Context: an optimization exercise on an open-source flow, tuned for small area and a short achievable clock period. The choices shown serve that exercise and are no tape-out recipe. At most, simulation tests tie the RTL to the original design; equivalence was not proved. The series may have gaps, and a smaller design here may also do less where the tests do not look. Function not checked in runs 1 to 3 and 9 to 12: the RTL went through the layout flow alone.

==> flow/config.mk <==
export PLATFORM = sky130hd
export DESIGN_NAME = BMD_64_RWDMA_FSM
export DESIGN_NICKNAME = BMD_64_RWDMA_FSM
export VERILOG_FILES = /design/flow/design.v
export SDC_FILE = /design/flow/constraint.sdc
export NUM_CORES = 4
export LEC_CHECK = 0
export CAP_MARGIN = 20
export CORE_MARGIN = 2
export CORE_UTILIZATION = 60
export PLACE_DENSITY = 0.75
export SETUP_SLACK_MARGIN = 4.5
export SLEW_MARGIN = 20
export SYNTH_HIERARCHICAL = 1
export SYNTH_MINIMUM_KEEP_SIZE = 0
==> flow/constraint.sdc <==
create_clock -name core_clock -period 8.5 [get_ports {clk}]
set_input_delay 1.7000 -clock core_clock [delete_from_list [all_inputs] [get_ports {clk}]]
set_output_delay 1.7000 -clock core_clock [all_outputs]
set_load 0.01 [all_outputs]
==> flow/design.v <==
`timescale 1ns/1ns
module BMD_64_RWDMA_FSM (
    clk,
    rst_n,
    init_rst_i,
    wdma_rst_o,
    mwr_len_i,
    mwr_count_i,
    wdma_start_o,
    wdma_addr_o,
    wdma_done_i,
    wdma_irq_o,
    next_wdma_addr_i,
    next_wdma_up_addr_i,
    next_wdma_valid_i,
    wdma_start_i,
    wdma_stop_i,
    wdma_running_o,
    wdma_frame_len_i,
    timeframe_end_i,
    wdma_buf_ptr_o,
    wdma_status_o,
    cc_timeout_o
);
input           clk;
input           rst_n;
input           init_rst_i;
output          wdma_rst_o;
input  [9:0]    mwr_len_i;
input  [15:0]   mwr_count_i;
output          wdma_start_o;
output [39:0]   wdma_addr_o;
input           wdma_done_i;
output          wdma_irq_o;
input  [31:0]   next_wdma_addr_i;
input  [7:0]    next_wdma_up_addr_i;
input           next_wdma_valid_i;
input           wdma_start_i;
input           wdma_stop_i;
output          wdma_running_o;
input  [15:0]   wdma_frame_len_i;
input           timeframe_end_i;
output [15:0]   wdma_buf_ptr_o;
output [3:0]    wdma_status_o;
output          cc_timeout_o;
reg             wdma_irq_o;
reg             wdma_start_o;
reg             wdma_running_o;
reg    [3:0]    wdma_status_o;
reg             st_idle, st_load, st_wait, st_dma, st_check, st_stop;
reg             prev_check;          
reg             timeframe_end_prev;
reg [15:0]      wdma_buf_cnt;
reg             next_wdma_valid;
reg             wdma_stop;
reg [15:0]      cnt_16bit;
reg [1:0]       a_lo;
reg [11:0]      a_hi;
reg [26:0]      s_q;
reg [26:0]      c_q;
wire            cc_timeout_o = cnt_16bit[15];
wire            wdma_rst_o = timeframe_end_i & st_wait;
wire [15:0]     wdma_buf_ptr_o = wdma_buf_cnt;
wire [26:0]     mid;
    wire ag0 = s_q[0] & c_q[0];
    wire ap0;
    rw_x2 u_ap0 (.a(s_q[0]), .b(c_q[0]), .y(ap0));
    wire ag1 = s_q[1] & c_q[1];
    wire ap1;
    rw_x2 u_ap1 (.a(s_q[1]), .b(c_q[1]), .y(ap1));
    wire ag2 = s_q[2] & c_q[2];
    wire ap2;
    rw_x2 u_ap2 (.a(s_q[2]), .b(c_q[2]), .y(ap2));
    wire ag3 = s_q[3] & c_q[3];
    wire ap3;
    rw_x2 u_ap3 (.a(s_q[3]), .b(c_q[3]), .y(ap3));
    wire ag4 = s_q[4] & c_q[4];
    wire ap4;
    rw_x2 u_ap4 (.a(s_q[4]), .b(c_q[4]), .y(ap4));
    wire ag5 = s_q[5] & c_q[5];
    wire ap5;
    rw_x2 u_ap5 (.a(s_q[5]), .b(c_q[5]), .y(ap5));
    wire ag6 = s_q[6] & c_q[6];
    wire ap6;
    rw_x2 u_ap6 (.a(s_q[6]), .b(c_q[6]), .y(ap6));
    wire ag7 = s_q[7] & c_q[7];
    wire ap7;
    rw_x2 u_ap7 (.a(s_q[7]), .b(c_q[7]), .y(ap7));
    wire ag8 = s_q[8] & c_q[8];
    wire ap8;
    rw_x2 u_ap8 (.a(s_q[8]), .b(c_q[8]), .y(ap8));
    wire ag9 = s_q[9] & c_q[9];
    wire ap9;
    rw_x2 u_ap9 (.a(s_q[9]), .b(c_q[9]), .y(ap9));
    wire ag10 = s_q[10] & c_q[10];
    wire ap10;
    rw_x2 u_ap10 (.a(s_q[10]), .b(c_q[10]), .y(ap10));
    wire ag11 = s_q[11] & c_q[11];
    wire ap11;
    rw_x2 u_ap11 (.a(s_q[11]), .b(c_q[11]), .y(ap11));
    wire ag12 = s_q[12] & c_q[12];
    wire ap12;
    rw_x2 u_ap12 (.a(s_q[12]), .b(c_q[12]), .y(ap12));
    wire ag13 = s_q[13] & c_q[13];
    wire ap13;
    rw_x2 u_ap13 (.a(s_q[13]), .b(c_q[13]), .y(ap13));
    wire ag14 = s_q[14] & c_q[14];
    wire ap14;
    rw_x2 u_ap14 (.a(s_q[14]), .b(c_q[14]), .y(ap14));
    wire ag15 = s_q[15] & c_q[15];
    wire ap15;
    rw_x2 u_ap15 (.a(s_q[15]), .b(c_q[15]), .y(ap15));
    wire ag16 = s_q[16] & c_q[16];
    wire ap16;
    rw_x2 u_ap16 (.a(s_q[16]), .b(c_q[16]), .y(ap16));
    wire ag17 = s_q[17] & c_q[17];
    wire ap17;
    rw_x2 u_ap17 (.a(s_q[17]), .b(c_q[17]), .y(ap17));
    wire ag18 = s_q[18] & c_q[18];
    wire ap18;
    rw_x2 u_ap18 (.a(s_q[18]), .b(c_q[18]), .y(ap18));
    wire ag19 = s_q[19] & c_q[19];
    wire ap19;
    rw_x2 u_ap19 (.a(s_q[19]), .b(c_q[19]), .y(ap19));
    wire ag20 = s_q[20] & c_q[20];
    wire ap20;
    rw_x2 u_ap20 (.a(s_q[20]), .b(c_q[20]), .y(ap20));
    wire ag21 = s_q[21] & c_q[21];
    wire ap21;
    rw_x2 u_ap21 (.a(s_q[21]), .b(c_q[21]), .y(ap21));
    wire ag22 = s_q[22] & c_q[22];
    wire ap22;
    rw_x2 u_ap22 (.a(s_q[22]), .b(c_q[22]), .y(ap22));
    wire ag23 = s_q[23] & c_q[23];
    wire ap23;
    rw_x2 u_ap23 (.a(s_q[23]), .b(c_q[23]), .y(ap23));
    wire ag24 = s_q[24] & c_q[24];
    wire ap24;
    rw_x2 u_ap24 (.a(s_q[24]), .b(c_q[24]), .y(ap24));
    wire ag25 = s_q[25] & c_q[25];
    wire ap25;
    rw_x2 u_ap25 (.a(s_q[25]), .b(c_q[25]), .y(ap25));
    wire g1_1;
    rw_ao21 u_g1_1 (.a(ag1), .b(ap1), .c(ag0), .y(g1_1));
    wire g1_3;
    rw_ao21 u_g1_3 (.a(ag3), .b(ap3), .c(ag2), .y(g1_3));
    wire p1_3 = ap3 & ap2;
    wire g1_5;
    rw_ao21 u_g1_5 (.a(ag5), .b(ap5), .c(ag4), .y(g1_5));
    wire p1_5 = ap5 & ap4;
    wire g1_7;
    rw_ao21 u_g1_7 (.a(ag7), .b(ap7), .c(ag6), .y(g1_7));
    wire p1_7 = ap7 & ap6;
    wire g1_9;
    rw_ao21 u_g1_9 (.a(ag9), .b(ap9), .c(ag8), .y(g1_9));
    wire p1_9 = ap9 & ap8;
    wire g1_11;
    rw_ao21 u_g1_11 (.a(ag11), .b(ap11), .c(ag10), .y(g1_11));
    wire p1_11 = ap11 & ap10;
    wire g1_13;
    rw_ao21 u_g1_13 (.a(ag13), .b(ap13), .c(ag12), .y(g1_13));
    wire p1_13 = ap13 & ap12;
    wire g1_15;
    rw_ao21 u_g1_15 (.a(ag15), .b(ap15), .c(ag14), .y(g1_15));
    wire p1_15 = ap15 & ap14;
    wire g1_17;
    rw_ao21 u_g1_17 (.a(ag17), .b(ap17), .c(ag16), .y(g1_17));
    wire p1_17 = ap17 & ap16;
    wire g1_19;
    rw_ao21 u_g1_19 (.a(ag19), .b(ap19), .c(ag18), .y(g1_19));
    wire p1_19 = ap19 & ap18;
    wire g1_21;
    rw_ao21 u_g1_21 (.a(ag21), .b(ap21), .c(ag20), .y(g1_21));
    wire p1_21 = ap21 & ap20;
    wire g1_23;
    rw_ao21 u_g1_23 (.a(ag23), .b(ap23), .c(ag22), .y(g1_23));
    wire p1_23 = ap23 & ap22;
    wire g1_25;
    rw_ao21 u_g1_25 (.a(ag25), .b(ap25), .c(ag24), .y(g1_25));
    wire p1_25 = ap25 & ap24;
    wire g2_2;
    rw_ao21 u_g2_2 (.a(ag2), .b(ap2), .c(g1_1), .y(g2_2));
    wire g2_3;
    rw_ao21 u_g2_3 (.a(g1_3), .b(p1_3), .c(g1_1), .y(g2_3));
    wire g2_6;
    rw_ao21 u_g2_6 (.a(ag6), .b(ap6), .c(g1_5), .y(g2_6));
    wire p2_6 = ap6 & p1_5;
    wire g2_7;
    rw_ao21 u_g2_7 (.a(g1_7), .b(p1_7), .c(g1_5), .y(g2_7));
    wire p2_7 = p1_7 & p1_5;
    wire g2_10;
    rw_ao21 u_g2_10 (.a(ag10), .b(ap10), .c(g1_9), .y(g2_10));
    wire p2_10 = ap10 & p1_9;
    wire g2_11;
    rw_ao21 u_g2_11 (.a(g1_11), .b(p1_11), .c(g1_9), .y(g2_11));
    wire p2_11 = p1_11 & p1_9;
    wire g2_14;
    rw_ao21 u_g2_14 (.a(ag14), .b(ap14), .c(g1_13), .y(g2_14));
    wire p2_14 = ap14 & p1_13;
    wire g2_15;
    rw_ao21 u_g2_15 (.a(g1_15), .b(p1_15), .c(g1_13), .y(g2_15));
    wire p2_15 = p1_15 & p1_13;
    wire g2_18;
    rw_ao21 u_g2_18 (.a(ag18), .b(ap18), .c(g1_17), .y(g2_18));
    wire p2_18 = ap18 & p1_17;
    wire g2_19;
    rw_ao21 u_g2_19 (.a(g1_19), .b(p1_19), .c(g1_17), .y(g2_19));
    wire p2_19 = p1_19 & p1_17;
    wire g2_22;
    rw_ao21 u_g2_22 (.a(ag22), .b(ap22), .c(g1_21), .y(g2_22));
    wire p2_22 = ap22 & p1_21;
    wire g2_23;
    rw_ao21 u_g2_23 (.a(g1_23), .b(p1_23), .c(g1_21), .y(g2_23));
    wire p2_23 = p1_23 & p1_21;
    wire g4_4;
    rw_ao21 u_g4_4 (.a(ag4), .b(ap4), .c(g2_3), .y(g4_4));
    wire g4_5;
    rw_ao21 u_g4_5 (.a(g1_5), .b(p1_5), .c(g2_3), .y(g4_5));
    wire g4_6;
    rw_ao21 u_g4_6 (.a(g2_6), .b(p2_6), .c(g2_3), .y(g4_6));
    wire g4_7;
    rw_ao21 u_g4_7 (.a(g2_7), .b(p2_7), .c(g2_3), .y(g4_7));
    wire g4_12;
    rw_ao21 u_g4_12 (.a(ag12), .b(ap12), .c(g2_11), .y(g4_12));
    wire p4_12 = ap12 & p2_11;
    wire g4_13;
    rw_ao21 u_g4_13 (.a(g1_13), .b(p1_13), .c(g2_11), .y(g4_13));
    wire p4_13 = p1_13 & p2_11;
    wire g4_14;
    rw_ao21 u_g4_14 (.a(g2_14), .b(p2_14), .c(g2_11), .y(g4_14));
    wire p4_14 = p2_14 & p2_11;
    wire g4_15;
    rw_ao21 u_g4_15 (.a(g2_15), .b(p2_15), .c(g2_11), .y(g4_15));
    wire p4_15 = p2_15 & p2_11;
    wire g4_20;
    rw_ao21 u_g4_20 (.a(ag20), .b(ap20), .c(g2_19), .y(g4_20));
    wire p4_20 = ap20 & p2_19;
    wire g4_21;
    rw_ao21 u_g4_21 (.a(g1_21), .b(p1_21), .c(g2_19), .y(g4_21));
    wire p4_21 = p1_21 & p2_19;
    wire g4_22;
    rw_ao21 u_g4_22 (.a(g2_22), .b(p2_22), .c(g2_19), .y(g4_22));
    wire p4_22 = p2_22 & p2_19;
    wire g4_23;
    rw_ao21 u_g4_23 (.a(g2_23), .b(p2_23), .c(g2_19), .y(g4_23));
    wire p4_23 = p2_23 & p2_19;
    wire g8_8;
    rw_ao21 u_g8_8 (.a(ag8), .b(ap8), .c(g4_7), .y(g8_8));
    wire g8_9;
    rw_ao21 u_g8_9 (.a(g1_9), .b(p1_9), .c(g4_7), .y(g8_9));
    wire g8_10;
    rw_ao21 u_g8_10 (.a(g2_10), .b(p2_10), .c(g4_7), .y(g8_10));
    wire g8_11;
    rw_ao21 u_g8_11 (.a(g2_11), .b(p2_11), .c(g4_7), .y(g8_11));
    wire g8_12;
    rw_ao21 u_g8_12 (.a(g4_12), .b(p4_12), .c(g4_7), .y(g8_12));
    wire g8_13;
    rw_ao21 u_g8_13 (.a(g4_13), .b(p4_13), .c(g4_7), .y(g8_13));
    wire g8_14;
    rw_ao21 u_g8_14 (.a(g4_14), .b(p4_14), .c(g4_7), .y(g8_14));
    wire g8_15;
    rw_ao21 u_g8_15 (.a(g4_15), .b(p4_15), .c(g4_7), .y(g8_15));
    wire g8_24;
    rw_ao21 u_g8_24 (.a(ag24), .b(ap24), .c(g4_23), .y(g8_24));
    wire p8_24 = ap24 & p4_23;
    wire g8_25;
    rw_ao21 u_g8_25 (.a(g1_25), .b(p1_25), .c(g4_23), .y(g8_25));
    wire p8_25 = p1_25 & p4_23;
    wire g16_16;
    rw_ao21 u_g16_16 (.a(ag16), .b(ap16), .c(g8_15), .y(g16_16));
    wire g16_17;
    rw_ao21 u_g16_17 (.a(g1_17), .b(p1_17), .c(g8_15), .y(g16_17));
    wire g16_18;
    rw_ao21 u_g16_18 (.a(g2_18), .b(p2_18), .c(g8_15), .y(g16_18));
    wire g16_19;
    rw_ao21 u_g16_19 (.a(g2_19), .b(p2_19), .c(g8_15), .y(g16_19));
    wire g16_20;
    rw_ao21 u_g16_20 (.a(g4_20), .b(p4_20), .c(g8_15), .y(g16_20));
    wire g16_21;
    rw_ao21 u_g16_21 (.a(g4_21), .b(p4_21), .c(g8_15), .y(g16_21));
    wire g16_22;
    rw_ao21 u_g16_22 (.a(g4_22), .b(p4_22), .c(g8_15), .y(g16_22));
    wire g16_23;
    rw_ao21 u_g16_23 (.a(g4_23), .b(p4_23), .c(g8_15), .y(g16_23));
    wire g16_24;
    rw_ao21 u_g16_24 (.a(g8_24), .b(p8_24), .c(g8_15), .y(g16_24));
    wire g16_25;
    rw_ao21 u_g16_25 (.a(g8_25), .b(p8_25), .c(g8_15), .y(g16_25));
    assign mid[0] = ap0;
    rw_x2 u_sum1 (.a(ap1), .b(ag0), .y(mid[1]));
    rw_x2 u_sum2 (.a(ap2), .b(g1_1), .y(mid[2]));
    rw_x2 u_sum3 (.a(ap3), .b(g2_2), .y(mid[3]));
    rw_x2 u_sum4 (.a(ap4), .b(g2_3), .y(mid[4]));
    rw_x2 u_sum5 (.a(ap5), .b(g4_4), .y(mid[5]));
    rw_x2 u_sum6 (.a(ap6), .b(g4_5), .y(mid[6]));
    rw_x2 u_sum7 (.a(ap7), .b(g4_6), .y(mid[7]));
    rw_x2 u_sum8 (.a(ap8), .b(g4_7), .y(mid[8]));
    rw_x2 u_sum9 (.a(ap9), .b(g8_8), .y(mid[9]));
    rw_x2 u_sum10 (.a(ap10), .b(g8_9), .y(mid[10]));
    rw_x2 u_sum11 (.a(ap11), .b(g8_10), .y(mid[11]));
    rw_x2 u_sum12 (.a(ap12), .b(g8_11), .y(mid[12]));
    rw_x2 u_sum13 (.a(ap13), .b(g8_12), .y(mid[13]));
    rw_x2 u_sum14 (.a(ap14), .b(g8_13), .y(mid[14]));
    rw_x2 u_sum15 (.a(ap15), .b(g8_14), .y(mid[15]));
    rw_x2 u_sum16 (.a(ap16), .b(g8_15), .y(mid[16]));
    rw_x2 u_sum17 (.a(ap17), .b(g16_16), .y(mid[17]));
    rw_x2 u_sum18 (.a(ap18), .b(g16_17), .y(mid[18]));
    rw_x2 u_sum19 (.a(ap19), .b(g16_18), .y(mid[19]));
    rw_x2 u_sum20 (.a(ap20), .b(g16_19), .y(mid[20]));
    rw_x2 u_sum21 (.a(ap21), .b(g16_20), .y(mid[21]));
    rw_x2 u_sum22 (.a(ap22), .b(g16_21), .y(mid[22]));
    rw_x2 u_sum23 (.a(ap23), .b(g16_22), .y(mid[23]));
    rw_x2 u_sum24 (.a(ap24), .b(g16_23), .y(mid[24]));
    rw_x2 u_sum25 (.a(ap25), .b(g16_24), .y(mid[25]));
    wire ap26;
    rw_x2 u_ap26 (.a(s_q[26]), .b(c_q[26]), .y(ap26));
    rw_x2 u_sum26 (.a(ap26), .b(g16_25), .y(mid[26]));
    assign c26 = g16_25;
    assign p26 = ap26;
wire            c26;
wire            p26;
wire [11:0]     hi_ones;
wire [11:0]     out_hi;
assign hi_ones[0] = 1'b1;
genvar gi;
generate for (gi = 1; gi < 12; gi = gi + 1) begin : g_hi
    assign hi_ones[gi] = hi_ones[gi-1] & a_hi[gi-1];
end endgenerate
wire [11:0]     hi_c0 = a_hi ^ (hi_ones & {12{p26}});
wire [11:0]     hi_c1 = a_hi ^ (hi_ones & {12{~p26}});
generate for (gi = 0; gi < 12; gi = gi + 1) begin : g_hx
    rw_mux2 u_hm (.a(hi_c0[gi]), .b(hi_c1[gi]), .s(c26), .y(out_hi[gi]));
end endgenerate
assign wdma_addr_o = {out_hi, mid[25:0], a_lo};
wire [25:0]     x = s_q[25:0];
wire [26:0]     ts_n;
wire [26:0]     tc_n;
    wire pp0_0 = ~(mwr_len_i[0] & mwr_count_i[0]);
    wire pp0_1 = ~(mwr_len_i[0] & mwr_count_i[1]);
    wire pp0_2 = ~(mwr_len_i[0] & mwr_count_i[2]);
    wire pp0_3 = ~(mwr_len_i[0] & mwr_count_i[3]);
    wire pp0_4 = ~(mwr_len_i[0] & mwr_count_i[4]);
    wire pp0_5 = ~(mwr_len_i[0] & mwr_count_i[5]);
    wire pp0_6 = ~(mwr_len_i[0] & mwr_count_i[6]);
    wire pp0_7 = ~(mwr_len_i[0] & mwr_count_i[7]);
    wire pp0_8 = ~(mwr_len_i[0] & mwr_count_i[8]);
    wire pp0_9 = ~(mwr_len_i[0] & mwr_count_i[9]);
    wire pp0_10 = ~(mwr_len_i[0] & mwr_count_i[10]);
    wire pp0_11 = ~(mwr_len_i[0] & mwr_count_i[11]);
    wire pp0_12 = ~(mwr_len_i[0] & mwr_count_i[12]);
    wire pp0_13 = ~(mwr_len_i[0] & mwr_count_i[13]);
    wire pp0_14 = ~(mwr_len_i[0] & mwr_count_i[14]);
    wire pp0_15 = ~(mwr_len_i[0] & mwr_count_i[15]);
    wire pp1_0 = ~(mwr_len_i[1] & mwr_count_i[0]);
    wire pp1_1 = ~(mwr_len_i[1] & mwr_count_i[1]);
    wire pp1_2 = ~(mwr_len_i[1] & mwr_count_i[2]);
    wire pp1_3 = ~(mwr_len_i[1] & mwr_count_i[3]);
    wire pp1_4 = ~(mwr_len_i[1] & mwr_count_i[4]);
    wire pp1_5 = ~(mwr_len_i[1] & mwr_count_i[5]);
    wire pp1_6 = ~(mwr_len_i[1] & mwr_count_i[6]);
    wire pp1_7 = ~(mwr_len_i[1] & mwr_count_i[7]);
    wire pp1_8 = ~(mwr_len_i[1] & mwr_count_i[8]);
    wire pp1_9 = ~(mwr_len_i[1] & mwr_count_i[9]);
    wire pp1_10 = ~(mwr_len_i[1] & mwr_count_i[10]);
    wire pp1_11 = ~(mwr_len_i[1] & mwr_count_i[11]);
    wire pp1_12 = ~(mwr_len_i[1] & mwr_count_i[12]);
    wire pp1_13 = ~(mwr_len_i[1] & mwr_count_i[13]);
    wire pp1_14 = ~(mwr_len_i[1] & mwr_count_i[14]);
    wire pp1_15 = ~(mwr_len_i[1] & mwr_count_i[15]);
    wire pp2_0 = ~(mwr_len_i[2] & mwr_count_i[0]);
    wire pp2_1 = ~(mwr_len_i[2] & mwr_count_i[1]);
    wire pp2_2 = ~(mwr_len_i[2] & mwr_count_i[2]);
    wire pp2_3 = ~(mwr_len_i[2] & mwr_count_i[3]);
    wire pp2_4 = ~(mwr_len_i[2] & mwr_count_i[4]);
    wire pp2_5 = ~(mwr_len_i[2] & mwr_count_i[5]);
    wire pp2_6 = ~(mwr_len_i[2] & mwr_count_i[6]);
    wire pp2_7 = ~(mwr_len_i[2] & mwr_count_i[7]);
    wire pp2_8 = ~(mwr_len_i[2] & mwr_count_i[8]);
    wire pp2_9 = ~(mwr_len_i[2] & mwr_count_i[9]);
    wire pp2_10 = ~(mwr_len_i[2] & mwr_count_i[10]);
    wire pp2_11 = ~(mwr_len_i[2] & mwr_count_i[11]);
    wire pp2_12 = ~(mwr_len_i[2] & mwr_count_i[12]);
    wire pp2_13 = ~(mwr_len_i[2] & mwr_count_i[13]);
    wire pp2_14 = ~(mwr_len_i[2] & mwr_count_i[14]);
    wire pp2_15 = ~(mwr_len_i[2] & mwr_count_i[15]);
    wire pp3_0 = ~(mwr_len_i[3] & mwr_count_i[0]);
    wire pp3_1 = ~(mwr_len_i[3] & mwr_count_i[1]);
    wire pp3_2 = ~(mwr_len_i[3] & mwr_count_i[2]);
    wire pp3_3 = ~(mwr_len_i[3] & mwr_count_i[3]);
    wire pp3_4 = ~(mwr_len_i[3] & mwr_count_i[4]);
    wire pp3_5 = ~(mwr_len_i[3] & mwr_count_i[5]);
    wire pp3_6 = ~(mwr_len_i[3] & mwr_count_i[6]);
    wire pp3_7 = ~(mwr_len_i[3] & mwr_count_i[7]);
    wire pp3_8 = ~(mwr_len_i[3] & mwr_count_i[8]);
    wire pp3_9 = ~(mwr_len_i[3] & mwr_count_i[9]);
    wire pp3_10 = ~(mwr_len_i[3] & mwr_count_i[10]);
    wire pp3_11 = ~(mwr_len_i[3] & mwr_count_i[11]);
    wire pp3_12 = ~(mwr_len_i[3] & mwr_count_i[12]);
    wire pp3_13 = ~(mwr_len_i[3] & mwr_count_i[13]);
    wire pp3_14 = ~(mwr_len_i[3] & mwr_count_i[14]);
    wire pp3_15 = ~(mwr_len_i[3] & mwr_count_i[15]);
    wire pp4_0 = ~(mwr_len_i[4] & mwr_count_i[0]);
    wire pp4_1 = ~(mwr_len_i[4] & mwr_count_i[1]);
    wire pp4_2 = ~(mwr_len_i[4] & mwr_count_i[2]);
    wire pp4_3 = ~(mwr_len_i[4] & mwr_count_i[3]);
    wire pp4_4 = ~(mwr_len_i[4] & mwr_count_i[4]);
    wire pp4_5 = ~(mwr_len_i[4] & mwr_count_i[5]);
    wire pp4_6 = ~(mwr_len_i[4] & mwr_count_i[6]);
    wire pp4_7 = ~(mwr_len_i[4] & mwr_count_i[7]);
    wire pp4_8 = ~(mwr_len_i[4] & mwr_count_i[8]);
    wire pp4_9 = ~(mwr_len_i[4] & mwr_count_i[9]);
    wire pp4_10 = ~(mwr_len_i[4] & mwr_count_i[10]);
    wire pp4_11 = ~(mwr_len_i[4] & mwr_count_i[11]);
    wire pp4_12 = ~(mwr_len_i[4] & mwr_count_i[12]);
    wire pp4_13 = ~(mwr_len_i[4] & mwr_count_i[13]);
    wire pp4_14 = ~(mwr_len_i[4] & mwr_count_i[14]);
    wire pp4_15 = ~(mwr_len_i[4] & mwr_count_i[15]);
    wire pp5_0 = ~(mwr_len_i[5] & mwr_count_i[0]);
    wire pp5_1 = ~(mwr_len_i[5] & mwr_count_i[1]);
    wire pp5_2 = ~(mwr_len_i[5] & mwr_count_i[2]);
    wire pp5_3 = ~(mwr_len_i[5] & mwr_count_i[3]);
    wire pp5_4 = ~(mwr_len_i[5] & mwr_count_i[4]);
    wire pp5_5 = ~(mwr_len_i[5] & mwr_count_i[5]);
    wire pp5_6 = ~(mwr_len_i[5] & mwr_count_i[6]);
    wire pp5_7 = ~(mwr_len_i[5] & mwr_count_i[7]);
    wire pp5_8 = ~(mwr_len_i[5] & mwr_count_i[8]);
    wire pp5_9 = ~(mwr_len_i[5] & mwr_count_i[9]);
    wire pp5_10 = ~(mwr_len_i[5] & mwr_count_i[10]);
    wire pp5_11 = ~(mwr_len_i[5] & mwr_count_i[11]);
    wire pp5_12 = ~(mwr_len_i[5] & mwr_count_i[12]);
    wire pp5_13 = ~(mwr_len_i[5] & mwr_count_i[13]);
    wire pp5_14 = ~(mwr_len_i[5] & mwr_count_i[14]);
    wire pp5_15 = ~(mwr_len_i[5] & mwr_count_i[15]);
    wire pp6_0 = ~(mwr_len_i[6] & mwr_count_i[0]);
    wire pp6_1 = ~(mwr_len_i[6] & mwr_count_i[1]);
    wire pp6_2 = ~(mwr_len_i[6] & mwr_count_i[2]);
    wire pp6_3 = ~(mwr_len_i[6] & mwr_count_i[3]);
    wire pp6_4 = ~(mwr_len_i[6] & mwr_count_i[4]);
    wire pp6_5 = ~(mwr_len_i[6] & mwr_count_i[5]);
    wire pp6_6 = ~(mwr_len_i[6] & mwr_count_i[6]);
    wire pp6_7 = ~(mwr_len_i[6] & mwr_count_i[7]);
    wire pp6_8 = ~(mwr_len_i[6] & mwr_count_i[8]);
    wire pp6_9 = ~(mwr_len_i[6] & mwr_count_i[9]);
    wire pp6_10 = ~(mwr_len_i[6] & mwr_count_i[10]);
    wire pp6_11 = ~(mwr_len_i[6] & mwr_count_i[11]);
    wire pp6_12 = ~(mwr_len_i[6] & mwr_count_i[12]);
    wire pp6_13 = ~(mwr_len_i[6] & mwr_count_i[13]);
    wire pp6_14 = ~(mwr_len_i[6] & mwr_count_i[14]);
    wire pp6_15 = ~(mwr_len_i[6] & mwr_count_i[15]);
    wire pp7_0 = ~(mwr_len_i[7] & mwr_count_i[0]);
    wire pp7_1 = ~(mwr_len_i[7] & mwr_count_i[1]);
    wire pp7_2 = ~(mwr_len_i[7] & mwr_count_i[2]);
    wire pp7_3 = ~(mwr_len_i[7] & mwr_count_i[3]);
    wire pp7_4 = ~(mwr_len_i[7] & mwr_count_i[4]);
    wire pp7_5 = ~(mwr_len_i[7] & mwr_count_i[5]);
    wire pp7_6 = ~(mwr_len_i[7] & mwr_count_i[6]);
    wire pp7_7 = ~(mwr_len_i[7] & mwr_count_i[7]);
    wire pp7_8 = ~(mwr_len_i[7] & mwr_count_i[8]);
    wire pp7_9 = ~(mwr_len_i[7] & mwr_count_i[9]);
    wire pp7_10 = ~(mwr_len_i[7] & mwr_count_i[10]);
    wire pp7_11 = ~(mwr_len_i[7] & mwr_count_i[11]);
    wire pp7_12 = ~(mwr_len_i[7] & mwr_count_i[12]);
    wire pp7_13 = ~(mwr_len_i[7] & mwr_count_i[13]);
    wire pp7_14 = ~(mwr_len_i[7] & mwr_count_i[14]);
    wire pp7_15 = ~(mwr_len_i[7] & mwr_count_i[15]);
    wire pp8_0 = ~(mwr_len_i[8] & mwr_count_i[0]);
    wire pp8_1 = ~(mwr_len_i[8] & mwr_count_i[1]);
    wire pp8_2 = ~(mwr_len_i[8] & mwr_count_i[2]);
    wire pp8_3 = ~(mwr_len_i[8] & mwr_count_i[3]);
    wire pp8_4 = ~(mwr_len_i[8] & mwr_count_i[4]);
    wire pp8_5 = ~(mwr_len_i[8] & mwr_count_i[5]);
    wire pp8_6 = ~(mwr_len_i[8] & mwr_count_i[6]);
    wire pp8_7 = ~(mwr_len_i[8] & mwr_count_i[7]);
    wire pp8_8 = ~(mwr_len_i[8] & mwr_count_i[8]);
    wire pp8_9 = ~(mwr_len_i[8] & mwr_count_i[9]);
    wire pp8_10 = ~(mwr_len_i[8] & mwr_count_i[10]);
    wire pp8_11 = ~(mwr_len_i[8] & mwr_count_i[11]);
    wire pp8_12 = ~(mwr_len_i[8] & mwr_count_i[12]);
    wire pp8_13 = ~(mwr_len_i[8] & mwr_count_i[13]);
    wire pp8_14 = ~(mwr_len_i[8] & mwr_count_i[14]);
    wire pp8_15 = ~(mwr_len_i[8] & mwr_count_i[15]);
    wire pp9_0 = ~(mwr_len_i[9] & mwr_count_i[0]);
    wire pp9_1 = ~(mwr_len_i[9] & mwr_count_i[1]);
    wire pp9_2 = ~(mwr_len_i[9] & mwr_count_i[2]);
    wire pp9_3 = ~(mwr_len_i[9] & mwr_count_i[3]);
    wire pp9_4 = ~(mwr_len_i[9] & mwr_count_i[4]);
    wire pp9_5 = ~(mwr_len_i[9] & mwr_count_i[5]);
    wire pp9_6 = ~(mwr_len_i[9] & mwr_count_i[6]);
    wire pp9_7 = ~(mwr_len_i[9] & mwr_count_i[7]);
    wire pp9_8 = ~(mwr_len_i[9] & mwr_count_i[8]);
    wire pp9_9 = ~(mwr_len_i[9] & mwr_count_i[9]);
    wire pp9_10 = ~(mwr_len_i[9] & mwr_count_i[10]);
    wire pp9_11 = ~(mwr_len_i[9] & mwr_count_i[11]);
    wire pp9_12 = ~(mwr_len_i[9] & mwr_count_i[12]);
    wire pp9_13 = ~(mwr_len_i[9] & mwr_count_i[13]);
    wire pp9_14 = ~(mwr_len_i[9] & mwr_count_i[14]);
    wire pp9_15 = ~(mwr_len_i[9] & mwr_count_i[15]);
    wire [25:0] xn = ~x;
    wire hs0, hc0;
    rw_xn2 u_hs0 (.a(pp0_8), .b(pp1_7), .y(hs0));
    rw_or2 u_hc0 (.a(pp0_8), .b(pp1_7), .y(hc0));
    wire fs0, fc0;
    rw_fa u_fa0 (.a(pp0_9), .b(pp1_8), .c(pp2_7), .s(fs0), .co(fc0));
    wire hs1, hc1;
    rw_xn2 u_hs1 (.a(pp3_6), .b(pp4_5), .y(hs1));
    rw_or2 u_hc1 (.a(pp3_6), .b(pp4_5), .y(hc1));
    wire fs1, fc1;
    rw_fa u_fa1 (.a(pp0_10), .b(pp1_9), .c(pp2_8), .s(fs1), .co(fc1));
    wire fs2, fc2;
    rw_fa u_fa2 (.a(pp3_7), .b(pp4_6), .c(pp5_5), .s(fs2), .co(fc2));
    wire fs3, fc3;
    rw_fa u_fa3 (.a(pp0_11), .b(pp1_10), .c(pp2_9), .s(fs3), .co(fc3));
    wire fs4, fc4;
    rw_fa u_fa4 (.a(pp3_8), .b(pp4_7), .c(pp5_6), .s(fs4), .co(fc4));
    wire fs5, fc5;
    rw_fa u_fa5 (.a(pp0_12), .b(pp1_11), .c(pp2_10), .s(fs5), .co(fc5));
    wire fs6, fc6;
    rw_fa u_fa6 (.a(pp3_9), .b(pp4_8), .c(pp5_7), .s(fs6), .co(fc6));
    wire fs7, fc7;
    rw_fa u_fa7 (.a(pp0_13), .b(pp1_12), .c(pp2_11), .s(fs7), .co(fc7));
    wire fs8, fc8;
    rw_fa u_fa8 (.a(pp3_10), .b(pp4_9), .c(pp5_8), .s(fs8), .co(fc8));
    wire fs9, fc9;
    rw_fa u_fa9 (.a(pp0_14), .b(pp1_13), .c(pp2_12), .s(fs9), .co(fc9));
    wire fs10, fc10;
    rw_fa u_fa10 (.a(pp3_11), .b(pp4_10), .c(pp5_9), .s(fs10), .co(fc10));
    wire fs11, fc11;
    rw_fa u_fa11 (.a(pp0_15), .b(pp1_14), .c(pp2_13), .s(fs11), .co(fc11));
    wire fs12, fc12;
    rw_fa u_fa12 (.a(pp3_12), .b(pp4_11), .c(pp5_10), .s(fs12), .co(fc12));
    wire fs13, fc13;
    rw_fa u_fa13 (.a(pp1_15), .b(pp2_14), .c(pp3_13), .s(fs13), .co(fc13));
    wire hs2, hc2;
    rw_xn2 u_hs2 (.a(pp4_12), .b(pp5_11), .y(hs2));
    rw_or2 u_hc2 (.a(pp4_12), .b(pp5_11), .y(hc2));
    wire fs14, fc14;
    rw_fa u_fa14 (.a(pp2_15), .b(pp3_14), .c(pp4_13), .s(fs14), .co(fc14));
    wire hs3, hc3;
    rw_xn2 u_hs3 (.a(pp0_5), .b(pp1_4), .y(hs3));
    rw_or2 u_hc3 (.a(pp0_5), .b(pp1_4), .y(hc3));
    wire fs15, fc15;
    rw_fa u_fa15 (.a(pp0_6), .b(pp1_5), .c(pp2_4), .s(fs15), .co(fc15));
    wire hs4, hc4;
    rw_xn2 u_hs4 (.a(pp3_3), .b(pp4_2), .y(hs4));
    rw_or2 u_hc4 (.a(pp3_3), .b(pp4_2), .y(hc4));
    wire fs16, fc16;
    rw_fa u_fa16 (.a(pp0_7), .b(pp1_6), .c(pp2_5), .s(fs16), .co(fc16));
    wire fs17, fc17;
    rw_fa u_fa17 (.a(pp3_4), .b(pp4_3), .c(pp5_2), .s(fs17), .co(fc17));
    wire hs5, hc5;
    rw_xn2 u_hs5 (.a(pp6_1), .b(pp7_0), .y(hs5));
    rw_or2 u_hc5 (.a(pp6_1), .b(pp7_0), .y(hc5));
    wire fs18, fc18;
    rw_fa u_fa18 (.a(hs0), .b(pp2_6), .c(pp3_5), .s(fs18), .co(fc18));
    wire fs19, fc19;
    rw_fa u_fa19 (.a(pp4_4), .b(pp5_3), .c(pp6_2), .s(fs19), .co(fc19));
    wire fs20, fc20;
    rw_fa u_fa20 (.a(pp7_1), .b(pp8_0), .c(xn[8]), .s(fs20), .co(fc20));
    wire fs21, fc21;
    rw_fa u_fa21 (.a(hc0), .b(fs0), .c(hs1), .s(fs21), .co(fc21));
    wire fs22, fc22;
    rw_fa u_fa22 (.a(pp5_4), .b(pp6_3), .c(pp7_2), .s(fs22), .co(fc22));
    wire fs23, fc23;
    rw_fa u_fa23 (.a(pp8_1), .b(pp9_0), .c(xn[9]), .s(fs23), .co(fc23));
    wire fs24, fc24;
    rw_fa u_fa24 (.a(fc0), .b(hc1), .c(fs1), .s(fs24), .co(fc24));
    wire fs25, fc25;
    rw_fa u_fa25 (.a(fs2), .b(pp6_4), .c(pp7_3), .s(fs25), .co(fc25));
    wire fs26, fc26;
    rw_fa u_fa26 (.a(pp8_2), .b(pp9_1), .c(xn[10]), .s(fs26), .co(fc26));
    wire fs27, fc27;
    rw_fa u_fa27 (.a(fc1), .b(fc2), .c(fs3), .s(fs27), .co(fc27));
    wire fs28, fc28;
    rw_fa u_fa28 (.a(fs4), .b(pp6_5), .c(pp7_4), .s(fs28), .co(fc28));
    wire fs29, fc29;
    rw_fa u_fa29 (.a(pp8_3), .b(pp9_2), .c(xn[11]), .s(fs29), .co(fc29));
    wire fs30, fc30;
    rw_fa u_fa30 (.a(fc3), .b(fc4), .c(fs5), .s(fs30), .co(fc30));
    wire fs31, fc31;
    rw_fa u_fa31 (.a(fs6), .b(pp6_6), .c(pp7_5), .s(fs31), .co(fc31));
    wire fs32, fc32;
    rw_fa u_fa32 (.a(pp8_4), .b(pp9_3), .c(xn[12]), .s(fs32), .co(fc32));
    wire fs33, fc33;
    rw_fa u_fa33 (.a(fc5), .b(fc6), .c(fs7), .s(fs33), .co(fc33));
    wire fs34, fc34;
    rw_fa u_fa34 (.a(fs8), .b(pp6_7), .c(pp7_6), .s(fs34), .co(fc34));
    wire fs35, fc35;
    rw_fa u_fa35 (.a(pp8_5), .b(pp9_4), .c(xn[13]), .s(fs35), .co(fc35));
    wire fs36, fc36;
    rw_fa u_fa36 (.a(fc7), .b(fc8), .c(fs9), .s(fs36), .co(fc36));
    wire fs37, fc37;
    rw_fa u_fa37 (.a(fs10), .b(pp6_8), .c(pp7_7), .s(fs37), .co(fc37));
    wire fs38, fc38;
    rw_fa u_fa38 (.a(pp8_6), .b(pp9_5), .c(xn[14]), .s(fs38), .co(fc38));
    wire fs39, fc39;
    rw_fa u_fa39 (.a(fc9), .b(fc10), .c(fs11), .s(fs39), .co(fc39));
    wire fs40, fc40;
    rw_fa u_fa40 (.a(fs12), .b(pp6_9), .c(pp7_8), .s(fs40), .co(fc40));
    wire fs41, fc41;
    rw_fa u_fa41 (.a(pp8_7), .b(pp9_6), .c(xn[15]), .s(fs41), .co(fc41));
    wire fs42, fc42;
    rw_fa u_fa42 (.a(fc11), .b(fc12), .c(fs13), .s(fs42), .co(fc42));
    wire fs43, fc43;
    rw_fa u_fa43 (.a(hs2), .b(pp6_10), .c(pp7_9), .s(fs43), .co(fc43));
    wire fs44, fc44;
    rw_fa u_fa44 (.a(pp8_8), .b(pp9_7), .c(xn[16]), .s(fs44), .co(fc44));
    wire fs45, fc45;
    rw_fa u_fa45 (.a(fc13), .b(hc2), .c(fs14), .s(fs45), .co(fc45));
    wire fs46, fc46;
    rw_fa u_fa46 (.a(pp5_12), .b(pp6_11), .c(pp7_10), .s(fs46), .co(fc46));
    wire fs47, fc47;
    rw_fa u_fa47 (.a(pp8_9), .b(pp9_8), .c(xn[17]), .s(fs47), .co(fc47));
    wire fs48, fc48;
    rw_fa u_fa48 (.a(fc14), .b(pp3_15), .c(pp4_14), .s(fs48), .co(fc48));
    wire fs49, fc49;
    rw_fa u_fa49 (.a(pp5_13), .b(pp6_12), .c(pp7_11), .s(fs49), .co(fc49));
    wire fs50, fc50;
    rw_fa u_fa50 (.a(pp8_10), .b(pp9_9), .c(xn[18]), .s(fs50), .co(fc50));
    wire fs51, fc51;
    rw_fa u_fa51 (.a(pp4_15), .b(pp5_14), .c(pp6_13), .s(fs51), .co(fc51));
    wire fs52, fc52;
    rw_fa u_fa52 (.a(pp7_12), .b(pp8_11), .c(pp9_10), .s(fs52), .co(fc52));
    wire fs53, fc53;
    rw_fa u_fa53 (.a(pp5_15), .b(pp6_14), .c(pp7_13), .s(fs53), .co(fc53));
    wire hs6, hc6;
    rw_xn2 u_hs6 (.a(pp0_3), .b(pp1_2), .y(hs6));
    rw_or2 u_hc6 (.a(pp0_3), .b(pp1_2), .y(hc6));
    wire fs54, fc54;
    rw_fa u_fa54 (.a(pp0_4), .b(pp1_3), .c(pp2_2), .s(fs54), .co(fc54));
    wire hs7, hc7;
    rw_xn2 u_hs7 (.a(pp3_1), .b(pp4_0), .y(hs7));
    rw_or2 u_hc7 (.a(pp3_1), .b(pp4_0), .y(hc7));
    wire fs55, fc55;
    rw_fa u_fa55 (.a(hs3), .b(pp2_3), .c(pp3_2), .s(fs55), .co(fc55));
    wire fs56, fc56;
    rw_fa u_fa56 (.a(pp4_1), .b(pp5_0), .c(xn[5]), .s(fs56), .co(fc56));
    wire fs57, fc57;
    rw_fa u_fa57 (.a(hc3), .b(fs15), .c(hs4), .s(fs57), .co(fc57));
    wire fs58, fc58;
    rw_fa u_fa58 (.a(pp5_1), .b(pp6_0), .c(xn[6]), .s(fs58), .co(fc58));
    wire fs59, fc59;
    rw_fa u_fa59 (.a(fc15), .b(hc4), .c(fs16), .s(fs59), .co(fc59));
    wire fs60, fc60;
    rw_fa u_fa60 (.a(fs17), .b(hs5), .c(xn[7]), .s(fs60), .co(fc60));
    wire fs61, fc61;
    rw_fa u_fa61 (.a(fc16), .b(fc17), .c(hc5), .s(fs61), .co(fc61));
    wire fs62, fc62;
    rw_fa u_fa62 (.a(fs18), .b(fs19), .c(fs20), .s(fs62), .co(fc62));
    wire fs63, fc63;
    rw_fa u_fa63 (.a(fc18), .b(fc19), .c(fc20), .s(fs63), .co(fc63));
    wire fs64, fc64;
    rw_fa u_fa64 (.a(fs21), .b(fs22), .c(fs23), .s(fs64), .co(fc64));
    wire fs65, fc65;
    rw_fa u_fa65 (.a(fc21), .b(fc22), .c(fc23), .s(fs65), .co(fc65));
    wire fs66, fc66;
    rw_fa u_fa66 (.a(fs24), .b(fs25), .c(fs26), .s(fs66), .co(fc66));
    wire fs67, fc67;
    rw_fa u_fa67 (.a(fc24), .b(fc25), .c(fc26), .s(fs67), .co(fc67));
    wire fs68, fc68;
    rw_fa u_fa68 (.a(fs27), .b(fs28), .c(fs29), .s(fs68), .co(fc68));
    wire fs69, fc69;
    rw_fa u_fa69 (.a(fc27), .b(fc28), .c(fc29), .s(fs69), .co(fc69));
    wire fs70, fc70;
    rw_fa u_fa70 (.a(fs30), .b(fs31), .c(fs32), .s(fs70), .co(fc70));
    wire fs71, fc71;
    rw_fa u_fa71 (.a(fc30), .b(fc31), .c(fc32), .s(fs71), .co(fc71));
    wire fs72, fc72;
    rw_fa u_fa72 (.a(fs33), .b(fs34), .c(fs35), .s(fs72), .co(fc72));
    wire fs73, fc73;
    rw_fa u_fa73 (.a(fc33), .b(fc34), .c(fc35), .s(fs73), .co(fc73));
    wire fs74, fc74;
    rw_fa u_fa74 (.a(fs36), .b(fs37), .c(fs38), .s(fs74), .co(fc74));
    wire fs75, fc75;
    rw_fa u_fa75 (.a(fc36), .b(fc37), .c(fc38), .s(fs75), .co(fc75));
    wire fs76, fc76;
    rw_fa u_fa76 (.a(fs39), .b(fs40), .c(fs41), .s(fs76), .co(fc76));
    wire fs77, fc77;
    rw_fa u_fa77 (.a(fc39), .b(fc40), .c(fc41), .s(fs77), .co(fc77));
    wire fs78, fc78;
    rw_fa u_fa78 (.a(fs42), .b(fs43), .c(fs44), .s(fs78), .co(fc78));
    wire fs79, fc79;
    rw_fa u_fa79 (.a(fc42), .b(fc43), .c(fc44), .s(fs79), .co(fc79));
    wire fs80, fc80;
    rw_fa u_fa80 (.a(fs45), .b(fs46), .c(fs47), .s(fs80), .co(fc80));
    wire fs81, fc81;
    rw_fa u_fa81 (.a(fc45), .b(fc46), .c(fc47), .s(fs81), .co(fc81));
    wire fs82, fc82;
    rw_fa u_fa82 (.a(fs48), .b(fs49), .c(fs50), .s(fs82), .co(fc82));
    wire fs83, fc83;
    rw_fa u_fa83 (.a(fc48), .b(fc49), .c(fc50), .s(fs83), .co(fc83));
    wire fs84, fc84;
    rw_fa u_fa84 (.a(fs51), .b(fs52), .c(xn[19]), .s(fs84), .co(fc84));
    wire fs85, fc85;
    rw_fa u_fa85 (.a(fc51), .b(fc52), .c(fs53), .s(fs85), .co(fc85));
    wire fs86, fc86;
    rw_fa u_fa86 (.a(pp8_12), .b(pp9_11), .c(xn[20]), .s(fs86), .co(fc86));
    wire fs87, fc87;
    rw_fa u_fa87 (.a(fc53), .b(pp6_15), .c(pp7_14), .s(fs87), .co(fc87));
    wire fs88, fc88;
    rw_fa u_fa88 (.a(pp8_13), .b(pp9_12), .c(xn[21]), .s(fs88), .co(fc88));
    wire fs89, fc89;
    rw_fa u_fa89 (.a(pp7_15), .b(pp8_14), .c(pp9_13), .s(fs89), .co(fc89));
    wire hs8, hc8;
    rw_xn2 u_hs8 (.a(pp0_2), .b(pp1_1), .y(hs8));
    rw_or2 u_hc8 (.a(pp0_2), .b(pp1_1), .y(hc8));
    wire fs90, fc90;
    rw_fa u_fa90 (.a(hs6), .b(pp2_1), .c(pp3_0), .s(fs90), .co(fc90));
    wire fs91, fc91;
    rw_fa u_fa91 (.a(hc6), .b(fs54), .c(hs7), .s(fs91), .co(fc91));
    wire fs92, fc92;
    rw_fa u_fa92 (.a(fc54), .b(hc7), .c(fs55), .s(fs92), .co(fc92));
    wire fs93, fc93;
    rw_fa u_fa93 (.a(fc55), .b(fc56), .c(fs57), .s(fs93), .co(fc93));
    wire fs94, fc94;
    rw_fa u_fa94 (.a(fc57), .b(fc58), .c(fs59), .s(fs94), .co(fc94));
    wire fs95, fc95;
    rw_fa u_fa95 (.a(fc59), .b(fc60), .c(fs61), .s(fs95), .co(fc95));
    wire fs96, fc96;
    rw_fa u_fa96 (.a(fc61), .b(fc62), .c(fs63), .s(fs96), .co(fc96));
    wire fs97, fc97;
    rw_fa u_fa97 (.a(fc63), .b(fc64), .c(fs65), .s(fs97), .co(fc97));
    wire fs98, fc98;
    rw_fa u_fa98 (.a(fc65), .b(fc66), .c(fs67), .s(fs98), .co(fc98));
    wire fs99, fc99;
    rw_fa u_fa99 (.a(fc67), .b(fc68), .c(fs69), .s(fs99), .co(fc99));
    wire fs100, fc100;
    rw_fa u_fa100 (.a(fc69), .b(fc70), .c(fs71), .s(fs100), .co(fc100));
    wire fs101, fc101;
    rw_fa u_fa101 (.a(fc71), .b(fc72), .c(fs73), .s(fs101), .co(fc101));
    wire fs102, fc102;
    rw_fa u_fa102 (.a(fc73), .b(fc74), .c(fs75), .s(fs102), .co(fc102));
    wire fs103, fc103;
    rw_fa u_fa103 (.a(fc75), .b(fc76), .c(fs77), .s(fs103), .co(fc103));
    wire fs104, fc104;
    rw_fa u_fa104 (.a(fc77), .b(fc78), .c(fs79), .s(fs104), .co(fc104));
    wire fs105, fc105;
    rw_fa u_fa105 (.a(fc79), .b(fc80), .c(fs81), .s(fs105), .co(fc105));
    wire fs106, fc106;
    rw_fa u_fa106 (.a(fc81), .b(fc82), .c(fs83), .s(fs106), .co(fc106));
    wire fs107, fc107;
    rw_fa u_fa107 (.a(fc83), .b(fc84), .c(fs85), .s(fs107), .co(fc107));
    wire fs108, fc108;
    rw_fa u_fa108 (.a(fc85), .b(fc86), .c(fs87), .s(fs108), .co(fc108));
    wire fs109, fc109;
    rw_fa u_fa109 (.a(fc87), .b(fc88), .c(fs89), .s(fs109), .co(fc109));
    wire fs110, fc110;
    rw_fa u_fa110 (.a(fc89), .b(pp8_15), .c(pp9_14), .s(fs110), .co(fc110));
    wire hs9, hc9;
    rw_xn2 u_hs9 (.a(pp0_1), .b(pp1_0), .y(hs9));
    rw_or2 u_hc9 (.a(pp0_1), .b(pp1_0), .y(hc9));
    wire fs111, fc111;
    rw_fa u_fa111 (.a(hs8), .b(pp2_0), .c(xn[2]), .s(fs111), .co(fc111));
    wire fs112, fc112;
    rw_fa u_fa112 (.a(hc8), .b(fs90), .c(xn[3]), .s(fs112), .co(fc112));
    wire fs113, fc113;
    rw_fa u_fa113 (.a(fc90), .b(fs91), .c(xn[4]), .s(fs113), .co(fc113));
    wire fs114, fc114;
    rw_fa u_fa114 (.a(fc91), .b(fs92), .c(fs56), .s(fs114), .co(fc114));
    wire fs115, fc115;
    rw_fa u_fa115 (.a(fc92), .b(fs93), .c(fs58), .s(fs115), .co(fc115));
    wire fs116, fc116;
    rw_fa u_fa116 (.a(fc93), .b(fs94), .c(fs60), .s(fs116), .co(fc116));
    wire fs117, fc117;
    rw_fa u_fa117 (.a(fc94), .b(fs95), .c(fs62), .s(fs117), .co(fc117));
    wire fs118, fc118;
    rw_fa u_fa118 (.a(fc95), .b(fs96), .c(fs64), .s(fs118), .co(fc118));
    wire fs119, fc119;
    rw_fa u_fa119 (.a(fc96), .b(fs97), .c(fs66), .s(fs119), .co(fc119));
    wire fs120, fc120;
    rw_fa u_fa120 (.a(fc97), .b(fs98), .c(fs68), .s(fs120), .co(fc120));
    wire fs121, fc121;
    rw_fa u_fa121 (.a(fc98), .b(fs99), .c(fs70), .s(fs121), .co(fc121));
    wire fs122, fc122;
    rw_fa u_fa122 (.a(fc99), .b(fs100), .c(fs72), .s(fs122), .co(fc122));
    wire fs123, fc123;
    rw_fa u_fa123 (.a(fc100), .b(fs101), .c(fs74), .s(fs123), .co(fc123));
    wire fs124, fc124;
    rw_fa u_fa124 (.a(fc101), .b(fs102), .c(fs76), .s(fs124), .co(fc124));
    wire fs125, fc125;
    rw_fa u_fa125 (.a(fc102), .b(fs103), .c(fs78), .s(fs125), .co(fc125));
    wire fs126, fc126;
    rw_fa u_fa126 (.a(fc103), .b(fs104), .c(fs80), .s(fs126), .co(fc126));
    wire fs127, fc127;
    rw_fa u_fa127 (.a(fc104), .b(fs105), .c(fs82), .s(fs127), .co(fc127));
    wire fs128, fc128;
    rw_fa u_fa128 (.a(fc105), .b(fs106), .c(fs84), .s(fs128), .co(fc128));
    wire fs129, fc129;
    rw_fa u_fa129 (.a(fc106), .b(fs107), .c(fs86), .s(fs129), .co(fc129));
    wire fs130, fc130;
    rw_fa u_fa130 (.a(fc107), .b(fs108), .c(fs88), .s(fs130), .co(fc130));
    wire fs131, fc131;
    rw_fa u_fa131 (.a(fc108), .b(fs109), .c(xn[22]), .s(fs131), .co(fc131));
    wire fs132, fc132;
    rw_fa u_fa132 (.a(fc109), .b(fs110), .c(xn[23]), .s(fs132), .co(fc132));
    wire fs133, fc133;
    rw_fa u_fa133 (.a(fc110), .b(pp9_15), .c(xn[24]), .s(fs133), .co(fc133));
    assign ts_n[0] = pp0_0;
    assign tc_n[0] = xn[0];
    assign ts_n[1] = hs9;
    assign tc_n[1] = xn[1];
    assign ts_n[2] = hc9;
    assign tc_n[2] = fs111;
    assign ts_n[3] = fc111;
    assign tc_n[3] = fs112;
    assign ts_n[4] = fc112;
    assign tc_n[4] = fs113;
    assign ts_n[5] = fc113;
    assign tc_n[5] = fs114;
    assign ts_n[6] = fc114;
    assign tc_n[6] = fs115;
    assign ts_n[7] = fc115;
    assign tc_n[7] = fs116;
    assign ts_n[8] = fc116;
    assign tc_n[8] = fs117;
    assign ts_n[9] = fc117;
    assign tc_n[9] = fs118;
    assign ts_n[10] = fc118;
    assign tc_n[10] = fs119;
    assign ts_n[11] = fc119;
    assign tc_n[11] = fs120;
    assign ts_n[12] = fc120;
    assign tc_n[12] = fs121;
    assign ts_n[13] = fc121;
    assign tc_n[13] = fs122;
    assign ts_n[14] = fc122;
    assign tc_n[14] = fs123;
    assign ts_n[15] = fc123;
    assign tc_n[15] = fs124;
    assign ts_n[16] = fc124;
    assign tc_n[16] = fs125;
    assign ts_n[17] = fc125;
    assign tc_n[17] = fs126;
    assign ts_n[18] = fc126;
    assign tc_n[18] = fs127;
    assign ts_n[19] = fc127;
    assign tc_n[19] = fs128;
    assign ts_n[20] = fc128;
    assign tc_n[20] = fs129;
    assign ts_n[21] = fc129;
    assign tc_n[21] = fs130;
    assign ts_n[22] = fc130;
    assign tc_n[22] = fs131;
    assign ts_n[23] = fc131;
    assign tc_n[23] = fs132;
    assign ts_n[24] = fc132;
    assign tc_n[24] = fs133;
    assign ts_n[25] = fc133;
    assign tc_n[25] = xn[25];
    assign ts_n[26] = 1'b1;
    assign tc_n[26] = 1'b1;
wire            load_go  = st_load & next_wdma_valid & ~wdma_stop;
wire            dma_done = st_dma & wdma_done_i;
wire            buf_full = (wdma_buf_cnt == wdma_frame_len_i);
wire            ld_r   = rst_n & load_go;
wire            dd_r   = rst_n & dma_done;
wire            dd_n   = ~dd_r;
wire            hold_r = rst_n & ~load_go & ~dma_done & ~init_rst_i;
wire [26:0]     rest_n = ~(({27{ld_r}} & {1'b0, next_wdma_addr_i[27:2]})
                         | ({27{hold_r}} & {1'b0, mid[25:0]}));
wire [26:0]     s_d;
wire [26:0]     c_d;
genvar gk;
generate for (gk = 0; gk < 27; gk = gk + 1) begin : g_sc
    rw_o21ai u_s (.a1(ts_n[gk]), .a2(dd_n), .b1(rest_n[gk]), .y(s_d[gk]));
    rw_nor2  u_c (.a(tc_n[gk]), .b(dd_n), .y(c_d[gk]));
end endgenerate
always @(posedge clk) begin
    s_q <= s_d;
    c_q <= c_d;
end
always @(posedge clk) begin
    if (!rst_n) begin
        a_lo <= 2'b0;
        a_hi <= 12'b0;
    end
    else if (load_go) begin
        a_lo <= next_wdma_addr_i[1:0];
        a_hi <= {next_wdma_up_addr_i, next_wdma_addr_i[31:28]};
    end
    else if (dma_done) begin
        a_hi <= out_hi;
    end
    else if (init_rst_i) begin
        a_lo <= 2'b0;
        a_hi <= 12'b0;
    end
    else begin
        a_hi <= out_hi;
    end
end
always @(posedge clk) begin
    if (!rst_n) begin
        cnt_16bit <= 16'b0;
    end
    else if (init_rst_i || timeframe_end_i) begin
        cnt_16bit <= 16'b0;
    end
    else if (!cnt_16bit[15] && st_wait) begin
        cnt_16bit <= cnt_16bit + 16'd1;
    end
end
always @(posedge clk) begin
    prev_check <= st_check;
end
always @(posedge clk) begin
    if (!rst_n) begin
        st_idle  <= 1'b1;
        st_load  <= 1'b0;
        st_wait  <= 1'b0;
        st_dma   <= 1'b0;
        st_check <= 1'b0;
        st_stop  <= 1'b0;
        timeframe_end_prev <= 1'b0;
        wdma_irq_o <= 1'b0;
        wdma_start_o <= 1'b0;
        wdma_buf_cnt <= 16'h0;
        next_wdma_valid <= 1'b0;
        wdma_running_o <= 1'b0;
        wdma_status_o <= 4'b0000;
        wdma_stop <= 1'b0;
    end
    else begin
        timeframe_end_prev <= timeframe_end_i;
        st_idle  <= (st_idle & ~wdma_start_i)
                  | (init_rst_i & ((st_wait & ~cc_timeout_o & ~timeframe_end_prev)
                                   | (st_dma & ~wdma_done_i) | st_stop));
        st_load  <= (st_idle & wdma_start_i) | (st_check & ~wdma_stop & buf_full);
        st_wait  <= load_go
                  | (st_wait & ~cc_timeout_o & ~timeframe_end_prev & ~init_rst_i)
                  | (st_check & ~wdma_stop & ~buf_full);
        st_dma   <= (st_wait & ~cc_timeout_o & timeframe_end_prev)
                  | (st_dma & ~wdma_done_i & ~init_rst_i);
        st_check <= dma_done;
        st_stop  <= (st_load & ~(next_wdma_valid & ~wdma_stop))
                  | (st_wait & cc_timeout_o)
                  | (st_check & wdma_stop)
                  | (st_stop & ~init_rst_i);
        if (next_wdma_valid_i)
            next_wdma_valid <= 1'b1;
        else if (load_go || st_stop)
            next_wdma_valid <= 1'b0;
        if (wdma_stop_i)
            wdma_stop <= 1'b1;
        else if (st_stop || init_rst_i)
            wdma_stop <= 1'b0;
        if (st_load)
            wdma_irq_o <= (~next_wdma_valid | wdma_stop) & ~prev_check;
        else if ((st_wait & cc_timeout_o) | (st_check & (wdma_stop | buf_full)))
            wdma_irq_o <= 1'b1;
        else if (st_stop || init_rst_i)
            wdma_irq_o <= 1'b0;
        if (st_wait & ~cc_timeout_o & timeframe_end_prev)
            wdma_start_o <= 1'b1;
        else if (st_dma || init_rst_i)
            wdma_start_o <= 1'b0;
        if (st_load || (init_rst_i && !dma_done))
            wdma_buf_cnt <= 16'h0;
        else if (dma_done)
            wdma_buf_cnt <= wdma_buf_cnt + 16'd1;
        if (load_go)
            wdma_running_o <= 1'b1;
        else if (st_stop || init_rst_i)
            wdma_running_o <= 1'b0;
        if (st_load & ~wdma_stop & (prev_check | ~next_wdma_valid))
            wdma_status_o <= {2'b00, ~next_wdma_valid, prev_check};
        else if ((st_check | st_load) & wdma_stop)
            wdma_status_o <= 4'b0100;
        else if (st_wait & cc_timeout_o)
            wdma_status_o <= 4'b1000;
        else if (init_rst_i)
            wdma_status_o <= 4'b0000;
    end
end
endmodule
module rw_fa (input a, input b, input c, output s, output co);
assign s = a ^ b ^ c;
assign co = (a & b) | (a & c) | (b & c);
endmodule
module rw_ao21 (input a, input b, input c, output y);
assign y = a | (b & c);
endmodule
module rw_xn2 (input a, input b, output y);
assign y = ~(a ^ b);
endmodule
module rw_or2 (input a, input b, output y);
assign y = a | b;
endmodule
module rw_o21ai (input a1, input a2, input b1, output y);
assign y = ~((a1 | a2) & b1);
endmodule
module rw_nor2 (input a, input b, output y);
assign y = ~(a | b);
endmodule
module rw_mux2 (input a, input b, input s, output y);
assign y = s ? b : a;
endmodule
module rw_a2 (input a, input b, output y);
assign y = a & b;
endmodule
module rw_x2 (input a, input b, output y);
assign y = a ^ b;
endmodule
==> flow/flow/run.sh <==
#!/bin/bash
# Standard layout, but with sky130_fd_sc_hd__buf_1 as the port buffer cell
# (instead of the default clkdlybuf4s50_1, which is larger and slower).
set -euo pipefail
export BUFFER_PORTS_ARGS="-buffer_cell sky130_fd_sc_hd__buf_1"
bash standard.sh finish > flow_make.log 2>&1
==> flow/standard.sh <==
#!/bin/bash
# synth_recipe.tcl (not shown) runs the flow's synth.tcl, then flattens the netlist and writes it again
# the make line also repeats each setting of config.mk as NAME=value (left out here)
make -C /OpenROAD-flow-scripts/flow DESIGN_CONFIG=/design/flow/config.mk WORK_HOME=/design/flow/orfs CLKGATE_MAP_FILE= SYNTH_SCRIPT=/design/flow/synth_recipe.tcl "${@:-finish}"
**Run 1: I/O pins on the die edge**

Scale bar: 50 µm. Pins as bars across the die edge, other pins in gray.
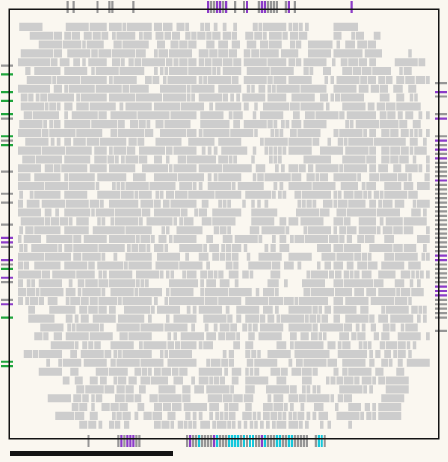
wdma_frame_len_i -> cyan  # pins 16, direction input, edge south
next_wdma_addr_i -> purple  # pins 32, direction input, edge 11 east, 9 north, 7 south, 5 west
mwr_len_i -> green  # pins 10, direction input, edge west
all pins by edge = 54 south, 48 east, 27 north, 26 west
Port Buffer Count: 154
die extent in x: 132 µm
die span in y: 132 µm

**Run 1: zoomed window**

Window x 20 to 45, y 20 to 45 µm. Cells in gray, sequential cells in the stronger gray; small squares are vias.
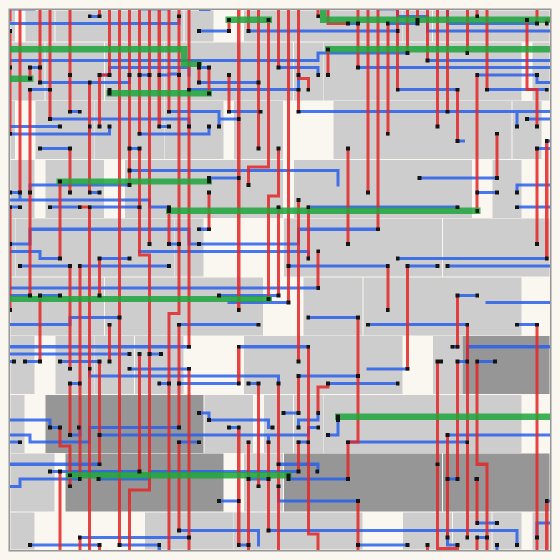
M1 -> blue
M3 -> green
M2 -> red
most frequent = fa_1 (10), nand2_1 (8)
cells with their middle in the window = 53
netlist names of flops here include = s_q (3), c_q (2)
sequential cells in the window = 5

**Run 1: wires at chosen ports, followed through buffers**

Scale bar: 50 µm.
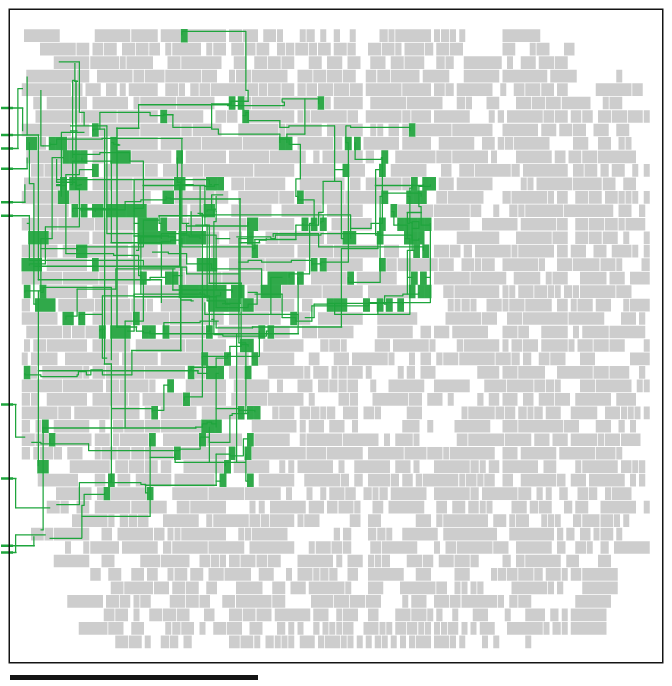
mwr_len_i -> green  # direction input, end cells 160, buffers 25, wire 2890 µm

==> impl_metrics.py, run 1 <==
metrics = {
    "status": {
        "outcome": "no timing/DRC/antenna violations",
    },
    "worst_setup_path": {
        "end_kind": "output port",
        "crit_required_ns": 6.80,
        "crit_type": "reg -> out",
        "cp_cell_sequence": "xor2_2, and2_2, nand2_1, nor2b_1, a21o_4, a21o_4, mux2_4, buf_6",
        "path_depth": 8,
        "slowest_stage": "dfxtp_1",
        "crit_arrival_ns": 2.61,
        "cp_num_buf_inv": 1,
        "rr_worst_depth": 6,
        "critPathLaunch": "s_q[8]$_DFF_P_",
        "cp-start-kind": "flip-flop",
        "r2r_setup_slack_ns": 5.82,
        "r2r-end": "c_q[17]$_DFF_P_",
        "path_common_cell": "a21o_4",
        "rr_startpoint": "s_q[16]$_DFF_P_",
        "max_stage_delay_ns": 0.40,
        "endpoint": "wdma_addr_o[28]",
        "crit_family": "simple AND/OR/NAND/NOR gates",
        "critPathMaxFanout": 6,
    },
    "global_route": {
        "grt_pass1_vias": 8398,
        "grt_max_degree": 40,
        "overflow": 0,
        "use_met3": 0.0498,
        "grt_most_used_layer": "met2",
        "grt_pass1_wl_mm": 41.9,
        "met1_usage": 0.399,
        "track_usage": 0.306,
        "use_met2": 0.515,
        "antenna_found_initial": 0,
    },
    "detailed_routing": {
        "avgViaCountPerCell": 5.76,
        "vias": 8406,
        "wl_met3_mm": 1.81,
        "firstDrtPassIters": 6,
        "wl_met1_mm": 11.1,
        "ant_nets": 0,
        "wl_met2_mm": 13.8,
        "avgRoutedWirePerCell_um": 18.9,
        "drtIter0Drc": 534,
        "routed.top_layer": "met4",
        "wl_mm": 27.6,
        "drc_errors": 0,
    },
    "logic_synthesis": {
        "synthTopCellsByCount": "nand2_1, fa_1, dfxtp_1",
        "synth.area.top_cells": "fa_1, dfxtp_1, xor2_1",
        "synth_top_area_frac": 0.274,
        "ys_ff_latch": 117,
        "synth_compound_area_frac": 0.116,
        "ys_seq_area_frac": 0.240,
        "synth_xor_area_frac": 0.108,
        "yosysMostFrequentCell": "nand2_1",
        "synth_cells": 1064,
        "muxShareOfSynthArea": 0.0206,
        "synth_top_family_by_area": "adder cells",
        "yosysUniqueCellTypes": 54,
        "synth_area_leader_cell": "fa_1",
        "synth_ff_type": "dfxtp_1",
        "yosysWarnings": 7,
        "synthAdderAreaFrac": 0.279,
        "async_reset_ff_frac": 0,
        "synth_area_mm2": 0.00978,
        "synth_edf_count": 0,
        "synth.avg_cell_area_um2": 9.19,
        "synthSimpleGateAreaFrac": 0.196,
    },
    "finish": {
        "top_regs": "c_q (27), s_q (27)",
        "fin_util": 0.786,
        "multi_input_area_share": 0.616,
        "clock_buffers": 19,
        "final_cell_count_no_fill": 1460,
        "multi_input_cells": 849,
        "nFlopsAndLatches": 117,
        "final_cell_mix": "nand2_1, dfxtp_1, buf_1, fa_2, nor2_1",
        "final_cell_area_mm2": 0.0125,
        "seq_area_frac": 0.189,
        "layout.nets": 1459,
        "nNonClkInverters": 44,
        "final_common_cell": "nand2_1",
        "synthToLayoutAreaGrowth_pct": 27.6,
        "clock_area_frac": 0.0472,
        "n_antenna_cell": 0,
        "num-nonclk-buffers": 202,
        "fill_cells": 1071,
        "multi_input_area_mm2": 0.00769,
        "regArea_mm2": 0.00236,
        "nonClkBufAreaFrac": 0.113,
        "drive_above_1_share": 0.248,
        "layout.area.top_class": "multi-input combinational cells",
    },
    "floorplanning": {
        "die_area_mm2": 0.0173,
        "core_area_mm2": 0.0159,
        "nWellTaps": 216,
        "io_pins": 155,
        "initial_utilization": 0.616,
        "rows": 46,
    },
    "clock_network": {
        "cts_resized": 179,
        "clockBufferDepth": 2,
        "cts_tree": "done",
        "clkSlewWorstSetupHoldPaths_ns": 0.06,
        "ctsHoldBuffers": 0,
        "cts_sinks": 117,
        "cts_root_buf": "clkbuf_16",
        "cts_setup_buffers": 25,
        "cts_max_level": 4,
        "clk_latency_ns": 0.42,
        "numCtsBuffers": 17,
    },
    "hold_path": {
        "hp-class": "reg -> reg",
        "whs_path_depth": 0,
        "min-delay-start": "st_check$_SDFF_PN0_",
        "hold_path_end": "prev_check$_DFF_P_",
    },
    "place": {
        "routabilityCongestion": 0.883,
        "placed_cells": 1382,
        "detailed_place.area_mm2": 0.0106,
        "dp_hpwl_mm": 18.2,
        "pre_cts_ws_ns": 3.26,
    },
    "timing": {
        "fin_setup_tns_ns": 0,
        "slew_headroom": 0.306,
        "drv_slew": 0,
        "setup_viol": 0,
        "rsz0062_at_grt": "yes",
        "fin_skew_ns": 0.00967,
        "period_share": 0.507,
        "tightest_slew_ns": 1.04,
        "period_minus_slack_ns": 4.31,
        "holdWs_ns": 0.439,
        "worst_slack_ns": 4.19,
        "fmax_mhz": 232,
        "hold_violations": 0,
    },
    "flow_run": {
        "maxCapViolations": 0,
    },
}
**Run 1: final layout**

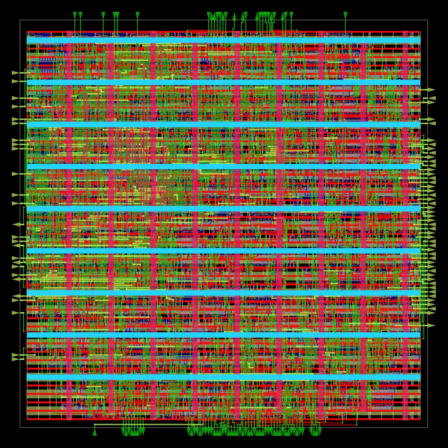

==> run 2: changes to the inputs <==
--- a/flow/design.v
+++ b/flow/design.v
@@ -53,12 +53,13 @@
 reg [15:0]      wdma_buf_cnt;
 reg             next_wdma_valid;
 reg             wdma_stop;
-reg [15:0]      cnt_16bit;
+reg [14:0]      to_lfsr;
+reg             cc_timeout_q;
 reg [1:0]       a_lo;
 reg [11:0]      a_hi;
 reg [26:0]      s_q;
 reg [26:0]      c_q;
-wire            cc_timeout_o = cnt_16bit[15];
+wire            cc_timeout_o = cc_timeout_q;
 wire            wdma_rst_o = timeframe_end_i & st_wait;
 wire [15:0]     wdma_buf_ptr_o = wdma_buf_cnt;
 wire [26:0]     mid;
@@ -888,15 +889,16 @@
         a_hi <= out_hi;
     end
 end
+wire            to_fb = to_lfsr[14] ^ to_lfsr[13] ^ (to_lfsr[13:0] == 14'd0);
 always @(posedge clk) begin
-    if (!rst_n) begin
-        cnt_16bit <= 16'b0;
-    end
-    else if (init_rst_i || timeframe_end_i) begin
-        cnt_16bit <= 16'b0;
+    if (!rst_n || init_rst_i || timeframe_end_i) begin
+        to_lfsr <= 15'd0;
+        cc_timeout_q <= 1'b0;
     end
-    else if (!cnt_16bit[15] && st_wait) begin
-        cnt_16bit <= cnt_16bit + 16'd1;
+    else if (!cc_timeout_q && st_wait) begin
+        to_lfsr <= {to_lfsr[13:0], to_fb};
+        if (to_lfsr == 15'h4000)
+            cc_timeout_q <= 1'b1;
     end
 end
 always @(posedge clk) begin
--- a/flow/config.mk
+++ b/flow/config.mk
@@ -9,7 +9,7 @@
 export CORE_MARGIN = 2
 export CORE_UTILIZATION = 60
 export PLACE_DENSITY = 0.75
-export SETUP_SLACK_MARGIN = 4.5
+export SETUP_SLACK_MARGIN = 4.3
 export SLEW_MARGIN = 20
 export SYNTH_HIERARCHICAL = 1
 export SYNTH_MINIMUM_KEEP_SIZE = 0
**Run 2: final layout**

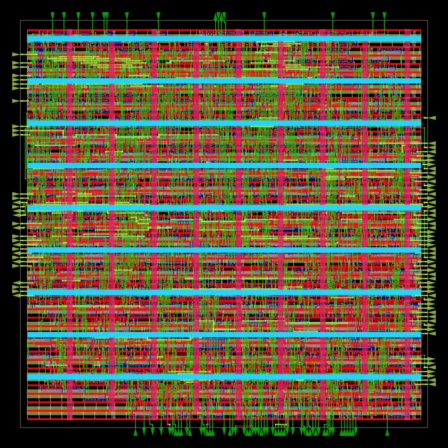
die area: 0.0172 mm²
die extent in x: 131 µm
Post-Layout Cell Count: 1414
Final Cell Area: 0.0117 mm²

**Run 2: M3 wires**

Scale bar: 50 µm.
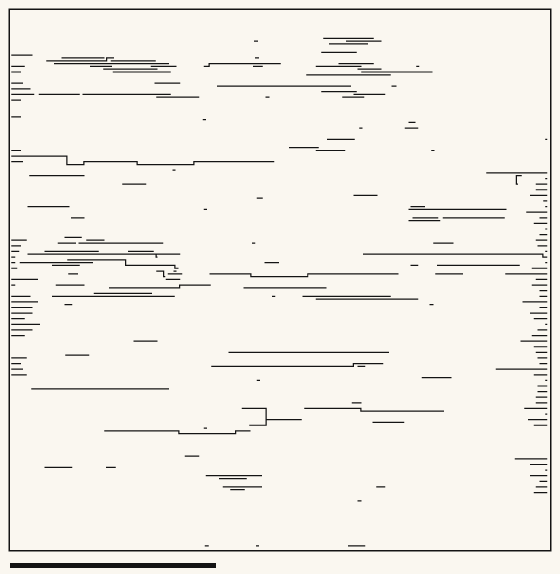
share of all routed wire = 6.3%
wire length on this layer = 1480 µm
nets with wire on the layer = 156
longest straight run = 43.5 µm
main direction = horizontal

==> run 2 against run 1 <==
  * Synthesized cell count is 1.3% lower
  * Clock skew is 0.00059 ns lower
  * Core utilization is 4.8 points lower
  * Routed wire length is 14% lower
  * Area after synthesis is 1.1% lower
==> impl_metrics.py, run 2 <==
metrics = {
    "global_route": {
        "met1_usage": 0.375,
        "grt_max_degree": 55,
        "grt_pass1_wl_mm": 37.8,
        "use_met2": 0.476,
        "grt_pass1_vias": 7804,
        "grt_most_used_layer": "met2",
        "overflow": 0,
        "track_usage": 0.285,
        "antenna_found_initial": 0,
        "use_met3": 0.0594,
    },
    "clock_network": {
        "cts_sinks": 117,
        "cts_max_level": 4,
        "clkSlewWorstSetupHoldPaths_ns": 0.05,
        "cts_setup_buffers": 9,
        "cts_root_buf": "clkbuf_16",
        "ctsHoldBuffers": 0,
        "numCtsBuffers": 17,
        "clk_latency_ns": 0.41,
        "cts_tree": "done",
        "cts_resized": 84,
        "clockBufferDepth": 2,
    },
    "timing": {
        "fin_skew_ns": 0.00908,
        "period_minus_slack_ns": 4.19,
        "setup_viol": 0,
        "period_share": 0.492,
        "drv_slew": 0,
        "rsz0062_at_grt": "yes",
        "holdWs_ns": 0.440,
        "fmax_mhz": 239,
        "hold_violations": 0,
        "slew_headroom": 0.245,
        "fin_setup_tns_ns": 0,
        "tightest_slew_ns": 1.13,
        "worst_slack_ns": 4.31,
    },
    "finish": {
        "n_antenna_cell": 0,
        "clock_buffers": 24,
        "layout.nets": 1412,
        "nonClkBufAreaFrac": 0.0827,
        "nNonClkInverters": 36,
        "regArea_mm2": 0.00235,
        "top_regs": "c_q (27), s_q (27), wdma_buf_cnt (16)",
        "final_cell_mix": "nand2_1, buf_1, dfxtp_1, fa_1, xor2_1",
        "seq_area_frac": 0.201,
        "multi_input_area_mm2": 0.00737,
        "drive_above_1_share": 0.174,
        "clock_area_frac": 0.0497,
        "fill_cells": 1202,
        "fin_util": 0.738,
        "multi_input_area_share": 0.632,
        "nFlopsAndLatches": 117,
        "multi_input_cells": 840,
        "synthToLayoutAreaGrowth_pct": 20.7,
        "final_common_cell": "nand2_1",
        "num-nonclk-buffers": 173,
        "layout.area.top_class": "multi-input combinational cells",
    },
    "detailed_routing": {
        "wl_met1_mm": 10.1,
        "avgRoutedWirePerCell_um": 16.8,
        "drtIter0Drc": 486,
        "vias": 7881,
        "firstDrtPassIters": 5,
        "routed.top_layer": "met4",
        "wl_met3_mm": 1.48,
        "drc_errors": 0,
        "wl_met2_mm": 11.7,
        "ant_nets": 0,
        "avgViaCountPerCell": 5.57,
        "wl_mm": 23.7,
    },
    "logic_synthesis": {
        "synth_area_mm2": 0.00967,
        "synth.area.top_cells": "fa_1, dfxtp_1, nand2_1",
        "synthAdderAreaFrac": 0.281,
        "synth_ff_type": "dfxtp_1",
        "synth_area_leader_cell": "fa_1",
        "ys_seq_area_frac": 0.242,
        "yosysWarnings": 7,
        "synth_top_area_frac": 0.277,
        "synth_cells": 1050,
        "ys_ff_latch": 117,
        "synthTopCellsByCount": "nand2_1, fa_1, dfxtp_1",
        "async_reset_ff_frac": 0,
        "yosysMostFrequentCell": "nand2_1",
        "muxShareOfSynthArea": 0.0186,
        "synth_xor_area_frac": 0.0996,
        "synth_top_family_by_area": "adder cells",
        "yosysUniqueCellTypes": 51,
        "synthSimpleGateAreaFrac": 0.194,
        "synth.avg_cell_area_um2": 9.21,
        "synth_edf_count": 0,
        "synth_compound_area_frac": 0.125,
    },
    "worst_setup_path": {
        "rr_startpoint": "s_q[18]$_DFF_P_",
        "r2r_setup_slack_ns": 5.92,
        "endpoint": "wdma_addr_o[19]",
        "crit_required_ns": 6.80,
        "cp-start-kind": "flip-flop",
        "r2r-end": "c_q[19]$_DFF_P_",
        "critPathMaxFanout": 10,
        "cp_num_buf_inv": 2,
        "crit_type": "reg -> out",
        "end_kind": "output port",
        "crit_family": "compound AO/OA/AOI/OAI gates",
        "max_stage_delay_ns": 0.33,
        "slowest_stage": "dfxtp_2",
        "critPathLaunch": "c_q[3]$_DFF_P_",
        "cp_cell_sequence": "xor2_2, and2_1, a21o_1, a21o_4, a21o_4, buf_12, a21o_1, xor2_2, buf_2",
        "rr_worst_depth": 6,
        "crit_arrival_ns": 2.49,
        "path_depth": 9,
    },
    "floorplanning": {
        "io_pins": 155,
        "rows": 46,
        "nWellTaps": 216,
        "initial_utilization": 0.611,
        "core_area_mm2": 0.0158,
    },
    "place": {
        "dp_hpwl_mm": 17.5,
        "pre_cts_ws_ns": 3.24,
        "detailed_place.area_mm2": 0.0105,
        "io_buffers": 154,
        "placed_cells": 1363,
        "routabilityCongestion": 0.882,
    },
    "hold_path": {
        "min-delay-start": "s_q[25]$_DFF_P_",
        "hold_path_end": "c_q[25]$_DFF_P_",
        "whs_path_depth": 2,
        "hp-class": "reg -> reg",
    },
    "flow_run": {
        "maxCapViolations": 0,
    },
    "status": {
        "outcome": "no timing/DRC/antenna violations",
    },
}
**Run 2: I/O pins on the die edge**

Scale bar: 50 µm. Pins as bars across the die edge, other pins in gray.
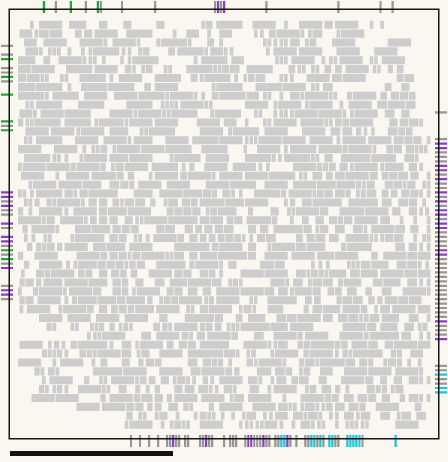

==> run 3: changes to the inputs <==
--- a/flow/config.mk
+++ b/flow/config.mk
@@ -7,8 +7,9 @@
 export LEC_CHECK = 0
 export CAP_MARGIN = 20
 export CORE_MARGIN = 2
-export CORE_UTILIZATION = 60
-export PLACE_DENSITY = 0.75
+export CORE_UTILIZATION = 70
+export CTS_BUF_LIST = sky130_fd_sc_hd__clkbuf_4 sky130_fd_sc_hd__clkbuf_8
+export PLACE_DENSITY = 0.8
 export SETUP_SLACK_MARGIN = 4.3
 export SLEW_MARGIN = 20
 export SYNTH_HIERARCHICAL = 1
**Run 3: I/O pins on the die edge**

Scale bar: 20 µm. Pins as bars across the die edge, other pins in gray.
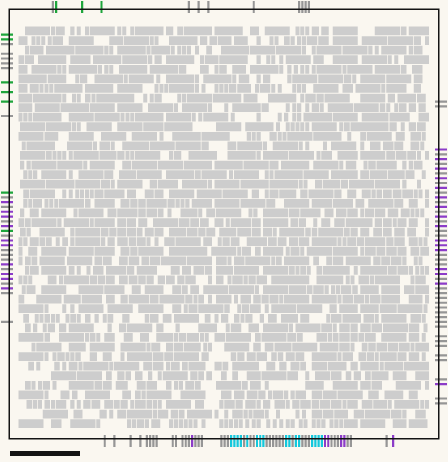
mwr_len_i -> green  # pins 10, direction input, edge 7 west, 3 north
wdma_frame_len_i -> cyan  # pins 16, direction input, edge south
next_wdma_addr_i -> purple  # pins 32, direction input, edge 16 east, 10 west, 6 south

**Run 3: zoomed window**

Window x 18 to 43, y 18 to 43 µm. Cells in gray, sequential cells in the stronger gray; small squares are vias.
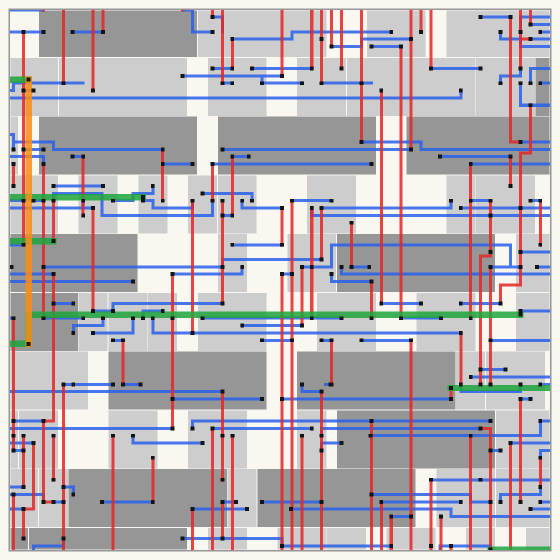
M2 -> red
M4 -> orange
M3 -> green
M1 -> blue
most frequent = dfxtp_1 (11), nand2_1 (8)
cells with their middle in the window = 48
sequential cells in the window = 11
netlist names of flops here include = to_lfsr (4)

==> run 3 against run 2 <==
  * Still clean
  * Die area is 14% lower
  * Routed wire length grew 8.3%
  * Hold slack better by 0.021 ns
  * Count of clock-buffer cells in the layout is 2 lower
  * Critical endpoint is now wdma_addr_o[39]
  * Highest routed layer unchanged
==> impl_metrics.py, run 3 <==
metrics = {
    "global_route": {
        "use_met3": 0.0744,
        "overflow": 0,
        "track_usage": 0.341,
        "met1_usage": 0.443,
        "grt_most_used_layer": "met2",
        "grt_pass1_vias": 8134,
        "grt_max_degree": 55,
        "antenna_found_initial": 0,
    },
    "clock_network": {
        "ctsHoldBuffers": 0,
        "clk_latency_ns": 0.45,
        "cts_tree": "done",
        "numCtsBuffers": 17,
        "cts_setup_buffers": 8,
        "clkSlewWorstSetupHoldPaths_ns": 0.07,
    },
    "worst_setup_path": {
        "rr_worst_depth": 6,
        "crit_arrival_ns": 2.59,
        "slowest_stage": "dfxtp_1",
        "endpoint": "wdma_addr_o[39]",
        "crit_family": "compound AO/OA/AOI/OAI gates",
        "critPathMaxFanout": 6,
        "r2r_setup_slack_ns": 5.81,
        "critPathLaunch": "c_q[5]$_DFF_P_",
        "r2r-end": "c_q[15]$_DFF_P_",
        "cp-start-kind": "flip-flop",
        "end_kind": "output port",
        "crit_type": "reg -> out",
        "cp_num_buf_inv": 1,
    },
    "finish": {
        "top_regs": "c_q (27), s_q (27), wdma_buf_cnt (16)",
        "multi_input_cells": 841,
        "layout.nets": 1412,
        "multi_input_area_mm2": 0.00742,
        "regArea_mm2": 0.00235,
        "clock_area_frac": 0.0401,
        "fill_cells": 727,
        "final_cell_count_no_fill": 1374,
        "n_antenna_cell": 0,
        "final_cell_mix": "nand2_1, buf_1, dfxtp_1, fa_1, xor2_1",
        "synthToLayoutAreaGrowth_pct": 18.6,
    },
    "logic_synthesis": {
        "synthAdderAreaFrac": 0.281,
        "synth_area_leader_cell": "fa_1",
        "synth_top_area_frac": 0.277,
        "synth_edf_count": 0,
        "yosysWarnings": 7,
        "synth_top_family_by_area": "adder cells",
        "synthSimpleGateAreaFrac": 0.194,
        "ys_seq_area_frac": 0.242,
        "yosysMostFrequentCell": "nand2_1",
        "synth_area_mm2": 0.00967,
        "ys_ff_latch": 117,
        "synth_cells": 1050,
    },
    "hold_path": {
        "whs_path_depth": 2,
        "hold_path_end": "c_q[1]$_DFF_P_",
    },
    "floorplanning": {
        "die_w_um": 122,
        "initial_utilization": 0.725,
        "die_area_mm2": 0.0148,
        "nWellTaps": 176,
    },
    "timing": {
        "period_share": 0.505,
        "rsz0062_at_grt": "yes",
        "slew_headroom": 0.258,
        "setup_viol": 0,
        "tightest_slew_ns": 1.11,
        "fin_setup_tns_ns": 0,
        "drv_slew": 0,
    },
    "detailed_routing": {
        "ant_nets": 0,
        "drtIter0Drc": 781,
        "avgViaCountPerCell": 6.01,
        "routed.top_layer": "met4",
        "wl_met3_mm": 2.09,
        "vias": 8253,
        "wl_mm": 25.7,
        "drc_errors": 0,
    },
    "place": {
        "routabilityCongestion": 0.867,
        "pre_cts_ws_ns": 3.30,
        "dp_hpwl_mm": 17.4,
        "detailed_place.area_mm2": 0.0104,
    },
    "status": {
        "outcome": "no timing/DRC/antenna violations",
    },
}
**Run 3: M3 wires**

Scale bar: 20 µm.
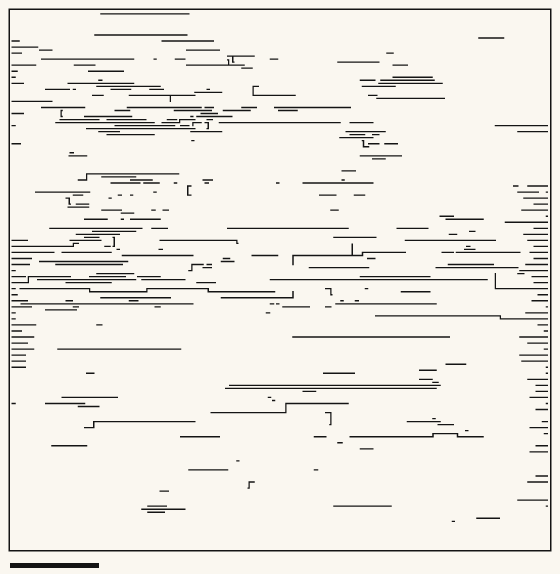

## Run 4: files that changed since run 3, shown whole
==> flow/design.v <==
`timescale 1ns/1ns
module BMD_64_RWDMA_FSM (
    clk,
    rst_n,
    init_rst_i,
    wdma_rst_o,
    mwr_len_i,
    mwr_count_i,
    wdma_start_o,
    wdma_addr_o,
    wdma_done_i,
    wdma_irq_o,
    next_wdma_addr_i,
    next_wdma_up_addr_i,
    next_wdma_valid_i,
    wdma_start_i,
    wdma_stop_i,
    wdma_running_o,
    wdma_frame_len_i,
    timeframe_end_i,
    wdma_buf_ptr_o,
    wdma_status_o,
    cc_timeout_o
);
input           clk;
input           rst_n;
input           init_rst_i;
output          wdma_rst_o;
input  [9:0]    mwr_len_i;
input  [15:0]   mwr_count_i;
output          wdma_start_o;
output [39:0]   wdma_addr_o;
input           wdma_done_i;
output          wdma_irq_o;
input  [31:0]   next_wdma_addr_i;
input  [7:0]    next_wdma_up_addr_i;
input           next_wdma_valid_i;
input           wdma_start_i;
input           wdma_stop_i;
output          wdma_running_o;
input  [15:0]   wdma_frame_len_i;
input           timeframe_end_i;
output [15:0]   wdma_buf_ptr_o;
output [3:0]    wdma_status_o;
output          cc_timeout_o;
reg             wdma_irq_o;
reg             wdma_start_o;
reg             wdma_running_o;
reg    [3:0]    wdma_status_o;
reg             st_idle, st_load, st_wait, st_dma, st_check, st_stop;
reg             prev_check;          
reg             timeframe_end_prev;
reg [15:0]      wdma_buf_cnt;
reg             next_wdma_valid;
reg             wdma_stop;
reg [14:0]      to_lfsr;
reg             cc_timeout_q;
reg [1:0]       a_lo;
reg [11:0]      a_hi;
reg [26:0]      s_q;
reg [26:0]      c_q;
wire            cc_timeout_o = cc_timeout_q;
wire            wdma_rst_o = timeframe_end_i & st_wait;
wire [15:0]     wdma_buf_ptr_o = wdma_buf_cnt;
wire [26:0]     mid;
    wire ag0 = s_q[0] & c_q[0];
    wire ap0;
    rw_x2 u_ap0 (.a(s_q[0]), .b(c_q[0]), .y(ap0));
    wire ag1 = s_q[1] & c_q[1];
    wire ap1;
    rw_x2 u_ap1 (.a(s_q[1]), .b(c_q[1]), .y(ap1));
    wire ag2 = s_q[2] & c_q[2];
    wire ap2;
    rw_x2 u_ap2 (.a(s_q[2]), .b(c_q[2]), .y(ap2));
    wire ag3 = s_q[3] & c_q[3];
    wire ap3;
    rw_x2 u_ap3 (.a(s_q[3]), .b(c_q[3]), .y(ap3));
    wire ag4 = s_q[4] & c_q[4];
    wire ap4;
    rw_x2 u_ap4 (.a(s_q[4]), .b(c_q[4]), .y(ap4));
    wire ag5 = s_q[5] & c_q[5];
    wire ap5;
    rw_x2 u_ap5 (.a(s_q[5]), .b(c_q[5]), .y(ap5));
    wire ag6 = s_q[6] & c_q[6];
    wire ap6;
    rw_x2 u_ap6 (.a(s_q[6]), .b(c_q[6]), .y(ap6));
    wire ag7 = s_q[7] & c_q[7];
    wire ap7;
    rw_x2 u_ap7 (.a(s_q[7]), .b(c_q[7]), .y(ap7));
    wire ag8 = s_q[8] & c_q[8];
    wire ap8;
    rw_x2 u_ap8 (.a(s_q[8]), .b(c_q[8]), .y(ap8));
    wire ag9 = s_q[9] & c_q[9];
    wire ap9;
    rw_x2 u_ap9 (.a(s_q[9]), .b(c_q[9]), .y(ap9));
    wire ag10 = s_q[10] & c_q[10];
    wire ap10;
    rw_x2 u_ap10 (.a(s_q[10]), .b(c_q[10]), .y(ap10));
    wire ag11 = s_q[11] & c_q[11];
    wire ap11;
    rw_x2 u_ap11 (.a(s_q[11]), .b(c_q[11]), .y(ap11));
    wire ag12 = s_q[12] & c_q[12];
    wire ap12;
    rw_x2 u_ap12 (.a(s_q[12]), .b(c_q[12]), .y(ap12));
    wire ag13 = s_q[13] & c_q[13];
    wire ap13;
    rw_x2 u_ap13 (.a(s_q[13]), .b(c_q[13]), .y(ap13));
    wire ag14 = s_q[14] & c_q[14];
    wire ap14;
    rw_x2 u_ap14 (.a(s_q[14]), .b(c_q[14]), .y(ap14));
    wire ag15 = s_q[15] & c_q[15];
    wire ap15;
    rw_x2 u_ap15 (.a(s_q[15]), .b(c_q[15]), .y(ap15));
    wire ag16 = s_q[16] & c_q[16];
    wire ap16;
    rw_x2 u_ap16 (.a(s_q[16]), .b(c_q[16]), .y(ap16));
    wire ag17 = s_q[17] & c_q[17];
    wire ap17;
    rw_x2 u_ap17 (.a(s_q[17]), .b(c_q[17]), .y(ap17));
    wire ag18 = s_q[18] & c_q[18];
    wire ap18;
    rw_x2 u_ap18 (.a(s_q[18]), .b(c_q[18]), .y(ap18));
    wire ag19 = s_q[19] & c_q[19];
    wire ap19;
    rw_x2 u_ap19 (.a(s_q[19]), .b(c_q[19]), .y(ap19));
    wire ag20 = s_q[20] & c_q[20];
    wire ap20;
    rw_x2 u_ap20 (.a(s_q[20]), .b(c_q[20]), .y(ap20));
    wire ag21 = s_q[21] & c_q[21];
    wire ap21;
    rw_x2 u_ap21 (.a(s_q[21]), .b(c_q[21]), .y(ap21));
    wire ag22 = s_q[22] & c_q[22];
    wire ap22;
    rw_x2 u_ap22 (.a(s_q[22]), .b(c_q[22]), .y(ap22));
    wire ag23 = s_q[23] & c_q[23];
    wire ap23;
    rw_x2 u_ap23 (.a(s_q[23]), .b(c_q[23]), .y(ap23));
    wire ag24 = s_q[24] & c_q[24];
    wire ap24;
    rw_x2 u_ap24 (.a(s_q[24]), .b(c_q[24]), .y(ap24));
    wire ag25 = s_q[25] & c_q[25];
    wire ap25;
    rw_x2 u_ap25 (.a(s_q[25]), .b(c_q[25]), .y(ap25));
    wire g1_1;
    rw_ao21 u_g1_1 (.a(ag1), .b(ap1), .c(ag0), .y(g1_1));
    wire g1_3;
    rw_ao21 u_g1_3 (.a(ag3), .b(ap3), .c(ag2), .y(g1_3));
    wire p1_3 = ap3 & ap2;
    wire g1_5;
    rw_ao21 u_g1_5 (.a(ag5), .b(ap5), .c(ag4), .y(g1_5));
    wire p1_5 = ap5 & ap4;
    wire g1_7;
    rw_ao21 u_g1_7 (.a(ag7), .b(ap7), .c(ag6), .y(g1_7));
    wire p1_7 = ap7 & ap6;
    wire g1_9;
    rw_ao21 u_g1_9 (.a(ag9), .b(ap9), .c(ag8), .y(g1_9));
    wire p1_9 = ap9 & ap8;
    wire g1_11;
    rw_ao21 u_g1_11 (.a(ag11), .b(ap11), .c(ag10), .y(g1_11));
    wire p1_11 = ap11 & ap10;
    wire g1_13;
    rw_ao21 u_g1_13 (.a(ag13), .b(ap13), .c(ag12), .y(g1_13));
    wire p1_13 = ap13 & ap12;
    wire g1_15;
    rw_ao21 u_g1_15 (.a(ag15), .b(ap15), .c(ag14), .y(g1_15));
    wire p1_15 = ap15 & ap14;
    wire g1_17;
    rw_ao21 u_g1_17 (.a(ag17), .b(ap17), .c(ag16), .y(g1_17));
    wire p1_17 = ap17 & ap16;
    wire g1_19;
    rw_ao21 u_g1_19 (.a(ag19), .b(ap19), .c(ag18), .y(g1_19));
    wire p1_19 = ap19 & ap18;
    wire g1_21;
    rw_ao21 u_g1_21 (.a(ag21), .b(ap21), .c(ag20), .y(g1_21));
    wire p1_21 = ap21 & ap20;
    wire g1_23;
    rw_ao21 u_g1_23 (.a(ag23), .b(ap23), .c(ag22), .y(g1_23));
    wire p1_23 = ap23 & ap22;
    wire g1_25;
    rw_ao21 u_g1_25 (.a(ag25), .b(ap25), .c(ag24), .y(g1_25));
    wire p1_25 = ap25 & ap24;
    wire g2_2;
    rw_ao21 u_g2_2 (.a(ag2), .b(ap2), .c(g1_1), .y(g2_2));
    wire g2_3;
    rw_ao21 u_g2_3 (.a(g1_3), .b(p1_3), .c(g1_1), .y(g2_3));
    wire g2_6;
    rw_ao21 u_g2_6 (.a(ag6), .b(ap6), .c(g1_5), .y(g2_6));
    wire p2_6 = ap6 & p1_5;
    wire g2_7;
    rw_ao21 u_g2_7 (.a(g1_7), .b(p1_7), .c(g1_5), .y(g2_7));
    wire p2_7 = p1_7 & p1_5;
    wire g2_10;
    rw_ao21 u_g2_10 (.a(ag10), .b(ap10), .c(g1_9), .y(g2_10));
    wire p2_10 = ap10 & p1_9;
    wire g2_11;
    rw_ao21 u_g2_11 (.a(g1_11), .b(p1_11), .c(g1_9), .y(g2_11));
    wire p2_11 = p1_11 & p1_9;
    wire g2_14;
    rw_ao21 u_g2_14 (.a(ag14), .b(ap14), .c(g1_13), .y(g2_14));
    wire p2_14 = ap14 & p1_13;
    wire g2_15;
    rw_ao21 u_g2_15 (.a(g1_15), .b(p1_15), .c(g1_13), .y(g2_15));
    wire p2_15 = p1_15 & p1_13;
    wire g2_18;
    rw_ao21 u_g2_18 (.a(ag18), .b(ap18), .c(g1_17), .y(g2_18));
    wire p2_18 = ap18 & p1_17;
    wire g2_19;
    rw_ao21 u_g2_19 (.a(g1_19), .b(p1_19), .c(g1_17), .y(g2_19));
    wire p2_19 = p1_19 & p1_17;
    wire g2_22;
    rw_ao21 u_g2_22 (.a(ag22), .b(ap22), .c(g1_21), .y(g2_22));
    wire p2_22 = ap22 & p1_21;
    wire g2_23;
    rw_ao21 u_g2_23 (.a(g1_23), .b(p1_23), .c(g1_21), .y(g2_23));
    wire p2_23 = p1_23 & p1_21;
    wire g4_4;
    rw_ao21 u_g4_4 (.a(ag4), .b(ap4), .c(g2_3), .y(g4_4));
    wire g4_5;
    rw_ao21 u_g4_5 (.a(g1_5), .b(p1_5), .c(g2_3), .y(g4_5));
    wire g4_6;
    rw_ao21 u_g4_6 (.a(g2_6), .b(p2_6), .c(g2_3), .y(g4_6));
    wire g4_7;
    rw_ao21 u_g4_7 (.a(g2_7), .b(p2_7), .c(g2_3), .y(g4_7));
    wire g4_12;
    rw_ao21 u_g4_12 (.a(ag12), .b(ap12), .c(g2_11), .y(g4_12));
    wire p4_12 = ap12 & p2_11;
    wire g4_13;
    rw_ao21 u_g4_13 (.a(g1_13), .b(p1_13), .c(g2_11), .y(g4_13));
    wire p4_13 = p1_13 & p2_11;
    wire g4_14;
    rw_ao21 u_g4_14 (.a(g2_14), .b(p2_14), .c(g2_11), .y(g4_14));
    wire p4_14 = p2_14 & p2_11;
    wire g4_15;
    rw_ao21 u_g4_15 (.a(g2_15), .b(p2_15), .c(g2_11), .y(g4_15));
    wire p4_15 = p2_15 & p2_11;
    wire g4_20;
    rw_ao21 u_g4_20 (.a(ag20), .b(ap20), .c(g2_19), .y(g4_20));
    wire p4_20 = ap20 & p2_19;
    wire g4_21;
    rw_ao21 u_g4_21 (.a(g1_21), .b(p1_21), .c(g2_19), .y(g4_21));
    wire p4_21 = p1_21 & p2_19;
    wire g4_22;
    rw_ao21 u_g4_22 (.a(g2_22), .b(p2_22), .c(g2_19), .y(g4_22));
    wire p4_22 = p2_22 & p2_19;
    wire g4_23;
    rw_ao21 u_g4_23 (.a(g2_23), .b(p2_23), .c(g2_19), .y(g4_23));
    wire p4_23 = p2_23 & p2_19;
    wire g8_8;
    rw_ao21 u_g8_8 (.a(ag8), .b(ap8), .c(g4_7), .y(g8_8));
    wire g8_9;
    rw_ao21 u_g8_9 (.a(g1_9), .b(p1_9), .c(g4_7), .y(g8_9));
    wire g8_10;
    rw_ao21 u_g8_10 (.a(g2_10), .b(p2_10), .c(g4_7), .y(g8_10));
    wire g8_11;
    rw_ao21 u_g8_11 (.a(g2_11), .b(p2_11), .c(g4_7), .y(g8_11));
    wire g8_12;
    rw_ao21 u_g8_12 (.a(g4_12), .b(p4_12), .c(g4_7), .y(g8_12));
    wire g8_13;
    rw_ao21 u_g8_13 (.a(g4_13), .b(p4_13), .c(g4_7), .y(g8_13));
    wire g8_14;
    rw_ao21 u_g8_14 (.a(g4_14), .b(p4_14), .c(g4_7), .y(g8_14));
    wire g8_15;
    rw_ao21 u_g8_15 (.a(g4_15), .b(p4_15), .c(g4_7), .y(g8_15));
    wire g8_24;
    rw_ao21 u_g8_24 (.a(ag24), .b(ap24), .c(g4_23), .y(g8_24));
    wire p8_24 = ap24 & p4_23;
    wire g8_25;
    rw_ao21 u_g8_25 (.a(g1_25), .b(p1_25), .c(g4_23), .y(g8_25));
    wire p8_25 = p1_25 & p4_23;
    wire g16_16;
    rw_ao21 u_g16_16 (.a(ag16), .b(ap16), .c(g8_15), .y(g16_16));
    wire g16_17;
    rw_ao21 u_g16_17 (.a(g1_17), .b(p1_17), .c(g8_15), .y(g16_17));
    wire g16_18;
    rw_ao21 u_g16_18 (.a(g2_18), .b(p2_18), .c(g8_15), .y(g16_18));
    wire g16_19;
    rw_ao21 u_g16_19 (.a(g2_19), .b(p2_19), .c(g8_15), .y(g16_19));
    wire g16_20;
    rw_ao21 u_g16_20 (.a(g4_20), .b(p4_20), .c(g8_15), .y(g16_20));
    wire g16_21;
    rw_ao21 u_g16_21 (.a(g4_21), .b(p4_21), .c(g8_15), .y(g16_21));
    wire g16_22;
    rw_ao21 u_g16_22 (.a(g4_22), .b(p4_22), .c(g8_15), .y(g16_22));
    wire g16_23;
    rw_ao21 u_g16_23 (.a(g4_23), .b(p4_23), .c(g8_15), .y(g16_23));
    wire g16_24;
    rw_ao21 u_g16_24 (.a(g8_24), .b(p8_24), .c(g8_15), .y(g16_24));
    wire g16_25;
    rw_ao21 u_g16_25 (.a(g8_25), .b(p8_25), .c(g8_15), .y(g16_25));
    assign mid[0] = ap0;
    rw_x2 u_sum1 (.a(ap1), .b(ag0), .y(mid[1]));
    rw_x2 u_sum2 (.a(ap2), .b(g1_1), .y(mid[2]));
    rw_x2 u_sum3 (.a(ap3), .b(g2_2), .y(mid[3]));
    rw_x2 u_sum4 (.a(ap4), .b(g2_3), .y(mid[4]));
    rw_x2 u_sum5 (.a(ap5), .b(g4_4), .y(mid[5]));
    rw_x2 u_sum6 (.a(ap6), .b(g4_5), .y(mid[6]));
    rw_x2 u_sum7 (.a(ap7), .b(g4_6), .y(mid[7]));
    rw_x2 u_sum8 (.a(ap8), .b(g4_7), .y(mid[8]));
    rw_x2 u_sum9 (.a(ap9), .b(g8_8), .y(mid[9]));
    rw_x2 u_sum10 (.a(ap10), .b(g8_9), .y(mid[10]));
    rw_x2 u_sum11 (.a(ap11), .b(g8_10), .y(mid[11]));
    rw_x2 u_sum12 (.a(ap12), .b(g8_11), .y(mid[12]));
    rw_x2 u_sum13 (.a(ap13), .b(g8_12), .y(mid[13]));
    rw_x2 u_sum14 (.a(ap14), .b(g8_13), .y(mid[14]));
    rw_x2 u_sum15 (.a(ap15), .b(g8_14), .y(mid[15]));
    rw_x2 u_sum16 (.a(ap16), .b(g8_15), .y(mid[16]));
    rw_x2 u_sum17 (.a(ap17), .b(g16_16), .y(mid[17]));
    rw_x2 u_sum18 (.a(ap18), .b(g16_17), .y(mid[18]));
    rw_x2 u_sum19 (.a(ap19), .b(g16_18), .y(mid[19]));
    rw_x2 u_sum20 (.a(ap20), .b(g16_19), .y(mid[20]));
    rw_x2 u_sum21 (.a(ap21), .b(g16_20), .y(mid[21]));
    rw_x2 u_sum22 (.a(ap22), .b(g16_21), .y(mid[22]));
    rw_x2 u_sum23 (.a(ap23), .b(g16_22), .y(mid[23]));
    rw_x2 u_sum24 (.a(ap24), .b(g16_23), .y(mid[24]));
    rw_x2 u_sum25 (.a(ap25), .b(g16_24), .y(mid[25]));
    wire ap26;
    rw_x2 u_ap26 (.a(s_q[26]), .b(c_q[26]), .y(ap26));
    rw_x2 u_sum26 (.a(ap26), .b(g16_25), .y(mid[26]));
    assign c26 = g16_25;
    assign p26 = ap26;
wire            c26;
wire            p26;
wire [11:0]     hi_ones;
wire [11:0]     out_hi;
assign hi_ones[0] = 1'b1;
genvar gi;
generate for (gi = 1; gi < 12; gi = gi + 1) begin : g_hi
    assign hi_ones[gi] = hi_ones[gi-1] & a_hi[gi-1];
end endgenerate
wire [11:0]     hi_c0 = a_hi ^ (hi_ones & {12{p26}});
wire [11:0]     hi_c1 = a_hi ^ (hi_ones & {12{~p26}});
generate for (gi = 0; gi < 12; gi = gi + 1) begin : g_hx
    rw_mux2 u_hm (.a(hi_c0[gi]), .b(hi_c1[gi]), .s(c26), .y(out_hi[gi]));
end endgenerate
assign wdma_addr_o = {out_hi, mid[25:0], a_lo};
wire [25:0]     x = s_q[25:0];
wire [26:0]     ts_n;
wire [26:0]     tc_n;
    wire pp0_0 = ~(mwr_len_i[0] & mwr_count_i[0]);
    wire pp0_1 = ~(mwr_len_i[0] & mwr_count_i[1]);
    wire pp0_2 = ~(mwr_len_i[0] & mwr_count_i[2]);
    wire pp0_3 = ~(mwr_len_i[0] & mwr_count_i[3]);
    wire pp0_4 = ~(mwr_len_i[0] & mwr_count_i[4]);
    wire pp0_5 = ~(mwr_len_i[0] & mwr_count_i[5]);
    wire pp0_6 = ~(mwr_len_i[0] & mwr_count_i[6]);
    wire pp0_7 = ~(mwr_len_i[0] & mwr_count_i[7]);
    wire pp0_8 = ~(mwr_len_i[0] & mwr_count_i[8]);
    wire pp0_9 = ~(mwr_len_i[0] & mwr_count_i[9]);
    wire pp0_10 = ~(mwr_len_i[0] & mwr_count_i[10]);
    wire pp0_11 = ~(mwr_len_i[0] & mwr_count_i[11]);
    wire pp0_12 = ~(mwr_len_i[0] & mwr_count_i[12]);
    wire pp0_13 = ~(mwr_len_i[0] & mwr_count_i[13]);
    wire pp0_14 = ~(mwr_len_i[0] & mwr_count_i[14]);
    wire pp0_15 = ~(mwr_len_i[0] & mwr_count_i[15]);
    wire pp1_0 = ~(mwr_len_i[1] & mwr_count_i[0]);
    wire pp1_1 = ~(mwr_len_i[1] & mwr_count_i[1]);
    wire pp1_2 = ~(mwr_len_i[1] & mwr_count_i[2]);
    wire pp1_3 = ~(mwr_len_i[1] & mwr_count_i[3]);
    wire pp1_4 = ~(mwr_len_i[1] & mwr_count_i[4]);
    wire pp1_5 = ~(mwr_len_i[1] & mwr_count_i[5]);
    wire pp1_6 = ~(mwr_len_i[1] & mwr_count_i[6]);
    wire pp1_7 = ~(mwr_len_i[1] & mwr_count_i[7]);
    wire pp1_8 = ~(mwr_len_i[1] & mwr_count_i[8]);
    wire pp1_9 = ~(mwr_len_i[1] & mwr_count_i[9]);
    wire pp1_10 = ~(mwr_len_i[1] & mwr_count_i[10]);
    wire pp1_11 = ~(mwr_len_i[1] & mwr_count_i[11]);
    wire pp1_12 = ~(mwr_len_i[1] & mwr_count_i[12]);
    wire pp1_13 = ~(mwr_len_i[1] & mwr_count_i[13]);
    wire pp1_14 = ~(mwr_len_i[1] & mwr_count_i[14]);
    wire pp1_15 = ~(mwr_len_i[1] & mwr_count_i[15]);
    wire pp2_0 = ~(mwr_len_i[2] & mwr_count_i[0]);
    wire pp2_1 = ~(mwr_len_i[2] & mwr_count_i[1]);
    wire pp2_2 = ~(mwr_len_i[2] & mwr_count_i[2]);
    wire pp2_3 = ~(mwr_len_i[2] & mwr_count_i[3]);
    wire pp2_4 = ~(mwr_len_i[2] & mwr_count_i[4]);
    wire pp2_5 = ~(mwr_len_i[2] & mwr_count_i[5]);
    wire pp2_6 = ~(mwr_len_i[2] & mwr_count_i[6]);
    wire pp2_7 = ~(mwr_len_i[2] & mwr_count_i[7]);
    wire pp2_8 = ~(mwr_len_i[2] & mwr_count_i[8]);
    wire pp2_9 = ~(mwr_len_i[2] & mwr_count_i[9]);
    wire pp2_10 = ~(mwr_len_i[2] & mwr_count_i[10]);
    wire pp2_11 = ~(mwr_len_i[2] & mwr_count_i[11]);
    wire pp2_12 = ~(mwr_len_i[2] & mwr_count_i[12]);
    wire pp2_13 = ~(mwr_len_i[2] & mwr_count_i[13]);
    wire pp2_14 = ~(mwr_len_i[2] & mwr_count_i[14]);
    wire pp2_15 = ~(mwr_len_i[2] & mwr_count_i[15]);
    wire pp3_0 = ~(mwr_len_i[3] & mwr_count_i[0]);
    wire pp3_1 = ~(mwr_len_i[3] & mwr_count_i[1]);
    wire pp3_2 = ~(mwr_len_i[3] & mwr_count_i[2]);
    wire pp3_3 = ~(mwr_len_i[3] & mwr_count_i[3]);
    wire pp3_4 = ~(mwr_len_i[3] & mwr_count_i[4]);
    wire pp3_5 = ~(mwr_len_i[3] & mwr_count_i[5]);
    wire pp3_6 = ~(mwr_len_i[3] & mwr_count_i[6]);
    wire pp3_7 = ~(mwr_len_i[3] & mwr_count_i[7]);
    wire pp3_8 = ~(mwr_len_i[3] & mwr_count_i[8]);
    wire pp3_9 = ~(mwr_len_i[3] & mwr_count_i[9]);
    wire pp3_10 = ~(mwr_len_i[3] & mwr_count_i[10]);
    wire pp3_11 = ~(mwr_len_i[3] & mwr_count_i[11]);
    wire pp3_12 = ~(mwr_len_i[3] & mwr_count_i[12]);
    wire pp3_13 = ~(mwr_len_i[3] & mwr_count_i[13]);
    wire pp3_14 = ~(mwr_len_i[3] & mwr_count_i[14]);
    wire pp3_15 = ~(mwr_len_i[3] & mwr_count_i[15]);
    wire pp4_0 = ~(mwr_len_i[4] & mwr_count_i[0]);
    wire pp4_1 = ~(mwr_len_i[4] & mwr_count_i[1]);
    wire pp4_2 = ~(mwr_len_i[4] & mwr_count_i[2]);
    wire pp4_3 = ~(mwr_len_i[4] & mwr_count_i[3]);
    wire pp4_4 = ~(mwr_len_i[4] & mwr_count_i[4]);
    wire pp4_5 = ~(mwr_len_i[4] & mwr_count_i[5]);
    wire pp4_6 = ~(mwr_len_i[4] & mwr_count_i[6]);
    wire pp4_7 = ~(mwr_len_i[4] & mwr_count_i[7]);
    wire pp4_8 = ~(mwr_len_i[4] & mwr_count_i[8]);
    wire pp4_9 = ~(mwr_len_i[4] & mwr_count_i[9]);
    wire pp4_10 = ~(mwr_len_i[4] & mwr_count_i[10]);
    wire pp4_11 = ~(mwr_len_i[4] & mwr_count_i[11]);
    wire pp4_12 = ~(mwr_len_i[4] & mwr_count_i[12]);
    wire pp4_13 = ~(mwr_len_i[4] & mwr_count_i[13]);
    wire pp4_14 = ~(mwr_len_i[4] & mwr_count_i[14]);
    wire pp4_15 = ~(mwr_len_i[4] & mwr_count_i[15]);
    wire pp5_0 = ~(mwr_len_i[5] & mwr_count_i[0]);
    wire pp5_1 = ~(mwr_len_i[5] & mwr_count_i[1]);
    wire pp5_2 = ~(mwr_len_i[5] & mwr_count_i[2]);
    wire pp5_3 = ~(mwr_len_i[5] & mwr_count_i[3]);
    wire pp5_4 = ~(mwr_len_i[5] & mwr_count_i[4]);
    wire pp5_5 = ~(mwr_len_i[5] & mwr_count_i[5]);
    wire pp5_6 = ~(mwr_len_i[5] & mwr_count_i[6]);
    wire pp5_7 = ~(mwr_len_i[5] & mwr_count_i[7]);
    wire pp5_8 = ~(mwr_len_i[5] & mwr_count_i[8]);
    wire pp5_9 = ~(mwr_len_i[5] & mwr_count_i[9]);
    wire pp5_10 = ~(mwr_len_i[5] & mwr_count_i[10]);
    wire pp5_11 = ~(mwr_len_i[5] & mwr_count_i[11]);
    wire pp5_12 = ~(mwr_len_i[5] & mwr_count_i[12]);
    wire pp5_13 = ~(mwr_len_i[5] & mwr_count_i[13]);
    wire pp5_14 = ~(mwr_len_i[5] & mwr_count_i[14]);
    wire pp5_15 = ~(mwr_len_i[5] & mwr_count_i[15]);
    wire pp6_0 = ~(mwr_len_i[6] & mwr_count_i[0]);
    wire pp6_1 = ~(mwr_len_i[6] & mwr_count_i[1]);
    wire pp6_2 = ~(mwr_len_i[6] & mwr_count_i[2]);
    wire pp6_3 = ~(mwr_len_i[6] & mwr_count_i[3]);
    wire pp6_4 = ~(mwr_len_i[6] & mwr_count_i[4]);
    wire pp6_5 = ~(mwr_len_i[6] & mwr_count_i[5]);
    wire pp6_6 = ~(mwr_len_i[6] & mwr_count_i[6]);
    wire pp6_7 = ~(mwr_len_i[6] & mwr_count_i[7]);
    wire pp6_8 = ~(mwr_len_i[6] & mwr_count_i[8]);
    wire pp6_9 = ~(mwr_len_i[6] & mwr_count_i[9]);
    wire pp6_10 = ~(mwr_len_i[6] & mwr_count_i[10]);
    wire pp6_11 = ~(mwr_len_i[6] & mwr_count_i[11]);
    wire pp6_12 = ~(mwr_len_i[6] & mwr_count_i[12]);
    wire pp6_13 = ~(mwr_len_i[6] & mwr_count_i[13]);
    wire pp6_14 = ~(mwr_len_i[6] & mwr_count_i[14]);
    wire pp6_15 = ~(mwr_len_i[6] & mwr_count_i[15]);
    wire pp7_0 = ~(mwr_len_i[7] & mwr_count_i[0]);
    wire pp7_1 = ~(mwr_len_i[7] & mwr_count_i[1]);
    wire pp7_2 = ~(mwr_len_i[7] & mwr_count_i[2]);
    wire pp7_3 = ~(mwr_len_i[7] & mwr_count_i[3]);
    wire pp7_4 = ~(mwr_len_i[7] & mwr_count_i[4]);
    wire pp7_5 = ~(mwr_len_i[7] & mwr_count_i[5]);
    wire pp7_6 = ~(mwr_len_i[7] & mwr_count_i[6]);
    wire pp7_7 = ~(mwr_len_i[7] & mwr_count_i[7]);
    wire pp7_8 = ~(mwr_len_i[7] & mwr_count_i[8]);
    wire pp7_9 = ~(mwr_len_i[7] & mwr_count_i[9]);
    wire pp7_10 = ~(mwr_len_i[7] & mwr_count_i[10]);
    wire pp7_11 = ~(mwr_len_i[7] & mwr_count_i[11]);
    wire pp7_12 = ~(mwr_len_i[7] & mwr_count_i[12]);
    wire pp7_13 = ~(mwr_len_i[7] & mwr_count_i[13]);
    wire pp7_14 = ~(mwr_len_i[7] & mwr_count_i[14]);
    wire pp7_15 = ~(mwr_len_i[7] & mwr_count_i[15]);
    wire pp8_0 = ~(mwr_len_i[8] & mwr_count_i[0]);
    wire pp8_1 = ~(mwr_len_i[8] & mwr_count_i[1]);
    wire pp8_2 = ~(mwr_len_i[8] & mwr_count_i[2]);
    wire pp8_3 = ~(mwr_len_i[8] & mwr_count_i[3]);
    wire pp8_4 = ~(mwr_len_i[8] & mwr_count_i[4]);
    wire pp8_5 = ~(mwr_len_i[8] & mwr_count_i[5]);
    wire pp8_6 = ~(mwr_len_i[8] & mwr_count_i[6]);
    wire pp8_7 = ~(mwr_len_i[8] & mwr_count_i[7]);
    wire pp8_8 = ~(mwr_len_i[8] & mwr_count_i[8]);
    wire pp8_9 = ~(mwr_len_i[8] & mwr_count_i[9]);
    wire pp8_10 = ~(mwr_len_i[8] & mwr_count_i[10]);
    wire pp8_11 = ~(mwr_len_i[8] & mwr_count_i[11]);
    wire pp8_12 = ~(mwr_len_i[8] & mwr_count_i[12]);
    wire pp8_13 = ~(mwr_len_i[8] & mwr_count_i[13]);
    wire pp8_14 = ~(mwr_len_i[8] & mwr_count_i[14]);
    wire pp8_15 = ~(mwr_len_i[8] & mwr_count_i[15]);
    wire pp9_0 = ~(mwr_len_i[9] & mwr_count_i[0]);
    wire pp9_1 = ~(mwr_len_i[9] & mwr_count_i[1]);
    wire pp9_2 = ~(mwr_len_i[9] & mwr_count_i[2]);
    wire pp9_3 = ~(mwr_len_i[9] & mwr_count_i[3]);
    wire pp9_4 = ~(mwr_len_i[9] & mwr_count_i[4]);
    wire pp9_5 = ~(mwr_len_i[9] & mwr_count_i[5]);
    wire pp9_6 = ~(mwr_len_i[9] & mwr_count_i[6]);
    wire pp9_7 = ~(mwr_len_i[9] & mwr_count_i[7]);
    wire pp9_8 = ~(mwr_len_i[9] & mwr_count_i[8]);
    wire pp9_9 = ~(mwr_len_i[9] & mwr_count_i[9]);
    wire pp9_10 = ~(mwr_len_i[9] & mwr_count_i[10]);
    wire pp9_11 = ~(mwr_len_i[9] & mwr_count_i[11]);
    wire pp9_12 = ~(mwr_len_i[9] & mwr_count_i[12]);
    wire pp9_13 = ~(mwr_len_i[9] & mwr_count_i[13]);
    wire pp9_14 = ~(mwr_len_i[9] & mwr_count_i[14]);
    wire pp9_15 = ~(mwr_len_i[9] & mwr_count_i[15]);
    wire [25:0] xn = ~x;
    wire hs0, hc0;
    rw_xn2 u_hs0 (.a(xn[8]), .b(pp0_8), .y(hs0));
    rw_or2 u_hc0 (.a(xn[8]), .b(pp0_8), .y(hc0));
    wire fs0, fc0;
    rw_fa u_fa0 (.a(xn[9]), .b(pp0_9), .c(pp1_8), .s(fs0), .co(fc0));
    wire hs1, hc1;
    rw_xn2 u_hs1 (.a(pp2_7), .b(pp3_6), .y(hs1));
    rw_or2 u_hc1 (.a(pp2_7), .b(pp3_6), .y(hc1));
    wire fs1, fc1;
    rw_fa u_fa1 (.a(xn[10]), .b(pp0_10), .c(pp1_9), .s(fs1), .co(fc1));
    wire fs2, fc2;
    rw_fa u_fa2 (.a(pp2_8), .b(pp3_7), .c(pp4_6), .s(fs2), .co(fc2));
    wire fs3, fc3;
    rw_fa u_fa3 (.a(xn[11]), .b(pp0_11), .c(pp1_10), .s(fs3), .co(fc3));
    wire fs4, fc4;
    rw_fa u_fa4 (.a(pp2_9), .b(pp3_8), .c(pp4_7), .s(fs4), .co(fc4));
    wire fs5, fc5;
    rw_fa u_fa5 (.a(xn[12]), .b(pp0_12), .c(pp1_11), .s(fs5), .co(fc5));
    wire fs6, fc6;
    rw_fa u_fa6 (.a(pp2_10), .b(pp3_9), .c(pp4_8), .s(fs6), .co(fc6));
    wire fs7, fc7;
    rw_fa u_fa7 (.a(xn[13]), .b(pp0_13), .c(pp1_12), .s(fs7), .co(fc7));
    wire fs8, fc8;
    rw_fa u_fa8 (.a(pp2_11), .b(pp3_10), .c(pp4_9), .s(fs8), .co(fc8));
    wire fs9, fc9;
    rw_fa u_fa9 (.a(xn[14]), .b(pp0_14), .c(pp1_13), .s(fs9), .co(fc9));
    wire fs10, fc10;
    rw_fa u_fa10 (.a(pp2_12), .b(pp3_11), .c(pp4_10), .s(fs10), .co(fc10));
    wire fs11, fc11;
    rw_fa u_fa11 (.a(xn[15]), .b(pp0_15), .c(pp1_14), .s(fs11), .co(fc11));
    wire fs12, fc12;
    rw_fa u_fa12 (.a(pp2_13), .b(pp3_12), .c(pp4_11), .s(fs12), .co(fc12));
    wire fs13, fc13;
    rw_fa u_fa13 (.a(xn[16]), .b(pp1_15), .c(pp2_14), .s(fs13), .co(fc13));
    wire hs2, hc2;
    rw_xn2 u_hs2 (.a(pp3_13), .b(pp4_12), .y(hs2));
    rw_or2 u_hc2 (.a(pp3_13), .b(pp4_12), .y(hc2));
    wire fs14, fc14;
    rw_fa u_fa14 (.a(xn[17]), .b(pp2_15), .c(pp3_14), .s(fs14), .co(fc14));
    wire hs3, hc3;
    rw_xn2 u_hs3 (.a(xn[5]), .b(pp0_5), .y(hs3));
    rw_or2 u_hc3 (.a(xn[5]), .b(pp0_5), .y(hc3));
    wire fs15, fc15;
    rw_fa u_fa15 (.a(xn[6]), .b(pp0_6), .c(pp1_5), .s(fs15), .co(fc15));
    wire hs4, hc4;
    rw_xn2 u_hs4 (.a(pp2_4), .b(pp3_3), .y(hs4));
    rw_or2 u_hc4 (.a(pp2_4), .b(pp3_3), .y(hc4));
    wire fs16, fc16;
    rw_fa u_fa16 (.a(xn[7]), .b(pp0_7), .c(pp1_6), .s(fs16), .co(fc16));
    wire fs17, fc17;
    rw_fa u_fa17 (.a(pp2_5), .b(pp3_4), .c(pp4_3), .s(fs17), .co(fc17));
    wire hs5, hc5;
    rw_xn2 u_hs5 (.a(pp5_2), .b(pp6_1), .y(hs5));
    rw_or2 u_hc5 (.a(pp5_2), .b(pp6_1), .y(hc5));
    wire fs18, fc18;
    rw_fa u_fa18 (.a(pp1_7), .b(pp2_6), .c(pp3_5), .s(fs18), .co(fc18));
    wire fs19, fc19;
    rw_fa u_fa19 (.a(pp4_4), .b(pp5_3), .c(pp6_2), .s(fs19), .co(fc19));
    wire fs20, fc20;
    rw_fa u_fa20 (.a(pp7_1), .b(pp8_0), .c(hs0), .s(fs20), .co(fc20));
    wire fs21, fc21;
    rw_fa u_fa21 (.a(pp4_5), .b(pp5_4), .c(pp6_3), .s(fs21), .co(fc21));
    wire fs22, fc22;
    rw_fa u_fa22 (.a(pp7_2), .b(pp8_1), .c(pp9_0), .s(fs22), .co(fc22));
    wire fs23, fc23;
    rw_fa u_fa23 (.a(hc0), .b(hs1), .c(fs0), .s(fs23), .co(fc23));
    wire fs24, fc24;
    rw_fa u_fa24 (.a(pp5_5), .b(pp6_4), .c(pp7_3), .s(fs24), .co(fc24));
    wire fs25, fc25;
    rw_fa u_fa25 (.a(pp8_2), .b(pp9_1), .c(hc1), .s(fs25), .co(fc25));
    wire fs26, fc26;
    rw_fa u_fa26 (.a(fc0), .b(fs1), .c(fs2), .s(fs26), .co(fc26));
    wire fs27, fc27;
    rw_fa u_fa27 (.a(pp5_6), .b(pp6_5), .c(pp7_4), .s(fs27), .co(fc27));
    wire fs28, fc28;
    rw_fa u_fa28 (.a(pp8_3), .b(pp9_2), .c(fc1), .s(fs28), .co(fc28));
    wire fs29, fc29;
    rw_fa u_fa29 (.a(fc2), .b(fs3), .c(fs4), .s(fs29), .co(fc29));
    wire fs30, fc30;
    rw_fa u_fa30 (.a(pp5_7), .b(pp6_6), .c(pp7_5), .s(fs30), .co(fc30));
    wire fs31, fc31;
    rw_fa u_fa31 (.a(pp8_4), .b(pp9_3), .c(fc3), .s(fs31), .co(fc31));
    wire fs32, fc32;
    rw_fa u_fa32 (.a(fc4), .b(fs5), .c(fs6), .s(fs32), .co(fc32));
    wire fs33, fc33;
    rw_fa u_fa33 (.a(pp5_8), .b(pp6_7), .c(pp7_6), .s(fs33), .co(fc33));
    wire fs34, fc34;
    rw_fa u_fa34 (.a(pp8_5), .b(pp9_4), .c(fc5), .s(fs34), .co(fc34));
    wire fs35, fc35;
    rw_fa u_fa35 (.a(fc6), .b(fs7), .c(fs8), .s(fs35), .co(fc35));
    wire fs36, fc36;
    rw_fa u_fa36 (.a(pp5_9), .b(pp6_8), .c(pp7_7), .s(fs36), .co(fc36));
    wire fs37, fc37;
    rw_fa u_fa37 (.a(pp8_6), .b(pp9_5), .c(fc7), .s(fs37), .co(fc37));
    wire fs38, fc38;
    rw_fa u_fa38 (.a(fc8), .b(fs9), .c(fs10), .s(fs38), .co(fc38));
    wire fs39, fc39;
    rw_fa u_fa39 (.a(pp5_10), .b(pp6_9), .c(pp7_8), .s(fs39), .co(fc39));
    wire fs40, fc40;
    rw_fa u_fa40 (.a(pp8_7), .b(pp9_6), .c(fc9), .s(fs40), .co(fc40));
    wire fs41, fc41;
    rw_fa u_fa41 (.a(fc10), .b(fs11), .c(fs12), .s(fs41), .co(fc41));
    wire fs42, fc42;
    rw_fa u_fa42 (.a(pp5_11), .b(pp6_10), .c(pp7_9), .s(fs42), .co(fc42));
    wire fs43, fc43;
    rw_fa u_fa43 (.a(pp8_8), .b(pp9_7), .c(hs2), .s(fs43), .co(fc43));
    wire fs44, fc44;
    rw_fa u_fa44 (.a(fc11), .b(fc12), .c(fs13), .s(fs44), .co(fc44));
    wire fs45, fc45;
    rw_fa u_fa45 (.a(pp4_13), .b(pp5_12), .c(pp6_11), .s(fs45), .co(fc45));
    wire fs46, fc46;
    rw_fa u_fa46 (.a(pp7_10), .b(pp8_9), .c(pp9_8), .s(fs46), .co(fc46));
    wire fs47, fc47;
    rw_fa u_fa47 (.a(hc2), .b(fc13), .c(fs14), .s(fs47), .co(fc47));
    wire fs48, fc48;
    rw_fa u_fa48 (.a(xn[18]), .b(pp3_15), .c(pp4_14), .s(fs48), .co(fc48));
    wire fs49, fc49;
    rw_fa u_fa49 (.a(pp5_13), .b(pp6_12), .c(pp7_11), .s(fs49), .co(fc49));
    wire fs50, fc50;
    rw_fa u_fa50 (.a(pp8_10), .b(pp9_9), .c(fc14), .s(fs50), .co(fc50));
    wire fs51, fc51;
    rw_fa u_fa51 (.a(xn[19]), .b(pp4_15), .c(pp5_14), .s(fs51), .co(fc51));
    wire fs52, fc52;
    rw_fa u_fa52 (.a(pp6_13), .b(pp7_12), .c(pp8_11), .s(fs52), .co(fc52));
    wire fs53, fc53;
    rw_fa u_fa53 (.a(xn[20]), .b(pp5_15), .c(pp6_14), .s(fs53), .co(fc53));
    wire hs6, hc6;
    rw_xn2 u_hs6 (.a(xn[3]), .b(pp0_3), .y(hs6));
    rw_or2 u_hc6 (.a(xn[3]), .b(pp0_3), .y(hc6));
    wire fs54, fc54;
    rw_fa u_fa54 (.a(xn[4]), .b(pp0_4), .c(pp1_3), .s(fs54), .co(fc54));
    wire hs7, hc7;
    rw_xn2 u_hs7 (.a(pp2_2), .b(pp3_1), .y(hs7));
    rw_or2 u_hc7 (.a(pp2_2), .b(pp3_1), .y(hc7));
    wire fs55, fc55;
    rw_fa u_fa55 (.a(pp1_4), .b(pp2_3), .c(pp3_2), .s(fs55), .co(fc55));
    wire fs56, fc56;
    rw_fa u_fa56 (.a(pp4_1), .b(pp5_0), .c(hs3), .s(fs56), .co(fc56));
    wire fs57, fc57;
    rw_fa u_fa57 (.a(pp4_2), .b(pp5_1), .c(pp6_0), .s(fs57), .co(fc57));
    wire fs58, fc58;
    rw_fa u_fa58 (.a(hc3), .b(hs4), .c(fs15), .s(fs58), .co(fc58));
    wire fs59, fc59;
    rw_fa u_fa59 (.a(pp7_0), .b(hc4), .c(hs5), .s(fs59), .co(fc59));
    wire fs60, fc60;
    rw_fa u_fa60 (.a(fc15), .b(fs16), .c(fs17), .s(fs60), .co(fc60));
    wire fs61, fc61;
    rw_fa u_fa61 (.a(hc5), .b(fc16), .c(fc17), .s(fs61), .co(fc61));
    wire fs62, fc62;
    rw_fa u_fa62 (.a(fs18), .b(fs19), .c(fs20), .s(fs62), .co(fc62));
    wire fs63, fc63;
    rw_fa u_fa63 (.a(fc18), .b(fc19), .c(fs21), .s(fs63), .co(fc63));
    wire fs64, fc64;
    rw_fa u_fa64 (.a(fs22), .b(fc20), .c(fs23), .s(fs64), .co(fc64));
    wire fs65, fc65;
    rw_fa u_fa65 (.a(fc21), .b(fc22), .c(fs24), .s(fs65), .co(fc65));
    wire fs66, fc66;
    rw_fa u_fa66 (.a(fs25), .b(fc23), .c(fs26), .s(fs66), .co(fc66));
    wire fs67, fc67;
    rw_fa u_fa67 (.a(fc24), .b(fs27), .c(fc25), .s(fs67), .co(fc67));
    wire fs68, fc68;
    rw_fa u_fa68 (.a(fs28), .b(fc26), .c(fs29), .s(fs68), .co(fc68));
    wire fs69, fc69;
    rw_fa u_fa69 (.a(fc27), .b(fs30), .c(fc28), .s(fs69), .co(fc69));
    wire fs70, fc70;
    rw_fa u_fa70 (.a(fs31), .b(fc29), .c(fs32), .s(fs70), .co(fc70));
    wire fs71, fc71;
    rw_fa u_fa71 (.a(fc30), .b(fs33), .c(fc31), .s(fs71), .co(fc71));
    wire fs72, fc72;
    rw_fa u_fa72 (.a(fs34), .b(fc32), .c(fs35), .s(fs72), .co(fc72));
    wire fs73, fc73;
    rw_fa u_fa73 (.a(fc33), .b(fs36), .c(fc34), .s(fs73), .co(fc73));
    wire fs74, fc74;
    rw_fa u_fa74 (.a(fs37), .b(fc35), .c(fs38), .s(fs74), .co(fc74));
    wire fs75, fc75;
    rw_fa u_fa75 (.a(fc36), .b(fs39), .c(fc37), .s(fs75), .co(fc75));
    wire fs76, fc76;
    rw_fa u_fa76 (.a(fs40), .b(fc38), .c(fs41), .s(fs76), .co(fc76));
    wire fs77, fc77;
    rw_fa u_fa77 (.a(fc39), .b(fs42), .c(fs43), .s(fs77), .co(fc77));
    wire fs78, fc78;
    rw_fa u_fa78 (.a(fc40), .b(fc41), .c(fs44), .s(fs78), .co(fc78));
    wire fs79, fc79;
    rw_fa u_fa79 (.a(fc42), .b(fs45), .c(fs46), .s(fs79), .co(fc79));
    wire fs80, fc80;
    rw_fa u_fa80 (.a(fc43), .b(fc44), .c(fs47), .s(fs80), .co(fc80));
    wire fs81, fc81;
    rw_fa u_fa81 (.a(fc45), .b(fc46), .c(fs48), .s(fs81), .co(fc81));
    wire fs82, fc82;
    rw_fa u_fa82 (.a(fs49), .b(fs50), .c(fc47), .s(fs82), .co(fc82));
    wire fs83, fc83;
    rw_fa u_fa83 (.a(pp9_10), .b(fc48), .c(fc49), .s(fs83), .co(fc83));
    wire fs84, fc84;
    rw_fa u_fa84 (.a(fs51), .b(fs52), .c(fc50), .s(fs84), .co(fc84));
    wire fs85, fc85;
    rw_fa u_fa85 (.a(pp7_13), .b(pp8_12), .c(pp9_11), .s(fs85), .co(fc85));
    wire fs86, fc86;
    rw_fa u_fa86 (.a(fc51), .b(fc52), .c(fs53), .s(fs86), .co(fc86));
    wire fs87, fc87;
    rw_fa u_fa87 (.a(xn[21]), .b(pp6_15), .c(pp7_14), .s(fs87), .co(fc87));
    wire fs88, fc88;
    rw_fa u_fa88 (.a(pp8_13), .b(pp9_12), .c(fc53), .s(fs88), .co(fc88));
    wire fs89, fc89;
    rw_fa u_fa89 (.a(xn[22]), .b(pp7_15), .c(pp8_14), .s(fs89), .co(fc89));
    wire hs8, hc8;
    rw_xn2 u_hs8 (.a(xn[2]), .b(pp0_2), .y(hs8));
    rw_or2 u_hc8 (.a(xn[2]), .b(pp0_2), .y(hc8));
    wire fs90, fc90;
    rw_fa u_fa90 (.a(pp1_2), .b(pp2_1), .c(pp3_0), .s(fs90), .co(fc90));
    wire fs91, fc91;
    rw_fa u_fa91 (.a(pp4_0), .b(hc6), .c(hs7), .s(fs91), .co(fc91));
    wire fs92, fc92;
    rw_fa u_fa92 (.a(hc7), .b(fc54), .c(fs55), .s(fs92), .co(fc92));
    wire fs93, fc93;
    rw_fa u_fa93 (.a(fc55), .b(fs57), .c(fc56), .s(fs93), .co(fc93));
    wire fs94, fc94;
    rw_fa u_fa94 (.a(fc57), .b(fs59), .c(fc58), .s(fs94), .co(fc94));
    wire fs95, fc95;
    rw_fa u_fa95 (.a(fc59), .b(fs61), .c(fc60), .s(fs95), .co(fc95));
    wire fs96, fc96;
    rw_fa u_fa96 (.a(fc61), .b(fs63), .c(fc62), .s(fs96), .co(fc96));
    wire fs97, fc97;
    rw_fa u_fa97 (.a(fc63), .b(fs65), .c(fc64), .s(fs97), .co(fc97));
    wire fs98, fc98;
    rw_fa u_fa98 (.a(fc65), .b(fs67), .c(fc66), .s(fs98), .co(fc98));
    wire fs99, fc99;
    rw_fa u_fa99 (.a(fc67), .b(fs69), .c(fc68), .s(fs99), .co(fc99));
    wire fs100, fc100;
    rw_fa u_fa100 (.a(fc69), .b(fs71), .c(fc70), .s(fs100), .co(fc100));
    wire fs101, fc101;
    rw_fa u_fa101 (.a(fc71), .b(fs73), .c(fc72), .s(fs101), .co(fc101));
    wire fs102, fc102;
    rw_fa u_fa102 (.a(fc73), .b(fs75), .c(fc74), .s(fs102), .co(fc102));
    wire fs103, fc103;
    rw_fa u_fa103 (.a(fc75), .b(fs77), .c(fc76), .s(fs103), .co(fc103));
    wire fs104, fc104;
    rw_fa u_fa104 (.a(fs79), .b(fc77), .c(fc78), .s(fs104), .co(fc104));
    wire fs105, fc105;
    rw_fa u_fa105 (.a(fc79), .b(fs81), .c(fc80), .s(fs105), .co(fc105));
    wire fs106, fc106;
    rw_fa u_fa106 (.a(fc81), .b(fs83), .c(fs84), .s(fs106), .co(fc106));
    wire fs107, fc107;
    rw_fa u_fa107 (.a(fs85), .b(fc83), .c(fs86), .s(fs107), .co(fc107));
    wire fs108, fc108;
    rw_fa u_fa108 (.a(fc85), .b(fs87), .c(fs88), .s(fs108), .co(fc108));
    wire fs109, fc109;
    rw_fa u_fa109 (.a(pp9_13), .b(fc87), .c(fs89), .s(fs109), .co(fc109));
    wire fs110, fc110;
    rw_fa u_fa110 (.a(xn[23]), .b(pp8_15), .c(pp9_14), .s(fs110), .co(fc110));
    wire hs9, hc9;
    rw_xn2 u_hs9 (.a(xn[1]), .b(pp0_1), .y(hs9));
    rw_or2 u_hc9 (.a(xn[1]), .b(pp0_1), .y(hc9));
    wire fs111, fc111;
    rw_fa u_fa111 (.a(pp1_1), .b(pp2_0), .c(hs8), .s(fs111), .co(fc111));
    wire fs112, fc112;
    rw_fa u_fa112 (.a(hc8), .b(hs6), .c(fs90), .s(fs112), .co(fc112));
    wire fs113, fc113;
    rw_fa u_fa113 (.a(fc90), .b(fs54), .c(fs91), .s(fs113), .co(fc113));
    wire fs114, fc114;
    rw_fa u_fa114 (.a(fc91), .b(fs56), .c(fs92), .s(fs114), .co(fc114));
    wire fs115, fc115;
    rw_fa u_fa115 (.a(fc92), .b(fs58), .c(fs93), .s(fs115), .co(fc115));
    wire fs116, fc116;
    rw_fa u_fa116 (.a(fc93), .b(fs60), .c(fs94), .s(fs116), .co(fc116));
    wire fs117, fc117;
    rw_fa u_fa117 (.a(fs62), .b(fc94), .c(fs95), .s(fs117), .co(fc117));
    wire fs118, fc118;
    rw_fa u_fa118 (.a(fc95), .b(fs64), .c(fs96), .s(fs118), .co(fc118));
    wire fs119, fc119;
    rw_fa u_fa119 (.a(fc96), .b(fs66), .c(fs97), .s(fs119), .co(fc119));
    wire fs120, fc120;
    rw_fa u_fa120 (.a(fs68), .b(fc97), .c(fs98), .s(fs120), .co(fc120));
    wire fs121, fc121;
    rw_fa u_fa121 (.a(fs70), .b(fc98), .c(fs99), .s(fs121), .co(fc121));
    wire fs122, fc122;
    rw_fa u_fa122 (.a(fs72), .b(fc99), .c(fs100), .s(fs122), .co(fc122));
    wire fs123, fc123;
    rw_fa u_fa123 (.a(fs74), .b(fc100), .c(fs101), .s(fs123), .co(fc123));
    wire fs124, fc124;
    rw_fa u_fa124 (.a(fs76), .b(fc101), .c(fs102), .s(fs124), .co(fc124));
    wire fs125, fc125;
    rw_fa u_fa125 (.a(fs78), .b(fc102), .c(fs103), .s(fs125), .co(fc125));
    wire fs126, fc126;
    rw_fa u_fa126 (.a(fs80), .b(fc103), .c(fs104), .s(fs126), .co(fc126));
    wire fs127, fc127;
    rw_fa u_fa127 (.a(fs82), .b(fc104), .c(fs105), .s(fs127), .co(fc127));
    wire fs128, fc128;
    rw_fa u_fa128 (.a(fc82), .b(fs106), .c(fc105), .s(fs128), .co(fc128));
    wire fs129, fc129;
    rw_fa u_fa129 (.a(fc84), .b(fs107), .c(fc106), .s(fs129), .co(fc129));
    wire fs130, fc130;
    rw_fa u_fa130 (.a(fc86), .b(fs108), .c(fc107), .s(fs130), .co(fc130));
    wire fs131, fc131;
    rw_fa u_fa131 (.a(fc88), .b(fs109), .c(fc108), .s(fs131), .co(fc131));
    wire fs132, fc132;
    rw_fa u_fa132 (.a(fc89), .b(fs110), .c(fc109), .s(fs132), .co(fc132));
    wire fs133, fc133;
    rw_fa u_fa133 (.a(xn[24]), .b(pp9_15), .c(fc110), .s(fs133), .co(fc133));
    assign ts_n[0] = xn[0];
    assign tc_n[0] = pp0_0;
    assign ts_n[1] = hs9;
    assign tc_n[1] = pp1_0;
    assign ts_n[2] = hc9;
    assign tc_n[2] = fs111;
    assign ts_n[3] = fc111;
    assign tc_n[3] = fs112;
    assign ts_n[4] = fc112;
    assign tc_n[4] = fs113;
    assign ts_n[5] = fc113;
    assign tc_n[5] = fs114;
    assign ts_n[6] = fc114;
    assign tc_n[6] = fs115;
    assign ts_n[7] = fc115;
    assign tc_n[7] = fs116;
    assign ts_n[8] = fc116;
    assign tc_n[8] = fs117;
    assign ts_n[9] = fc117;
    assign tc_n[9] = fs118;
    assign ts_n[10] = fc118;
    assign tc_n[10] = fs119;
    assign ts_n[11] = fc119;
    assign tc_n[11] = fs120;
    assign ts_n[12] = fc120;
    assign tc_n[12] = fs121;
    assign ts_n[13] = fc121;
    assign tc_n[13] = fs122;
    assign ts_n[14] = fc122;
    assign tc_n[14] = fs123;
    assign ts_n[15] = fc123;
    assign tc_n[15] = fs124;
    assign ts_n[16] = fc124;
    assign tc_n[16] = fs125;
    assign ts_n[17] = fc125;
    assign tc_n[17] = fs126;
    assign ts_n[18] = fc126;
    assign tc_n[18] = fs127;
    assign ts_n[19] = fc127;
    assign tc_n[19] = fs128;
    assign ts_n[20] = fc128;
    assign tc_n[20] = fs129;
    assign ts_n[21] = fc129;
    assign tc_n[21] = fs130;
    assign ts_n[22] = fc130;
    assign tc_n[22] = fs131;
    assign ts_n[23] = fc131;
    assign tc_n[23] = fs132;
    assign ts_n[24] = fc132;
    assign tc_n[24] = fs133;
    assign ts_n[25] = fc133;
    assign tc_n[25] = xn[25];
    assign ts_n[26] = 1'b1;
    assign tc_n[26] = 1'b1;
wire            load_go  = st_load & next_wdma_valid & ~wdma_stop;
wire            dma_done = st_dma & wdma_done_i;
wire            buf_full = (wdma_buf_cnt == wdma_frame_len_i);
wire            ld_r   = rst_n & load_go;
wire            dd_r   = rst_n & dma_done;
wire            dd_n   = ~dd_r;
wire            hold_r = rst_n & ~load_go & ~dma_done & ~init_rst_i;
wire [26:0]     rest_n = ~(({27{ld_r}} & {1'b0, next_wdma_addr_i[27:2]})
                         | ({27{hold_r}} & {1'b0, mid[25:0]}));
wire [26:0]     s_d;
wire [26:0]     c_d;
genvar gk;
generate for (gk = 0; gk < 27; gk = gk + 1) begin : g_sc
    rw_o21ai u_s (.a1(ts_n[gk]), .a2(dd_n), .b1(rest_n[gk]), .y(s_d[gk]));
    rw_nor2  u_c (.a(tc_n[gk]), .b(dd_n), .y(c_d[gk]));
end endgenerate
always @(posedge clk) begin
    s_q <= s_d;
    c_q <= c_d;
end
always @(posedge clk) begin
    if (!rst_n) begin
        a_lo <= 2'b0;
        a_hi <= 12'b0;
    end
    else if (load_go) begin
        a_lo <= next_wdma_addr_i[1:0];
        a_hi <= {next_wdma_up_addr_i, next_wdma_addr_i[31:28]};
    end
    else if (dma_done) begin
        a_hi <= out_hi;
    end
    else if (init_rst_i) begin
        a_lo <= 2'b0;
        a_hi <= 12'b0;
    end
    else begin
        a_hi <= out_hi;
    end
end
wire            to_fb = to_lfsr[14] ^ to_lfsr[13] ^ (to_lfsr[13:0] == 14'd0);
always @(posedge clk) begin
    if (!rst_n || init_rst_i || timeframe_end_i) begin
        to_lfsr <= 15'd0;
        cc_timeout_q <= 1'b0;
    end
    else if (!cc_timeout_q && st_wait) begin
        to_lfsr <= {to_lfsr[13:0], to_fb};
        if (to_lfsr == 15'h4000)
            cc_timeout_q <= 1'b1;
    end
end
always @(posedge clk) begin
    prev_check <= st_check;
end
always @(posedge clk) begin
    if (!rst_n) begin
        st_idle  <= 1'b1;
        st_load  <= 1'b0;
        st_wait  <= 1'b0;
        st_dma   <= 1'b0;
        st_check <= 1'b0;
        st_stop  <= 1'b0;
        timeframe_end_prev <= 1'b0;
        wdma_irq_o <= 1'b0;
        wdma_start_o <= 1'b0;
        wdma_buf_cnt <= 16'h0;
        next_wdma_valid <= 1'b0;
        wdma_running_o <= 1'b0;
        wdma_status_o <= 4'b0000;
        wdma_stop <= 1'b0;
    end
    else begin
        timeframe_end_prev <= timeframe_end_i;
        st_idle  <= (st_idle & ~wdma_start_i)
                  | (init_rst_i & ((st_wait & ~cc_timeout_o & ~timeframe_end_prev)
                                   | (st_dma & ~wdma_done_i) | st_stop));
        st_load  <= (st_idle & wdma_start_i) | (st_check & ~wdma_stop & buf_full);
        st_wait  <= load_go
                  | (st_wait & ~cc_timeout_o & ~timeframe_end_prev & ~init_rst_i)
                  | (st_check & ~wdma_stop & ~buf_full);
        st_dma   <= (st_wait & ~cc_timeout_o & timeframe_end_prev)
                  | (st_dma & ~wdma_done_i & ~init_rst_i);
        st_check <= dma_done;
        st_stop  <= (st_load & ~(next_wdma_valid & ~wdma_stop))
                  | (st_wait & cc_timeout_o)
                  | (st_check & wdma_stop)
                  | (st_stop & ~init_rst_i);
        if (next_wdma_valid_i)
            next_wdma_valid <= 1'b1;
        else if (load_go || st_stop)
            next_wdma_valid <= 1'b0;
        if (wdma_stop_i)
            wdma_stop <= 1'b1;
        else if (st_stop || init_rst_i)
            wdma_stop <= 1'b0;
        if (st_load)
            wdma_irq_o <= (~next_wdma_valid | wdma_stop) & ~prev_check;
        else if ((st_wait & cc_timeout_o) | (st_check & (wdma_stop | buf_full)))
            wdma_irq_o <= 1'b1;
        else if (st_stop || init_rst_i)
            wdma_irq_o <= 1'b0;
        if (st_wait & ~cc_timeout_o & timeframe_end_prev)
            wdma_start_o <= 1'b1;
        else if (st_dma || init_rst_i)
            wdma_start_o <= 1'b0;
        if (st_load || (init_rst_i && !dma_done))
            wdma_buf_cnt <= 16'h0;
        else if (dma_done)
            wdma_buf_cnt <= wdma_buf_cnt + 16'd1;
        if (load_go)
            wdma_running_o <= 1'b1;
        else if (st_stop || init_rst_i)
            wdma_running_o <= 1'b0;
        if (st_load & ~wdma_stop & (prev_check | ~next_wdma_valid))
            wdma_status_o <= {2'b00, ~next_wdma_valid, prev_check};
        else if ((st_check | st_load) & wdma_stop)
            wdma_status_o <= 4'b0100;
        else if (st_wait & cc_timeout_o)
            wdma_status_o <= 4'b1000;
        else if (init_rst_i)
            wdma_status_o <= 4'b0000;
    end
end
endmodule
module rw_fa (input a, input b, input c, output s, output co);
assign s = a ^ b ^ c;
assign co = (a & b) | (a & c) | (b & c);
endmodule
module rw_ao21 (input a, input b, input c, output y);
assign y = a | (b & c);
endmodule
module rw_xn2 (input a, input b, output y);
assign y = ~(a ^ b);
endmodule
module rw_or2 (input a, input b, output y);
assign y = a | b;
endmodule
module rw_o21ai (input a1, input a2, input b1, output y);
assign y = ~((a1 | a2) & b1);
endmodule
module rw_nor2 (input a, input b, output y);
assign y = ~(a | b);
endmodule
module rw_mux2 (input a, input b, input s, output y);
assign y = s ? b : a;
endmodule
module rw_a2 (input a, input b, output y);
assign y = a & b;
endmodule
module rw_x2 (input a, input b, output y);
assign y = a ^ b;
endmodule
**Run 4: M3 wires**

Scale bar: 20 µm.
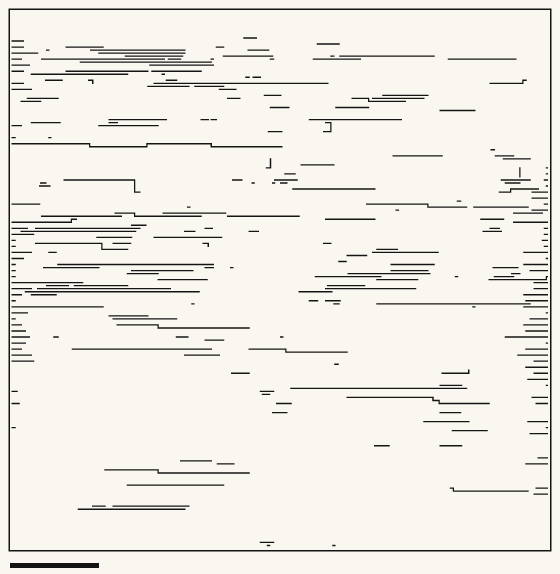
longest straight run = 39.6 µm
main direction = horizontal
nets with wire on the layer = 189
wire length on this layer = 1910 µm
share of all routed wire = 7.4%
DRT Wirelength: 25.7 mm
met3 Track Usage GR: 0.0679
overall via count from detail_route: 8231

==> run 4 against run 3 <==
  * Cell area is 1.5% lower
  * Via count is 0.27% lower
  * Critical endpoint is now wdma_addr_o[13]
  * Final cell count is 0.22% higher
  * Hold slack hardly changed
  * Die area stayed put
  * Still clean
  * First-iteration DRC count is 32% lower
==> impl_metrics.py, run 4 <==
metrics = {
    "worst_setup_path": {
        "cp_num_buf_inv": 3,
        "endpoint": "wdma_addr_o[13]",
        "r2r-end": "c_q[14]$_DFF_P_",
        "crit_arrival_ns": 2.67,
        "rr_worst_depth": 7,
        "crit_type": "reg -> out",
        "cp-start-kind": "flip-flop",
        "slowest_stage": "dfxtp_1",
        "critPathLaunch": "s_q[5]$_DFF_P_",
        "critPathMaxFanout": 7,
        "end_kind": "output port",
        "crit_family": "compound AO/OA/AOI/OAI gates",
        "r2r_setup_slack_ns": 5.34,
    },
    "place": {
        "routabilityCongestion": 0.877,
        "dp_hpwl_mm": 17.7,
        "pre_cts_ws_ns": 3.28,
        "detailed_place.area_mm2": 0.0103,
        "io_buffers": 154,
    },
    "timing": {
        "drv_slew": 0,
        "slew_headroom": 0.360,
        "tightest_slew_ns": 0.958,
        "fin_skew_ns": 0.00931,
        "fin_setup_tns_ns": 0,
        "period_share": 0.514,
        "worst_slack_ns": 4.13,
        "setup_viol": 0,
        "period_minus_slack_ns": 4.37,
        "rsz0062_at_grt": "yes",
    },
    "finish": {
        "multi_input_cells": 841,
        "top_regs": "c_q (27), s_q (27), wdma_buf_cnt (16)",
        "fill_cells": 793,
        "synthToLayoutAreaGrowth_pct": 16.9,
        "multi_input_area_share": 0.650,
        "final_cell_count_no_fill": 1377,
        "final_cell_mix": "nand2_1, buf_1, fa_1, dfxtp_1, xor2_1",
        "clock_area_frac": 0.0322,
        "layout.nets": 1415,
        "regArea_mm2": 0.00235,
        "multi_input_area_mm2": 0.00735,
    },
    "hold_path": {
        "hold_path_end": "c_q[25]$_DFF_P_",
        "whs_path_depth": 2,
    },
    "logic_synthesis": {
        "synth_top_family_by_area": "adder cells",
        "synth_edf_count": 0,
        "yosysMostFrequentCell": "nand2_1",
        "yosysWarnings": 7,
        "synthSimpleGateAreaFrac": 0.194,
        "ys_ff_latch": 117,
        "synth_area_leader_cell": "fa_1",
        "synthAdderAreaFrac": 0.281,
        "synth_top_area_frac": 0.277,
        "synth_cells": 1050,
        "synth_area_mm2": 0.00967,
        "ys_seq_area_frac": 0.242,
        "async_reset_ff_frac": 0,
    },
    "global_route": {
        "grt_most_used_layer": "met2",
        "track_usage": 0.339,
        "antenna_found_initial": 0,
        "overflow": 0,
        "grt_pass1_vias": 8015,
        "grt_max_degree": 55,
        "met1_usage": 0.443,
    },
    "detailed_routing": {
        "wl_met3_mm": 1.91,
        "drtIter0Drc": 529,
        "routed.top_layer": "met4",
        "avgViaCountPerCell": 5.98,
        "wl_met2_mm": 12.6,
        "drc_errors": 0,
        "ant_nets": 0,
    },
    "clock_network": {
        "numCtsBuffers": 17,
        "cts_setup_buffers": 10,
        "ctsHoldBuffers": 0,
        "clkSlewWorstSetupHoldPaths_ns": 0.08,
        "cts_tree": "done",
        "clk_latency_ns": 0.45,
    },
    "floorplanning": {
        "die_area_mm2": 0.0148,
        "die_w_um": 122,
        "initial_utilization": 0.725,
        "nWellTaps": 176,
    },
    "status": {
        "outcome": "no timing/DRC/antenna violations",
    },
}
**Run 4: zoomed window**

Window x 18 to 43, y 18 to 43 µm. Cells in gray, sequential cells in the stronger gray; small squares are vias.
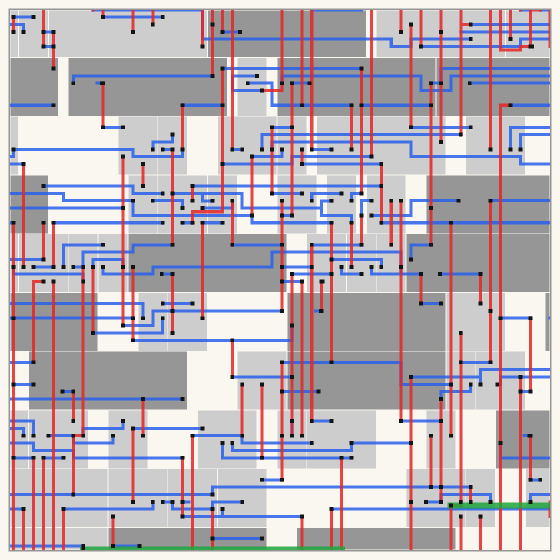

**Run 4: I/O pins on the die edge**

Scale bar: 20 µm. Pins as bars across the die edge, other pins in gray.
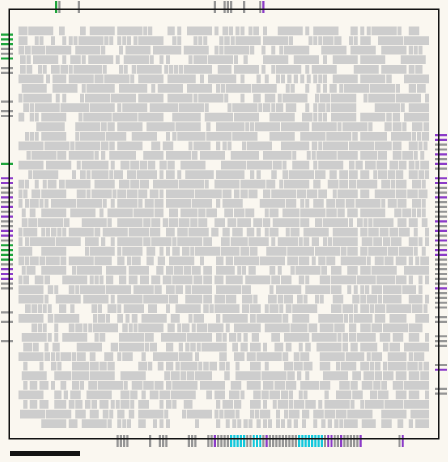

==> run 5: changes to the inputs <==
--- a/flow/config.mk
+++ b/flow/config.mk
@@ -10,7 +10,7 @@
 export CORE_UTILIZATION = 70
 export CTS_BUF_LIST = sky130_fd_sc_hd__clkbuf_4 sky130_fd_sc_hd__clkbuf_8
 export PLACE_DENSITY = 0.8
-export SETUP_SLACK_MARGIN = 4.3
+export SETUP_SLACK_MARGIN = 4.4
 export SLEW_MARGIN = 20
 export SYNTH_HIERARCHICAL = 1
 export SYNTH_MINIMUM_KEEP_SIZE = 0
**Run 5: I/O pins on the die edge**

Scale bar: 20 µm. Pins as bars across the die edge, other pins in gray.
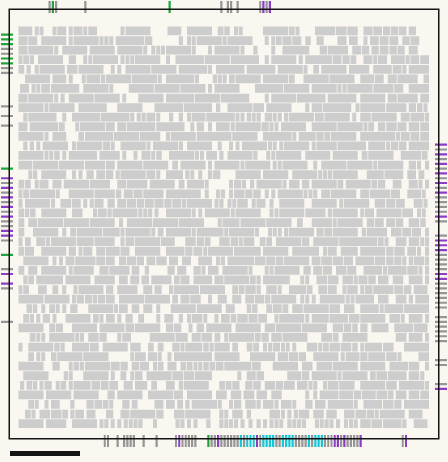
next_wdma_addr_i -> purple  # pins 32, direction input, edge 13 east, 9 west, 8 south, 2 north
wdma_frame_len_i -> cyan  # pins 16, direction input, edge south
mwr_len_i -> green  # pins 10, direction input, edge 7 west, 2 north, 1 south

**Run 5: zoomed window**

Window x 18 to 43, y 18 to 43 µm. Cells in gray, sequential cells in the stronger gray; small squares are vias.
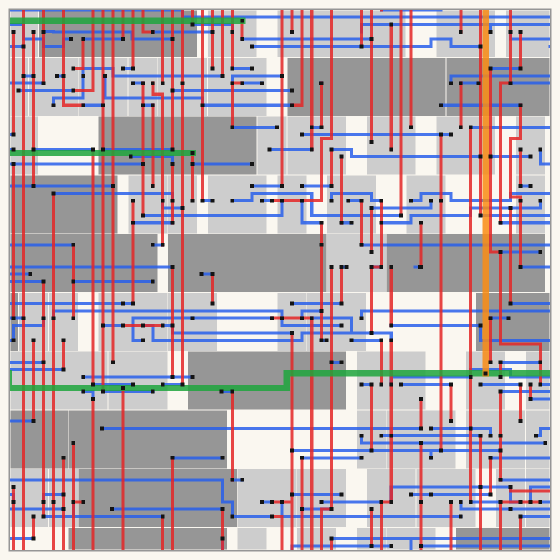
M4 -> orange
M1 -> blue
M2 -> red
M3 -> green
cells with their middle in the window = 59
most frequent = dfxtp_1 (11), nand2_1 (9), and2_1 (5)
sequential cells in the window = 11
netlist names of flops here include = to_lfsr (3)

==> run 5 against run 4 <==
  * Still clean on timing, DRC and antenna
  * Global-route usage up 1.3 points
  * Flip-flop and latch count is the same
  * Fmax is 0.20% higher
  * Routed wire length grew 6.2%
  * Final cell count increased by 0.58%
  * Core utilization up 1.7 points
  * Count of clock-buffer cells in the layout stayed put
  * Highest routed layer unchanged
==> impl_metrics.py, run 5 <==
metrics = {
    "timing": {
        "rsz0062_at_grt": "yes",
        "worst_slack_ns": 4.14,
        "slew_headroom": 0.328,
        "fmax_mhz": 229,
        "hold_violations": 0,
        "period_minus_slack_ns": 4.36,
        "fin_skew_ns": 0.0173,
        "fin_setup_tns_ns": 0,
        "setup_viol": 0,
        "period_share": 0.513,
        "drv_slew": 0,
        "tightest_slew_ns": 1.01,
    },
    "place": {
        "placed_cells": 1324,
        "routabilityCongestion": 0.915,
        "dp_hpwl_mm": 17.6,
        "pre_cts_ws_ns": 3.42,
        "detailed_place.area_mm2": 0.0104,
        "io_buffers": 154,
    },
    "worst_setup_path": {
        "r2r-end": "c_q[16]$_DFF_P_",
        "crit_required_ns": 6.80,
        "max_stage_delay_ns": 0.40,
        "critPathLaunch": "s_q[7]$_DFF_P_",
        "path_common_cell": "a21o_4",
        "slowest_stage": "dfxtp_1",
        "crit_type": "reg -> out",
        "critPathMaxFanout": 7,
        "cp_cell_sequence": "xor2_1, and2_1, and2_1, a21o_4, a21o_4, a21o_4, mux2_4, buf_6",
        "r2r_setup_slack_ns": 5.34,
        "rr_worst_depth": 7,
        "path_depth": 8,
        "cp-start-kind": "flip-flop",
        "crit_arrival_ns": 2.66,
        "cp_num_buf_inv": 1,
        "endpoint": "wdma_addr_o[31]",
        "crit_family": "compound AO/OA/AOI/OAI gates",
        "end_kind": "output port",
    },
    "floorplanning": {
        "nWellTaps": 176,
        "die_w_um": 122,
        "initial_utilization": 0.725,
        "io_pins": 155,
        "die_y_um": 122,
        "die_area_mm2": 0.0148,
        "rows": 42,
        "core_area_mm2": 0.0133,
    },
    "global_route": {
        "met1_usage": 0.457,
        "grt_pass1_wl_mm": 40.0,
        "use_met2": 0.570,
        "antenna_found_initial": 0,
        "grt_pass1_vias": 8116,
        "overflow": 0,
        "track_usage": 0.352,
        "grt_max_degree": 55,
        "use_met3": 0.0983,
        "grt_most_used_layer": "met2",
    },
    "finish": {
        "seq_area_frac": 0.204,
        "top_regs": "c_q (27), s_q (27), wdma_buf_cnt (16)",
        "num-nonclk-buffers": 185,
        "n_antenna_cell": 0,
        "layout.nets": 1424,
        "multi_input_area_share": 0.643,
        "final_cell_mix": "nand2_1, dfxtp_1, fa_1, buf_1, a21o_1",
        "regArea_mm2": 0.00235,
        "multi_input_cells": 840,
        "final_common_cell": "nand2_1",
        "nNonClkInverters": 36,
        "final_cell_area_mm2": 0.0115,
        "fill_cells": 729,
        "multi_input_area_mm2": 0.00742,
        "drive_above_1_share": 0.179,
        "final_cell_count_no_fill": 1385,
        "synthToLayoutAreaGrowth_pct": 19.3,
        "clock_area_frac": 0.0335,
        "fin_util": 0.864,
    },
    "detailed_routing": {
        "firstDrtPassIters": 5,
        "ant_nets": 0,
        "wl_mm": 27.3,
        "avgViaCountPerCell": 6.10,
        "routed.top_layer": "met4",
        "avgRoutedWirePerCell_um": 19.7,
        "vias": 8450,
        "wl_met2_mm": 13.2,
        "wl_met3_mm": 2.62,
        "drtIter0Drc": 760,
        "wl_met1_mm": 10.6,
        "drc_errors": 0,
    },
    "hold_path": {
        "hold_path_end": "c_q[25]$_DFF_P_",
        "min-delay-start": "s_q[25]$_DFF_P_",
        "hp-class": "reg -> reg",
        "whs_path_depth": 2,
    },
    "logic_synthesis": {
        "yosysMostFrequentCell": "nand2_1",
        "synthAdderAreaFrac": 0.281,
        "ys_seq_area_frac": 0.242,
        "synth_top_area_frac": 0.277,
        "synthSimpleGateAreaFrac": 0.194,
        "yosysWarnings": 7,
        "synth_area_leader_cell": "fa_1",
        "synth.area.top_cells": "fa_1, dfxtp_1, nand2_1",
        "ys_ff_latch": 117,
        "synth_xor_area_frac": 0.0996,
        "synth_area_mm2": 0.00967,
        "synth_ff_type": "dfxtp_1",
        "async_reset_ff_frac": 0,
        "synth_top_family_by_area": "adder cells",
        "muxShareOfSynthArea": 0.0186,
        "synthTopCellsByCount": "nand2_1, fa_1, dfxtp_1",
        "synth_edf_count": 0,
        "synth_cells": 1050,
    },
    "clock_network": {
        "clkSlewWorstSetupHoldPaths_ns": 0.08,
        "numCtsBuffers": 17,
        "cts_root_buf": "clkbuf_8",
        "clockBufferDepth": 2,
        "ctsHoldBuffers": 0,
        "cts_sinks": 117,
        "cts_resized": 90,
        "cts_setup_buffers": 13,
        "clk_latency_ns": 0.45,
        "cts_tree": "done",
        "cts_max_level": 4,
    },
    "flow_run": {
        "maxCapViolations": 0,
    },
    "status": {
        "outcome": "no timing/DRC/antenna violations",
    },
}
**Run 5: wires at chosen ports, followed through buffers**

Scale bar: 20 µm.
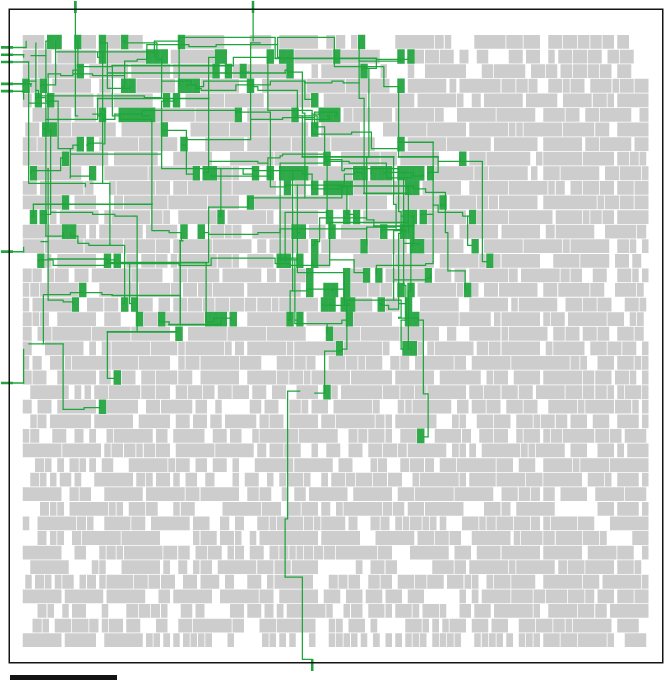

==> run 6: changes to the inputs <==
==> flow/flow/run.sh (replaced) <==
#!/bin/bash
# Standard layout (standard.sh, unchanged synthesis), with two changes:
# - the port buffers are sky130_fd_sc_hd__buf_1 instead of the default
#   clkdlybuf4s50_1, which is larger and slower;
# - clock tree synthesis does not add dummy loads (it otherwise uses the same
#   arguments as ORFS: sink clustering, clock-net repair, CTS_BUF_LIST).
set -euo pipefail
export BUFFER_PORTS_ARGS="-buffer_cell sky130_fd_sc_hd__buf_1"
export CTS_ARGS="-sink_clustering_enable -repair_clock_nets -dont_use_dummy_load -buf_list {sky130_fd_sc_hd__clkbuf_4 sky130_fd_sc_hd__clkbuf_8}"
bash standard.sh finish > flow_make.log 2>&1
--- a/flow/config.mk
+++ b/flow/config.mk
@@ -10,7 +10,7 @@
 export CORE_UTILIZATION = 70
 export CTS_BUF_LIST = sky130_fd_sc_hd__clkbuf_4 sky130_fd_sc_hd__clkbuf_8
 export PLACE_DENSITY = 0.8
-export SETUP_SLACK_MARGIN = 4.4
+export SETUP_SLACK_MARGIN = 4.3
 export SLEW_MARGIN = 20
 export SYNTH_HIERARCHICAL = 1
 export SYNTH_MINIMUM_KEEP_SIZE = 0
**Run 6: wires at chosen ports, followed through buffers**

Scale bar: 20 µm.
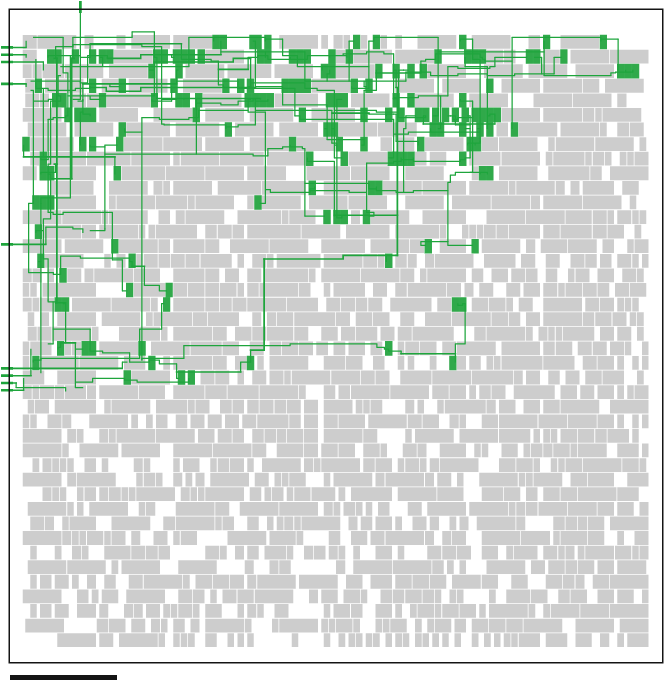
IO Pins: 155

**Run 6: M3 wires**

Scale bar: 20 µm.
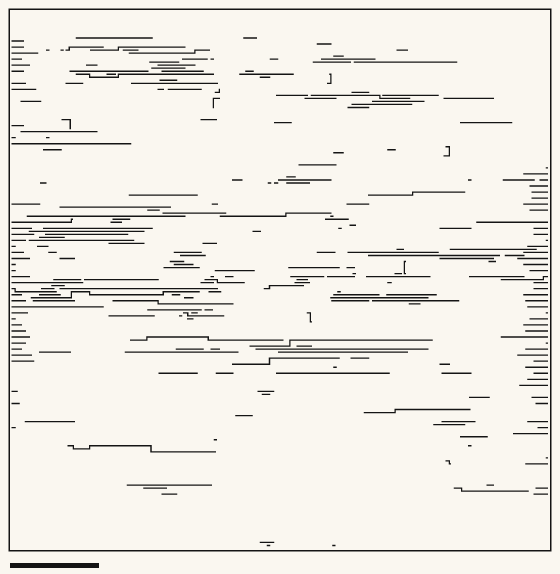
longest straight run = 38.6 µm
wire length on this layer = 2020 µm
main direction = horizontal

==> run 6 against run 5 <==
  * Synthesized cell count did not move
  * Area after synthesis stayed put
  * Routed wire length shrank 7.6%
  * Flip-flop and latch count unchanged
  * Die area did not move
  * Critical endpoint is now wdma_addr_o[39]
==> impl_metrics.py, run 6 <==
metrics = {
    "status": {
        "outcome": "no timing/DRC/antenna violations",
    },
    "logic_synthesis": {
        "synth_top_family_by_area": "adder cells",
        "synth_ff_type": "dfxtp_1",
        "synth_xor_area_frac": 0.0996,
        "synthAdderAreaFrac": 0.281,
        "synthSimpleGateAreaFrac": 0.194,
        "muxShareOfSynthArea": 0.0186,
        "ys_seq_area_frac": 0.242,
        "synth_area_leader_cell": "fa_1",
        "async_reset_ff_frac": 0,
        "yosysWarnings": 7,
    },
    "clock_network": {
        "cts_root_buf": "clkbuf_8",
        "cts_tree": "done",
    },
    "worst_setup_path": {
        "cp_num_buf_inv": 1,
        "cp_cell_sequence": "and2_1, a21o_1, a21o_1, a21o_1, a21o_1, a21o_4, mux2_4, buf_6",
        "path_common_cell": "a21o_1",
        "crit_required_ns": 6.80,
        "slowest_stage": "dfxtp_1",
        "r2r-end": "c_q[17]$_DFF_P_",
        "critPathMaxFanout": 6,
        "crit_family": "compound AO/OA/AOI/OAI gates",
        "endpoint": "wdma_addr_o[39]",
        "critPathLaunch": "s_q[16]$_DFF_P_",
        "max_stage_delay_ns": 0.36,
    },
    "timing": {
        "fin_setup_tns_ns": 0,
        "slew_headroom": 0.371,
        "hold_violations": 0,
        "setup_viol": 0,
        "fmax_mhz": 232,
        "period_minus_slack_ns": 4.31,
        "fin_skew_ns": 0.0192,
    },
    "finish": {
        "final_cell_mix": "nand2_1, buf_1, fa_1, dfxtp_1, xor2_1",
        "regArea_mm2": 0.00236,
        "fill_cells": 816,
        "final_common_cell": "nand2_1",
        "nNonClkInverters": 36,
        "layout.nets": 1416,
        "final_cell_count_no_fill": 1363,
        "multi_input_area_mm2": 0.00731,
        "multi_input_cells": 840,
        "clock_area_frac": 0.0210,
    },
    "place": {
        "routabilityCongestion": 0.877,
        "io_buffers": 154,
        "placed_cells": 1323,
        "detailed_place.area_mm2": 0.0103,
    },
    "detailed_routing": {
        "drtIter0Drc": 666,
        "avgRoutedWirePerCell_um": 18.5,
        "wl_mm": 25.3,
        "drc_errors": 0,
        "ant_nets": 0,
        "vias": 8151,
        "routed.top_layer": "met4",
        "firstDrtPassIters": 6,
        "wl_met2_mm": 12.3,
    },
    "hold_path": {
        "hold_path_end": "c_q[25]$_DFF_P_",
        "whs_path_depth": 2,
        "min-delay-start": "s_q[25]$_DFF_P_",
        "hp-class": "reg -> reg",
    },
    "global_route": {
        "met1_usage": 0.442,
        "grt_pass1_wl_mm": 38.3,
        "grt_max_degree": 55,
        "grt_most_used_layer": "met2",
        "use_met3": 0.0674,
    },
    "floorplanning": {
        "initial_utilization": 0.725,
        "die_area_mm2": 0.0148,
    },
    "flow_run": {
        "maxCapViolations": 0,
    },
}
**Run 6: final layout**

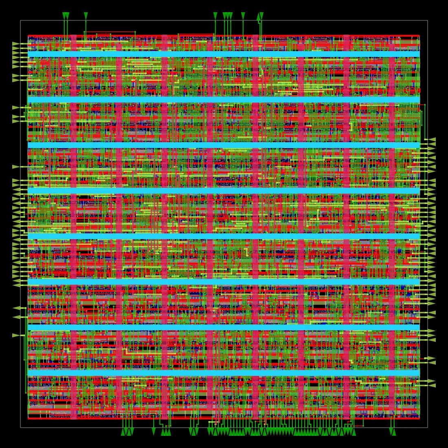

==> run 7: changes to the inputs <==
--- a/flow/config.mk
+++ b/flow/config.mk
@@ -10,7 +10,7 @@
 export CORE_UTILIZATION = 70
 export CTS_BUF_LIST = sky130_fd_sc_hd__clkbuf_4 sky130_fd_sc_hd__clkbuf_8
 export PLACE_DENSITY = 0.8
-export SETUP_SLACK_MARGIN = 4.3
+export SETUP_SLACK_MARGIN = 4.2
 export SLEW_MARGIN = 20
 export SYNTH_HIERARCHICAL = 1
 export SYNTH_MINIMUM_KEEP_SIZE = 0
**Run 7: final layout**

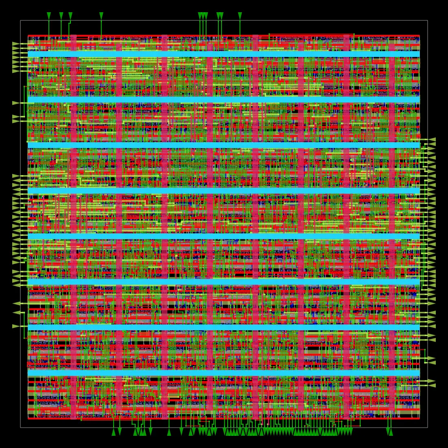
Post-Layout Cell Count: 1361
die span in y: 122 µm
die area: 0.0148 mm²

**Run 7: M3 wires**

Scale bar: 20 µm.
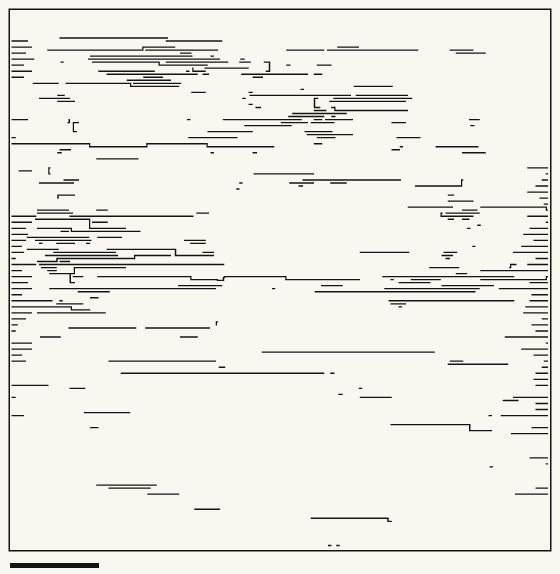
DRT Wirelength: 25.0 mm
overall via count from detail_route: 8212
met3 Track Usage GR: 0.0726

==> run 7 against run 6 <==
  * Sequential share of layout area grew 0.11 points
  * Critical path depth is the same
  * Register-to-register slack gained 0.06 ns
  * Hold slack lost 0.026 ns
  * Synthesized cell count is the same
  * Die area is the same
  * Area after synthesis is the same
==> impl_metrics.py, run 7 <==
metrics = {
    "hold_path": {
        "min-delay-start": "s_q[25]$_DFF_P_",
        "hp-class": "reg -> reg",
        "hold_path_end": "c_q[25]$_DFF_P_",
        "whs_path_depth": 2,
    },
    "logic_synthesis": {
        "yosysWarnings": 7,
        "synth_top_family_by_area": "adder cells",
        "ys_seq_area_frac": 0.242,
        "synthAdderAreaFrac": 0.281,
        "async_reset_ff_frac": 0,
        "synth_xor_area_frac": 0.0996,
        "synth_area_leader_cell": "fa_1",
        "muxShareOfSynthArea": 0.0186,
        "synth.avg_cell_area_um2": 9.21,
        "ys_ff_latch": 117,
        "synth_ff_type": "dfxtp_1",
        "synthSimpleGateAreaFrac": 0.194,
    },
    "place": {
        "routabilityCongestion": 0.907,
        "detailed_place.area_mm2": 0.0103,
        "io_buffers": 154,
    },
    "worst_setup_path": {
        "max_stage_delay_ns": 0.35,
        "crit_required_ns": 6.80,
        "crit_family": "compound AO/OA/AOI/OAI gates",
        "r2r-end": "c_q[15]$_DFF_P_",
        "cp_num_buf_inv": 1,
        "critPathMaxFanout": 6,
        "cp-start-kind": "flip-flop",
        "cp_cell_sequence": "and2_1, a21o_1, a21o_1, a21o_1, a21o_1, a21o_4, mux2_4, buf_6",
        "endpoint": "wdma_addr_o[37]",
    },
    "timing": {
        "setup_viol": 0,
        "holdWs_ns": 0.442,
        "fmax_mhz": 235,
        "hold_violations": 0,
        "slew_headroom": 0.217,
        "period_minus_slack_ns": 4.26,
        "fin_setup_tns_ns": 0,
        "tightest_slew_ns": 1.17,
        "fin_skew_ns": 0.0217,
    },
    "finish": {
        "final_common_cell": "nand2_1",
        "regArea_mm2": 0.00235,
        "multi_input_area_mm2": 0.00729,
        "fill_cells": 846,
        "multi_input_cells": 840,
        "layout.nets": 1414,
        "nNonClkInverters": 36,
        "clock_area_frac": 0.0211,
        "final_cell_mix": "nand2_1, buf_1, fa_1, dfxtp_1, xor2_1",
    },
    "detailed_routing": {
        "wl_met3_mm": 2.04,
        "wl_met2_mm": 12.3,
        "avgRoutedWirePerCell_um": 18.4,
        "firstDrtPassIters": 5,
        "ant_nets": 0,
        "drc_errors": 0,
        "drtIter0Drc": 675,
        "routed.top_layer": "met4",
    },
    "flow_run": {
        "maxCapViolations": 0,
    },
    "floorplanning": {
        "initial_utilization": 0.725,
        "io_pins": 155,
    },
    "global_route": {
        "met1_usage": 0.446,
        "grt_pass1_wl_mm": 38.9,
        "use_met2": 0.555,
        "grt_max_degree": 55,
        "grt_most_used_layer": "met2",
    },
    "clock_network": {
        "cts_tree": "done",
    },
    "status": {
        "outcome": "no timing/DRC/antenna violations",
    },
}
**Run 7: I/O pins on the die edge**

Scale bar: 20 µm. Pins as bars across the die edge, other pins in gray.
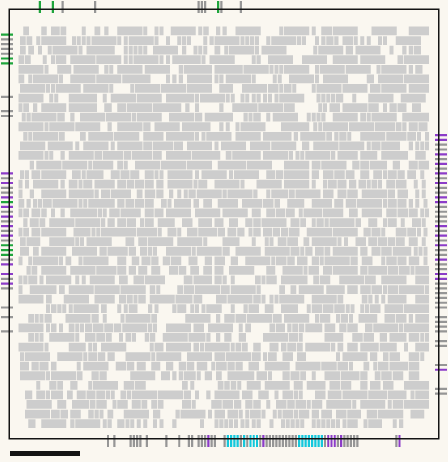

==> run 8: changes to the inputs <==
--- a/flow/config.mk
+++ b/flow/config.mk
@@ -7,9 +7,9 @@
 export LEC_CHECK = 0
 export CAP_MARGIN = 20
 export CORE_MARGIN = 2
-export CORE_UTILIZATION = 70
+export CORE_UTILIZATION = 80
 export CTS_BUF_LIST = sky130_fd_sc_hd__clkbuf_4 sky130_fd_sc_hd__clkbuf_8
-export PLACE_DENSITY = 0.8
+export PLACE_DENSITY = 0.88
 export SETUP_SLACK_MARGIN = 4.2
 export SLEW_MARGIN = 20
 export SYNTH_HIERARCHICAL = 1
**Run 8: I/O pins on the die edge**

Scale bar: 20 µm. Pins as bars across the die edge, other pins in gray.
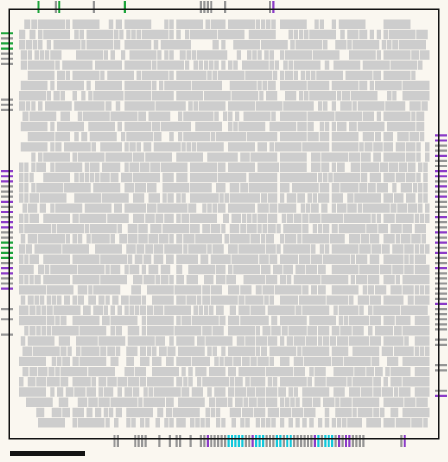
mwr_len_i -> green  # pins 10, direction input, edge 7 west, 3 north
next_wdma_addr_i -> purple  # pins 32, direction input, edge 14 east, 10 west, 7 south, 1 north
wdma_frame_len_i -> cyan  # pins 16, direction input, edge south

==> run 8 against run 7 <==
  * Still clean
  * Global-route usage grew 8.1 points
  * Final cell count shrank 2.6%
  * Area after synthesis is the same
  * Highest routed layer unchanged
==> impl_metrics.py, run 8 <==
metrics = {
    "status": {
        "outcome": "no timing/DRC/antenna violations",
    },
    "logic_synthesis": {
        "ys_seq_area_frac": 0.242,
        "synthAdderAreaFrac": 0.281,
        "synth.avg_cell_area_um2": 9.21,
        "synthSimpleGateAreaFrac": 0.194,
        "yosysWarnings": 7,
        "synth_ff_type": "dfxtp_1",
        "async_reset_ff_frac": 0,
        "synth_top_family_by_area": "adder cells",
        "synth_xor_area_frac": 0.0996,
        "synth_compound_area_frac": 0.125,
        "synth_top_area_frac": 0.277,
        "ys_ff_latch": 117,
        "muxShareOfSynthArea": 0.0186,
        "synth_area_leader_cell": "fa_1",
        "synth_edf_count": 0,
    },
    "timing": {
        "period_minus_slack_ns": 4.43,
        "fin_setup_tns_ns": 0,
        "rsz0062_at_grt": "yes",
        "fin_skew_ns": 0.0264,
        "holdWs_ns": 0.442,
        "hold_violations": 0,
        "fmax_mhz": 226,
        "slew_headroom": 0.327,
        "tightest_slew_ns": 1.01,
        "period_share": 0.521,
        "setup_viol": 0,
    },
    "finish": {
        "fill_cells": 498,
        "multi_input_cells": 841,
        "nFlopsAndLatches": 117,
        "clock_area_frac": 0.0214,
        "regArea_mm2": 0.00235,
        "layout.nets": 1408,
        "multi_input_area_mm2": 0.00723,
        "drive_above_1_share": 0.114,
        "seq_area_frac": 0.215,
        "nNonClkInverters": 36,
        "final_cell_count_no_fill": 1326,
        "final_cell_mix": "nand2_1, buf_1, fa_1, dfxtp_1, xor2_1",
        "n_antenna_cell": 0,
        "layout.area.top_class": "multi-input combinational cells",
        "final_common_cell": "nand2_1",
    },
    "hold_path": {
        "hold_path_end": "c_q[25]$_DFF_P_",
        "min-delay-start": "s_q[25]$_DFF_P_",
        "hp-class": "reg -> reg",
        "whs_path_depth": 2,
    },
    "floorplanning": {
        "io_pins": 155,
        "initial_utilization": 0.812,
        "die_area_mm2": 0.0130,
        "die_y_um": 114,
    },
    "worst_setup_path": {
        "rr_startpoint": "s_q[11]$_DFF_P_",
        "crit_required_ns": 6.80,
        "max_stage_delay_ns": 0.46,
        "r2r-end": "c_q[12]$_DFF_P_",
        "endpoint": "wdma_addr_o[37]",
        "critPathMaxFanout": 6,
        "cp_num_buf_inv": 1,
        "cp-start-kind": "flip-flop",
        "crit_family": "compound AO/OA/AOI/OAI gates",
        "cp_cell_sequence": "xor2_2, and2_1, a21o_1, a21o_1, a21o_4, a21o_4, mux2_4, buf_6",
        "r2r_setup_slack_ns": 5.21,
        "slowest_stage": "dfxtp_1",
        "rr_worst_depth": 7,
        "path_depth": 8,
    },
    "detailed_routing": {
        "ant_nets": 0,
        "wl_met3_mm": 4.05,
        "wl_met2_mm": 14.6,
        "vias": 9152,
        "avgRoutedWirePerCell_um": 23.3,
        "firstDrtPassIters": 12,
        "drtIter0Drc": 1258,
        "wl_mm": 30.9,
        "avgViaCountPerCell": 6.90,
        "drc_errors": 0,
        "routed.top_layer": "met4",
    },
    "clock_network": {
        "cts_sinks": 117,
        "cts_max_level": 4,
        "cts_tree": "done",
    },
    "global_route": {
        "grt_max_degree": 55,
        "met1_usage": 0.513,
        "use_met2": 0.687,
        "grt_pass1_wl_mm": 42.0,
        "grt_most_used_layer": "met2",
        "use_met3": 0.108,
        "overflow": 0,
    },
    "place": {
        "detailed_place.area_mm2": 0.0103,
        "routabilityCongestion": 0.924,
        "io_buffers": 154,
    },
    "flow_run": {
        "maxCapViolations": 0,
    },
}
**Run 8: zoomed window**

Window x 16 to 41, y 16 to 41 µm. Cells in gray, sequential cells in the stronger gray; small squares are vias.
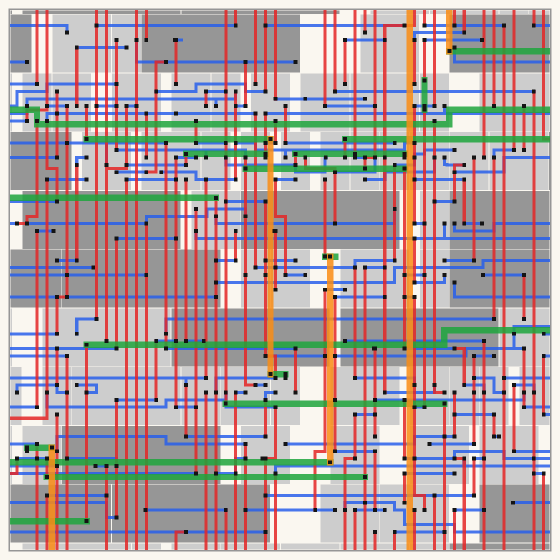
M2 -> red
M4 -> orange
M1 -> blue
M3 -> green
sequential cells in the window = 12
most frequent = nand2_1 (15), dfxtp_1 (12), a21oi_1 (7)
netlist names of flops here include = to_lfsr (7)
cells with their middle in the window = 61

**Run 8: M3 wires**

Scale bar: 20 µm.
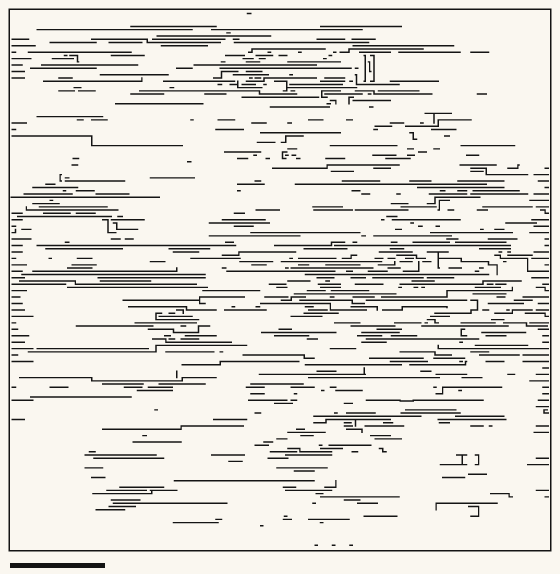

--- run 9: outline of the changes from run 8 ---
flow/design.v: 1004 -> 1033 lines; modules unchanged: 9
  BMD_64_RWDMA_FSM: edited, 975 -> 992 lines
  rw_nor3: new, 3 lines
  rw_gfa: new, 6 lines
  rw_mj3: new, 3 lines
==> module rw_nor3 as of run 9 <==
module rw_nor3 (input a, input b, input c, output y);
assign y = ~(a | b | c);
endmodule
==> module rw_mj3 as of run 9 <==
module rw_mj3 (input a, input b, input c, output y);
assign y = (a & b) | (a & c) | (b & c);
endmodule
==> module rw_gfa as of run 9 <==
module rw_gfa (input a, input b, input c, output s, output co);
wire ab;
rw_x2 u_ab (.a(a), .b(b), .y(ab));
rw_x2 u_s (.a(ab), .b(c), .y(s));
rw_mj3 u_co (.a(a), .b(b), .c(c), .y(co));
endmodule
==> flow/flow/run.sh (replaced) <==
#!/bin/bash
# Standard layout, but with sky130_fd_sc_hd__buf_1 as the port buffer cell
# (instead of the default clkdlybuf4s50_1, which is larger and slower).
set -euo pipefail
export BUFFER_PORTS_ARGS="-buffer_cell sky130_fd_sc_hd__buf_1"
bash standard.sh finish > flow_make.log 2>&1
--- a/flow/config.mk
+++ b/flow/config.mk
@@ -8,8 +8,8 @@
 export CAP_MARGIN = 20
 export CORE_MARGIN = 2
-export CORE_UTILIZATION = 80
+export CORE_UTILIZATION = 70
 export CTS_BUF_LIST = sky130_fd_sc_hd__clkbuf_4 sky130_fd_sc_hd__clkbuf_8
-export PLACE_DENSITY = 0.88
-export SETUP_SLACK_MARGIN = 4.2
+export PLACE_DENSITY = 0.8
+export SETUP_SLACK_MARGIN = 4.4
 export SLEW_MARGIN = 20
 export SYNTH_HIERARCHICAL = 1
**Run 9: M3 wires**

Scale bar: 50 µm.
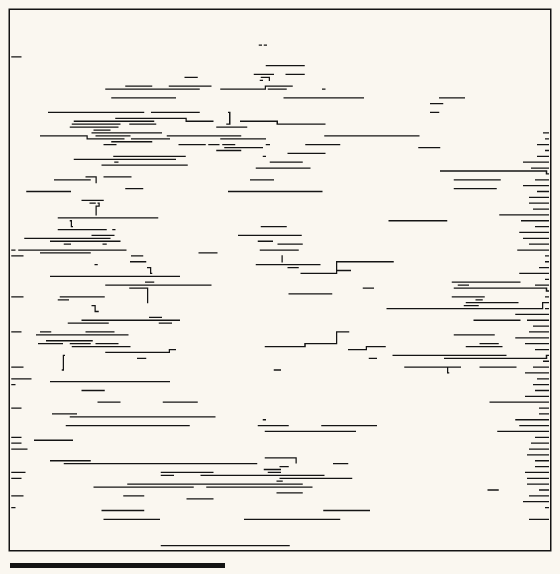
DRT Wirelength: 26.5 mm
met3 Track Usage GR: 0.0629
overall via count from detail_route: 8996

**Run 9: I/O pins on the die edge**

Scale bar: 50 µm. Pins as bars across the die edge, other pins in gray.
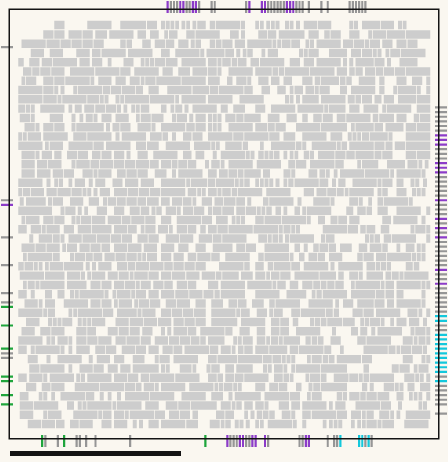
mwr_len_i -> green  # pins 10, direction input, edge 7 west, 3 south
wdma_frame_len_i -> cyan  # pins 16, direction input, edge 12 east, 4 south
next_wdma_addr_i -> purple  # pins 32, direction input, edge 12 east, 11 north, 8 south, 1 west
all pins by edge = 66 east, 38 north, 35 south, 16 west

==> run 9 against run 8 <==
  * Synthesized cell count grew 13%
  * Critical path depth shrank 1
  * Flip-flop and latch count shrank 1
  * Register-to-register slack gained 0.31 ns
  * Final cell count grew 16%
  * Critical path type unchanged
  * Sequential share of layout area shrank 2.1 points
==> impl_metrics.py, run 9 <==
metrics = {
    "status": {
        "outcome": "no timing/DRC/antenna violations",
    },
    "timing": {
        "fin_setup_tns_ns": 0,
        "period_share": 0.487,
        "hold_violations": 0,
        "holdWs_ns": 0.436,
        "setup_viol": 0,
        "tightest_slew_ns": 0.956,
        "slew_headroom": 0.361,
        "fin_skew_ns": 0.0168,
        "fmax_mhz": 242,
        "period_minus_slack_ns": 4.14,
        "rsz0062_at_grt": "yes",
    },
    "worst_setup_path": {
        "slowest_stage": "dfxtp_2",
        "path_depth": 7,
        "rr_worst_depth": 12,
        "r2r_setup_slack_ns": 5.52,
        "rr_startpoint": "p_q[16]$_DFF_P_",
        "crit_family": "compound AO/OA/AOI/OAI gates",
        "r2r-end": "p_q[16]$_DFF_P_",
        "cp_cell_sequence": "a21o_1, a21o_1, a21o_1, a21o_1, a21o_4, mux2_4, clkbuf_2",
        "cp-start-kind": "flip-flop",
        "critPathMaxFanout": 6,
        "cp_num_buf_inv": 1,
        "endpoint": "wdma_addr_o[33]",
        "crit_required_ns": 6.80,
        "max_stage_delay_ns": 0.34,
    },
    "finish": {
        "regArea_mm2": 0.00233,
        "clock_area_frac": 0.0291,
        "final_cell_count_no_fill": 1536,
        "seq_area_frac": 0.194,
        "multi_input_area_mm2": 0.00787,
        "drive_above_1_share": 0.218,
        "layout.nets": 1489,
        "fill_cells": 935,
        "final_cell_mix": "xor2_1, nand2_1, buf_1, dfxtp_1, maj3_2",
        "n_antenna_cell": 1,
        "final_common_cell": "xor2_1",
        "layout.area.top_class": "multi-input combinational cells",
        "nFlopsAndLatches": 116,
        "multi_input_cells": 969,
        "largest-register": "p_q",
    },
    "logic_synthesis": {
        "yosysWarnings": 7,
        "synthSimpleGateAreaFrac": 0.179,
        "synth_ff_type": "dfxtp_1",
        "synth_compound_area_frac": 0.117,
        "async_reset_ff_frac": 0,
        "synth_xor_area_frac": 0.226,
        "synth_top_area_frac": 0.225,
        "synth.avg_cell_area_um2": 8.73,
        "synth_edf_count": 0,
        "synth_area_leader_cell": "dfxtp_1",
        "synth_top_family_by_area": "XOR/XNOR gates",
        "muxShareOfSynthArea": 0.0174,
        "synthAdderAreaFrac": 0.197,
    },
    "floorplanning": {
        "io_pins": 155,
        "die_area_mm2": 0.0157,
        "die_y_um": 125,
        "initial_utilization": 0.713,
    },
    "detailed_routing": {
        "wl_met2_mm": 12.9,
        "routed.top_layer": "met4",
        "ant_nets": 0,
        "wl_met3_mm": 2.09,
        "avgViaCountPerCell": 5.86,
        "firstDrtPassIters": 5,
        "avgRoutedWirePerCell_um": 17.2,
    },
    "clock_network": {
        "clkSlewWorstSetupHoldPaths_ns": 0.07,
        "cts_tree": "done",
        "cts_sinks": 116,
        "cts_root_buf": "clkbuf_8",
        "cts_max_level": 4,
    },
    "hold_path": {
        "hold_path_end": "prev_check$_DFF_P_",
        "hp-class": "reg -> reg",
        "min-delay-start": "st_check$_SDFF_PN0_",
        "whs_path_depth": 0,
    },
    "place": {
        "detailed_place.area_mm2": 0.0110,
        "routabilityCongestion": 0.859,
        "io_buffers": 154,
    },
    "global_route": {
        "grt_most_used_layer": "met2",
        "grt_pass1_wl_mm": 41.6,
        "overflow": 0,
        "met1_usage": 0.432,
    },
    "flow_run": {
        "maxCapViolations": 0,
    },
}
**Run 9: wires at chosen ports, followed through buffers**

Scale bar: 50 µm.
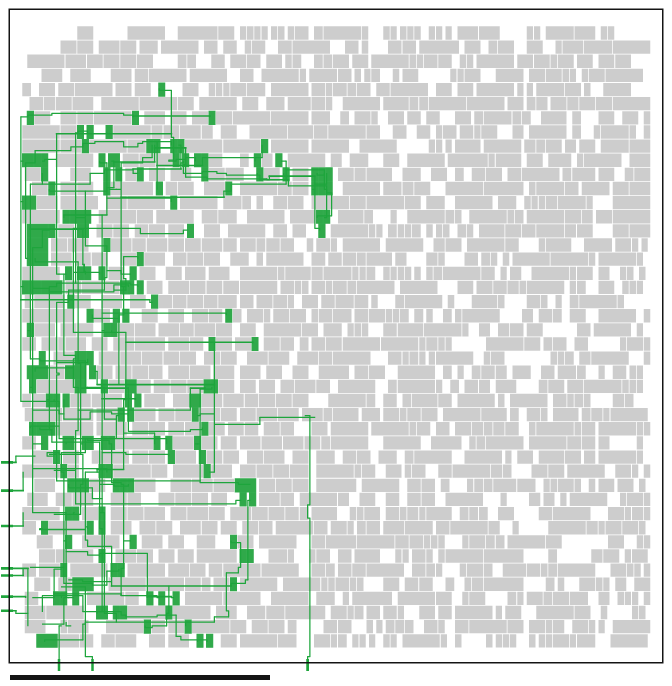

==> run 10: changes to the inputs <==
--- a/flow/design.v
+++ b/flow/design.v
@@ -488,36 +488,36 @@
     rw_xn2 u_hs1 (.a(pp2_7), .b(pp3_6), .y(hs1));
     rw_or2 u_hc1 (.a(pp2_7), .b(pp3_6), .y(hc1));
     wire fs1, fc1;
-    rw_gfa u_fs1 (.a(xn[10]), .b(pp0_10), .c(pp1_9), .s(fs1), .co(fc1));
+    rw_fa u_fs1 (.a(xn[10]), .b(pp0_10), .c(pp1_9), .s(fs1), .co(fc1));
     wire fs2, fc2;
-    rw_gfa u_fs2 (.a(pp2_8), .b(pp3_7), .c(pp4_6), .s(fs2), .co(fc2));
+    rw_fa u_fs2 (.a(pp2_8), .b(pp3_7), .c(pp4_6), .s(fs2), .co(fc2));
     wire fs3, fc3;
-    rw_gfa u_fs3 (.a(xn[11]), .b(pp0_11), .c(pp1_10), .s(fs3), .co(fc3));
+    rw_fa u_fs3 (.a(xn[11]), .b(pp0_11), .c(pp1_10), .s(fs3), .co(fc3));
     wire fs4, fc4;
-    rw_gfa u_fs4 (.a(pp2_9), .b(pp3_8), .c(pp4_7), .s(fs4), .co(fc4));
+    rw_fa u_fs4 (.a(pp2_9), .b(pp3_8), .c(pp4_7), .s(fs4), .co(fc4));
     wire fs5, fc5;
-    rw_gfa u_fs5 (.a(xn[12]), .b(pp0_12), .c(pp1_11), .s(fs5), .co(fc5));
+    rw_fa u_fs5 (.a(xn[12]), .b(pp0_12), .c(pp1_11), .s(fs5), .co(fc5));
     wire fs6, fc6;
-    rw_gfa u_fs6 (.a(pp2_10), .b(pp3_9), .c(pp4_8), .s(fs6), .co(fc6));
+    rw_fa u_fs6 (.a(pp2_10), .b(pp3_9), .c(pp4_8), .s(fs6), .co(fc6));
     wire fs7, fc7;
-    rw_gfa u_fs7 (.a(xn[13]), .b(pp0_13), .c(pp1_12), .s(fs7), .co(fc7));
+    rw_fa u_fs7 (.a(xn[13]), .b(pp0_13), .c(pp1_12), .s(fs7), .co(fc7));
     wire fs8, fc8;
-    rw_gfa u_fs8 (.a(pp2_11), .b(pp3_10), .c(pp4_9), .s(fs8), .co(fc8));
+    rw_fa u_fs8 (.a(pp2_11), .b(pp3_10), .c(pp4_9), .s(fs8), .co(fc8));
     wire fs9, fc9;
-    rw_gfa u_fs9 (.a(xn[14]), .b(pp0_14), .c(pp1_13), .s(fs9), .co(fc9));
+    rw_fa u_fs9 (.a(xn[14]), .b(pp0_14), .c(pp1_13), .s(fs9), .co(fc9));
     wire fs10, fc10;
-    rw_gfa u_fs10 (.a(pp2_12), .b(pp3_11), .c(pp4_10), .s(fs10), .co(fc10));
+    rw_fa u_fs10 (.a(pp2_12), .b(pp3_11), .c(pp4_10), .s(fs10), .co(fc10));
     wire fs11, fc11;
-    rw_gfa u_fs11 (.a(xn[15]), .b(pp0_15), .c(pp1_14), .s(fs11), .co(fc11));
+    rw_fa u_fs11 (.a(xn[15]), .b(pp0_15), .c(pp1_14), .s(fs11), .co(fc11));
     wire fs12, fc12;
-    rw_gfa u_fs12 (.a(pp2_13), .b(pp3_12), .c(pp4_11), .s(fs12), .co(fc12));
+    rw_fa u_fs12 (.a(pp2_13), .b(pp3_12), .c(pp4_11), .s(fs12), .co(fc12));
     wire fs13, fc13;
-    rw_gfa u_fs13 (.a(xn[16]), .b(pp1_15), .c(pp2_14), .s(fs13), .co(fc13));
+    rw_fa u_fs13 (.a(xn[16]), .b(pp1_15), .c(pp2_14), .s(fs13), .co(fc13));
     wire hs2, hc2;
     rw_xn2 u_hs2 (.a(pp3_13), .b(pp4_12), .y(hs2));
     rw_or2 u_hc2 (.a(pp3_13), .b(pp4_12), .y(hc2));
     wire fs14, fc14;
-    rw_gfa u_fs14 (.a(xn[17]), .b(pp2_15), .c(pp3_14), .s(fs14), .co(fc14));
+    rw_fa u_fs14 (.a(xn[17]), .b(pp2_15), .c(pp3_14), .s(fs14), .co(fc14));
     wire hs3, hc3;
     rw_xn2 u_hs3 (.a(xn[5]), .b(pp0_5), .y(hs3));
     rw_or2 u_hc3 (.a(xn[5]), .b(pp0_5), .y(hc3));
@@ -598,7 +598,7 @@
     wire fs49, fc49;
     rw_fa u_fs49 (.a(pp5_13), .b(pp6_12), .c(pp7_11), .s(fs49), .co(fc49));
     wire fs50, fc50;
-    rw_gfa u_fs50 (.a(pp8_10), .b(pp9_9), .c(fc14), .s(fs50), .co(fc50));
+    rw_fa u_fs50 (.a(pp8_10), .b(pp9_9), .c(fc14), .s(fs50), .co(fc50));
     wire fs51, fc51;
     rw_fa u_fs51 (.a(xn[19]), .b(pp4_15), .c(pp5_14), .s(fs51), .co(fc51));
     wire fs52, fc52;
@@ -628,41 +628,41 @@
     wire fs61, fc61;
     rw_fa u_fs61 (.a(hc5), .b(fs18), .c(fs19), .s(fs61), .co(fc61));
     wire fs62, fc62;
-    rw_gfa u_fs62 (.a(fc16), .b(fc17), .c(fs20), .s(fs62), .co(fc62));
+    rw_fa u_fs62 (.a(fc16), .b(fc17), .c(fs20), .s(fs62), .co(fc62));
     wire fs63, fc63;
-    rw_gfa u_fs63 (.a(fs21), .b(fs22), .c(fc18), .s(fs63), .co(fc63));
+    rw_fa u_fs63 (.a(fs21), .b(fs22), .c(fc18), .s(fs63), .co(fc63));
     wire fs64, fc64;
-    rw_gfa u_fs64 (.a(fc19), .b(fs23), .c(fc20), .s(fs64), .co(fc64));
+    rw_fa u_fs64 (.a(fc19), .b(fs23), .c(fc20), .s(fs64), .co(fc64));
     wire fs65, fc65;
-    rw_gfa u_fs65 (.a(fs24), .b(fc21), .c(fc22), .s(fs65), .co(fc65));
+    rw_fa u_fs65 (.a(fs24), .b(fc21), .c(fc22), .s(fs65), .co(fc65));
     wire fs66, fc66;
     rw_fa u_fs66 (.a(fs25), .b(fs26), .c(fc23), .s(fs66), .co(fc66));
     wire fs67, fc67;
-    rw_gfa u_fs67 (.a(fs27), .b(fc24), .c(fs28), .s(fs67), .co(fc67));
+    rw_fa u_fs67 (.a(fs27), .b(fc24), .c(fs28), .s(fs67), .co(fc67));
     wire fs68, fc68;
     rw_gfa u_fs68 (.a(fc25), .b(fs29), .c(fc26), .s(fs68), .co(fc68));
     wire fs69, fc69;
-    rw_gfa u_fs69 (.a(fs30), .b(fc27), .c(fs31), .s(fs69), .co(fc69));
+    rw_fa u_fs69 (.a(fs30), .b(fc27), .c(fs31), .s(fs69), .co(fc69));
     wire fs70, fc70;
     rw_gfa u_fs70 (.a(fc28), .b(fs32), .c(fc29), .s(fs70), .co(fc70));
     wire fs71, fc71;
-    rw_gfa u_fs71 (.a(fs33), .b(fc30), .c(fs34), .s(fs71), .co(fc71));
+    rw_fa u_fs71 (.a(fs33), .b(fc30), .c(fs34), .s(fs71), .co(fc71));
     wire fs72, fc72;
     rw_gfa u_fs72 (.a(fc31), .b(fs35), .c(fc32), .s(fs72), .co(fc72));
     wire fs73, fc73;
-    rw_gfa u_fs73 (.a(fs36), .b(fc33), .c(fs37), .s(fs73), .co(fc73));
+    rw_fa u_fs73 (.a(fs36), .b(fc33), .c(fs37), .s(fs73), .co(fc73));
     wire fs74, fc74;
     rw_gfa u_fs74 (.a(fc34), .b(fs38), .c(fc35), .s(fs74), .co(fc74));
     wire fs75, fc75;
-    rw_gfa u_fs75 (.a(fs39), .b(fc36), .c(fs40), .s(fs75), .co(fc75));
+    rw_fa u_fs75 (.a(fs39), .b(fc36), .c(fs40), .s(fs75), .co(fc75));
     wire fs76, fc76;
     rw_gfa u_fs76 (.a(fc37), .b(fs41), .c(fc38), .s(fs76), .co(fc76));
     wire fs77, fc77;
-    rw_gfa u_fs77 (.a(fs42), .b(fc39), .c(fs43), .s(fs77), .co(fc77));
+    rw_fa u_fs77 (.a(fs42), .b(fc39), .c(fs43), .s(fs77), .co(fc77));
     wire fs78, fc78;
     rw_gfa u_fs78 (.a(fc40), .b(fs44), .c(fc41), .s(fs78), .co(fc78));
     wire fs79, fc79;
-    rw_gfa u_fs79 (.a(fs45), .b(fs46), .c(fc42), .s(fs79), .co(fc79));
+    rw_fa u_fs79 (.a(fs45), .b(fs46), .c(fc42), .s(fs79), .co(fc79));
     wire fs80, fc80;
     rw_gfa u_fs80 (.a(fc43), .b(fs47), .c(fc44), .s(fs80), .co(fc80));
     wire fs81, fc81;
@@ -672,7 +672,7 @@
     wire fs83, fc83;
     rw_fa u_fs83 (.a(pp9_10), .b(fs51), .c(fs52), .s(fs83), .co(fc83));
     wire fs84, fc84;
-    rw_gfa u_fs84 (.a(fc48), .b(fc49), .c(fc50), .s(fs84), .co(fc84));
+    rw_fa u_fs84 (.a(fc48), .b(fc49), .c(fc50), .s(fs84), .co(fc84));
     wire fs85, fc85;
     rw_fa u_fs85 (.a(pp7_13), .b(pp8_12), .c(pp9_11), .s(fs85), .co(fc85));
     wire fs86, fc86;
@@ -693,15 +693,15 @@
     wire fs92, fc92;
     rw_fa u_fs92 (.a(hc7), .b(fs55), .c(fc54), .s(fs92), .co(fc92));
     wire fs93, fc93;
-    rw_gfa u_fs93 (.a(fs57), .b(fc55), .c(fs58), .s(fs93), .co(fc93));
+    rw_fa u_fs93 (.a(fs57), .b(fc55), .c(fs58), .s(fs93), .co(fc93));
     wire fs94, fc94;
-    rw_gfa u_fs94 (.a(fc57), .b(fs59), .c(fs60), .s(fs94), .co(fc94));
+    rw_fa u_fs94 (.a(fc57), .b(fs59), .c(fs60), .s(fs94), .co(fc94));
     wire fs95, fc95;
     rw_gfa u_fs95 (.a(fc59), .b(fs61), .c(fs62), .s(fs95), .co(fc95));
     wire fs96, fc96;
-    rw_gfa u_fs96 (.a(fs63), .b(fc61), .c(fc62), .s(fs96), .co(fc96));
+    rw_fa u_fs96 (.a(fs63), .b(fc61), .c(fc62), .s(fs96), .co(fc96));
     wire fs97, fc97;
-    rw_gfa u_fs97 (.a(fs65), .b(fc63), .c(fc64), .s(fs97), .co(fc97));
+    rw_fa u_fs97 (.a(fs65), .b(fc63), .c(fc64), .s(fs97), .co(fc97));
     wire fs98, fc98;
     rw_gfa u_fs98 (.a(fs67), .b(fc65), .c(fs68), .s(fs98), .co(fc98));
     wire fs99, fc99;
@@ -721,7 +721,7 @@
     wire fs106, fc106;
     rw_gfa u_fs106 (.a(fs83), .b(fc81), .c(fs84), .s(fs106), .co(fc106));
     wire fs107, fc107;
-    rw_gfa u_fs107 (.a(fs85), .b(fc83), .c(fs86), .s(fs107), .co(fc107));
+    rw_fa u_fs107 (.a(fs85), .b(fc83), .c(fs86), .s(fs107), .co(fc107));
     wire fs108, fc108;
     rw_fa u_fs108 (.a(fs87), .b(fc85), .c(fs88), .s(fs108), .co(fc108));
     wire fs109, fc109;
@@ -744,7 +744,7 @@
     wire fs116, fc116;
     rw_gfa u_fs116 (.a(fc58), .b(fs94), .c(fc93), .s(fs116), .co(fc116));
     wire fs117, fc117;
-    rw_gfa u_fs117 (.a(fc60), .b(fs95), .c(fc94), .s(fs117), .co(fc117));
+    rw_fa u_fs117 (.a(fc60), .b(fs95), .c(fc94), .s(fs117), .co(fc117));
     wire fs118, fc118;
     rw_gfa u_fs118 (.a(fs64), .b(fs96), .c(fc95), .s(fs118), .co(fc118));
     wire fs119, fc119;
@@ -770,7 +770,7 @@
     wire fs129, fc129;
     rw_gfa u_fs129 (.a(fs107), .b(fc84), .c(fc106), .s(fs129), .co(fc129));
     wire fs130, fc130;
-    rw_gfa u_fs130 (.a(fc86), .b(fs108), .c(fc107), .s(fs130), .co(fc130));
+    rw_fa u_fs130 (.a(fc86), .b(fs108), .c(fc107), .s(fs130), .co(fc130));
     wire fs131, fc131;
     rw_fa u_fs131 (.a(fs109), .b(fc88), .c(fc108), .s(fs131), .co(fc131));
     wire fs132, fc132;
**Run 10: wires at chosen ports, followed through buffers**

Scale bar: 20 µm.
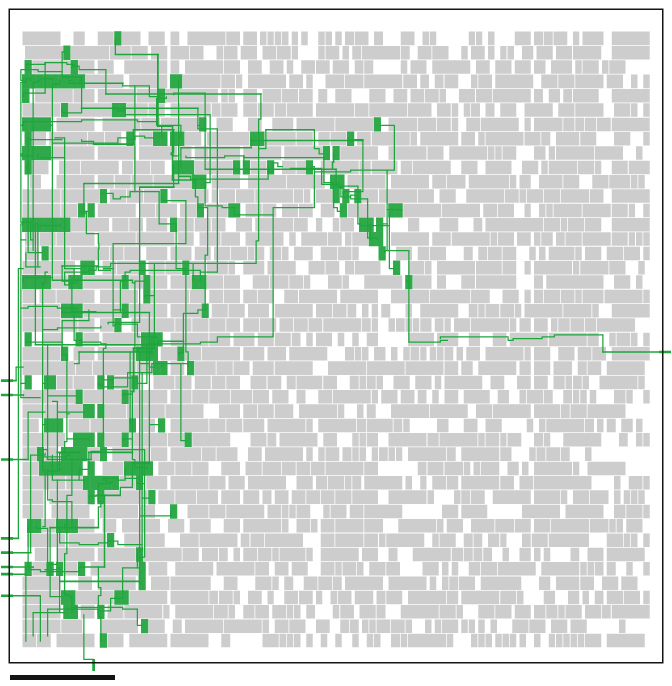

**Run 10: zoomed window**

Window x 18 to 43, y 18 to 43 µm. Cells in gray, sequential cells in the stronger gray; small squares are vias.
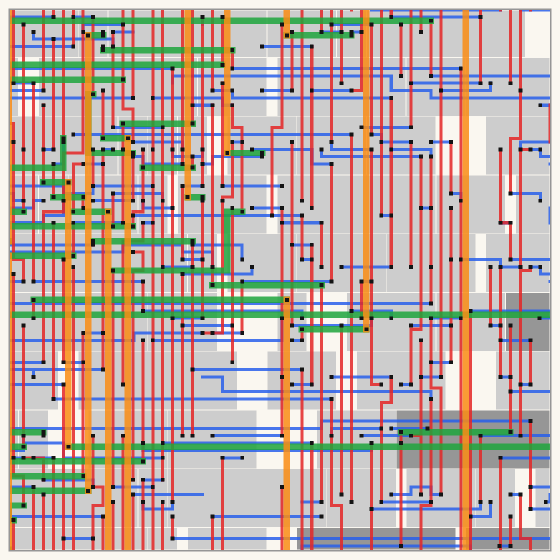
M2 -> red
M3 -> green
M4 -> orange
M1 -> blue
cells with their middle in the window = 53
netlist names of flops here include = g_q (1)
sequential cells in the window = 1
most frequent = xor2_1 (13), nand2_1 (12)

==> run 10 against run 9 <==
  * Highest routed layer unchanged
  * Sequential share of layout area barely moved
  * Routed wire length grew 8.3%
  * Flip-flop and latch count did not move
  * Synthesized cell count decreased by 5.7%
  * Largest cell class unchanged
==> impl_metrics.py, run 10 <==
metrics = {
    "status": {
        "outcome": "no timing/DRC/antenna violations",
    },
    "detailed_routing": {
        "wl_met1_mm": 10.6,
        "wl_mm": 28.7,
        "wl_met3_mm": 2.69,
        "avgRoutedWirePerCell_um": 19.3,
        "firstDrtPassIters": 5,
        "vias": 9120,
        "routed.top_layer": "met4",
        "avgViaCountPerCell": 6.15,
        "ant_nets": 0,
        "wl_met2_mm": 13.9,
    },
    "logic_synthesis": {
        "synthTopCellsByCount": "nand2_1, xor2_1, dfxtp_1",
        "synth_compound_area_frac": 0.121,
        "synth.avg_cell_area_um2": 9.00,
        "synth_ff_type": "dfxtp_1",
        "ys_seq_area_frac": 0.232,
        "muxShareOfSynthArea": 0.0180,
        "yosysWarnings": 7,
        "synthSimpleGateAreaFrac": 0.184,
        "async_reset_ff_frac": 0,
        "yosysUniqueCellTypes": 58,
        "synth_edf_count": 0,
        "synthAdderAreaFrac": 0.233,
        "ys_ff_latch": 116,
        "synth_area_mm2": 0.0100,
        "synth_top_area_frac": 0.232,
        "synth_top_family_by_area": "adder cells",
        "synth_cells": 1115,
        "synth_area_leader_cell": "dfxtp_1",
        "synth_xor_area_frac": 0.174,
    },
    "clock_network": {
        "clkSlewWorstSetupHoldPaths_ns": 0.07,
        "cts_max_level": 4,
        "clk_latency_ns": 0.45,
        "cts_sinks": 116,
        "ctsHoldBuffers": 0,
        "cts_tree": "done",
        "cts_resized": 82,
        "cts_root_buf": "clkbuf_8",
    },
    "finish": {
        "nonClkBufAreaFrac": 0.112,
        "clock_area_frac": 0.0337,
        "final_cell_area_mm2": 0.0120,
        "num-nonclk-buffers": 213,
        "drive_above_1_share": 0.212,
        "largest-register": "p_q",
        "nFlopsAndLatches": 116,
        "multi_input_cells": 901,
        "n_antenna_cell": 0,
        "fin_util": 0.861,
        "layout.area.top_class": "multi-input combinational cells",
        "top_regs": "p_q (27), g_q (26), wdma_buf_cnt (16)",
        "layout.nets": 1473,
        "largest_reg_flops": 27,
        "final_common_cell": "nand2_1",
        "fill_cells": 779,
        "final_cell_count_no_fill": 1483,
        "final_cell_mix": "nand2_1, xor2_1, buf_1, dfxtp_1, fa_1",
        "regArea_mm2": 0.00233,
        "seq_area_frac": 0.194,
        "multi_input_area_share": 0.628,
        "multi_input_area_mm2": 0.00754,
        "synthToLayoutAreaGrowth_pct": 19.6,
    },
    "floorplanning": {
        "io_pins": 155,
        "rows": 43,
        "die_y_um": 124,
        "initial_utilization": 0.720,
        "die_area_mm2": 0.0153,
    },
    "worst_setup_path": {
        "r2r_setup_slack_ns": 5.17,
        "crit_family": "XOR/XNOR gates",
        "slowest_stage": "fa_1",
        "rr_startpoint": "p_q[11]$_DFF_P_",
        "cp_cell_sequence": "buf_12, buf_12, nand2_4, fa_1, xor2_1, xor2_1, xor2_1, xor2_1, xor2_1, xor2_1, xor2_1, xnor2_1, o21ai_1",
        "endpoint": "p_q[11]$_DFF_P_",
        "end_kind": "flip-flop",
        "max_stage_delay_ns": 0.59,
        "cp_num_buf_inv": 2,
        "critPathLaunch": "mwr_len_i[3]",
        "crit_required_ns": 8.80,
        "r2r-end": "p_q[11]$_DFF_P_",
        "rr_worst_depth": 11,
        "cp-start-kind": "primary input",
        "path_depth": 13,
        "crit_arrival_ns": 4.62,
        "critPathMaxFanout": 7,
        "crit_type": "in -> reg",
    },
    "hold_path": {
        "min-delay-start": "to_lfsr[12]$_SDFFE_PP0P_",
        "hold_path_end": "to_lfsr[13]$_SDFFE_PP0P_",
        "whs_path_depth": 2,
        "hp-class": "reg -> reg",
    },
    "place": {
        "placed_cells": 1393,
        "routabilityCongestion": 0.893,
        "detailed_place.area_mm2": 0.0107,
        "dp_hpwl_mm": 17.8,
        "io_buffers": 154,
        "pre_cts_ws_ns": 3.22,
    },
    "global_route": {
        "overflow": 0,
        "track_usage": 0.323,
        "grt_pass1_vias": 8116,
        "grt_most_used_layer": "met2",
        "grt_max_degree": 54,
        "use_met3": 0.0755,
        "met1_usage": 0.404,
        "grt_pass1_wl_mm": 38.3,
    },
    "flow_run": {
        "maxCapViolations": 0,
    },
    "timing": {
        "tightest_slew_ns": 1.07,
        "fmax_mhz": 231,
        "hold_violations": 0,
        "worst_slack_ns": 4.18,
        "rsz0062_at_grt": "yes",
        "fin_skew_ns": 0.0115,
        "period_share": 0.509,
        "holdWs_ns": 0.460,
        "slew_headroom": 0.286,
        "period_minus_slack_ns": 4.32,
        "fin_setup_tns_ns": 0,
        "setup_viol": 0,
    },
}
**Run 10: final layout**

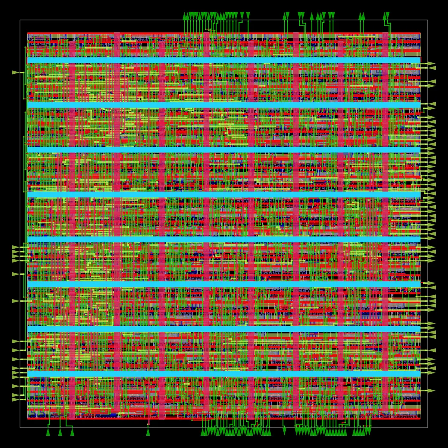

## Run 11: large edit since run 10, in outline
flow/design.v: 1033 -> 926 lines; modules unchanged: 12
  BMD_64_RWDMA_FSM: edited, 992 -> 766 lines
  rw_add: new, 119 lines
==> module rw_add as of run 11 <==
module rw_add (input [26:0] p, input [25:0] g, output [26:0] mid, output c26);
wire G1_1 = g[1] | (p[1] & g[0]);
wire G1_3 = g[3] | (p[3] & g[2]);
wire P1_3 = p[3] & p[2];
wire G1_5 = g[5] | (p[5] & g[4]);
wire P1_5 = p[5] & p[4];
wire G1_7 = g[7] | (p[7] & g[6]);
wire P1_7 = p[7] & p[6];
wire G1_9 = g[9] | (p[9] & g[8]);
wire P1_9 = p[9] & p[8];
wire G1_11 = g[11] | (p[11] & g[10]);
wire P1_11 = p[11] & p[10];
wire G1_13 = g[13] | (p[13] & g[12]);
wire P1_13 = p[13] & p[12];
wire G1_15 = g[15] | (p[15] & g[14]);
wire P1_15 = p[15] & p[14];
wire G1_17 = g[17] | (p[17] & g[16]);
wire P1_17 = p[17] & p[16];
wire G1_19 = g[19] | (p[19] & g[18]);
wire P1_19 = p[19] & p[18];
wire G1_21 = g[21] | (p[21] & g[20]);
wire P1_21 = p[21] & p[20];
wire G1_23 = g[23] | (p[23] & g[22]);
wire P1_23 = p[23] & p[22];
wire G1_25 = g[25] | (p[25] & g[24]);
wire P1_25 = p[25] & p[24];
wire G2_2 = g[2] | (p[2] & G1_1);
wire G2_3 = G1_3 | (P1_3 & G1_1);
wire G2_6 = g[6] | (p[6] & G1_5);
wire P2_6 = p[6] & P1_5;
wire G2_7 = G1_7 | (P1_7 & G1_5);
wire P2_7 = P1_7 & P1_5;
wire G2_10 = g[10] | (p[10] & G1_9);
wire P2_10 = p[10] & P1_9;
wire G2_11 = G1_11 | (P1_11 & G1_9);
wire P2_11 = P1_11 & P1_9;
wire G2_14 = g[14] | (p[14] & G1_13);
wire P2_14 = p[14] & P1_13;
wire G2_15 = G1_15 | (P1_15 & G1_13);
wire P2_15 = P1_15 & P1_13;
wire G2_18 = g[18] | (p[18] & G1_17);
wire P2_18 = p[18] & P1_17;
wire G2_19 = G1_19 | (P1_19 & G1_17);
wire P2_19 = P1_19 & P1_17;
wire G2_22 = g[22] | (p[22] & G1_21);
wire P2_22 = p[22] & P1_21;
wire G2_23 = G1_23 | (P1_23 & G1_21);
wire P2_23 = P1_23 & P1_21;
wire G4_4 = g[4] | (p[4] & G2_3);
wire G4_5 = G1_5 | (P1_5 & G2_3);
wire G4_6 = G2_6 | (P2_6 & G2_3);
wire G4_7 = G2_7 | (P2_7 & G2_3);
wire G4_12 = g[12] | (p[12] & G2_11);
wire P4_12 = p[12] & P2_11;
wire G4_13 = G1_13 | (P1_13 & G2_11);
wire P4_13 = P1_13 & P2_11;
wire G4_14 = G2_14 | (P2_14 & G2_11);
wire P4_14 = P2_14 & P2_11;
wire G4_15 = G2_15 | (P2_15 & G2_11);
wire P4_15 = P2_15 & P2_11;
wire G4_20 = g[20] | (p[20] & G2_19);
wire P4_20 = p[20] & P2_19;
wire G4_21 = G1_21 | (P1_21 & G2_19);
wire P4_21 = P1_21 & P2_19;
wire G4_22 = G2_22 | (P2_22 & G2_19);
wire P4_22 = P2_22 & P2_19;
wire G4_23 = G2_23 | (P2_23 & G2_19);
wire P4_23 = P2_23 & P2_19;
wire G8_8 = g[8] | (p[8] & G4_7);
wire G8_9 = G1_9 | (P1_9 & G4_7);
wire G8_10 = G2_10 | (P2_10 & G4_7);
wire G8_11 = G2_11 | (P2_11 & G4_7);
wire G8_12 = G4_12 | (P4_12 & G4_7);
wire G8_13 = G4_13 | (P4_13 & G4_7);
wire G8_14 = G4_14 | (P4_14 & G4_7);
wire G8_15 = G4_15 | (P4_15 & G4_7);
wire G8_24 = g[24] | (p[24] & G4_23);
wire P8_24 = p[24] & P4_23;
wire G8_25 = G1_25 | (P1_25 & G4_23);
wire P8_25 = P1_25 & P4_23;
wire G16_16 = g[16] | (p[16] & G8_15);
wire G16_17 = G1_17 | (P1_17 & G8_15);
wire G16_18 = G2_18 | (P2_18 & G8_15);
wire G16_19 = G2_19 | (P2_19 & G8_15);
wire G16_20 = G4_20 | (P4_20 & G8_15);
wire G16_21 = G4_21 | (P4_21 & G8_15);
wire G16_22 = G4_22 | (P4_22 & G8_15);
wire G16_23 = G4_23 | (P4_23 & G8_15);
wire G16_24 = G8_24 | (P8_24 & G8_15);
wire G16_25 = G8_25 | (P8_25 & G8_15);
assign mid[0] = p[0];
assign mid[1] = p[1] ^ g[0];
assign mid[2] = p[2] ^ G1_1;
assign mid[3] = p[3] ^ G2_2;
assign mid[4] = p[4] ^ G2_3;
assign mid[5] = p[5] ^ G4_4;
assign mid[6] = p[6] ^ G4_5;
assign mid[7] = p[7] ^ G4_6;
assign mid[8] = p[8] ^ G4_7;
assign mid[9] = p[9] ^ G8_8;
assign mid[10] = p[10] ^ G8_9;
assign mid[11] = p[11] ^ G8_10;
assign mid[12] = p[12] ^ G8_11;
assign mid[13] = p[13] ^ G8_12;
assign mid[14] = p[14] ^ G8_13;
assign mid[15] = p[15] ^ G8_14;
assign mid[16] = p[16] ^ G8_15;
assign mid[17] = p[17] ^ G16_16;
assign mid[18] = p[18] ^ G16_17;
assign mid[19] = p[19] ^ G16_18;
assign mid[20] = p[20] ^ G16_19;
assign mid[21] = p[21] ^ G16_20;
assign mid[22] = p[22] ^ G16_21;
assign mid[23] = p[23] ^ G16_22;
assign mid[24] = p[24] ^ G16_23;
assign mid[25] = p[25] ^ G16_24;
assign mid[26] = p[26] ^ G16_25;
assign c26 = G16_25;
endmodule
**Run 11: final layout**

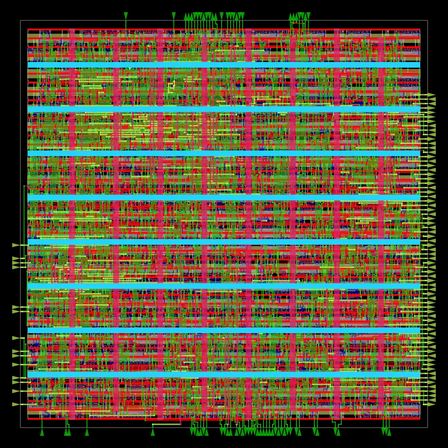
Post-Layout Cell Count: 1533
DRT Wirelength: 26.5 mm
Cell Rows: 44
die span in y: 125 µm
Final Cell Area: 0.0120 mm²

==> run 11 against run 10 <==
  * Sequential share of layout area about the same
==> impl_metrics.py, run 11 <==
metrics = {
    "timing": {
        "period_minus_slack_ns": 4.35,
        "tightest_slew_ns": 1.05,
        "hold_violations": 0,
        "rsz0062_at_grt": "yes",
        "setup_viol": 0,
        "fin_skew_ns": 0.0186,
        "fmax_mhz": 230,
    },
    "finish": {
        "layout.area.top_class": "multi-input combinational cells",
        "drive_above_1_share": 0.221,
        "top_regs": "p_q (27), g_q (26), wdma_buf_cnt (16)",
        "fill_cells": 914,
        "synthToLayoutAreaGrowth_pct": 17.2,
        "final_common_cell": "xor2_1",
        "multi_input_area_mm2": 0.00786,
        "largest-register": "p_q",
        "layout.nets": 1490,
        "nonClkBufAreaFrac": 0.0862,
        "num-nonclk-buffers": 192,
        "seq_area_frac": 0.194,
        "largest_reg_flops": 27,
        "nFlopsAndLatches": 116,
        "final_cell_mix": "xor2_1, nand2_1, buf_1, dfxtp_1, maj3_2",
        "multi_input_area_share": 0.652,
        "n_antenna_cell": 0,
    },
    "worst_setup_path": {
        "r2r_setup_slack_ns": 5.48,
        "cp-start-kind": "flip-flop",
        "crit_type": "reg -> out",
        "path_depth": 8,
        "cp_num_buf_inv": 2,
        "critPathLaunch": "p_q[12]$_DFF_P_",
        "max_stage_delay_ns": 0.40,
        "critPathMaxFanout": 12,
        "crit_arrival_ns": 2.65,
        "slowest_stage": "dfxtp_4",
        "rr_worst_depth": 12,
        "crit_required_ns": 6.80,
        "endpoint": "wdma_addr_o[39]",
        "rr_startpoint": "p_q[16]$_DFF_P_",
        "cp_cell_sequence": "and4_1, and3_1, o2111a_2, o21ai_2, a311oi_4, buf_12, mux2_4, buf_1",
        "r2r-end": "p_q[16]$_DFF_P_",
    },
    "place": {
        "dp_hpwl_mm": 19.4,
        "routabilityCongestion": 0.880,
        "io_buffers": 154,
        "pre_cts_ws_ns": 3.40,
        "detailed_place.area_mm2": 0.0110,
    },
    "hold_path": {
        "min-delay-start": "st_check$_SDFF_PN0_",
        "whs_path_depth": 0,
        "hp-class": "reg -> reg",
    },
    "detailed_routing": {
        "firstDrtPassIters": 8,
        "routed.top_layer": "met4",
        "wl_met1_mm": 10.7,
        "avgRoutedWirePerCell_um": 17.3,
        "vias": 9181,
        "wl_met3_mm": 1.94,
        "avgViaCountPerCell": 5.99,
        "wl_met2_mm": 13.1,
    },
    "global_route": {
        "grt_pass1_wl_mm": 42.8,
        "grt_max_degree": 54,
        "use_met3": 0.0608,
        "grt_pass1_vias": 8913,
        "track_usage": 0.332,
    },
    "clock_network": {
        "cts_tree": "done",
        "cts_root_buf": "clkbuf_8",
        "cts_resized": 79,
        "cts_max_level": 4,
        "cts_sinks": 116,
        "clkSlewWorstSetupHoldPaths_ns": 0.08,
    },
    "logic_synthesis": {
        "synth.avg_cell_area_um2": 8.68,
        "yosysWarnings": 7,
    },
    "status": {
        "outcome": "no timing/DRC/antenna violations",
    },
    "floorplanning": {
        "initial_utilization": 0.713,
    },
}
**Run 11: wires at chosen ports, followed through buffers**

Scale bar: 50 µm.
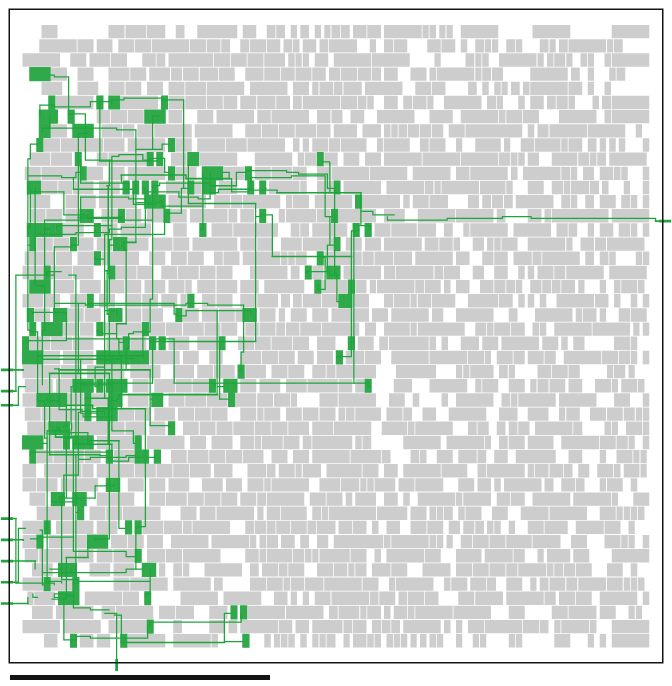

**Run 11: zoomed window**

Window x 19 to 44, y 19 to 44 µm. Cells in gray, sequential cells in the stronger gray; small squares are vias.
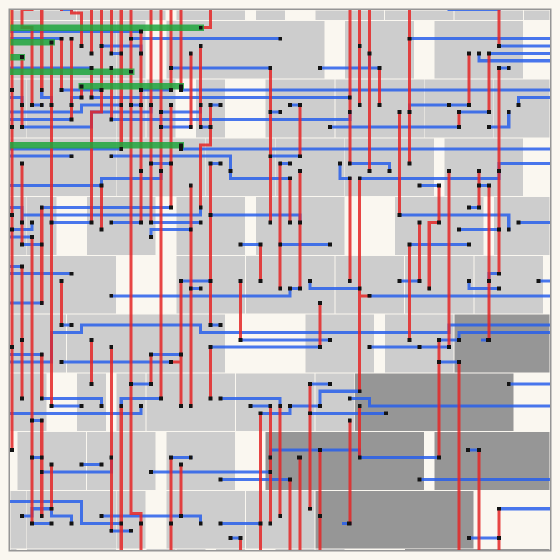

==> run 12: too many edits to list; what changed since run 11 <==
flow/design.v: 926 -> 1075 lines; modules unchanged: 11
  BMD_64_RWDMA_FSM: edited, 766 -> 1028 lines
  rw_aoi21: new, 3 lines
  rw_oai21: new, 3 lines
  rw_nand2: new, 3 lines
  removed: rw_nor3, rw_add
==> module rw_nand2 as of run 12 <==
module rw_nand2 (input a, input b, output y);
assign y = ~(a & b);
endmodule
==> module rw_oai21 as of run 12 <==
module rw_oai21 (input a1, input a2, input b1, output y);
assign y = ~((a1 | a2) & b1);
endmodule
==> module rw_aoi21 as of run 12 <==
module rw_aoi21 (input a1, input a2, input b1, output y);
assign y = ~((a1 & a2) | b1);
endmodule
==> flow/flow/run.sh (replaced) <==
#!/bin/bash
# Standard layout (standard.sh, unchanged synthesis), with two changes:
# - the port buffers are sky130_fd_sc_hd__buf_1 instead of the default
#   clkdlybuf4s50_1, which is larger and slower;
# - clock tree synthesis does not add dummy loads (it otherwise uses the same
#   arguments as ORFS: sink clustering, clock-net repair, CTS_BUF_LIST).
set -euo pipefail
export BUFFER_PORTS_ARGS="-buffer_cell sky130_fd_sc_hd__buf_1"
export CTS_ARGS="-sink_clustering_enable -repair_clock_nets -dont_use_dummy_load -buf_list {sky130_fd_sc_hd__clkbuf_4 sky130_fd_sc_hd__clkbuf_8}"
bash standard.sh finish > flow_make.log 2>&1
**Run 12: zoomed window**

Window x 18 to 43, y 18 to 43 µm. Cells in gray, sequential cells in the stronger gray; small squares are vias.
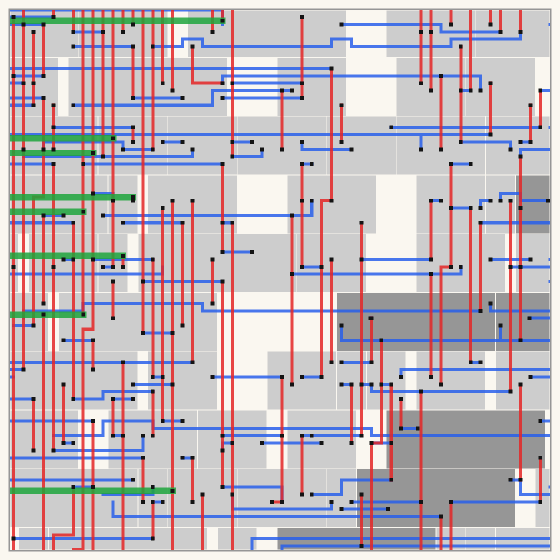

**Run 12: M3 wires**

Scale bar: 20 µm.
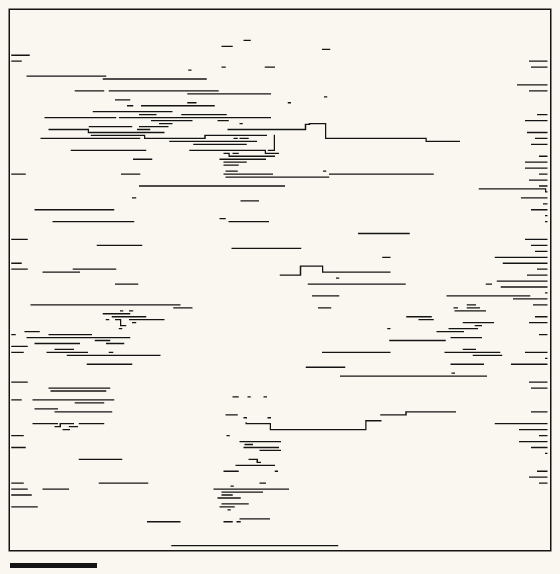
met3 Track Usage GR: 0.0467
DRT Wirelength: 23.9 mm
overall via count from detail_route: 8601

==> run 12 against run 11 <==
  * Still clean on timing, DRC and antenna
  * Cell area shrank 6.6%
  * Via count decreased by 6.3%
  * Area after synthesis decreased by 2.7%
  * Final cell count down 3.4%
  * Global-route usage decreased by 2.1 points
  * Clock skew rose by 0.0094 ns
  * Register-to-register slack improved by 0.38 ns
  * Fmax rose by 4.4%
  * Critical endpoint is now wdma_addr_o[24]
==> impl_metrics.py, run 12 <==
metrics = {
    "hold_path": {
        "whs_path_depth": 2,
        "hold_path_end": "to_lfsr[5]$_SDFFE_PP0P_",
        "min-delay-start": "to_lfsr[4]$_SDFFE_PP0P_",
        "hp-class": "reg -> reg",
    },
    "finish": {
        "final_cell_mix": "nand2_1, xor2_1, buf_1, dfxtp_1, fa_1",
        "final_cell_count_no_fill": 1481,
        "num-nonclk-buffers": 172,
        "clock_area_frac": 0.0208,
        "synthToLayoutAreaGrowth_pct": 12.5,
        "regArea_mm2": 0.00235,
        "fin_util": 0.808,
        "nNonClkInverters": 58,
        "final_cell_area_mm2": 0.0113,
        "clock_buffers": 17,
        "fill_cells": 978,
        "seq_area_frac": 0.209,
        "final_common_cell": "nand2_1",
        "multi_input_area_share": 0.664,
        "layout.area.top_class": "multi-input combinational cells",
        "multi_input_cells": 937,
        "nonClkBufAreaFrac": 0.0670,
        "layout.nets": 1479,
        "nFlopsAndLatches": 117,
        "multi_input_area_mm2": 0.00748,
        "n_antenna_cell": 0,
        "drive_above_1_share": 0.153,
        "top_regs": "c_q (27), s_q (27), wdma_buf_cnt (16)",
    },
    "logic_synthesis": {
        "muxShareOfSynthArea": 0.0190,
        "yosysMostFrequentCell": "nand2_1",
        "ys_ff_latch": 117,
        "synth_area_leader_cell": "dfxtp_1",
        "yosysWarnings": 7,
        "synth.area.top_cells": "dfxtp_1, fa_1, xor2_1",
        "yosysUniqueCellTypes": 53,
        "ys_seq_area_frac": 0.234,
        "synth.avg_cell_area_um2": 8.55,
        "synth_cells": 1171,
        "synthTopCellsByCount": "nand2_1, xor2_1, dfxtp_1",
        "synth_top_area_frac": 0.234,
        "synth_area_mm2": 0.0100,
        "synthAdderAreaFrac": 0.227,
        "async_reset_ff_frac": 0,
        "synthSimpleGateAreaFrac": 0.168,
        "synth_ff_type": "dfxtp_1",
        "synth_edf_count": 0,
        "synth_xor_area_frac": 0.186,
        "synth_compound_area_frac": 0.118,
    },
    "clock_network": {
        "clk_latency_ns": 0.44,
        "cts_resized": 36,
        "cts_max_level": 4,
        "cts_sinks": 117,
        "clockBufferDepth": 2,
        "clkSlewWorstSetupHoldPaths_ns": 0.07,
        "ctsHoldBuffers": 0,
        "numCtsBuffers": 17,
        "cts_root_buf": "clkbuf_8",
        "cts_tree": "done",
    },
    "timing": {
        "fin_setup_tns_ns": 0,
        "rsz0062_at_grt": "yes",
        "holdWs_ns": 0.447,
        "fmax_mhz": 240,
        "period_share": 0.490,
        "hold_violations": 0,
        "fin_skew_ns": 0.0279,
        "setup_viol": 0,
        "tightest_slew_ns": 1.08,
        "period_minus_slack_ns": 4.16,
        "worst_slack_ns": 4.34,
        "drv_slew": 0,
        "slew_headroom": 0.276,
    },
    "worst_setup_path": {
        "r2r-end": "c_q[15]$_DFF_P_",
        "path_depth": 9,
        "critPathLaunch": "c_q[9]$_DFF_P_",
        "critPathMaxFanout": 4,
        "slowest_stage": "dfxtp_1",
        "rr_startpoint": "s_q[12]$_DFF_P_",
        "crit_family": "compound AO/OA/AOI/OAI gates",
        "crit_type": "reg -> out",
        "max_stage_delay_ns": 0.34,
        "crit_arrival_ns": 2.46,
        "cp_num_buf_inv": 2,
        "rr_worst_depth": 8,
        "r2r_setup_slack_ns": 5.86,
        "path_common_cell": "o21ai_2",
        "cp_cell_sequence": "xnor2_2, o21ai_2, a21oi_2, o21ai_2, a21oi_4, buf_4, o21ai_1, xnor2_1, buf_2",
        "crit_required_ns": 6.80,
        "endpoint": "wdma_addr_o[24]",
        "end_kind": "output port",
        "cp-start-kind": "flip-flop",
    },
    "place": {
        "detailed_place.area_mm2": 0.0106,
        "dp_hpwl_mm": 18.0,
        "pre_cts_ws_ns": 3.86,
        "routabilityCongestion": 0.881,
        "io_buffers": 154,
        "placed_cells": 1448,
    },
    "global_route": {
        "antenna_found_initial": 0,
        "use_met2": 0.521,
        "met1_usage": 0.420,
        "overflow": 0,
        "grt_pass1_wl_mm": 37.3,
        "grt_max_degree": 55,
        "track_usage": 0.311,
        "grt_pass1_vias": 7818,
    },
    "floorplanning": {
        "rows": 43,
        "die_w_um": 124,
        "io_pins": 155,
        "die_area_mm2": 0.0153,
        "die_y_um": 124,
        "core_area_mm2": 0.0139,
        "nWellTaps": 180,
        "initial_utilization": 0.718,
    },
    "detailed_routing": {
        "wl_met2_mm": 11.5,
        "wl_met1_mm": 10.2,
        "firstDrtPassIters": 5,
        "avgRoutedWirePerCell_um": 16.2,
        "drc_errors": 0,
        "wl_met3_mm": 1.68,
        "routed.top_layer": "met4",
        "ant_nets": 0,
        "drtIter0Drc": 590,
        "avgViaCountPerCell": 5.81,
    },
    "flow_run": {
        "maxCapViolations": 0,
    },
    "status": {
        "outcome": "no timing/DRC/antenna violations",
    },
}
**Run 12: final layout**

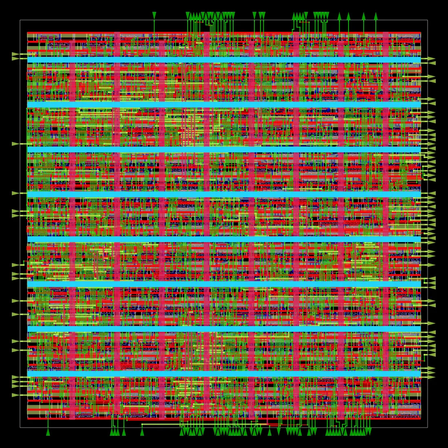

## Run 13: large edit since run 12, in outline
flow/design.v: 1075 -> 1075 lines; modules unchanged: 14
  BMD_64_RWDMA_FSM: edited, 1028 -> 1028 lines
==> flow/flow/run.sh (replaced) <==
#!/bin/bash
# The standard layout (standard.sh), with the standard synthesis unchanged:
#  1. synthesis: `standard.sh synth`, as is;
#  2. the rest of the flow, with these layout choices:
#     - port buffers are sky130_fd_sc_hd__buf_1 (the default pick, clkdlybuf4s50_1,
#       is larger and slower);
#     - the delay cells (clkdlybuf4s*, dlygate4sd*, dlymetal6s*) are not used by
#       placement/timing repair, which otherwise picks them to drive fanout;
#     - clock tree synthesis adds no dummy loads (same arguments as ORFS otherwise).
set -euo pipefail
bash standard.sh synth > flow_synth.log 2>&1
export BUFFER_PORTS_ARGS="-buffer_cell sky130_fd_sc_hd__buf_1"
export CTS_ARGS="-sink_clustering_enable -repair_clock_nets -dont_use_dummy_load -buf_list {sky130_fd_sc_hd__clkbuf_4 sky130_fd_sc_hd__clkbuf_8}"
export DONT_USE_CELLS="sky130_fd_sc_hd__clkdlybuf4s15_1 sky130_fd_sc_hd__clkdlybuf4s15_2 sky130_fd_sc_hd__clkdlybuf4s18_1 sky130_fd_sc_hd__clkdlybuf4s18_2 sky130_fd_sc_hd__clkdlybuf4s25_1 sky130_fd_sc_hd__clkdlybuf4s25_2 sky130_fd_sc_hd__clkdlybuf4s50_1 sky130_fd_sc_hd__clkdlybuf4s50_2 sky130_fd_sc_hd__dlygate4sd1_1 sky130_fd_sc_hd__dlygate4sd2_1 sky130_fd_sc_hd__dlygate4sd3_1 sky130_fd_sc_hd__dlymetal6s2s_1 sky130_fd_sc_hd__dlymetal6s4s_1 sky130_fd_sc_hd__dlymetal6s6s_1"
bash standard.sh finish > flow_make.log 2>&1
--- a/flow/config.mk
+++ b/flow/config.mk
@@ -11,5 +11,5 @@
 export CTS_BUF_LIST = sky130_fd_sc_hd__clkbuf_4 sky130_fd_sc_hd__clkbuf_8
 export PLACE_DENSITY = 0.8
-export SETUP_SLACK_MARGIN = 4.4
+export SETUP_SLACK_MARGIN = 4.2
 export SLEW_MARGIN = 20
 export SYNTH_HIERARCHICAL = 1
**Run 13: final layout**

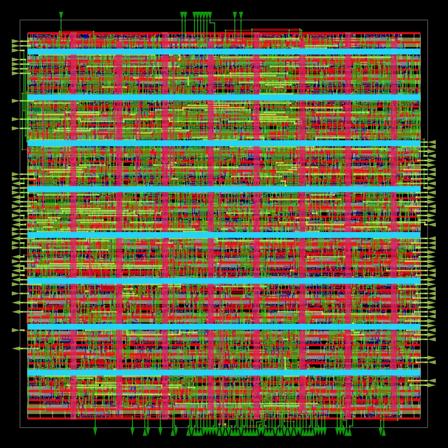
Cell Rows: 42
die area: 0.0146 mm²
Final Cell Area: 0.0107 mm²

**Run 13: zoomed window**

Window x 18 to 43, y 18 to 43 µm. Cells in gray, sequential cells in the stronger gray; small squares are vias.
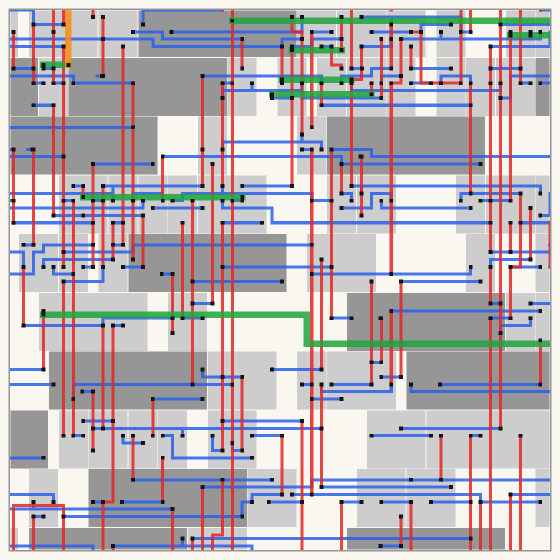
M2 -> red
M3 -> green
M4 -> orange
M1 -> blue
cells with their middle in the window = 58
most frequent = nand2_1 (21), a21oi_1 (9), dfxtp_1 (9)
netlist names of flops here include = to_lfsr (8), cc_timeout_q (1)
sequential cells in the window = 9

==> run 13 against run 12 <==
  * Setup slack worse by 0.092 ns
  * Count of clock-buffer cells in the layout unchanged
  * Non-clock buffer count down 9
  * First-iteration DRC count up 21%
  * Die area down 4.3%
  * Flip-flop and latch count unchanged
==> impl_metrics.py, run 13 <==
metrics = {
    "place": {
        "io_buffers": 154,
        "dp_hpwl_mm": 17.1,
        "pre_cts_ws_ns": 3.20,
        "placed_cells": 1342,
        "detailed_place.area_mm2": 0.0102,
        "routabilityCongestion": 0.873,
    },
    "status": {
        "outcome": "no timing/DRC/antenna violations",
    },
    "finish": {
        "multi_input_cells": 835,
        "num-nonclk-buffers": 163,
        "layout.nets": 1419,
        "seq_area_frac": 0.218,
        "nFlopsAndLatches": 117,
        "drive_above_1_share": 0.113,
        "final_common_cell": "nand2_1",
        "regArea_mm2": 0.00234,
        "nNonClkInverters": 58,
        "final_cell_mix": "nand2_1, buf_1, fa_1, dfxtp_1, nor2_1",
        "final_cell_count_no_fill": 1366,
        "fill_cells": 896,
        "layout.area.top_class": "multi-input combinational cells",
        "fin_util": 0.808,
        "multi_input_area_share": 0.648,
        "top_regs": "c_q (27), s_q (27), wdma_buf_cnt (16)",
        "clock_buffers": 17,
        "multi_input_area_mm2": 0.00697,
        "n_antenna_cell": 0,
        "nonClkBufAreaFrac": 0.0711,
        "clock_area_frac": 0.0218,
        "synthToLayoutAreaGrowth_pct": 12.4,
    },
    "logic_synthesis": {
        "synthTopCellsByCount": "nand2_1, fa_1, dfxtp_1",
        "ys_seq_area_frac": 0.245,
        "async_reset_ff_frac": 0,
        "yosysUniqueCellTypes": 52,
        "synth_cells": 1069,
        "synth_edf_count": 0,
        "synth.avg_cell_area_um2": 8.94,
        "synthAdderAreaFrac": 0.284,
        "yosysMostFrequentCell": "nand2_1",
        "muxShareOfSynthArea": 0.0199,
        "synth_ff_type": "dfxtp_1",
        "synth_xor_area_frac": 0.101,
        "synth_top_area_frac": 0.281,
        "synth_area_leader_cell": "fa_1",
        "yosysWarnings": 7,
        "ys_ff_latch": 117,
        "synthSimpleGateAreaFrac": 0.176,
        "synth_area_mm2": 0.00956,
        "synth.area.top_cells": "fa_1, dfxtp_1, nand2_1",
        "synth_compound_area_frac": 0.124,
        "synth_top_family_by_area": "adder cells",
    },
    "timing": {
        "setup_viol": 0,
        "period_minus_slack_ns": 4.26,
        "period_share": 0.501,
        "fmax_mhz": 235,
        "hold_violations": 0,
        "tightest_slew_ns": 1.11,
        "slew_headroom": 0.260,
        "holdWs_ns": 0.453,
        "fin_setup_tns_ns": 0,
        "fin_skew_ns": 0.0341,
        "worst_slack_ns": 4.24,
        "rsz0062_at_grt": "yes",
        "drv_slew": 0,
    },
    "global_route": {
        "use_met3": 0.0752,
        "track_usage": 0.336,
        "overflow": 0,
        "use_met2": 0.542,
        "grt_pass1_vias": 7952,
        "grt_max_degree": 55,
        "met1_usage": 0.458,
        "grt_pass1_wl_mm": 38.3,
        "antenna_found_initial": 0,
        "grt_most_used_layer": "met2",
    },
    "worst_setup_path": {
        "cp_num_buf_inv": 1,
        "r2r_setup_slack_ns": 5.27,
        "crit_arrival_ns": 4.56,
        "cp_cell_sequence": "clkbuf_4, nand2_1, fa_2, fa_1, fa_1, fa_2, fa_2, nor2_1",
        "crit_family": "adder cells",
        "rr_startpoint": "s_q[15]$_DFF_P_",
        "path_common_cell": "fa_2",
        "end_kind": "flip-flop",
        "r2r-end": "c_q[15]$_DFF_P_",
        "crit_required_ns": 8.80,
        "max_stage_delay_ns": 0.54,
        "critPathLaunch": "mwr_count_i[11]",
        "endpoint": "c_q[15]$_DFF_P_",
        "crit_type": "in -> reg",
        "critPathMaxFanout": 10,
        "cp-start-kind": "primary input",
        "slowest_stage": "fa_2",
        "path_depth": 8,
        "rr_worst_depth": 7,
    },
    "hold_path": {
        "whs_path_depth": 2,
        "min-delay-start": "s_q[25]$_DFF_P_",
        "hold_path_end": "c_q[25]$_DFF_P_",
        "hp-class": "reg -> reg",
    },
    "detailed_routing": {
        "drtIter0Drc": 712,
        "firstDrtPassIters": 5,
        "avgRoutedWirePerCell_um": 17.5,
        "vias": 8047,
        "routed.top_layer": "met4",
        "wl_mm": 24.0,
        "wl_met3_mm": 2.13,
        "avgViaCountPerCell": 5.89,
        "wl_met2_mm": 11.7,
        "wl_met1_mm": 9.69,
        "ant_nets": 0,
        "drc_errors": 0,
    },
    "clock_network": {
        "clkSlewWorstSetupHoldPaths_ns": 0.07,
        "clockBufferDepth": 2,
        "numCtsBuffers": 17,
        "cts_max_level": 4,
        "cts_tree": "done",
        "cts_resized": 52,
        "cts_root_buf": "clkbuf_8",
        "cts_setup_buffers": 3,
        "cts_sinks": 117,
        "ctsHoldBuffers": 0,
        "clk_latency_ns": 0.45,
    },
    "floorplanning": {
        "initial_utilization": 0.719,
        "core_area_mm2": 0.0133,
        "die_w_um": 121,
        "nWellTaps": 176,
        "die_y_um": 121,
        "io_pins": 155,
    },
    "flow_run": {
        "maxCapViolations": 0,
    },
}
**Run 13: I/O pins on the die edge**

Scale bar: 20 µm. Pins as bars across the die edge, other pins in gray.
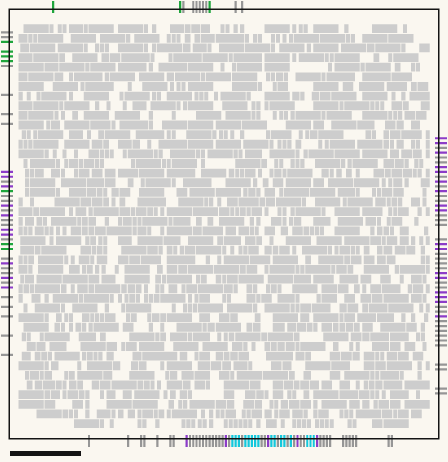

==> run 14: changes to the inputs <==
==> flow/flow/run.sh (replaced) <==
#!/bin/bash
# Standard layout (standard.sh, unchanged synthesis), with two changes:
# - the port buffers are sky130_fd_sc_hd__buf_1 instead of the default
#   clkdlybuf4s50_1, which is larger and slower;
# - clock tree synthesis does not add dummy loads (it otherwise uses the same
#   arguments as ORFS: sink clustering, clock-net repair, CTS_BUF_LIST).
set -euo pipefail
export BUFFER_PORTS_ARGS="-buffer_cell sky130_fd_sc_hd__buf_1"
export CTS_ARGS="-sink_clustering_enable -repair_clock_nets -dont_use_dummy_load -buf_list {sky130_fd_sc_hd__clkbuf_4 sky130_fd_sc_hd__clkbuf_8}"
bash standard.sh finish > flow_make.log 2>&1
--- a/flow/config.mk
+++ b/flow/config.mk
@@ -10,7 +10,7 @@
 export CORE_UTILIZATION = 70
 export CTS_BUF_LIST = sky130_fd_sc_hd__clkbuf_4 sky130_fd_sc_hd__clkbuf_8
 export PLACE_DENSITY = 0.8
-export SETUP_SLACK_MARGIN = 4.2
+export SETUP_SLACK_MARGIN = 4.1
 export SLEW_MARGIN = 20
 export SYNTH_HIERARCHICAL = 1
 export SYNTH_MINIMUM_KEEP_SIZE = 0
**Run 14: I/O pins on the die edge**

Scale bar: 20 µm. Pins as bars across the die edge, other pins in gray.
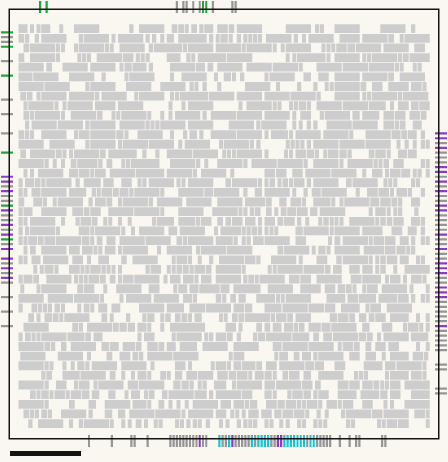
wdma_frame_len_i -> cyan  # pins 16, direction input, edge south
next_wdma_addr_i -> purple  # pins 32, direction input, edge 18 east, 10 west, 4 south
mwr_len_i -> green  # pins 10, direction input, edge 6 west, 4 north
all pins by edge = 58 south, 50 east, 35 west, 12 north
die span in y: 121 µm
die extent in x: 121 µm

**Run 14: zoomed window**

Window x 18 to 43, y 18 to 43 µm. Cells in gray, sequential cells in the stronger gray; small squares are vias.
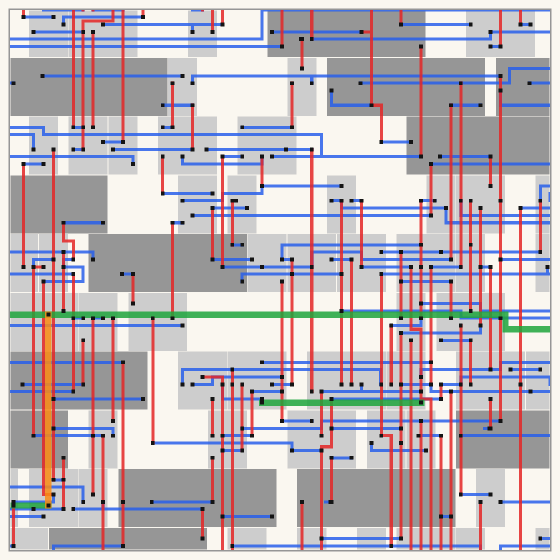
M3 -> green
M1 -> blue
M2 -> red
M4 -> orange
netlist names of flops here include = wdma_status_o (4), to_lfsr (2)
sequential cells in the window = 10
cells with their middle in the window = 52
most frequent = dfxtp_1 (10), nand2_1 (7), nor2_1 (4)

==> run 14 against run 13 <==
  * Flip-flop and latch count unchanged
  * Setup slack worse by 0.056 ns
  * Global-route usage decreased by 0.62 points
  * Register-to-register slack better by 0.02 ns
  * Non-clock buffer count down 2
  * Fmax decreased by 1.3%
  * Clock skew is 0.0050 ns lower
  * Via count fell by 1.3%
  * Hold slack better by 0.0034 ns
  * Core utilization is 0.92 points lower
==> impl_metrics.py, run 14 <==
metrics = {
    "logic_synthesis": {
        "synth_edf_count": 0,
        "synth_area_leader_cell": "fa_1",
        "synth_area_mm2": 0.00956,
        "yosysUniqueCellTypes": 52,
        "yosysWarnings": 7,
        "synthTopCellsByCount": "nand2_1, fa_1, dfxtp_1",
        "yosysMostFrequentCell": "nand2_1",
        "synth.avg_cell_area_um2": 8.94,
        "synth_compound_area_frac": 0.124,
        "async_reset_ff_frac": 0,
        "synth_xor_area_frac": 0.101,
        "synth_top_area_frac": 0.281,
        "ys_seq_area_frac": 0.245,
        "synthSimpleGateAreaFrac": 0.176,
        "synthAdderAreaFrac": 0.284,
        "synth.area.top_cells": "fa_1, dfxtp_1, nand2_1",
        "muxShareOfSynthArea": 0.0199,
        "synth_ff_type": "dfxtp_1",
        "synth_cells": 1069,
        "synth_top_family_by_area": "adder cells",
        "ys_ff_latch": 117,
    },
    "finish": {
        "multi_input_area_share": 0.652,
        "regArea_mm2": 0.00234,
        "clock_area_frac": 0.0220,
        "num-nonclk-buffers": 161,
        "final_common_cell": "nand2_1",
        "top_regs": "c_q (27), s_q (27), wdma_buf_cnt (16)",
        "multi_input_area_mm2": 0.00692,
        "nNonClkInverters": 58,
        "fin_util": 0.799,
        "clock_buffers": 17,
        "multi_input_cells": 835,
        "layout.area.top_class": "multi-input combinational cells",
        "drive_above_1_share": 0.100,
        "n_antenna_cell": 0,
        "final_cell_count_no_fill": 1364,
        "nonClkBufAreaFrac": 0.0646,
        "synthToLayoutAreaGrowth_pct": 11.1,
        "fill_cells": 948,
        "layout.nets": 1417,
        "nFlopsAndLatches": 117,
        "seq_area_frac": 0.220,
        "final_cell_mix": "nand2_1, buf_1, fa_1, dfxtp_1, nor2_1",
        "final_cell_area_mm2": 0.0106,
    },
    "timing": {
        "period_share": 0.507,
        "fin_setup_tns_ns": 0,
        "rsz0062_at_grt": "no",
        "fmax_mhz": 232,
        "holdWs_ns": 0.457,
        "tightest_slew_ns": 1.16,
        "fin_skew_ns": 0.0291,
        "hold_violations": 0,
        "period_minus_slack_ns": 4.31,
        "setup_viol": 0,
        "drv_slew": 0,
        "worst_slack_ns": 4.19,
        "slew_headroom": 0.226,
    },
    "worst_setup_path": {
        "cp-start-kind": "primary input",
        "path_common_cell": "fa_1",
        "r2r_setup_slack_ns": 5.29,
        "end_kind": "flip-flop",
        "path_depth": 8,
        "rr_worst_depth": 7,
        "crit_type": "in -> reg",
        "endpoint": "c_q[15]$_DFF_P_",
        "rr_startpoint": "s_q[15]$_DFF_P_",
        "crit_arrival_ns": 4.61,
        "crit_required_ns": 8.80,
        "r2r-end": "c_q[15]$_DFF_P_",
        "critPathMaxFanout": 16,
        "slowest_stage": "fa_1",
        "crit_family": "adder cells",
        "cp_cell_sequence": "clkbuf_4, nand2_1, fa_1, fa_1, fa_1, fa_2, fa_1, nor2_1",
        "cp_num_buf_inv": 1,
        "max_stage_delay_ns": 0.58,
        "critPathLaunch": "mwr_len_i[0]",
    },
    "clock_network": {
        "clk_latency_ns": 0.45,
        "clockBufferDepth": 2,
        "cts_root_buf": "clkbuf_8",
        "numCtsBuffers": 17,
        "clkSlewWorstSetupHoldPaths_ns": 0.06,
        "ctsHoldBuffers": 0,
        "cts_resized": 27,
        "cts_sinks": 117,
        "cts_setup_buffers": 4,
        "cts_max_level": 4,
        "cts_tree": "done",
    },
    "detailed_routing": {
        "avgRoutedWirePerCell_um": 16.9,
        "wl_met3_mm": 1.90,
        "wl_mm": 23.1,
        "wl_met1_mm": 9.69,
        "wl_met2_mm": 11.1,
        "drtIter0Drc": 549,
        "vias": 7943,
        "drc_errors": 0,
        "routed.top_layer": "met4",
        "avgViaCountPerCell": 5.82,
        "ant_nets": 0,
        "firstDrtPassIters": 5,
    },
    "floorplanning": {
        "nWellTaps": 176,
        "rows": 42,
        "core_area_mm2": 0.0133,
        "io_pins": 155,
        "initial_utilization": 0.719,
        "die_area_mm2": 0.0146,
    },
    "global_route": {
        "grt_max_degree": 55,
        "grt_pass1_wl_mm": 37.6,
        "met1_usage": 0.447,
        "grt_pass1_vias": 7754,
        "overflow": 0,
        "use_met3": 0.0771,
        "grt_most_used_layer": "met2",
        "track_usage": 0.330,
        "antenna_found_initial": 0,
        "use_met2": 0.533,
    },
    "hold_path": {
        "min-delay-start": "s_q[25]$_DFF_P_",
        "hold_path_end": "c_q[25]$_DFF_P_",
        "whs_path_depth": 2,
        "hp-class": "reg -> reg",
    },
    "place": {
        "io_buffers": 154,
        "detailed_place.area_mm2": 0.0102,
        "dp_hpwl_mm": 17.2,
        "routabilityCongestion": 0.861,
        "pre_cts_ws_ns": 3.21,
        "placed_cells": 1343,
    },
    "status": {
        "outcome": "no timing/DRC/antenna violations",
    },
    "flow_run": {
        "maxCapViolations": 0,
    },
}
**Run 14: wires at chosen ports, followed through buffers**

Scale bar: 20 µm.
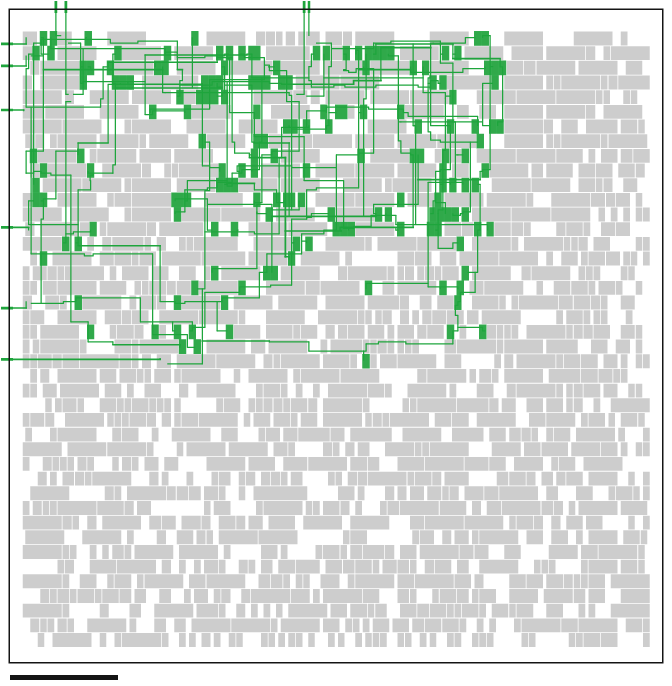

==> run 15: changes to the inputs <==
--- a/flow/config.mk
+++ b/flow/config.mk
@@ -10,7 +10,7 @@
 export CORE_UTILIZATION = 70
 export CTS_BUF_LIST = sky130_fd_sc_hd__clkbuf_4 sky130_fd_sc_hd__clkbuf_8
 export PLACE_DENSITY = 0.8
-export SETUP_SLACK_MARGIN = 4.1
+export SETUP_SLACK_MARGIN = 4.3
 export SLEW_MARGIN = 20
 export SYNTH_HIERARCHICAL = 1
 export SYNTH_MINIMUM_KEEP_SIZE = 0
**Run 15: wires at chosen ports, followed through buffers**

Scale bar: 20 µm.
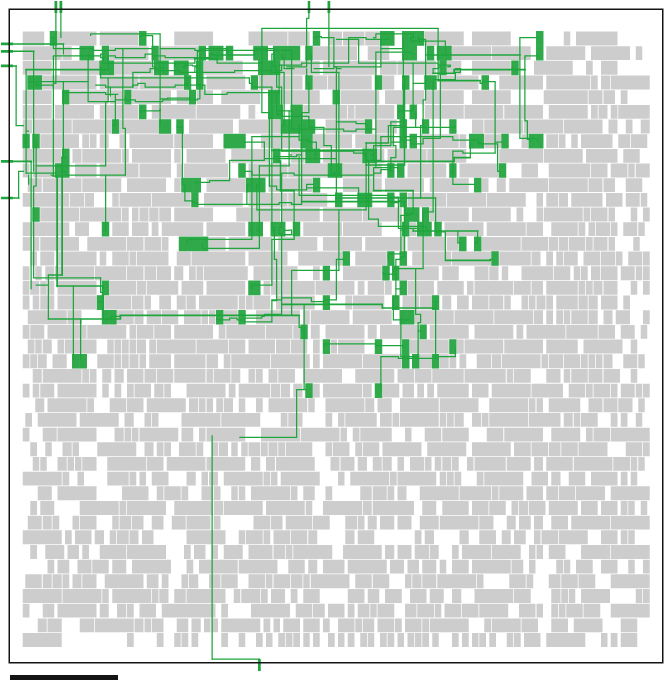
mwr_len_i -> green  # direction input, end cells 160, buffers 16, wire 2530 µm

==> run 15 against run 14 <==
  * Sequential share of layout area decreased by 1.1 points
  * Cell area up 5.5%
  * Count of clock-buffer cells in the layout stayed put
  * Largest cell class unchanged
  * Synthesized cell count stayed put
  * Register-to-register slack got worse by 0.03 ns
  * Clock skew grew 0.0022 ns
  * Area after synthesis stayed put
  * Non-clock buffer count grew 22
==> impl_metrics.py, run 15 <==
metrics = {
    "worst_setup_path": {
        "slowest_stage": "dfxtp_2",
        "max_stage_delay_ns": 0.34,
        "rr_worst_depth": 7,
        "crit_family": "compound AO/OA/AOI/OAI gates",
        "crit_required_ns": 6.80,
        "end_kind": "output port",
        "cp_cell_sequence": "xnor2_2, o21ai_2, a21oi_2, o21ai_2, a21oi_4, inv_4, a21oi_2, xor2_1, buf_1",
        "critPathLaunch": "s_q[9]$_DFF_P_",
        "crit_arrival_ns": 2.48,
        "path_depth": 9,
        "cp_num_buf_inv": 2,
        "r2r_setup_slack_ns": 5.26,
        "rr_startpoint": "s_q[11]$_DFF_P_",
        "r2r-end": "c_q[11]$_DFF_P_",
        "crit_type": "reg -> out",
        "critPathMaxFanout": 5,
        "cp-start-kind": "flip-flop",
        "endpoint": "wdma_addr_o[23]",
    },
    "global_route": {
        "grt_most_used_layer": "met2",
        "overflow": 0,
        "use_met3": 0.0663,
        "grt_max_degree": 55,
        "use_met2": 0.552,
        "track_usage": 0.339,
        "grt_pass1_wl_mm": 38.8,
        "met1_usage": 0.460,
        "grt_pass1_vias": 8029,
        "antenna_found_initial": 0,
    },
    "floorplanning": {
        "die_area_mm2": 0.0146,
        "rows": 42,
        "core_area_mm2": 0.0133,
        "nWellTaps": 176,
        "die_w_um": 121,
        "initial_utilization": 0.719,
        "io_pins": 155,
        "die_y_um": 121,
    },
    "timing": {
        "period_minus_slack_ns": 4.18,
        "setup_viol": 0,
        "fmax_mhz": 239,
        "fin_setup_tns_ns": 0,
        "holdWs_ns": 0.444,
        "hold_violations": 0,
        "fin_skew_ns": 0.0312,
        "worst_slack_ns": 4.32,
        "slew_headroom": 0.326,
        "tightest_slew_ns": 1.01,
        "drv_slew": 0,
        "period_share": 0.492,
        "rsz0062_at_grt": "yes",
    },
    "finish": {
        "fin_util": 0.843,
        "regArea_mm2": 0.00235,
        "final_cell_mix": "nand2_1, buf_1, fa_1, dfxtp_1, nor2_1",
        "n_antenna_cell": 0,
        "nonClkBufAreaFrac": 0.0899,
        "synthToLayoutAreaGrowth_pct": 17.3,
        "num-nonclk-buffers": 183,
        "final_cell_area_mm2": 0.0112,
        "fill_cells": 828,
        "top_regs": "c_q (27), s_q (27), wdma_buf_cnt (16)",
        "nFlopsAndLatches": 117,
        "nNonClkInverters": 58,
        "clock_area_frac": 0.0209,
        "multi_input_cells": 835,
        "clock_buffers": 17,
        "layout.area.top_class": "multi-input combinational cells",
        "final_common_cell": "nand2_1",
        "layout.nets": 1439,
        "final_cell_count_no_fill": 1386,
        "multi_input_area_mm2": 0.00718,
        "drive_above_1_share": 0.164,
        "multi_input_area_share": 0.640,
        "seq_area_frac": 0.210,
    },
    "detailed_routing": {
        "ant_nets": 0,
        "vias": 8277,
        "wl_mm": 25.2,
        "avgViaCountPerCell": 5.97,
        "wl_met3_mm": 2.06,
        "firstDrtPassIters": 7,
        "drc_errors": 0,
        "avgRoutedWirePerCell_um": 18.2,
        "wl_met2_mm": 12.4,
        "routed.top_layer": "met4",
        "drtIter0Drc": 789,
        "wl_met1_mm": 10.0,
    },
    "clock_network": {
        "clockBufferDepth": 2,
        "clk_latency_ns": 0.44,
        "cts_tree": "done",
        "numCtsBuffers": 17,
        "cts_root_buf": "clkbuf_8",
        "clkSlewWorstSetupHoldPaths_ns": 0.08,
        "cts_resized": 77,
        "cts_setup_buffers": 5,
        "ctsHoldBuffers": 0,
        "cts_sinks": 117,
        "cts_max_level": 4,
    },
    "logic_synthesis": {
        "synth_top_area_frac": 0.281,
        "synth_top_family_by_area": "adder cells",
        "synthAdderAreaFrac": 0.284,
        "synth.area.top_cells": "fa_1, dfxtp_1, nand2_1",
        "yosysUniqueCellTypes": 52,
        "synth_ff_type": "dfxtp_1",
        "synth_area_leader_cell": "fa_1",
        "synthTopCellsByCount": "nand2_1, fa_1, dfxtp_1",
        "ys_seq_area_frac": 0.245,
        "async_reset_ff_frac": 0,
        "synthSimpleGateAreaFrac": 0.176,
        "yosysWarnings": 7,
        "synth_edf_count": 0,
        "synth_xor_area_frac": 0.101,
        "muxShareOfSynthArea": 0.0199,
        "ys_ff_latch": 117,
        "synth.avg_cell_area_um2": 8.94,
        "yosysMostFrequentCell": "nand2_1",
        "synth_area_mm2": 0.00956,
        "synth_cells": 1069,
        "synth_compound_area_frac": 0.124,
    },
    "place": {
        "placed_cells": 1343,
        "pre_cts_ws_ns": 3.20,
        "dp_hpwl_mm": 17.2,
        "io_buffers": 154,
        "detailed_place.area_mm2": 0.0102,
        "routabilityCongestion": 0.846,
    },
    "hold_path": {
        "min-delay-start": "st_check$_SDFF_PN0_",
        "hold_path_end": "prev_check$_DFF_P_",
        "hp-class": "reg -> reg",
        "whs_path_depth": 0,
    },
    "status": {
        "outcome": "no timing/DRC/antenna violations",
    },
    "flow_run": {
        "maxCapViolations": 0,
    },
}
**Run 15: I/O pins on the die edge**

Scale bar: 20 µm. Pins as bars across the die edge, other pins in gray.
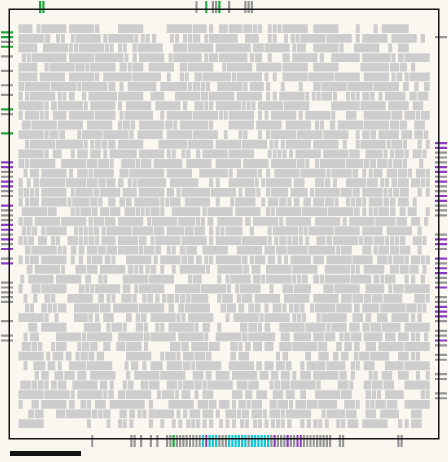
next_wdma_addr_i -> purple  # pins 32, direction input, edge 17 east, 10 west, 5 south
wdma_frame_len_i -> cyan  # pins 16, direction input, edge south
mwr_len_i -> green  # pins 10, direction input, edge 5 west, 4 north, 1 south


## Gallery

Final layout.
(a)
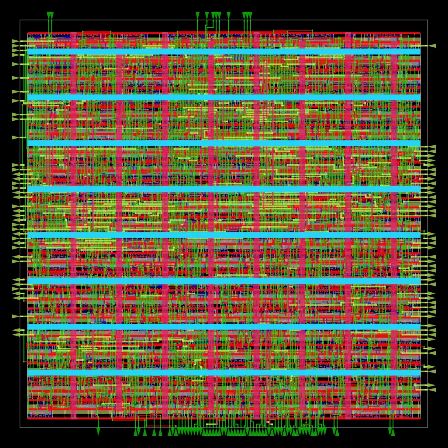
(b)
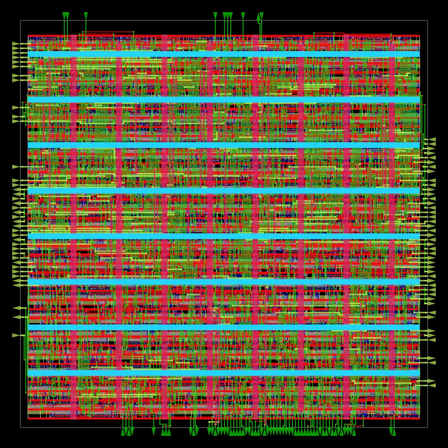
(c)
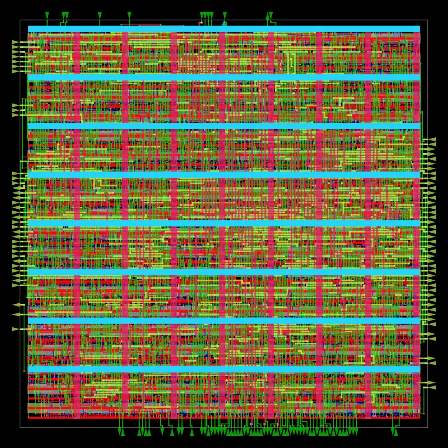
(d)
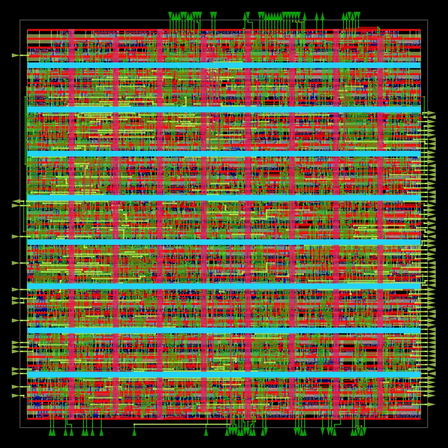
(e)
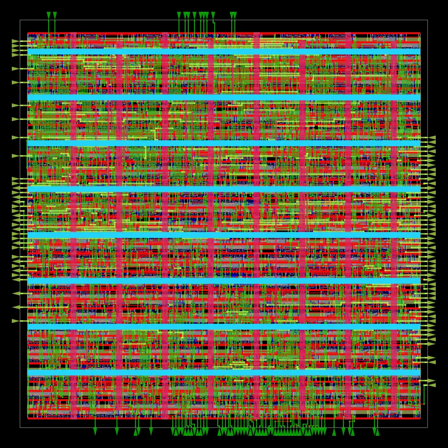
| picture | from |
|---|---|
| (b) | run 4 |
| (e) | run 14 |
| (c) | run 8 |
| (a) | run 15 |
| (d) | run 9 |
- most wire: (c)


==> notes/layouts.md <==
Pictures saved along the way, in no particular order.

M3 wires.
image #1
Scale bar: 50 µm.
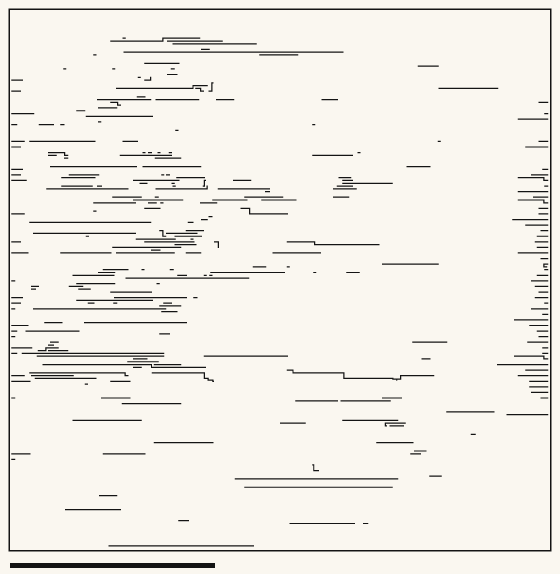
image #2
Scale bar: 20 µm.
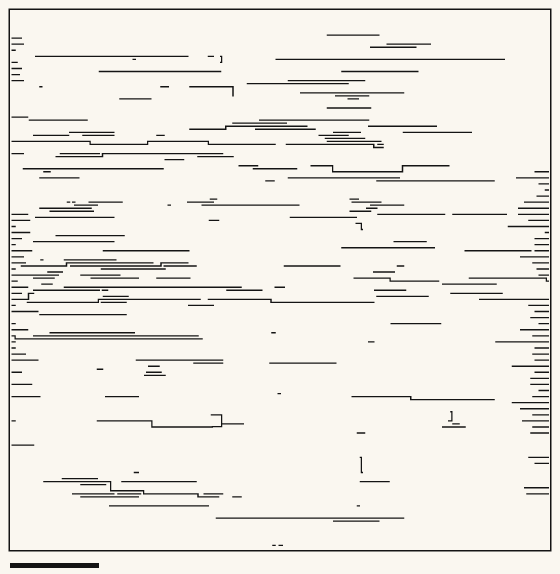
image #3
Scale bar: 50 µm.
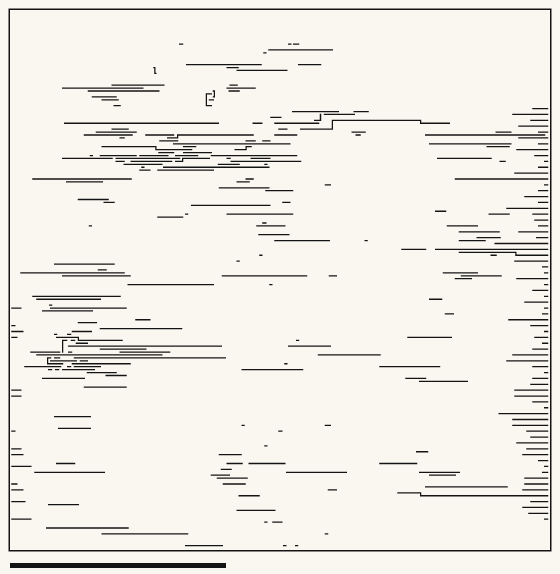
image #4
Scale bar: 20 µm.
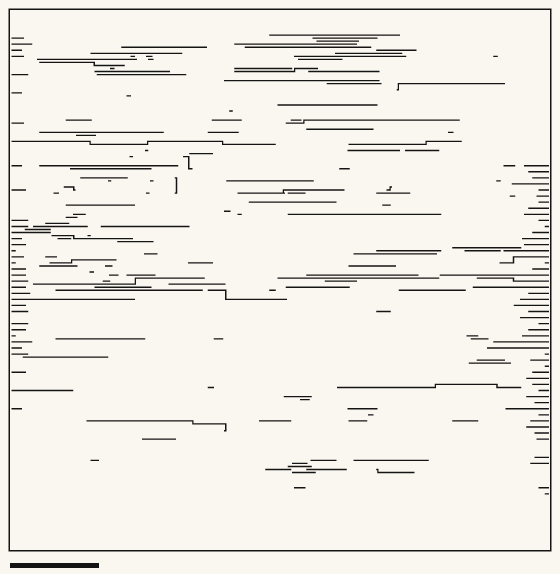
image #5
Scale bar: 20 µm.
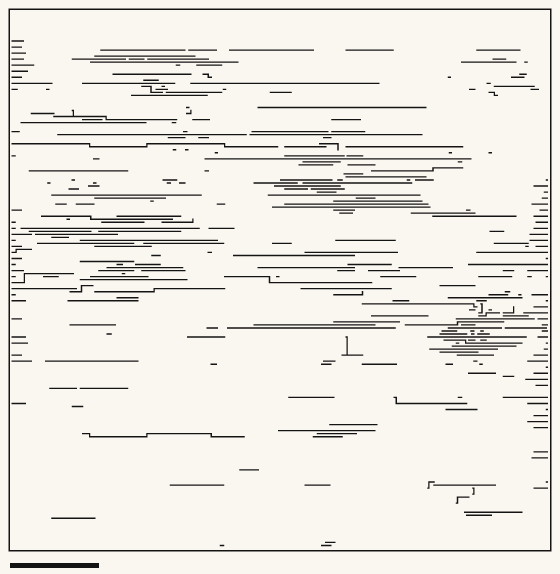
image #6
Scale bar: 20 µm.
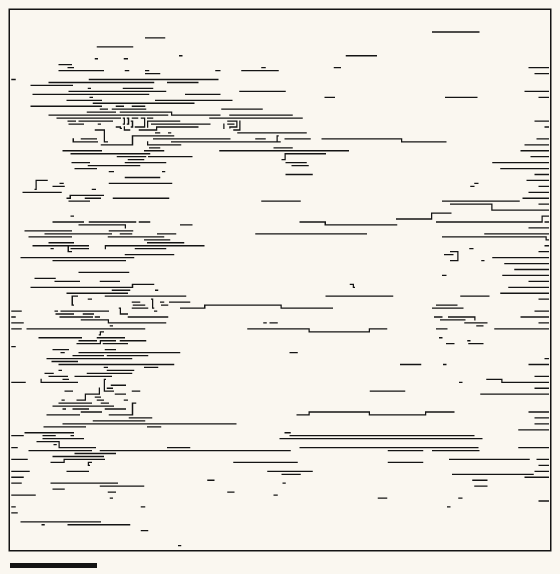
- run 10 = image #6
- run 1 = image #1
- run 11 = image #3
- run 13 = image #2
- run 5 = image #5
- run 14 = image #4

[afterwards: timing with drivers on the ports]
Ports are ideal in the flow. The routed layouts listed here were re-timed in OpenROAD.
Step 1 sets driving cells, clkbuf_16 on the clock port and buf_2 on the other inputs (assumed; they add their load-dependent delay and slew).
Step 2 moves the port delays by t, midway between the first and last clock arrival at a register: inputs arrive t later, outputs are due t later. That takes back most of the time a late clock gives input paths.
Slacks: ideal ports / drivers / drivers and shift; pairs: ideal ports / drivers.
| run | shift t [ns] | setup slack, ns | hold WS [ns] | worst data-port slew with drivers (ns) |
|---|---|---|---|---|
| run 1 | 0.458 | 4.187 / 4.148 / 3.805 | 0.439 / 0.439 / 0.439 | 0.17 |
| run 2 | 0.446 | 4.315 / 4.274 / 3.902 | 0.440 / 0.440 / 0.440 | 0.06 |
| run 3 | 0.475 | 4.206 / 4.169 / 3.814 | 0.460 / 0.460 / 0.460 | 0.06 |
| run 4 | 0.485 | 4.129 / 4.091 / 3.817 | 0.460 / 0.460 / 0.460 | 0.06 |
| run 5 | 0.476 | 4.138 / 4.102 / 3.921 | 0.463 / 0.463 / 0.463 | 0.07 |
| run 6 | 0.470 | 4.188 / 4.150 / 3.885 | 0.467 / 0.467 / 0.467 | 0.06 |
| run 7 | 0.461 | 4.239 / 4.204 / 3.820 | 0.442 / 0.442 / 0.442 | 0.05 |
| run 8 | 0.475 | 4.073 / 4.032 / 3.660 | 0.442 / 0.442 / 0.442 | 0.06 |
| run 9 | 0.475 | 4.363 / 4.328 / 3.982 | 0.436 / 0.436 / 0.436 | 0.07 |
| run 10 | 0.477 | 4.176 / 4.143 / 3.666 | 0.460 / 0.460 / 0.460 | 0.11 |
| run 11 | 0.460 | 4.154 / 4.118 / 3.994 | 0.452 / 0.452 / 0.452 | 0.08 |
| run 12 | 0.457 | 4.336 / 4.301 / 4.072 | 0.447 / 0.447 / 0.447 | 0.06 |
| run 13 | 0.468 | 4.244 / 4.243 / 3.775 | 0.453 / 0.453 / 0.453 | 0.06 |
| run 14 | 0.472 | 4.188 / 4.159 / 3.707 | 0.457 / 0.457 / 0.457 | 0.06 |
| run 15 | 0.464 | 4.319 / 4.281 / 3.837 | 0.444 / 0.444 / 0.444 | 0.09 |
After both steps every run listed still meets setup and hold. The setup slack of run 10, which loses most, moves by -0.033 ns with the drivers and by -0.510 ns with both steps.
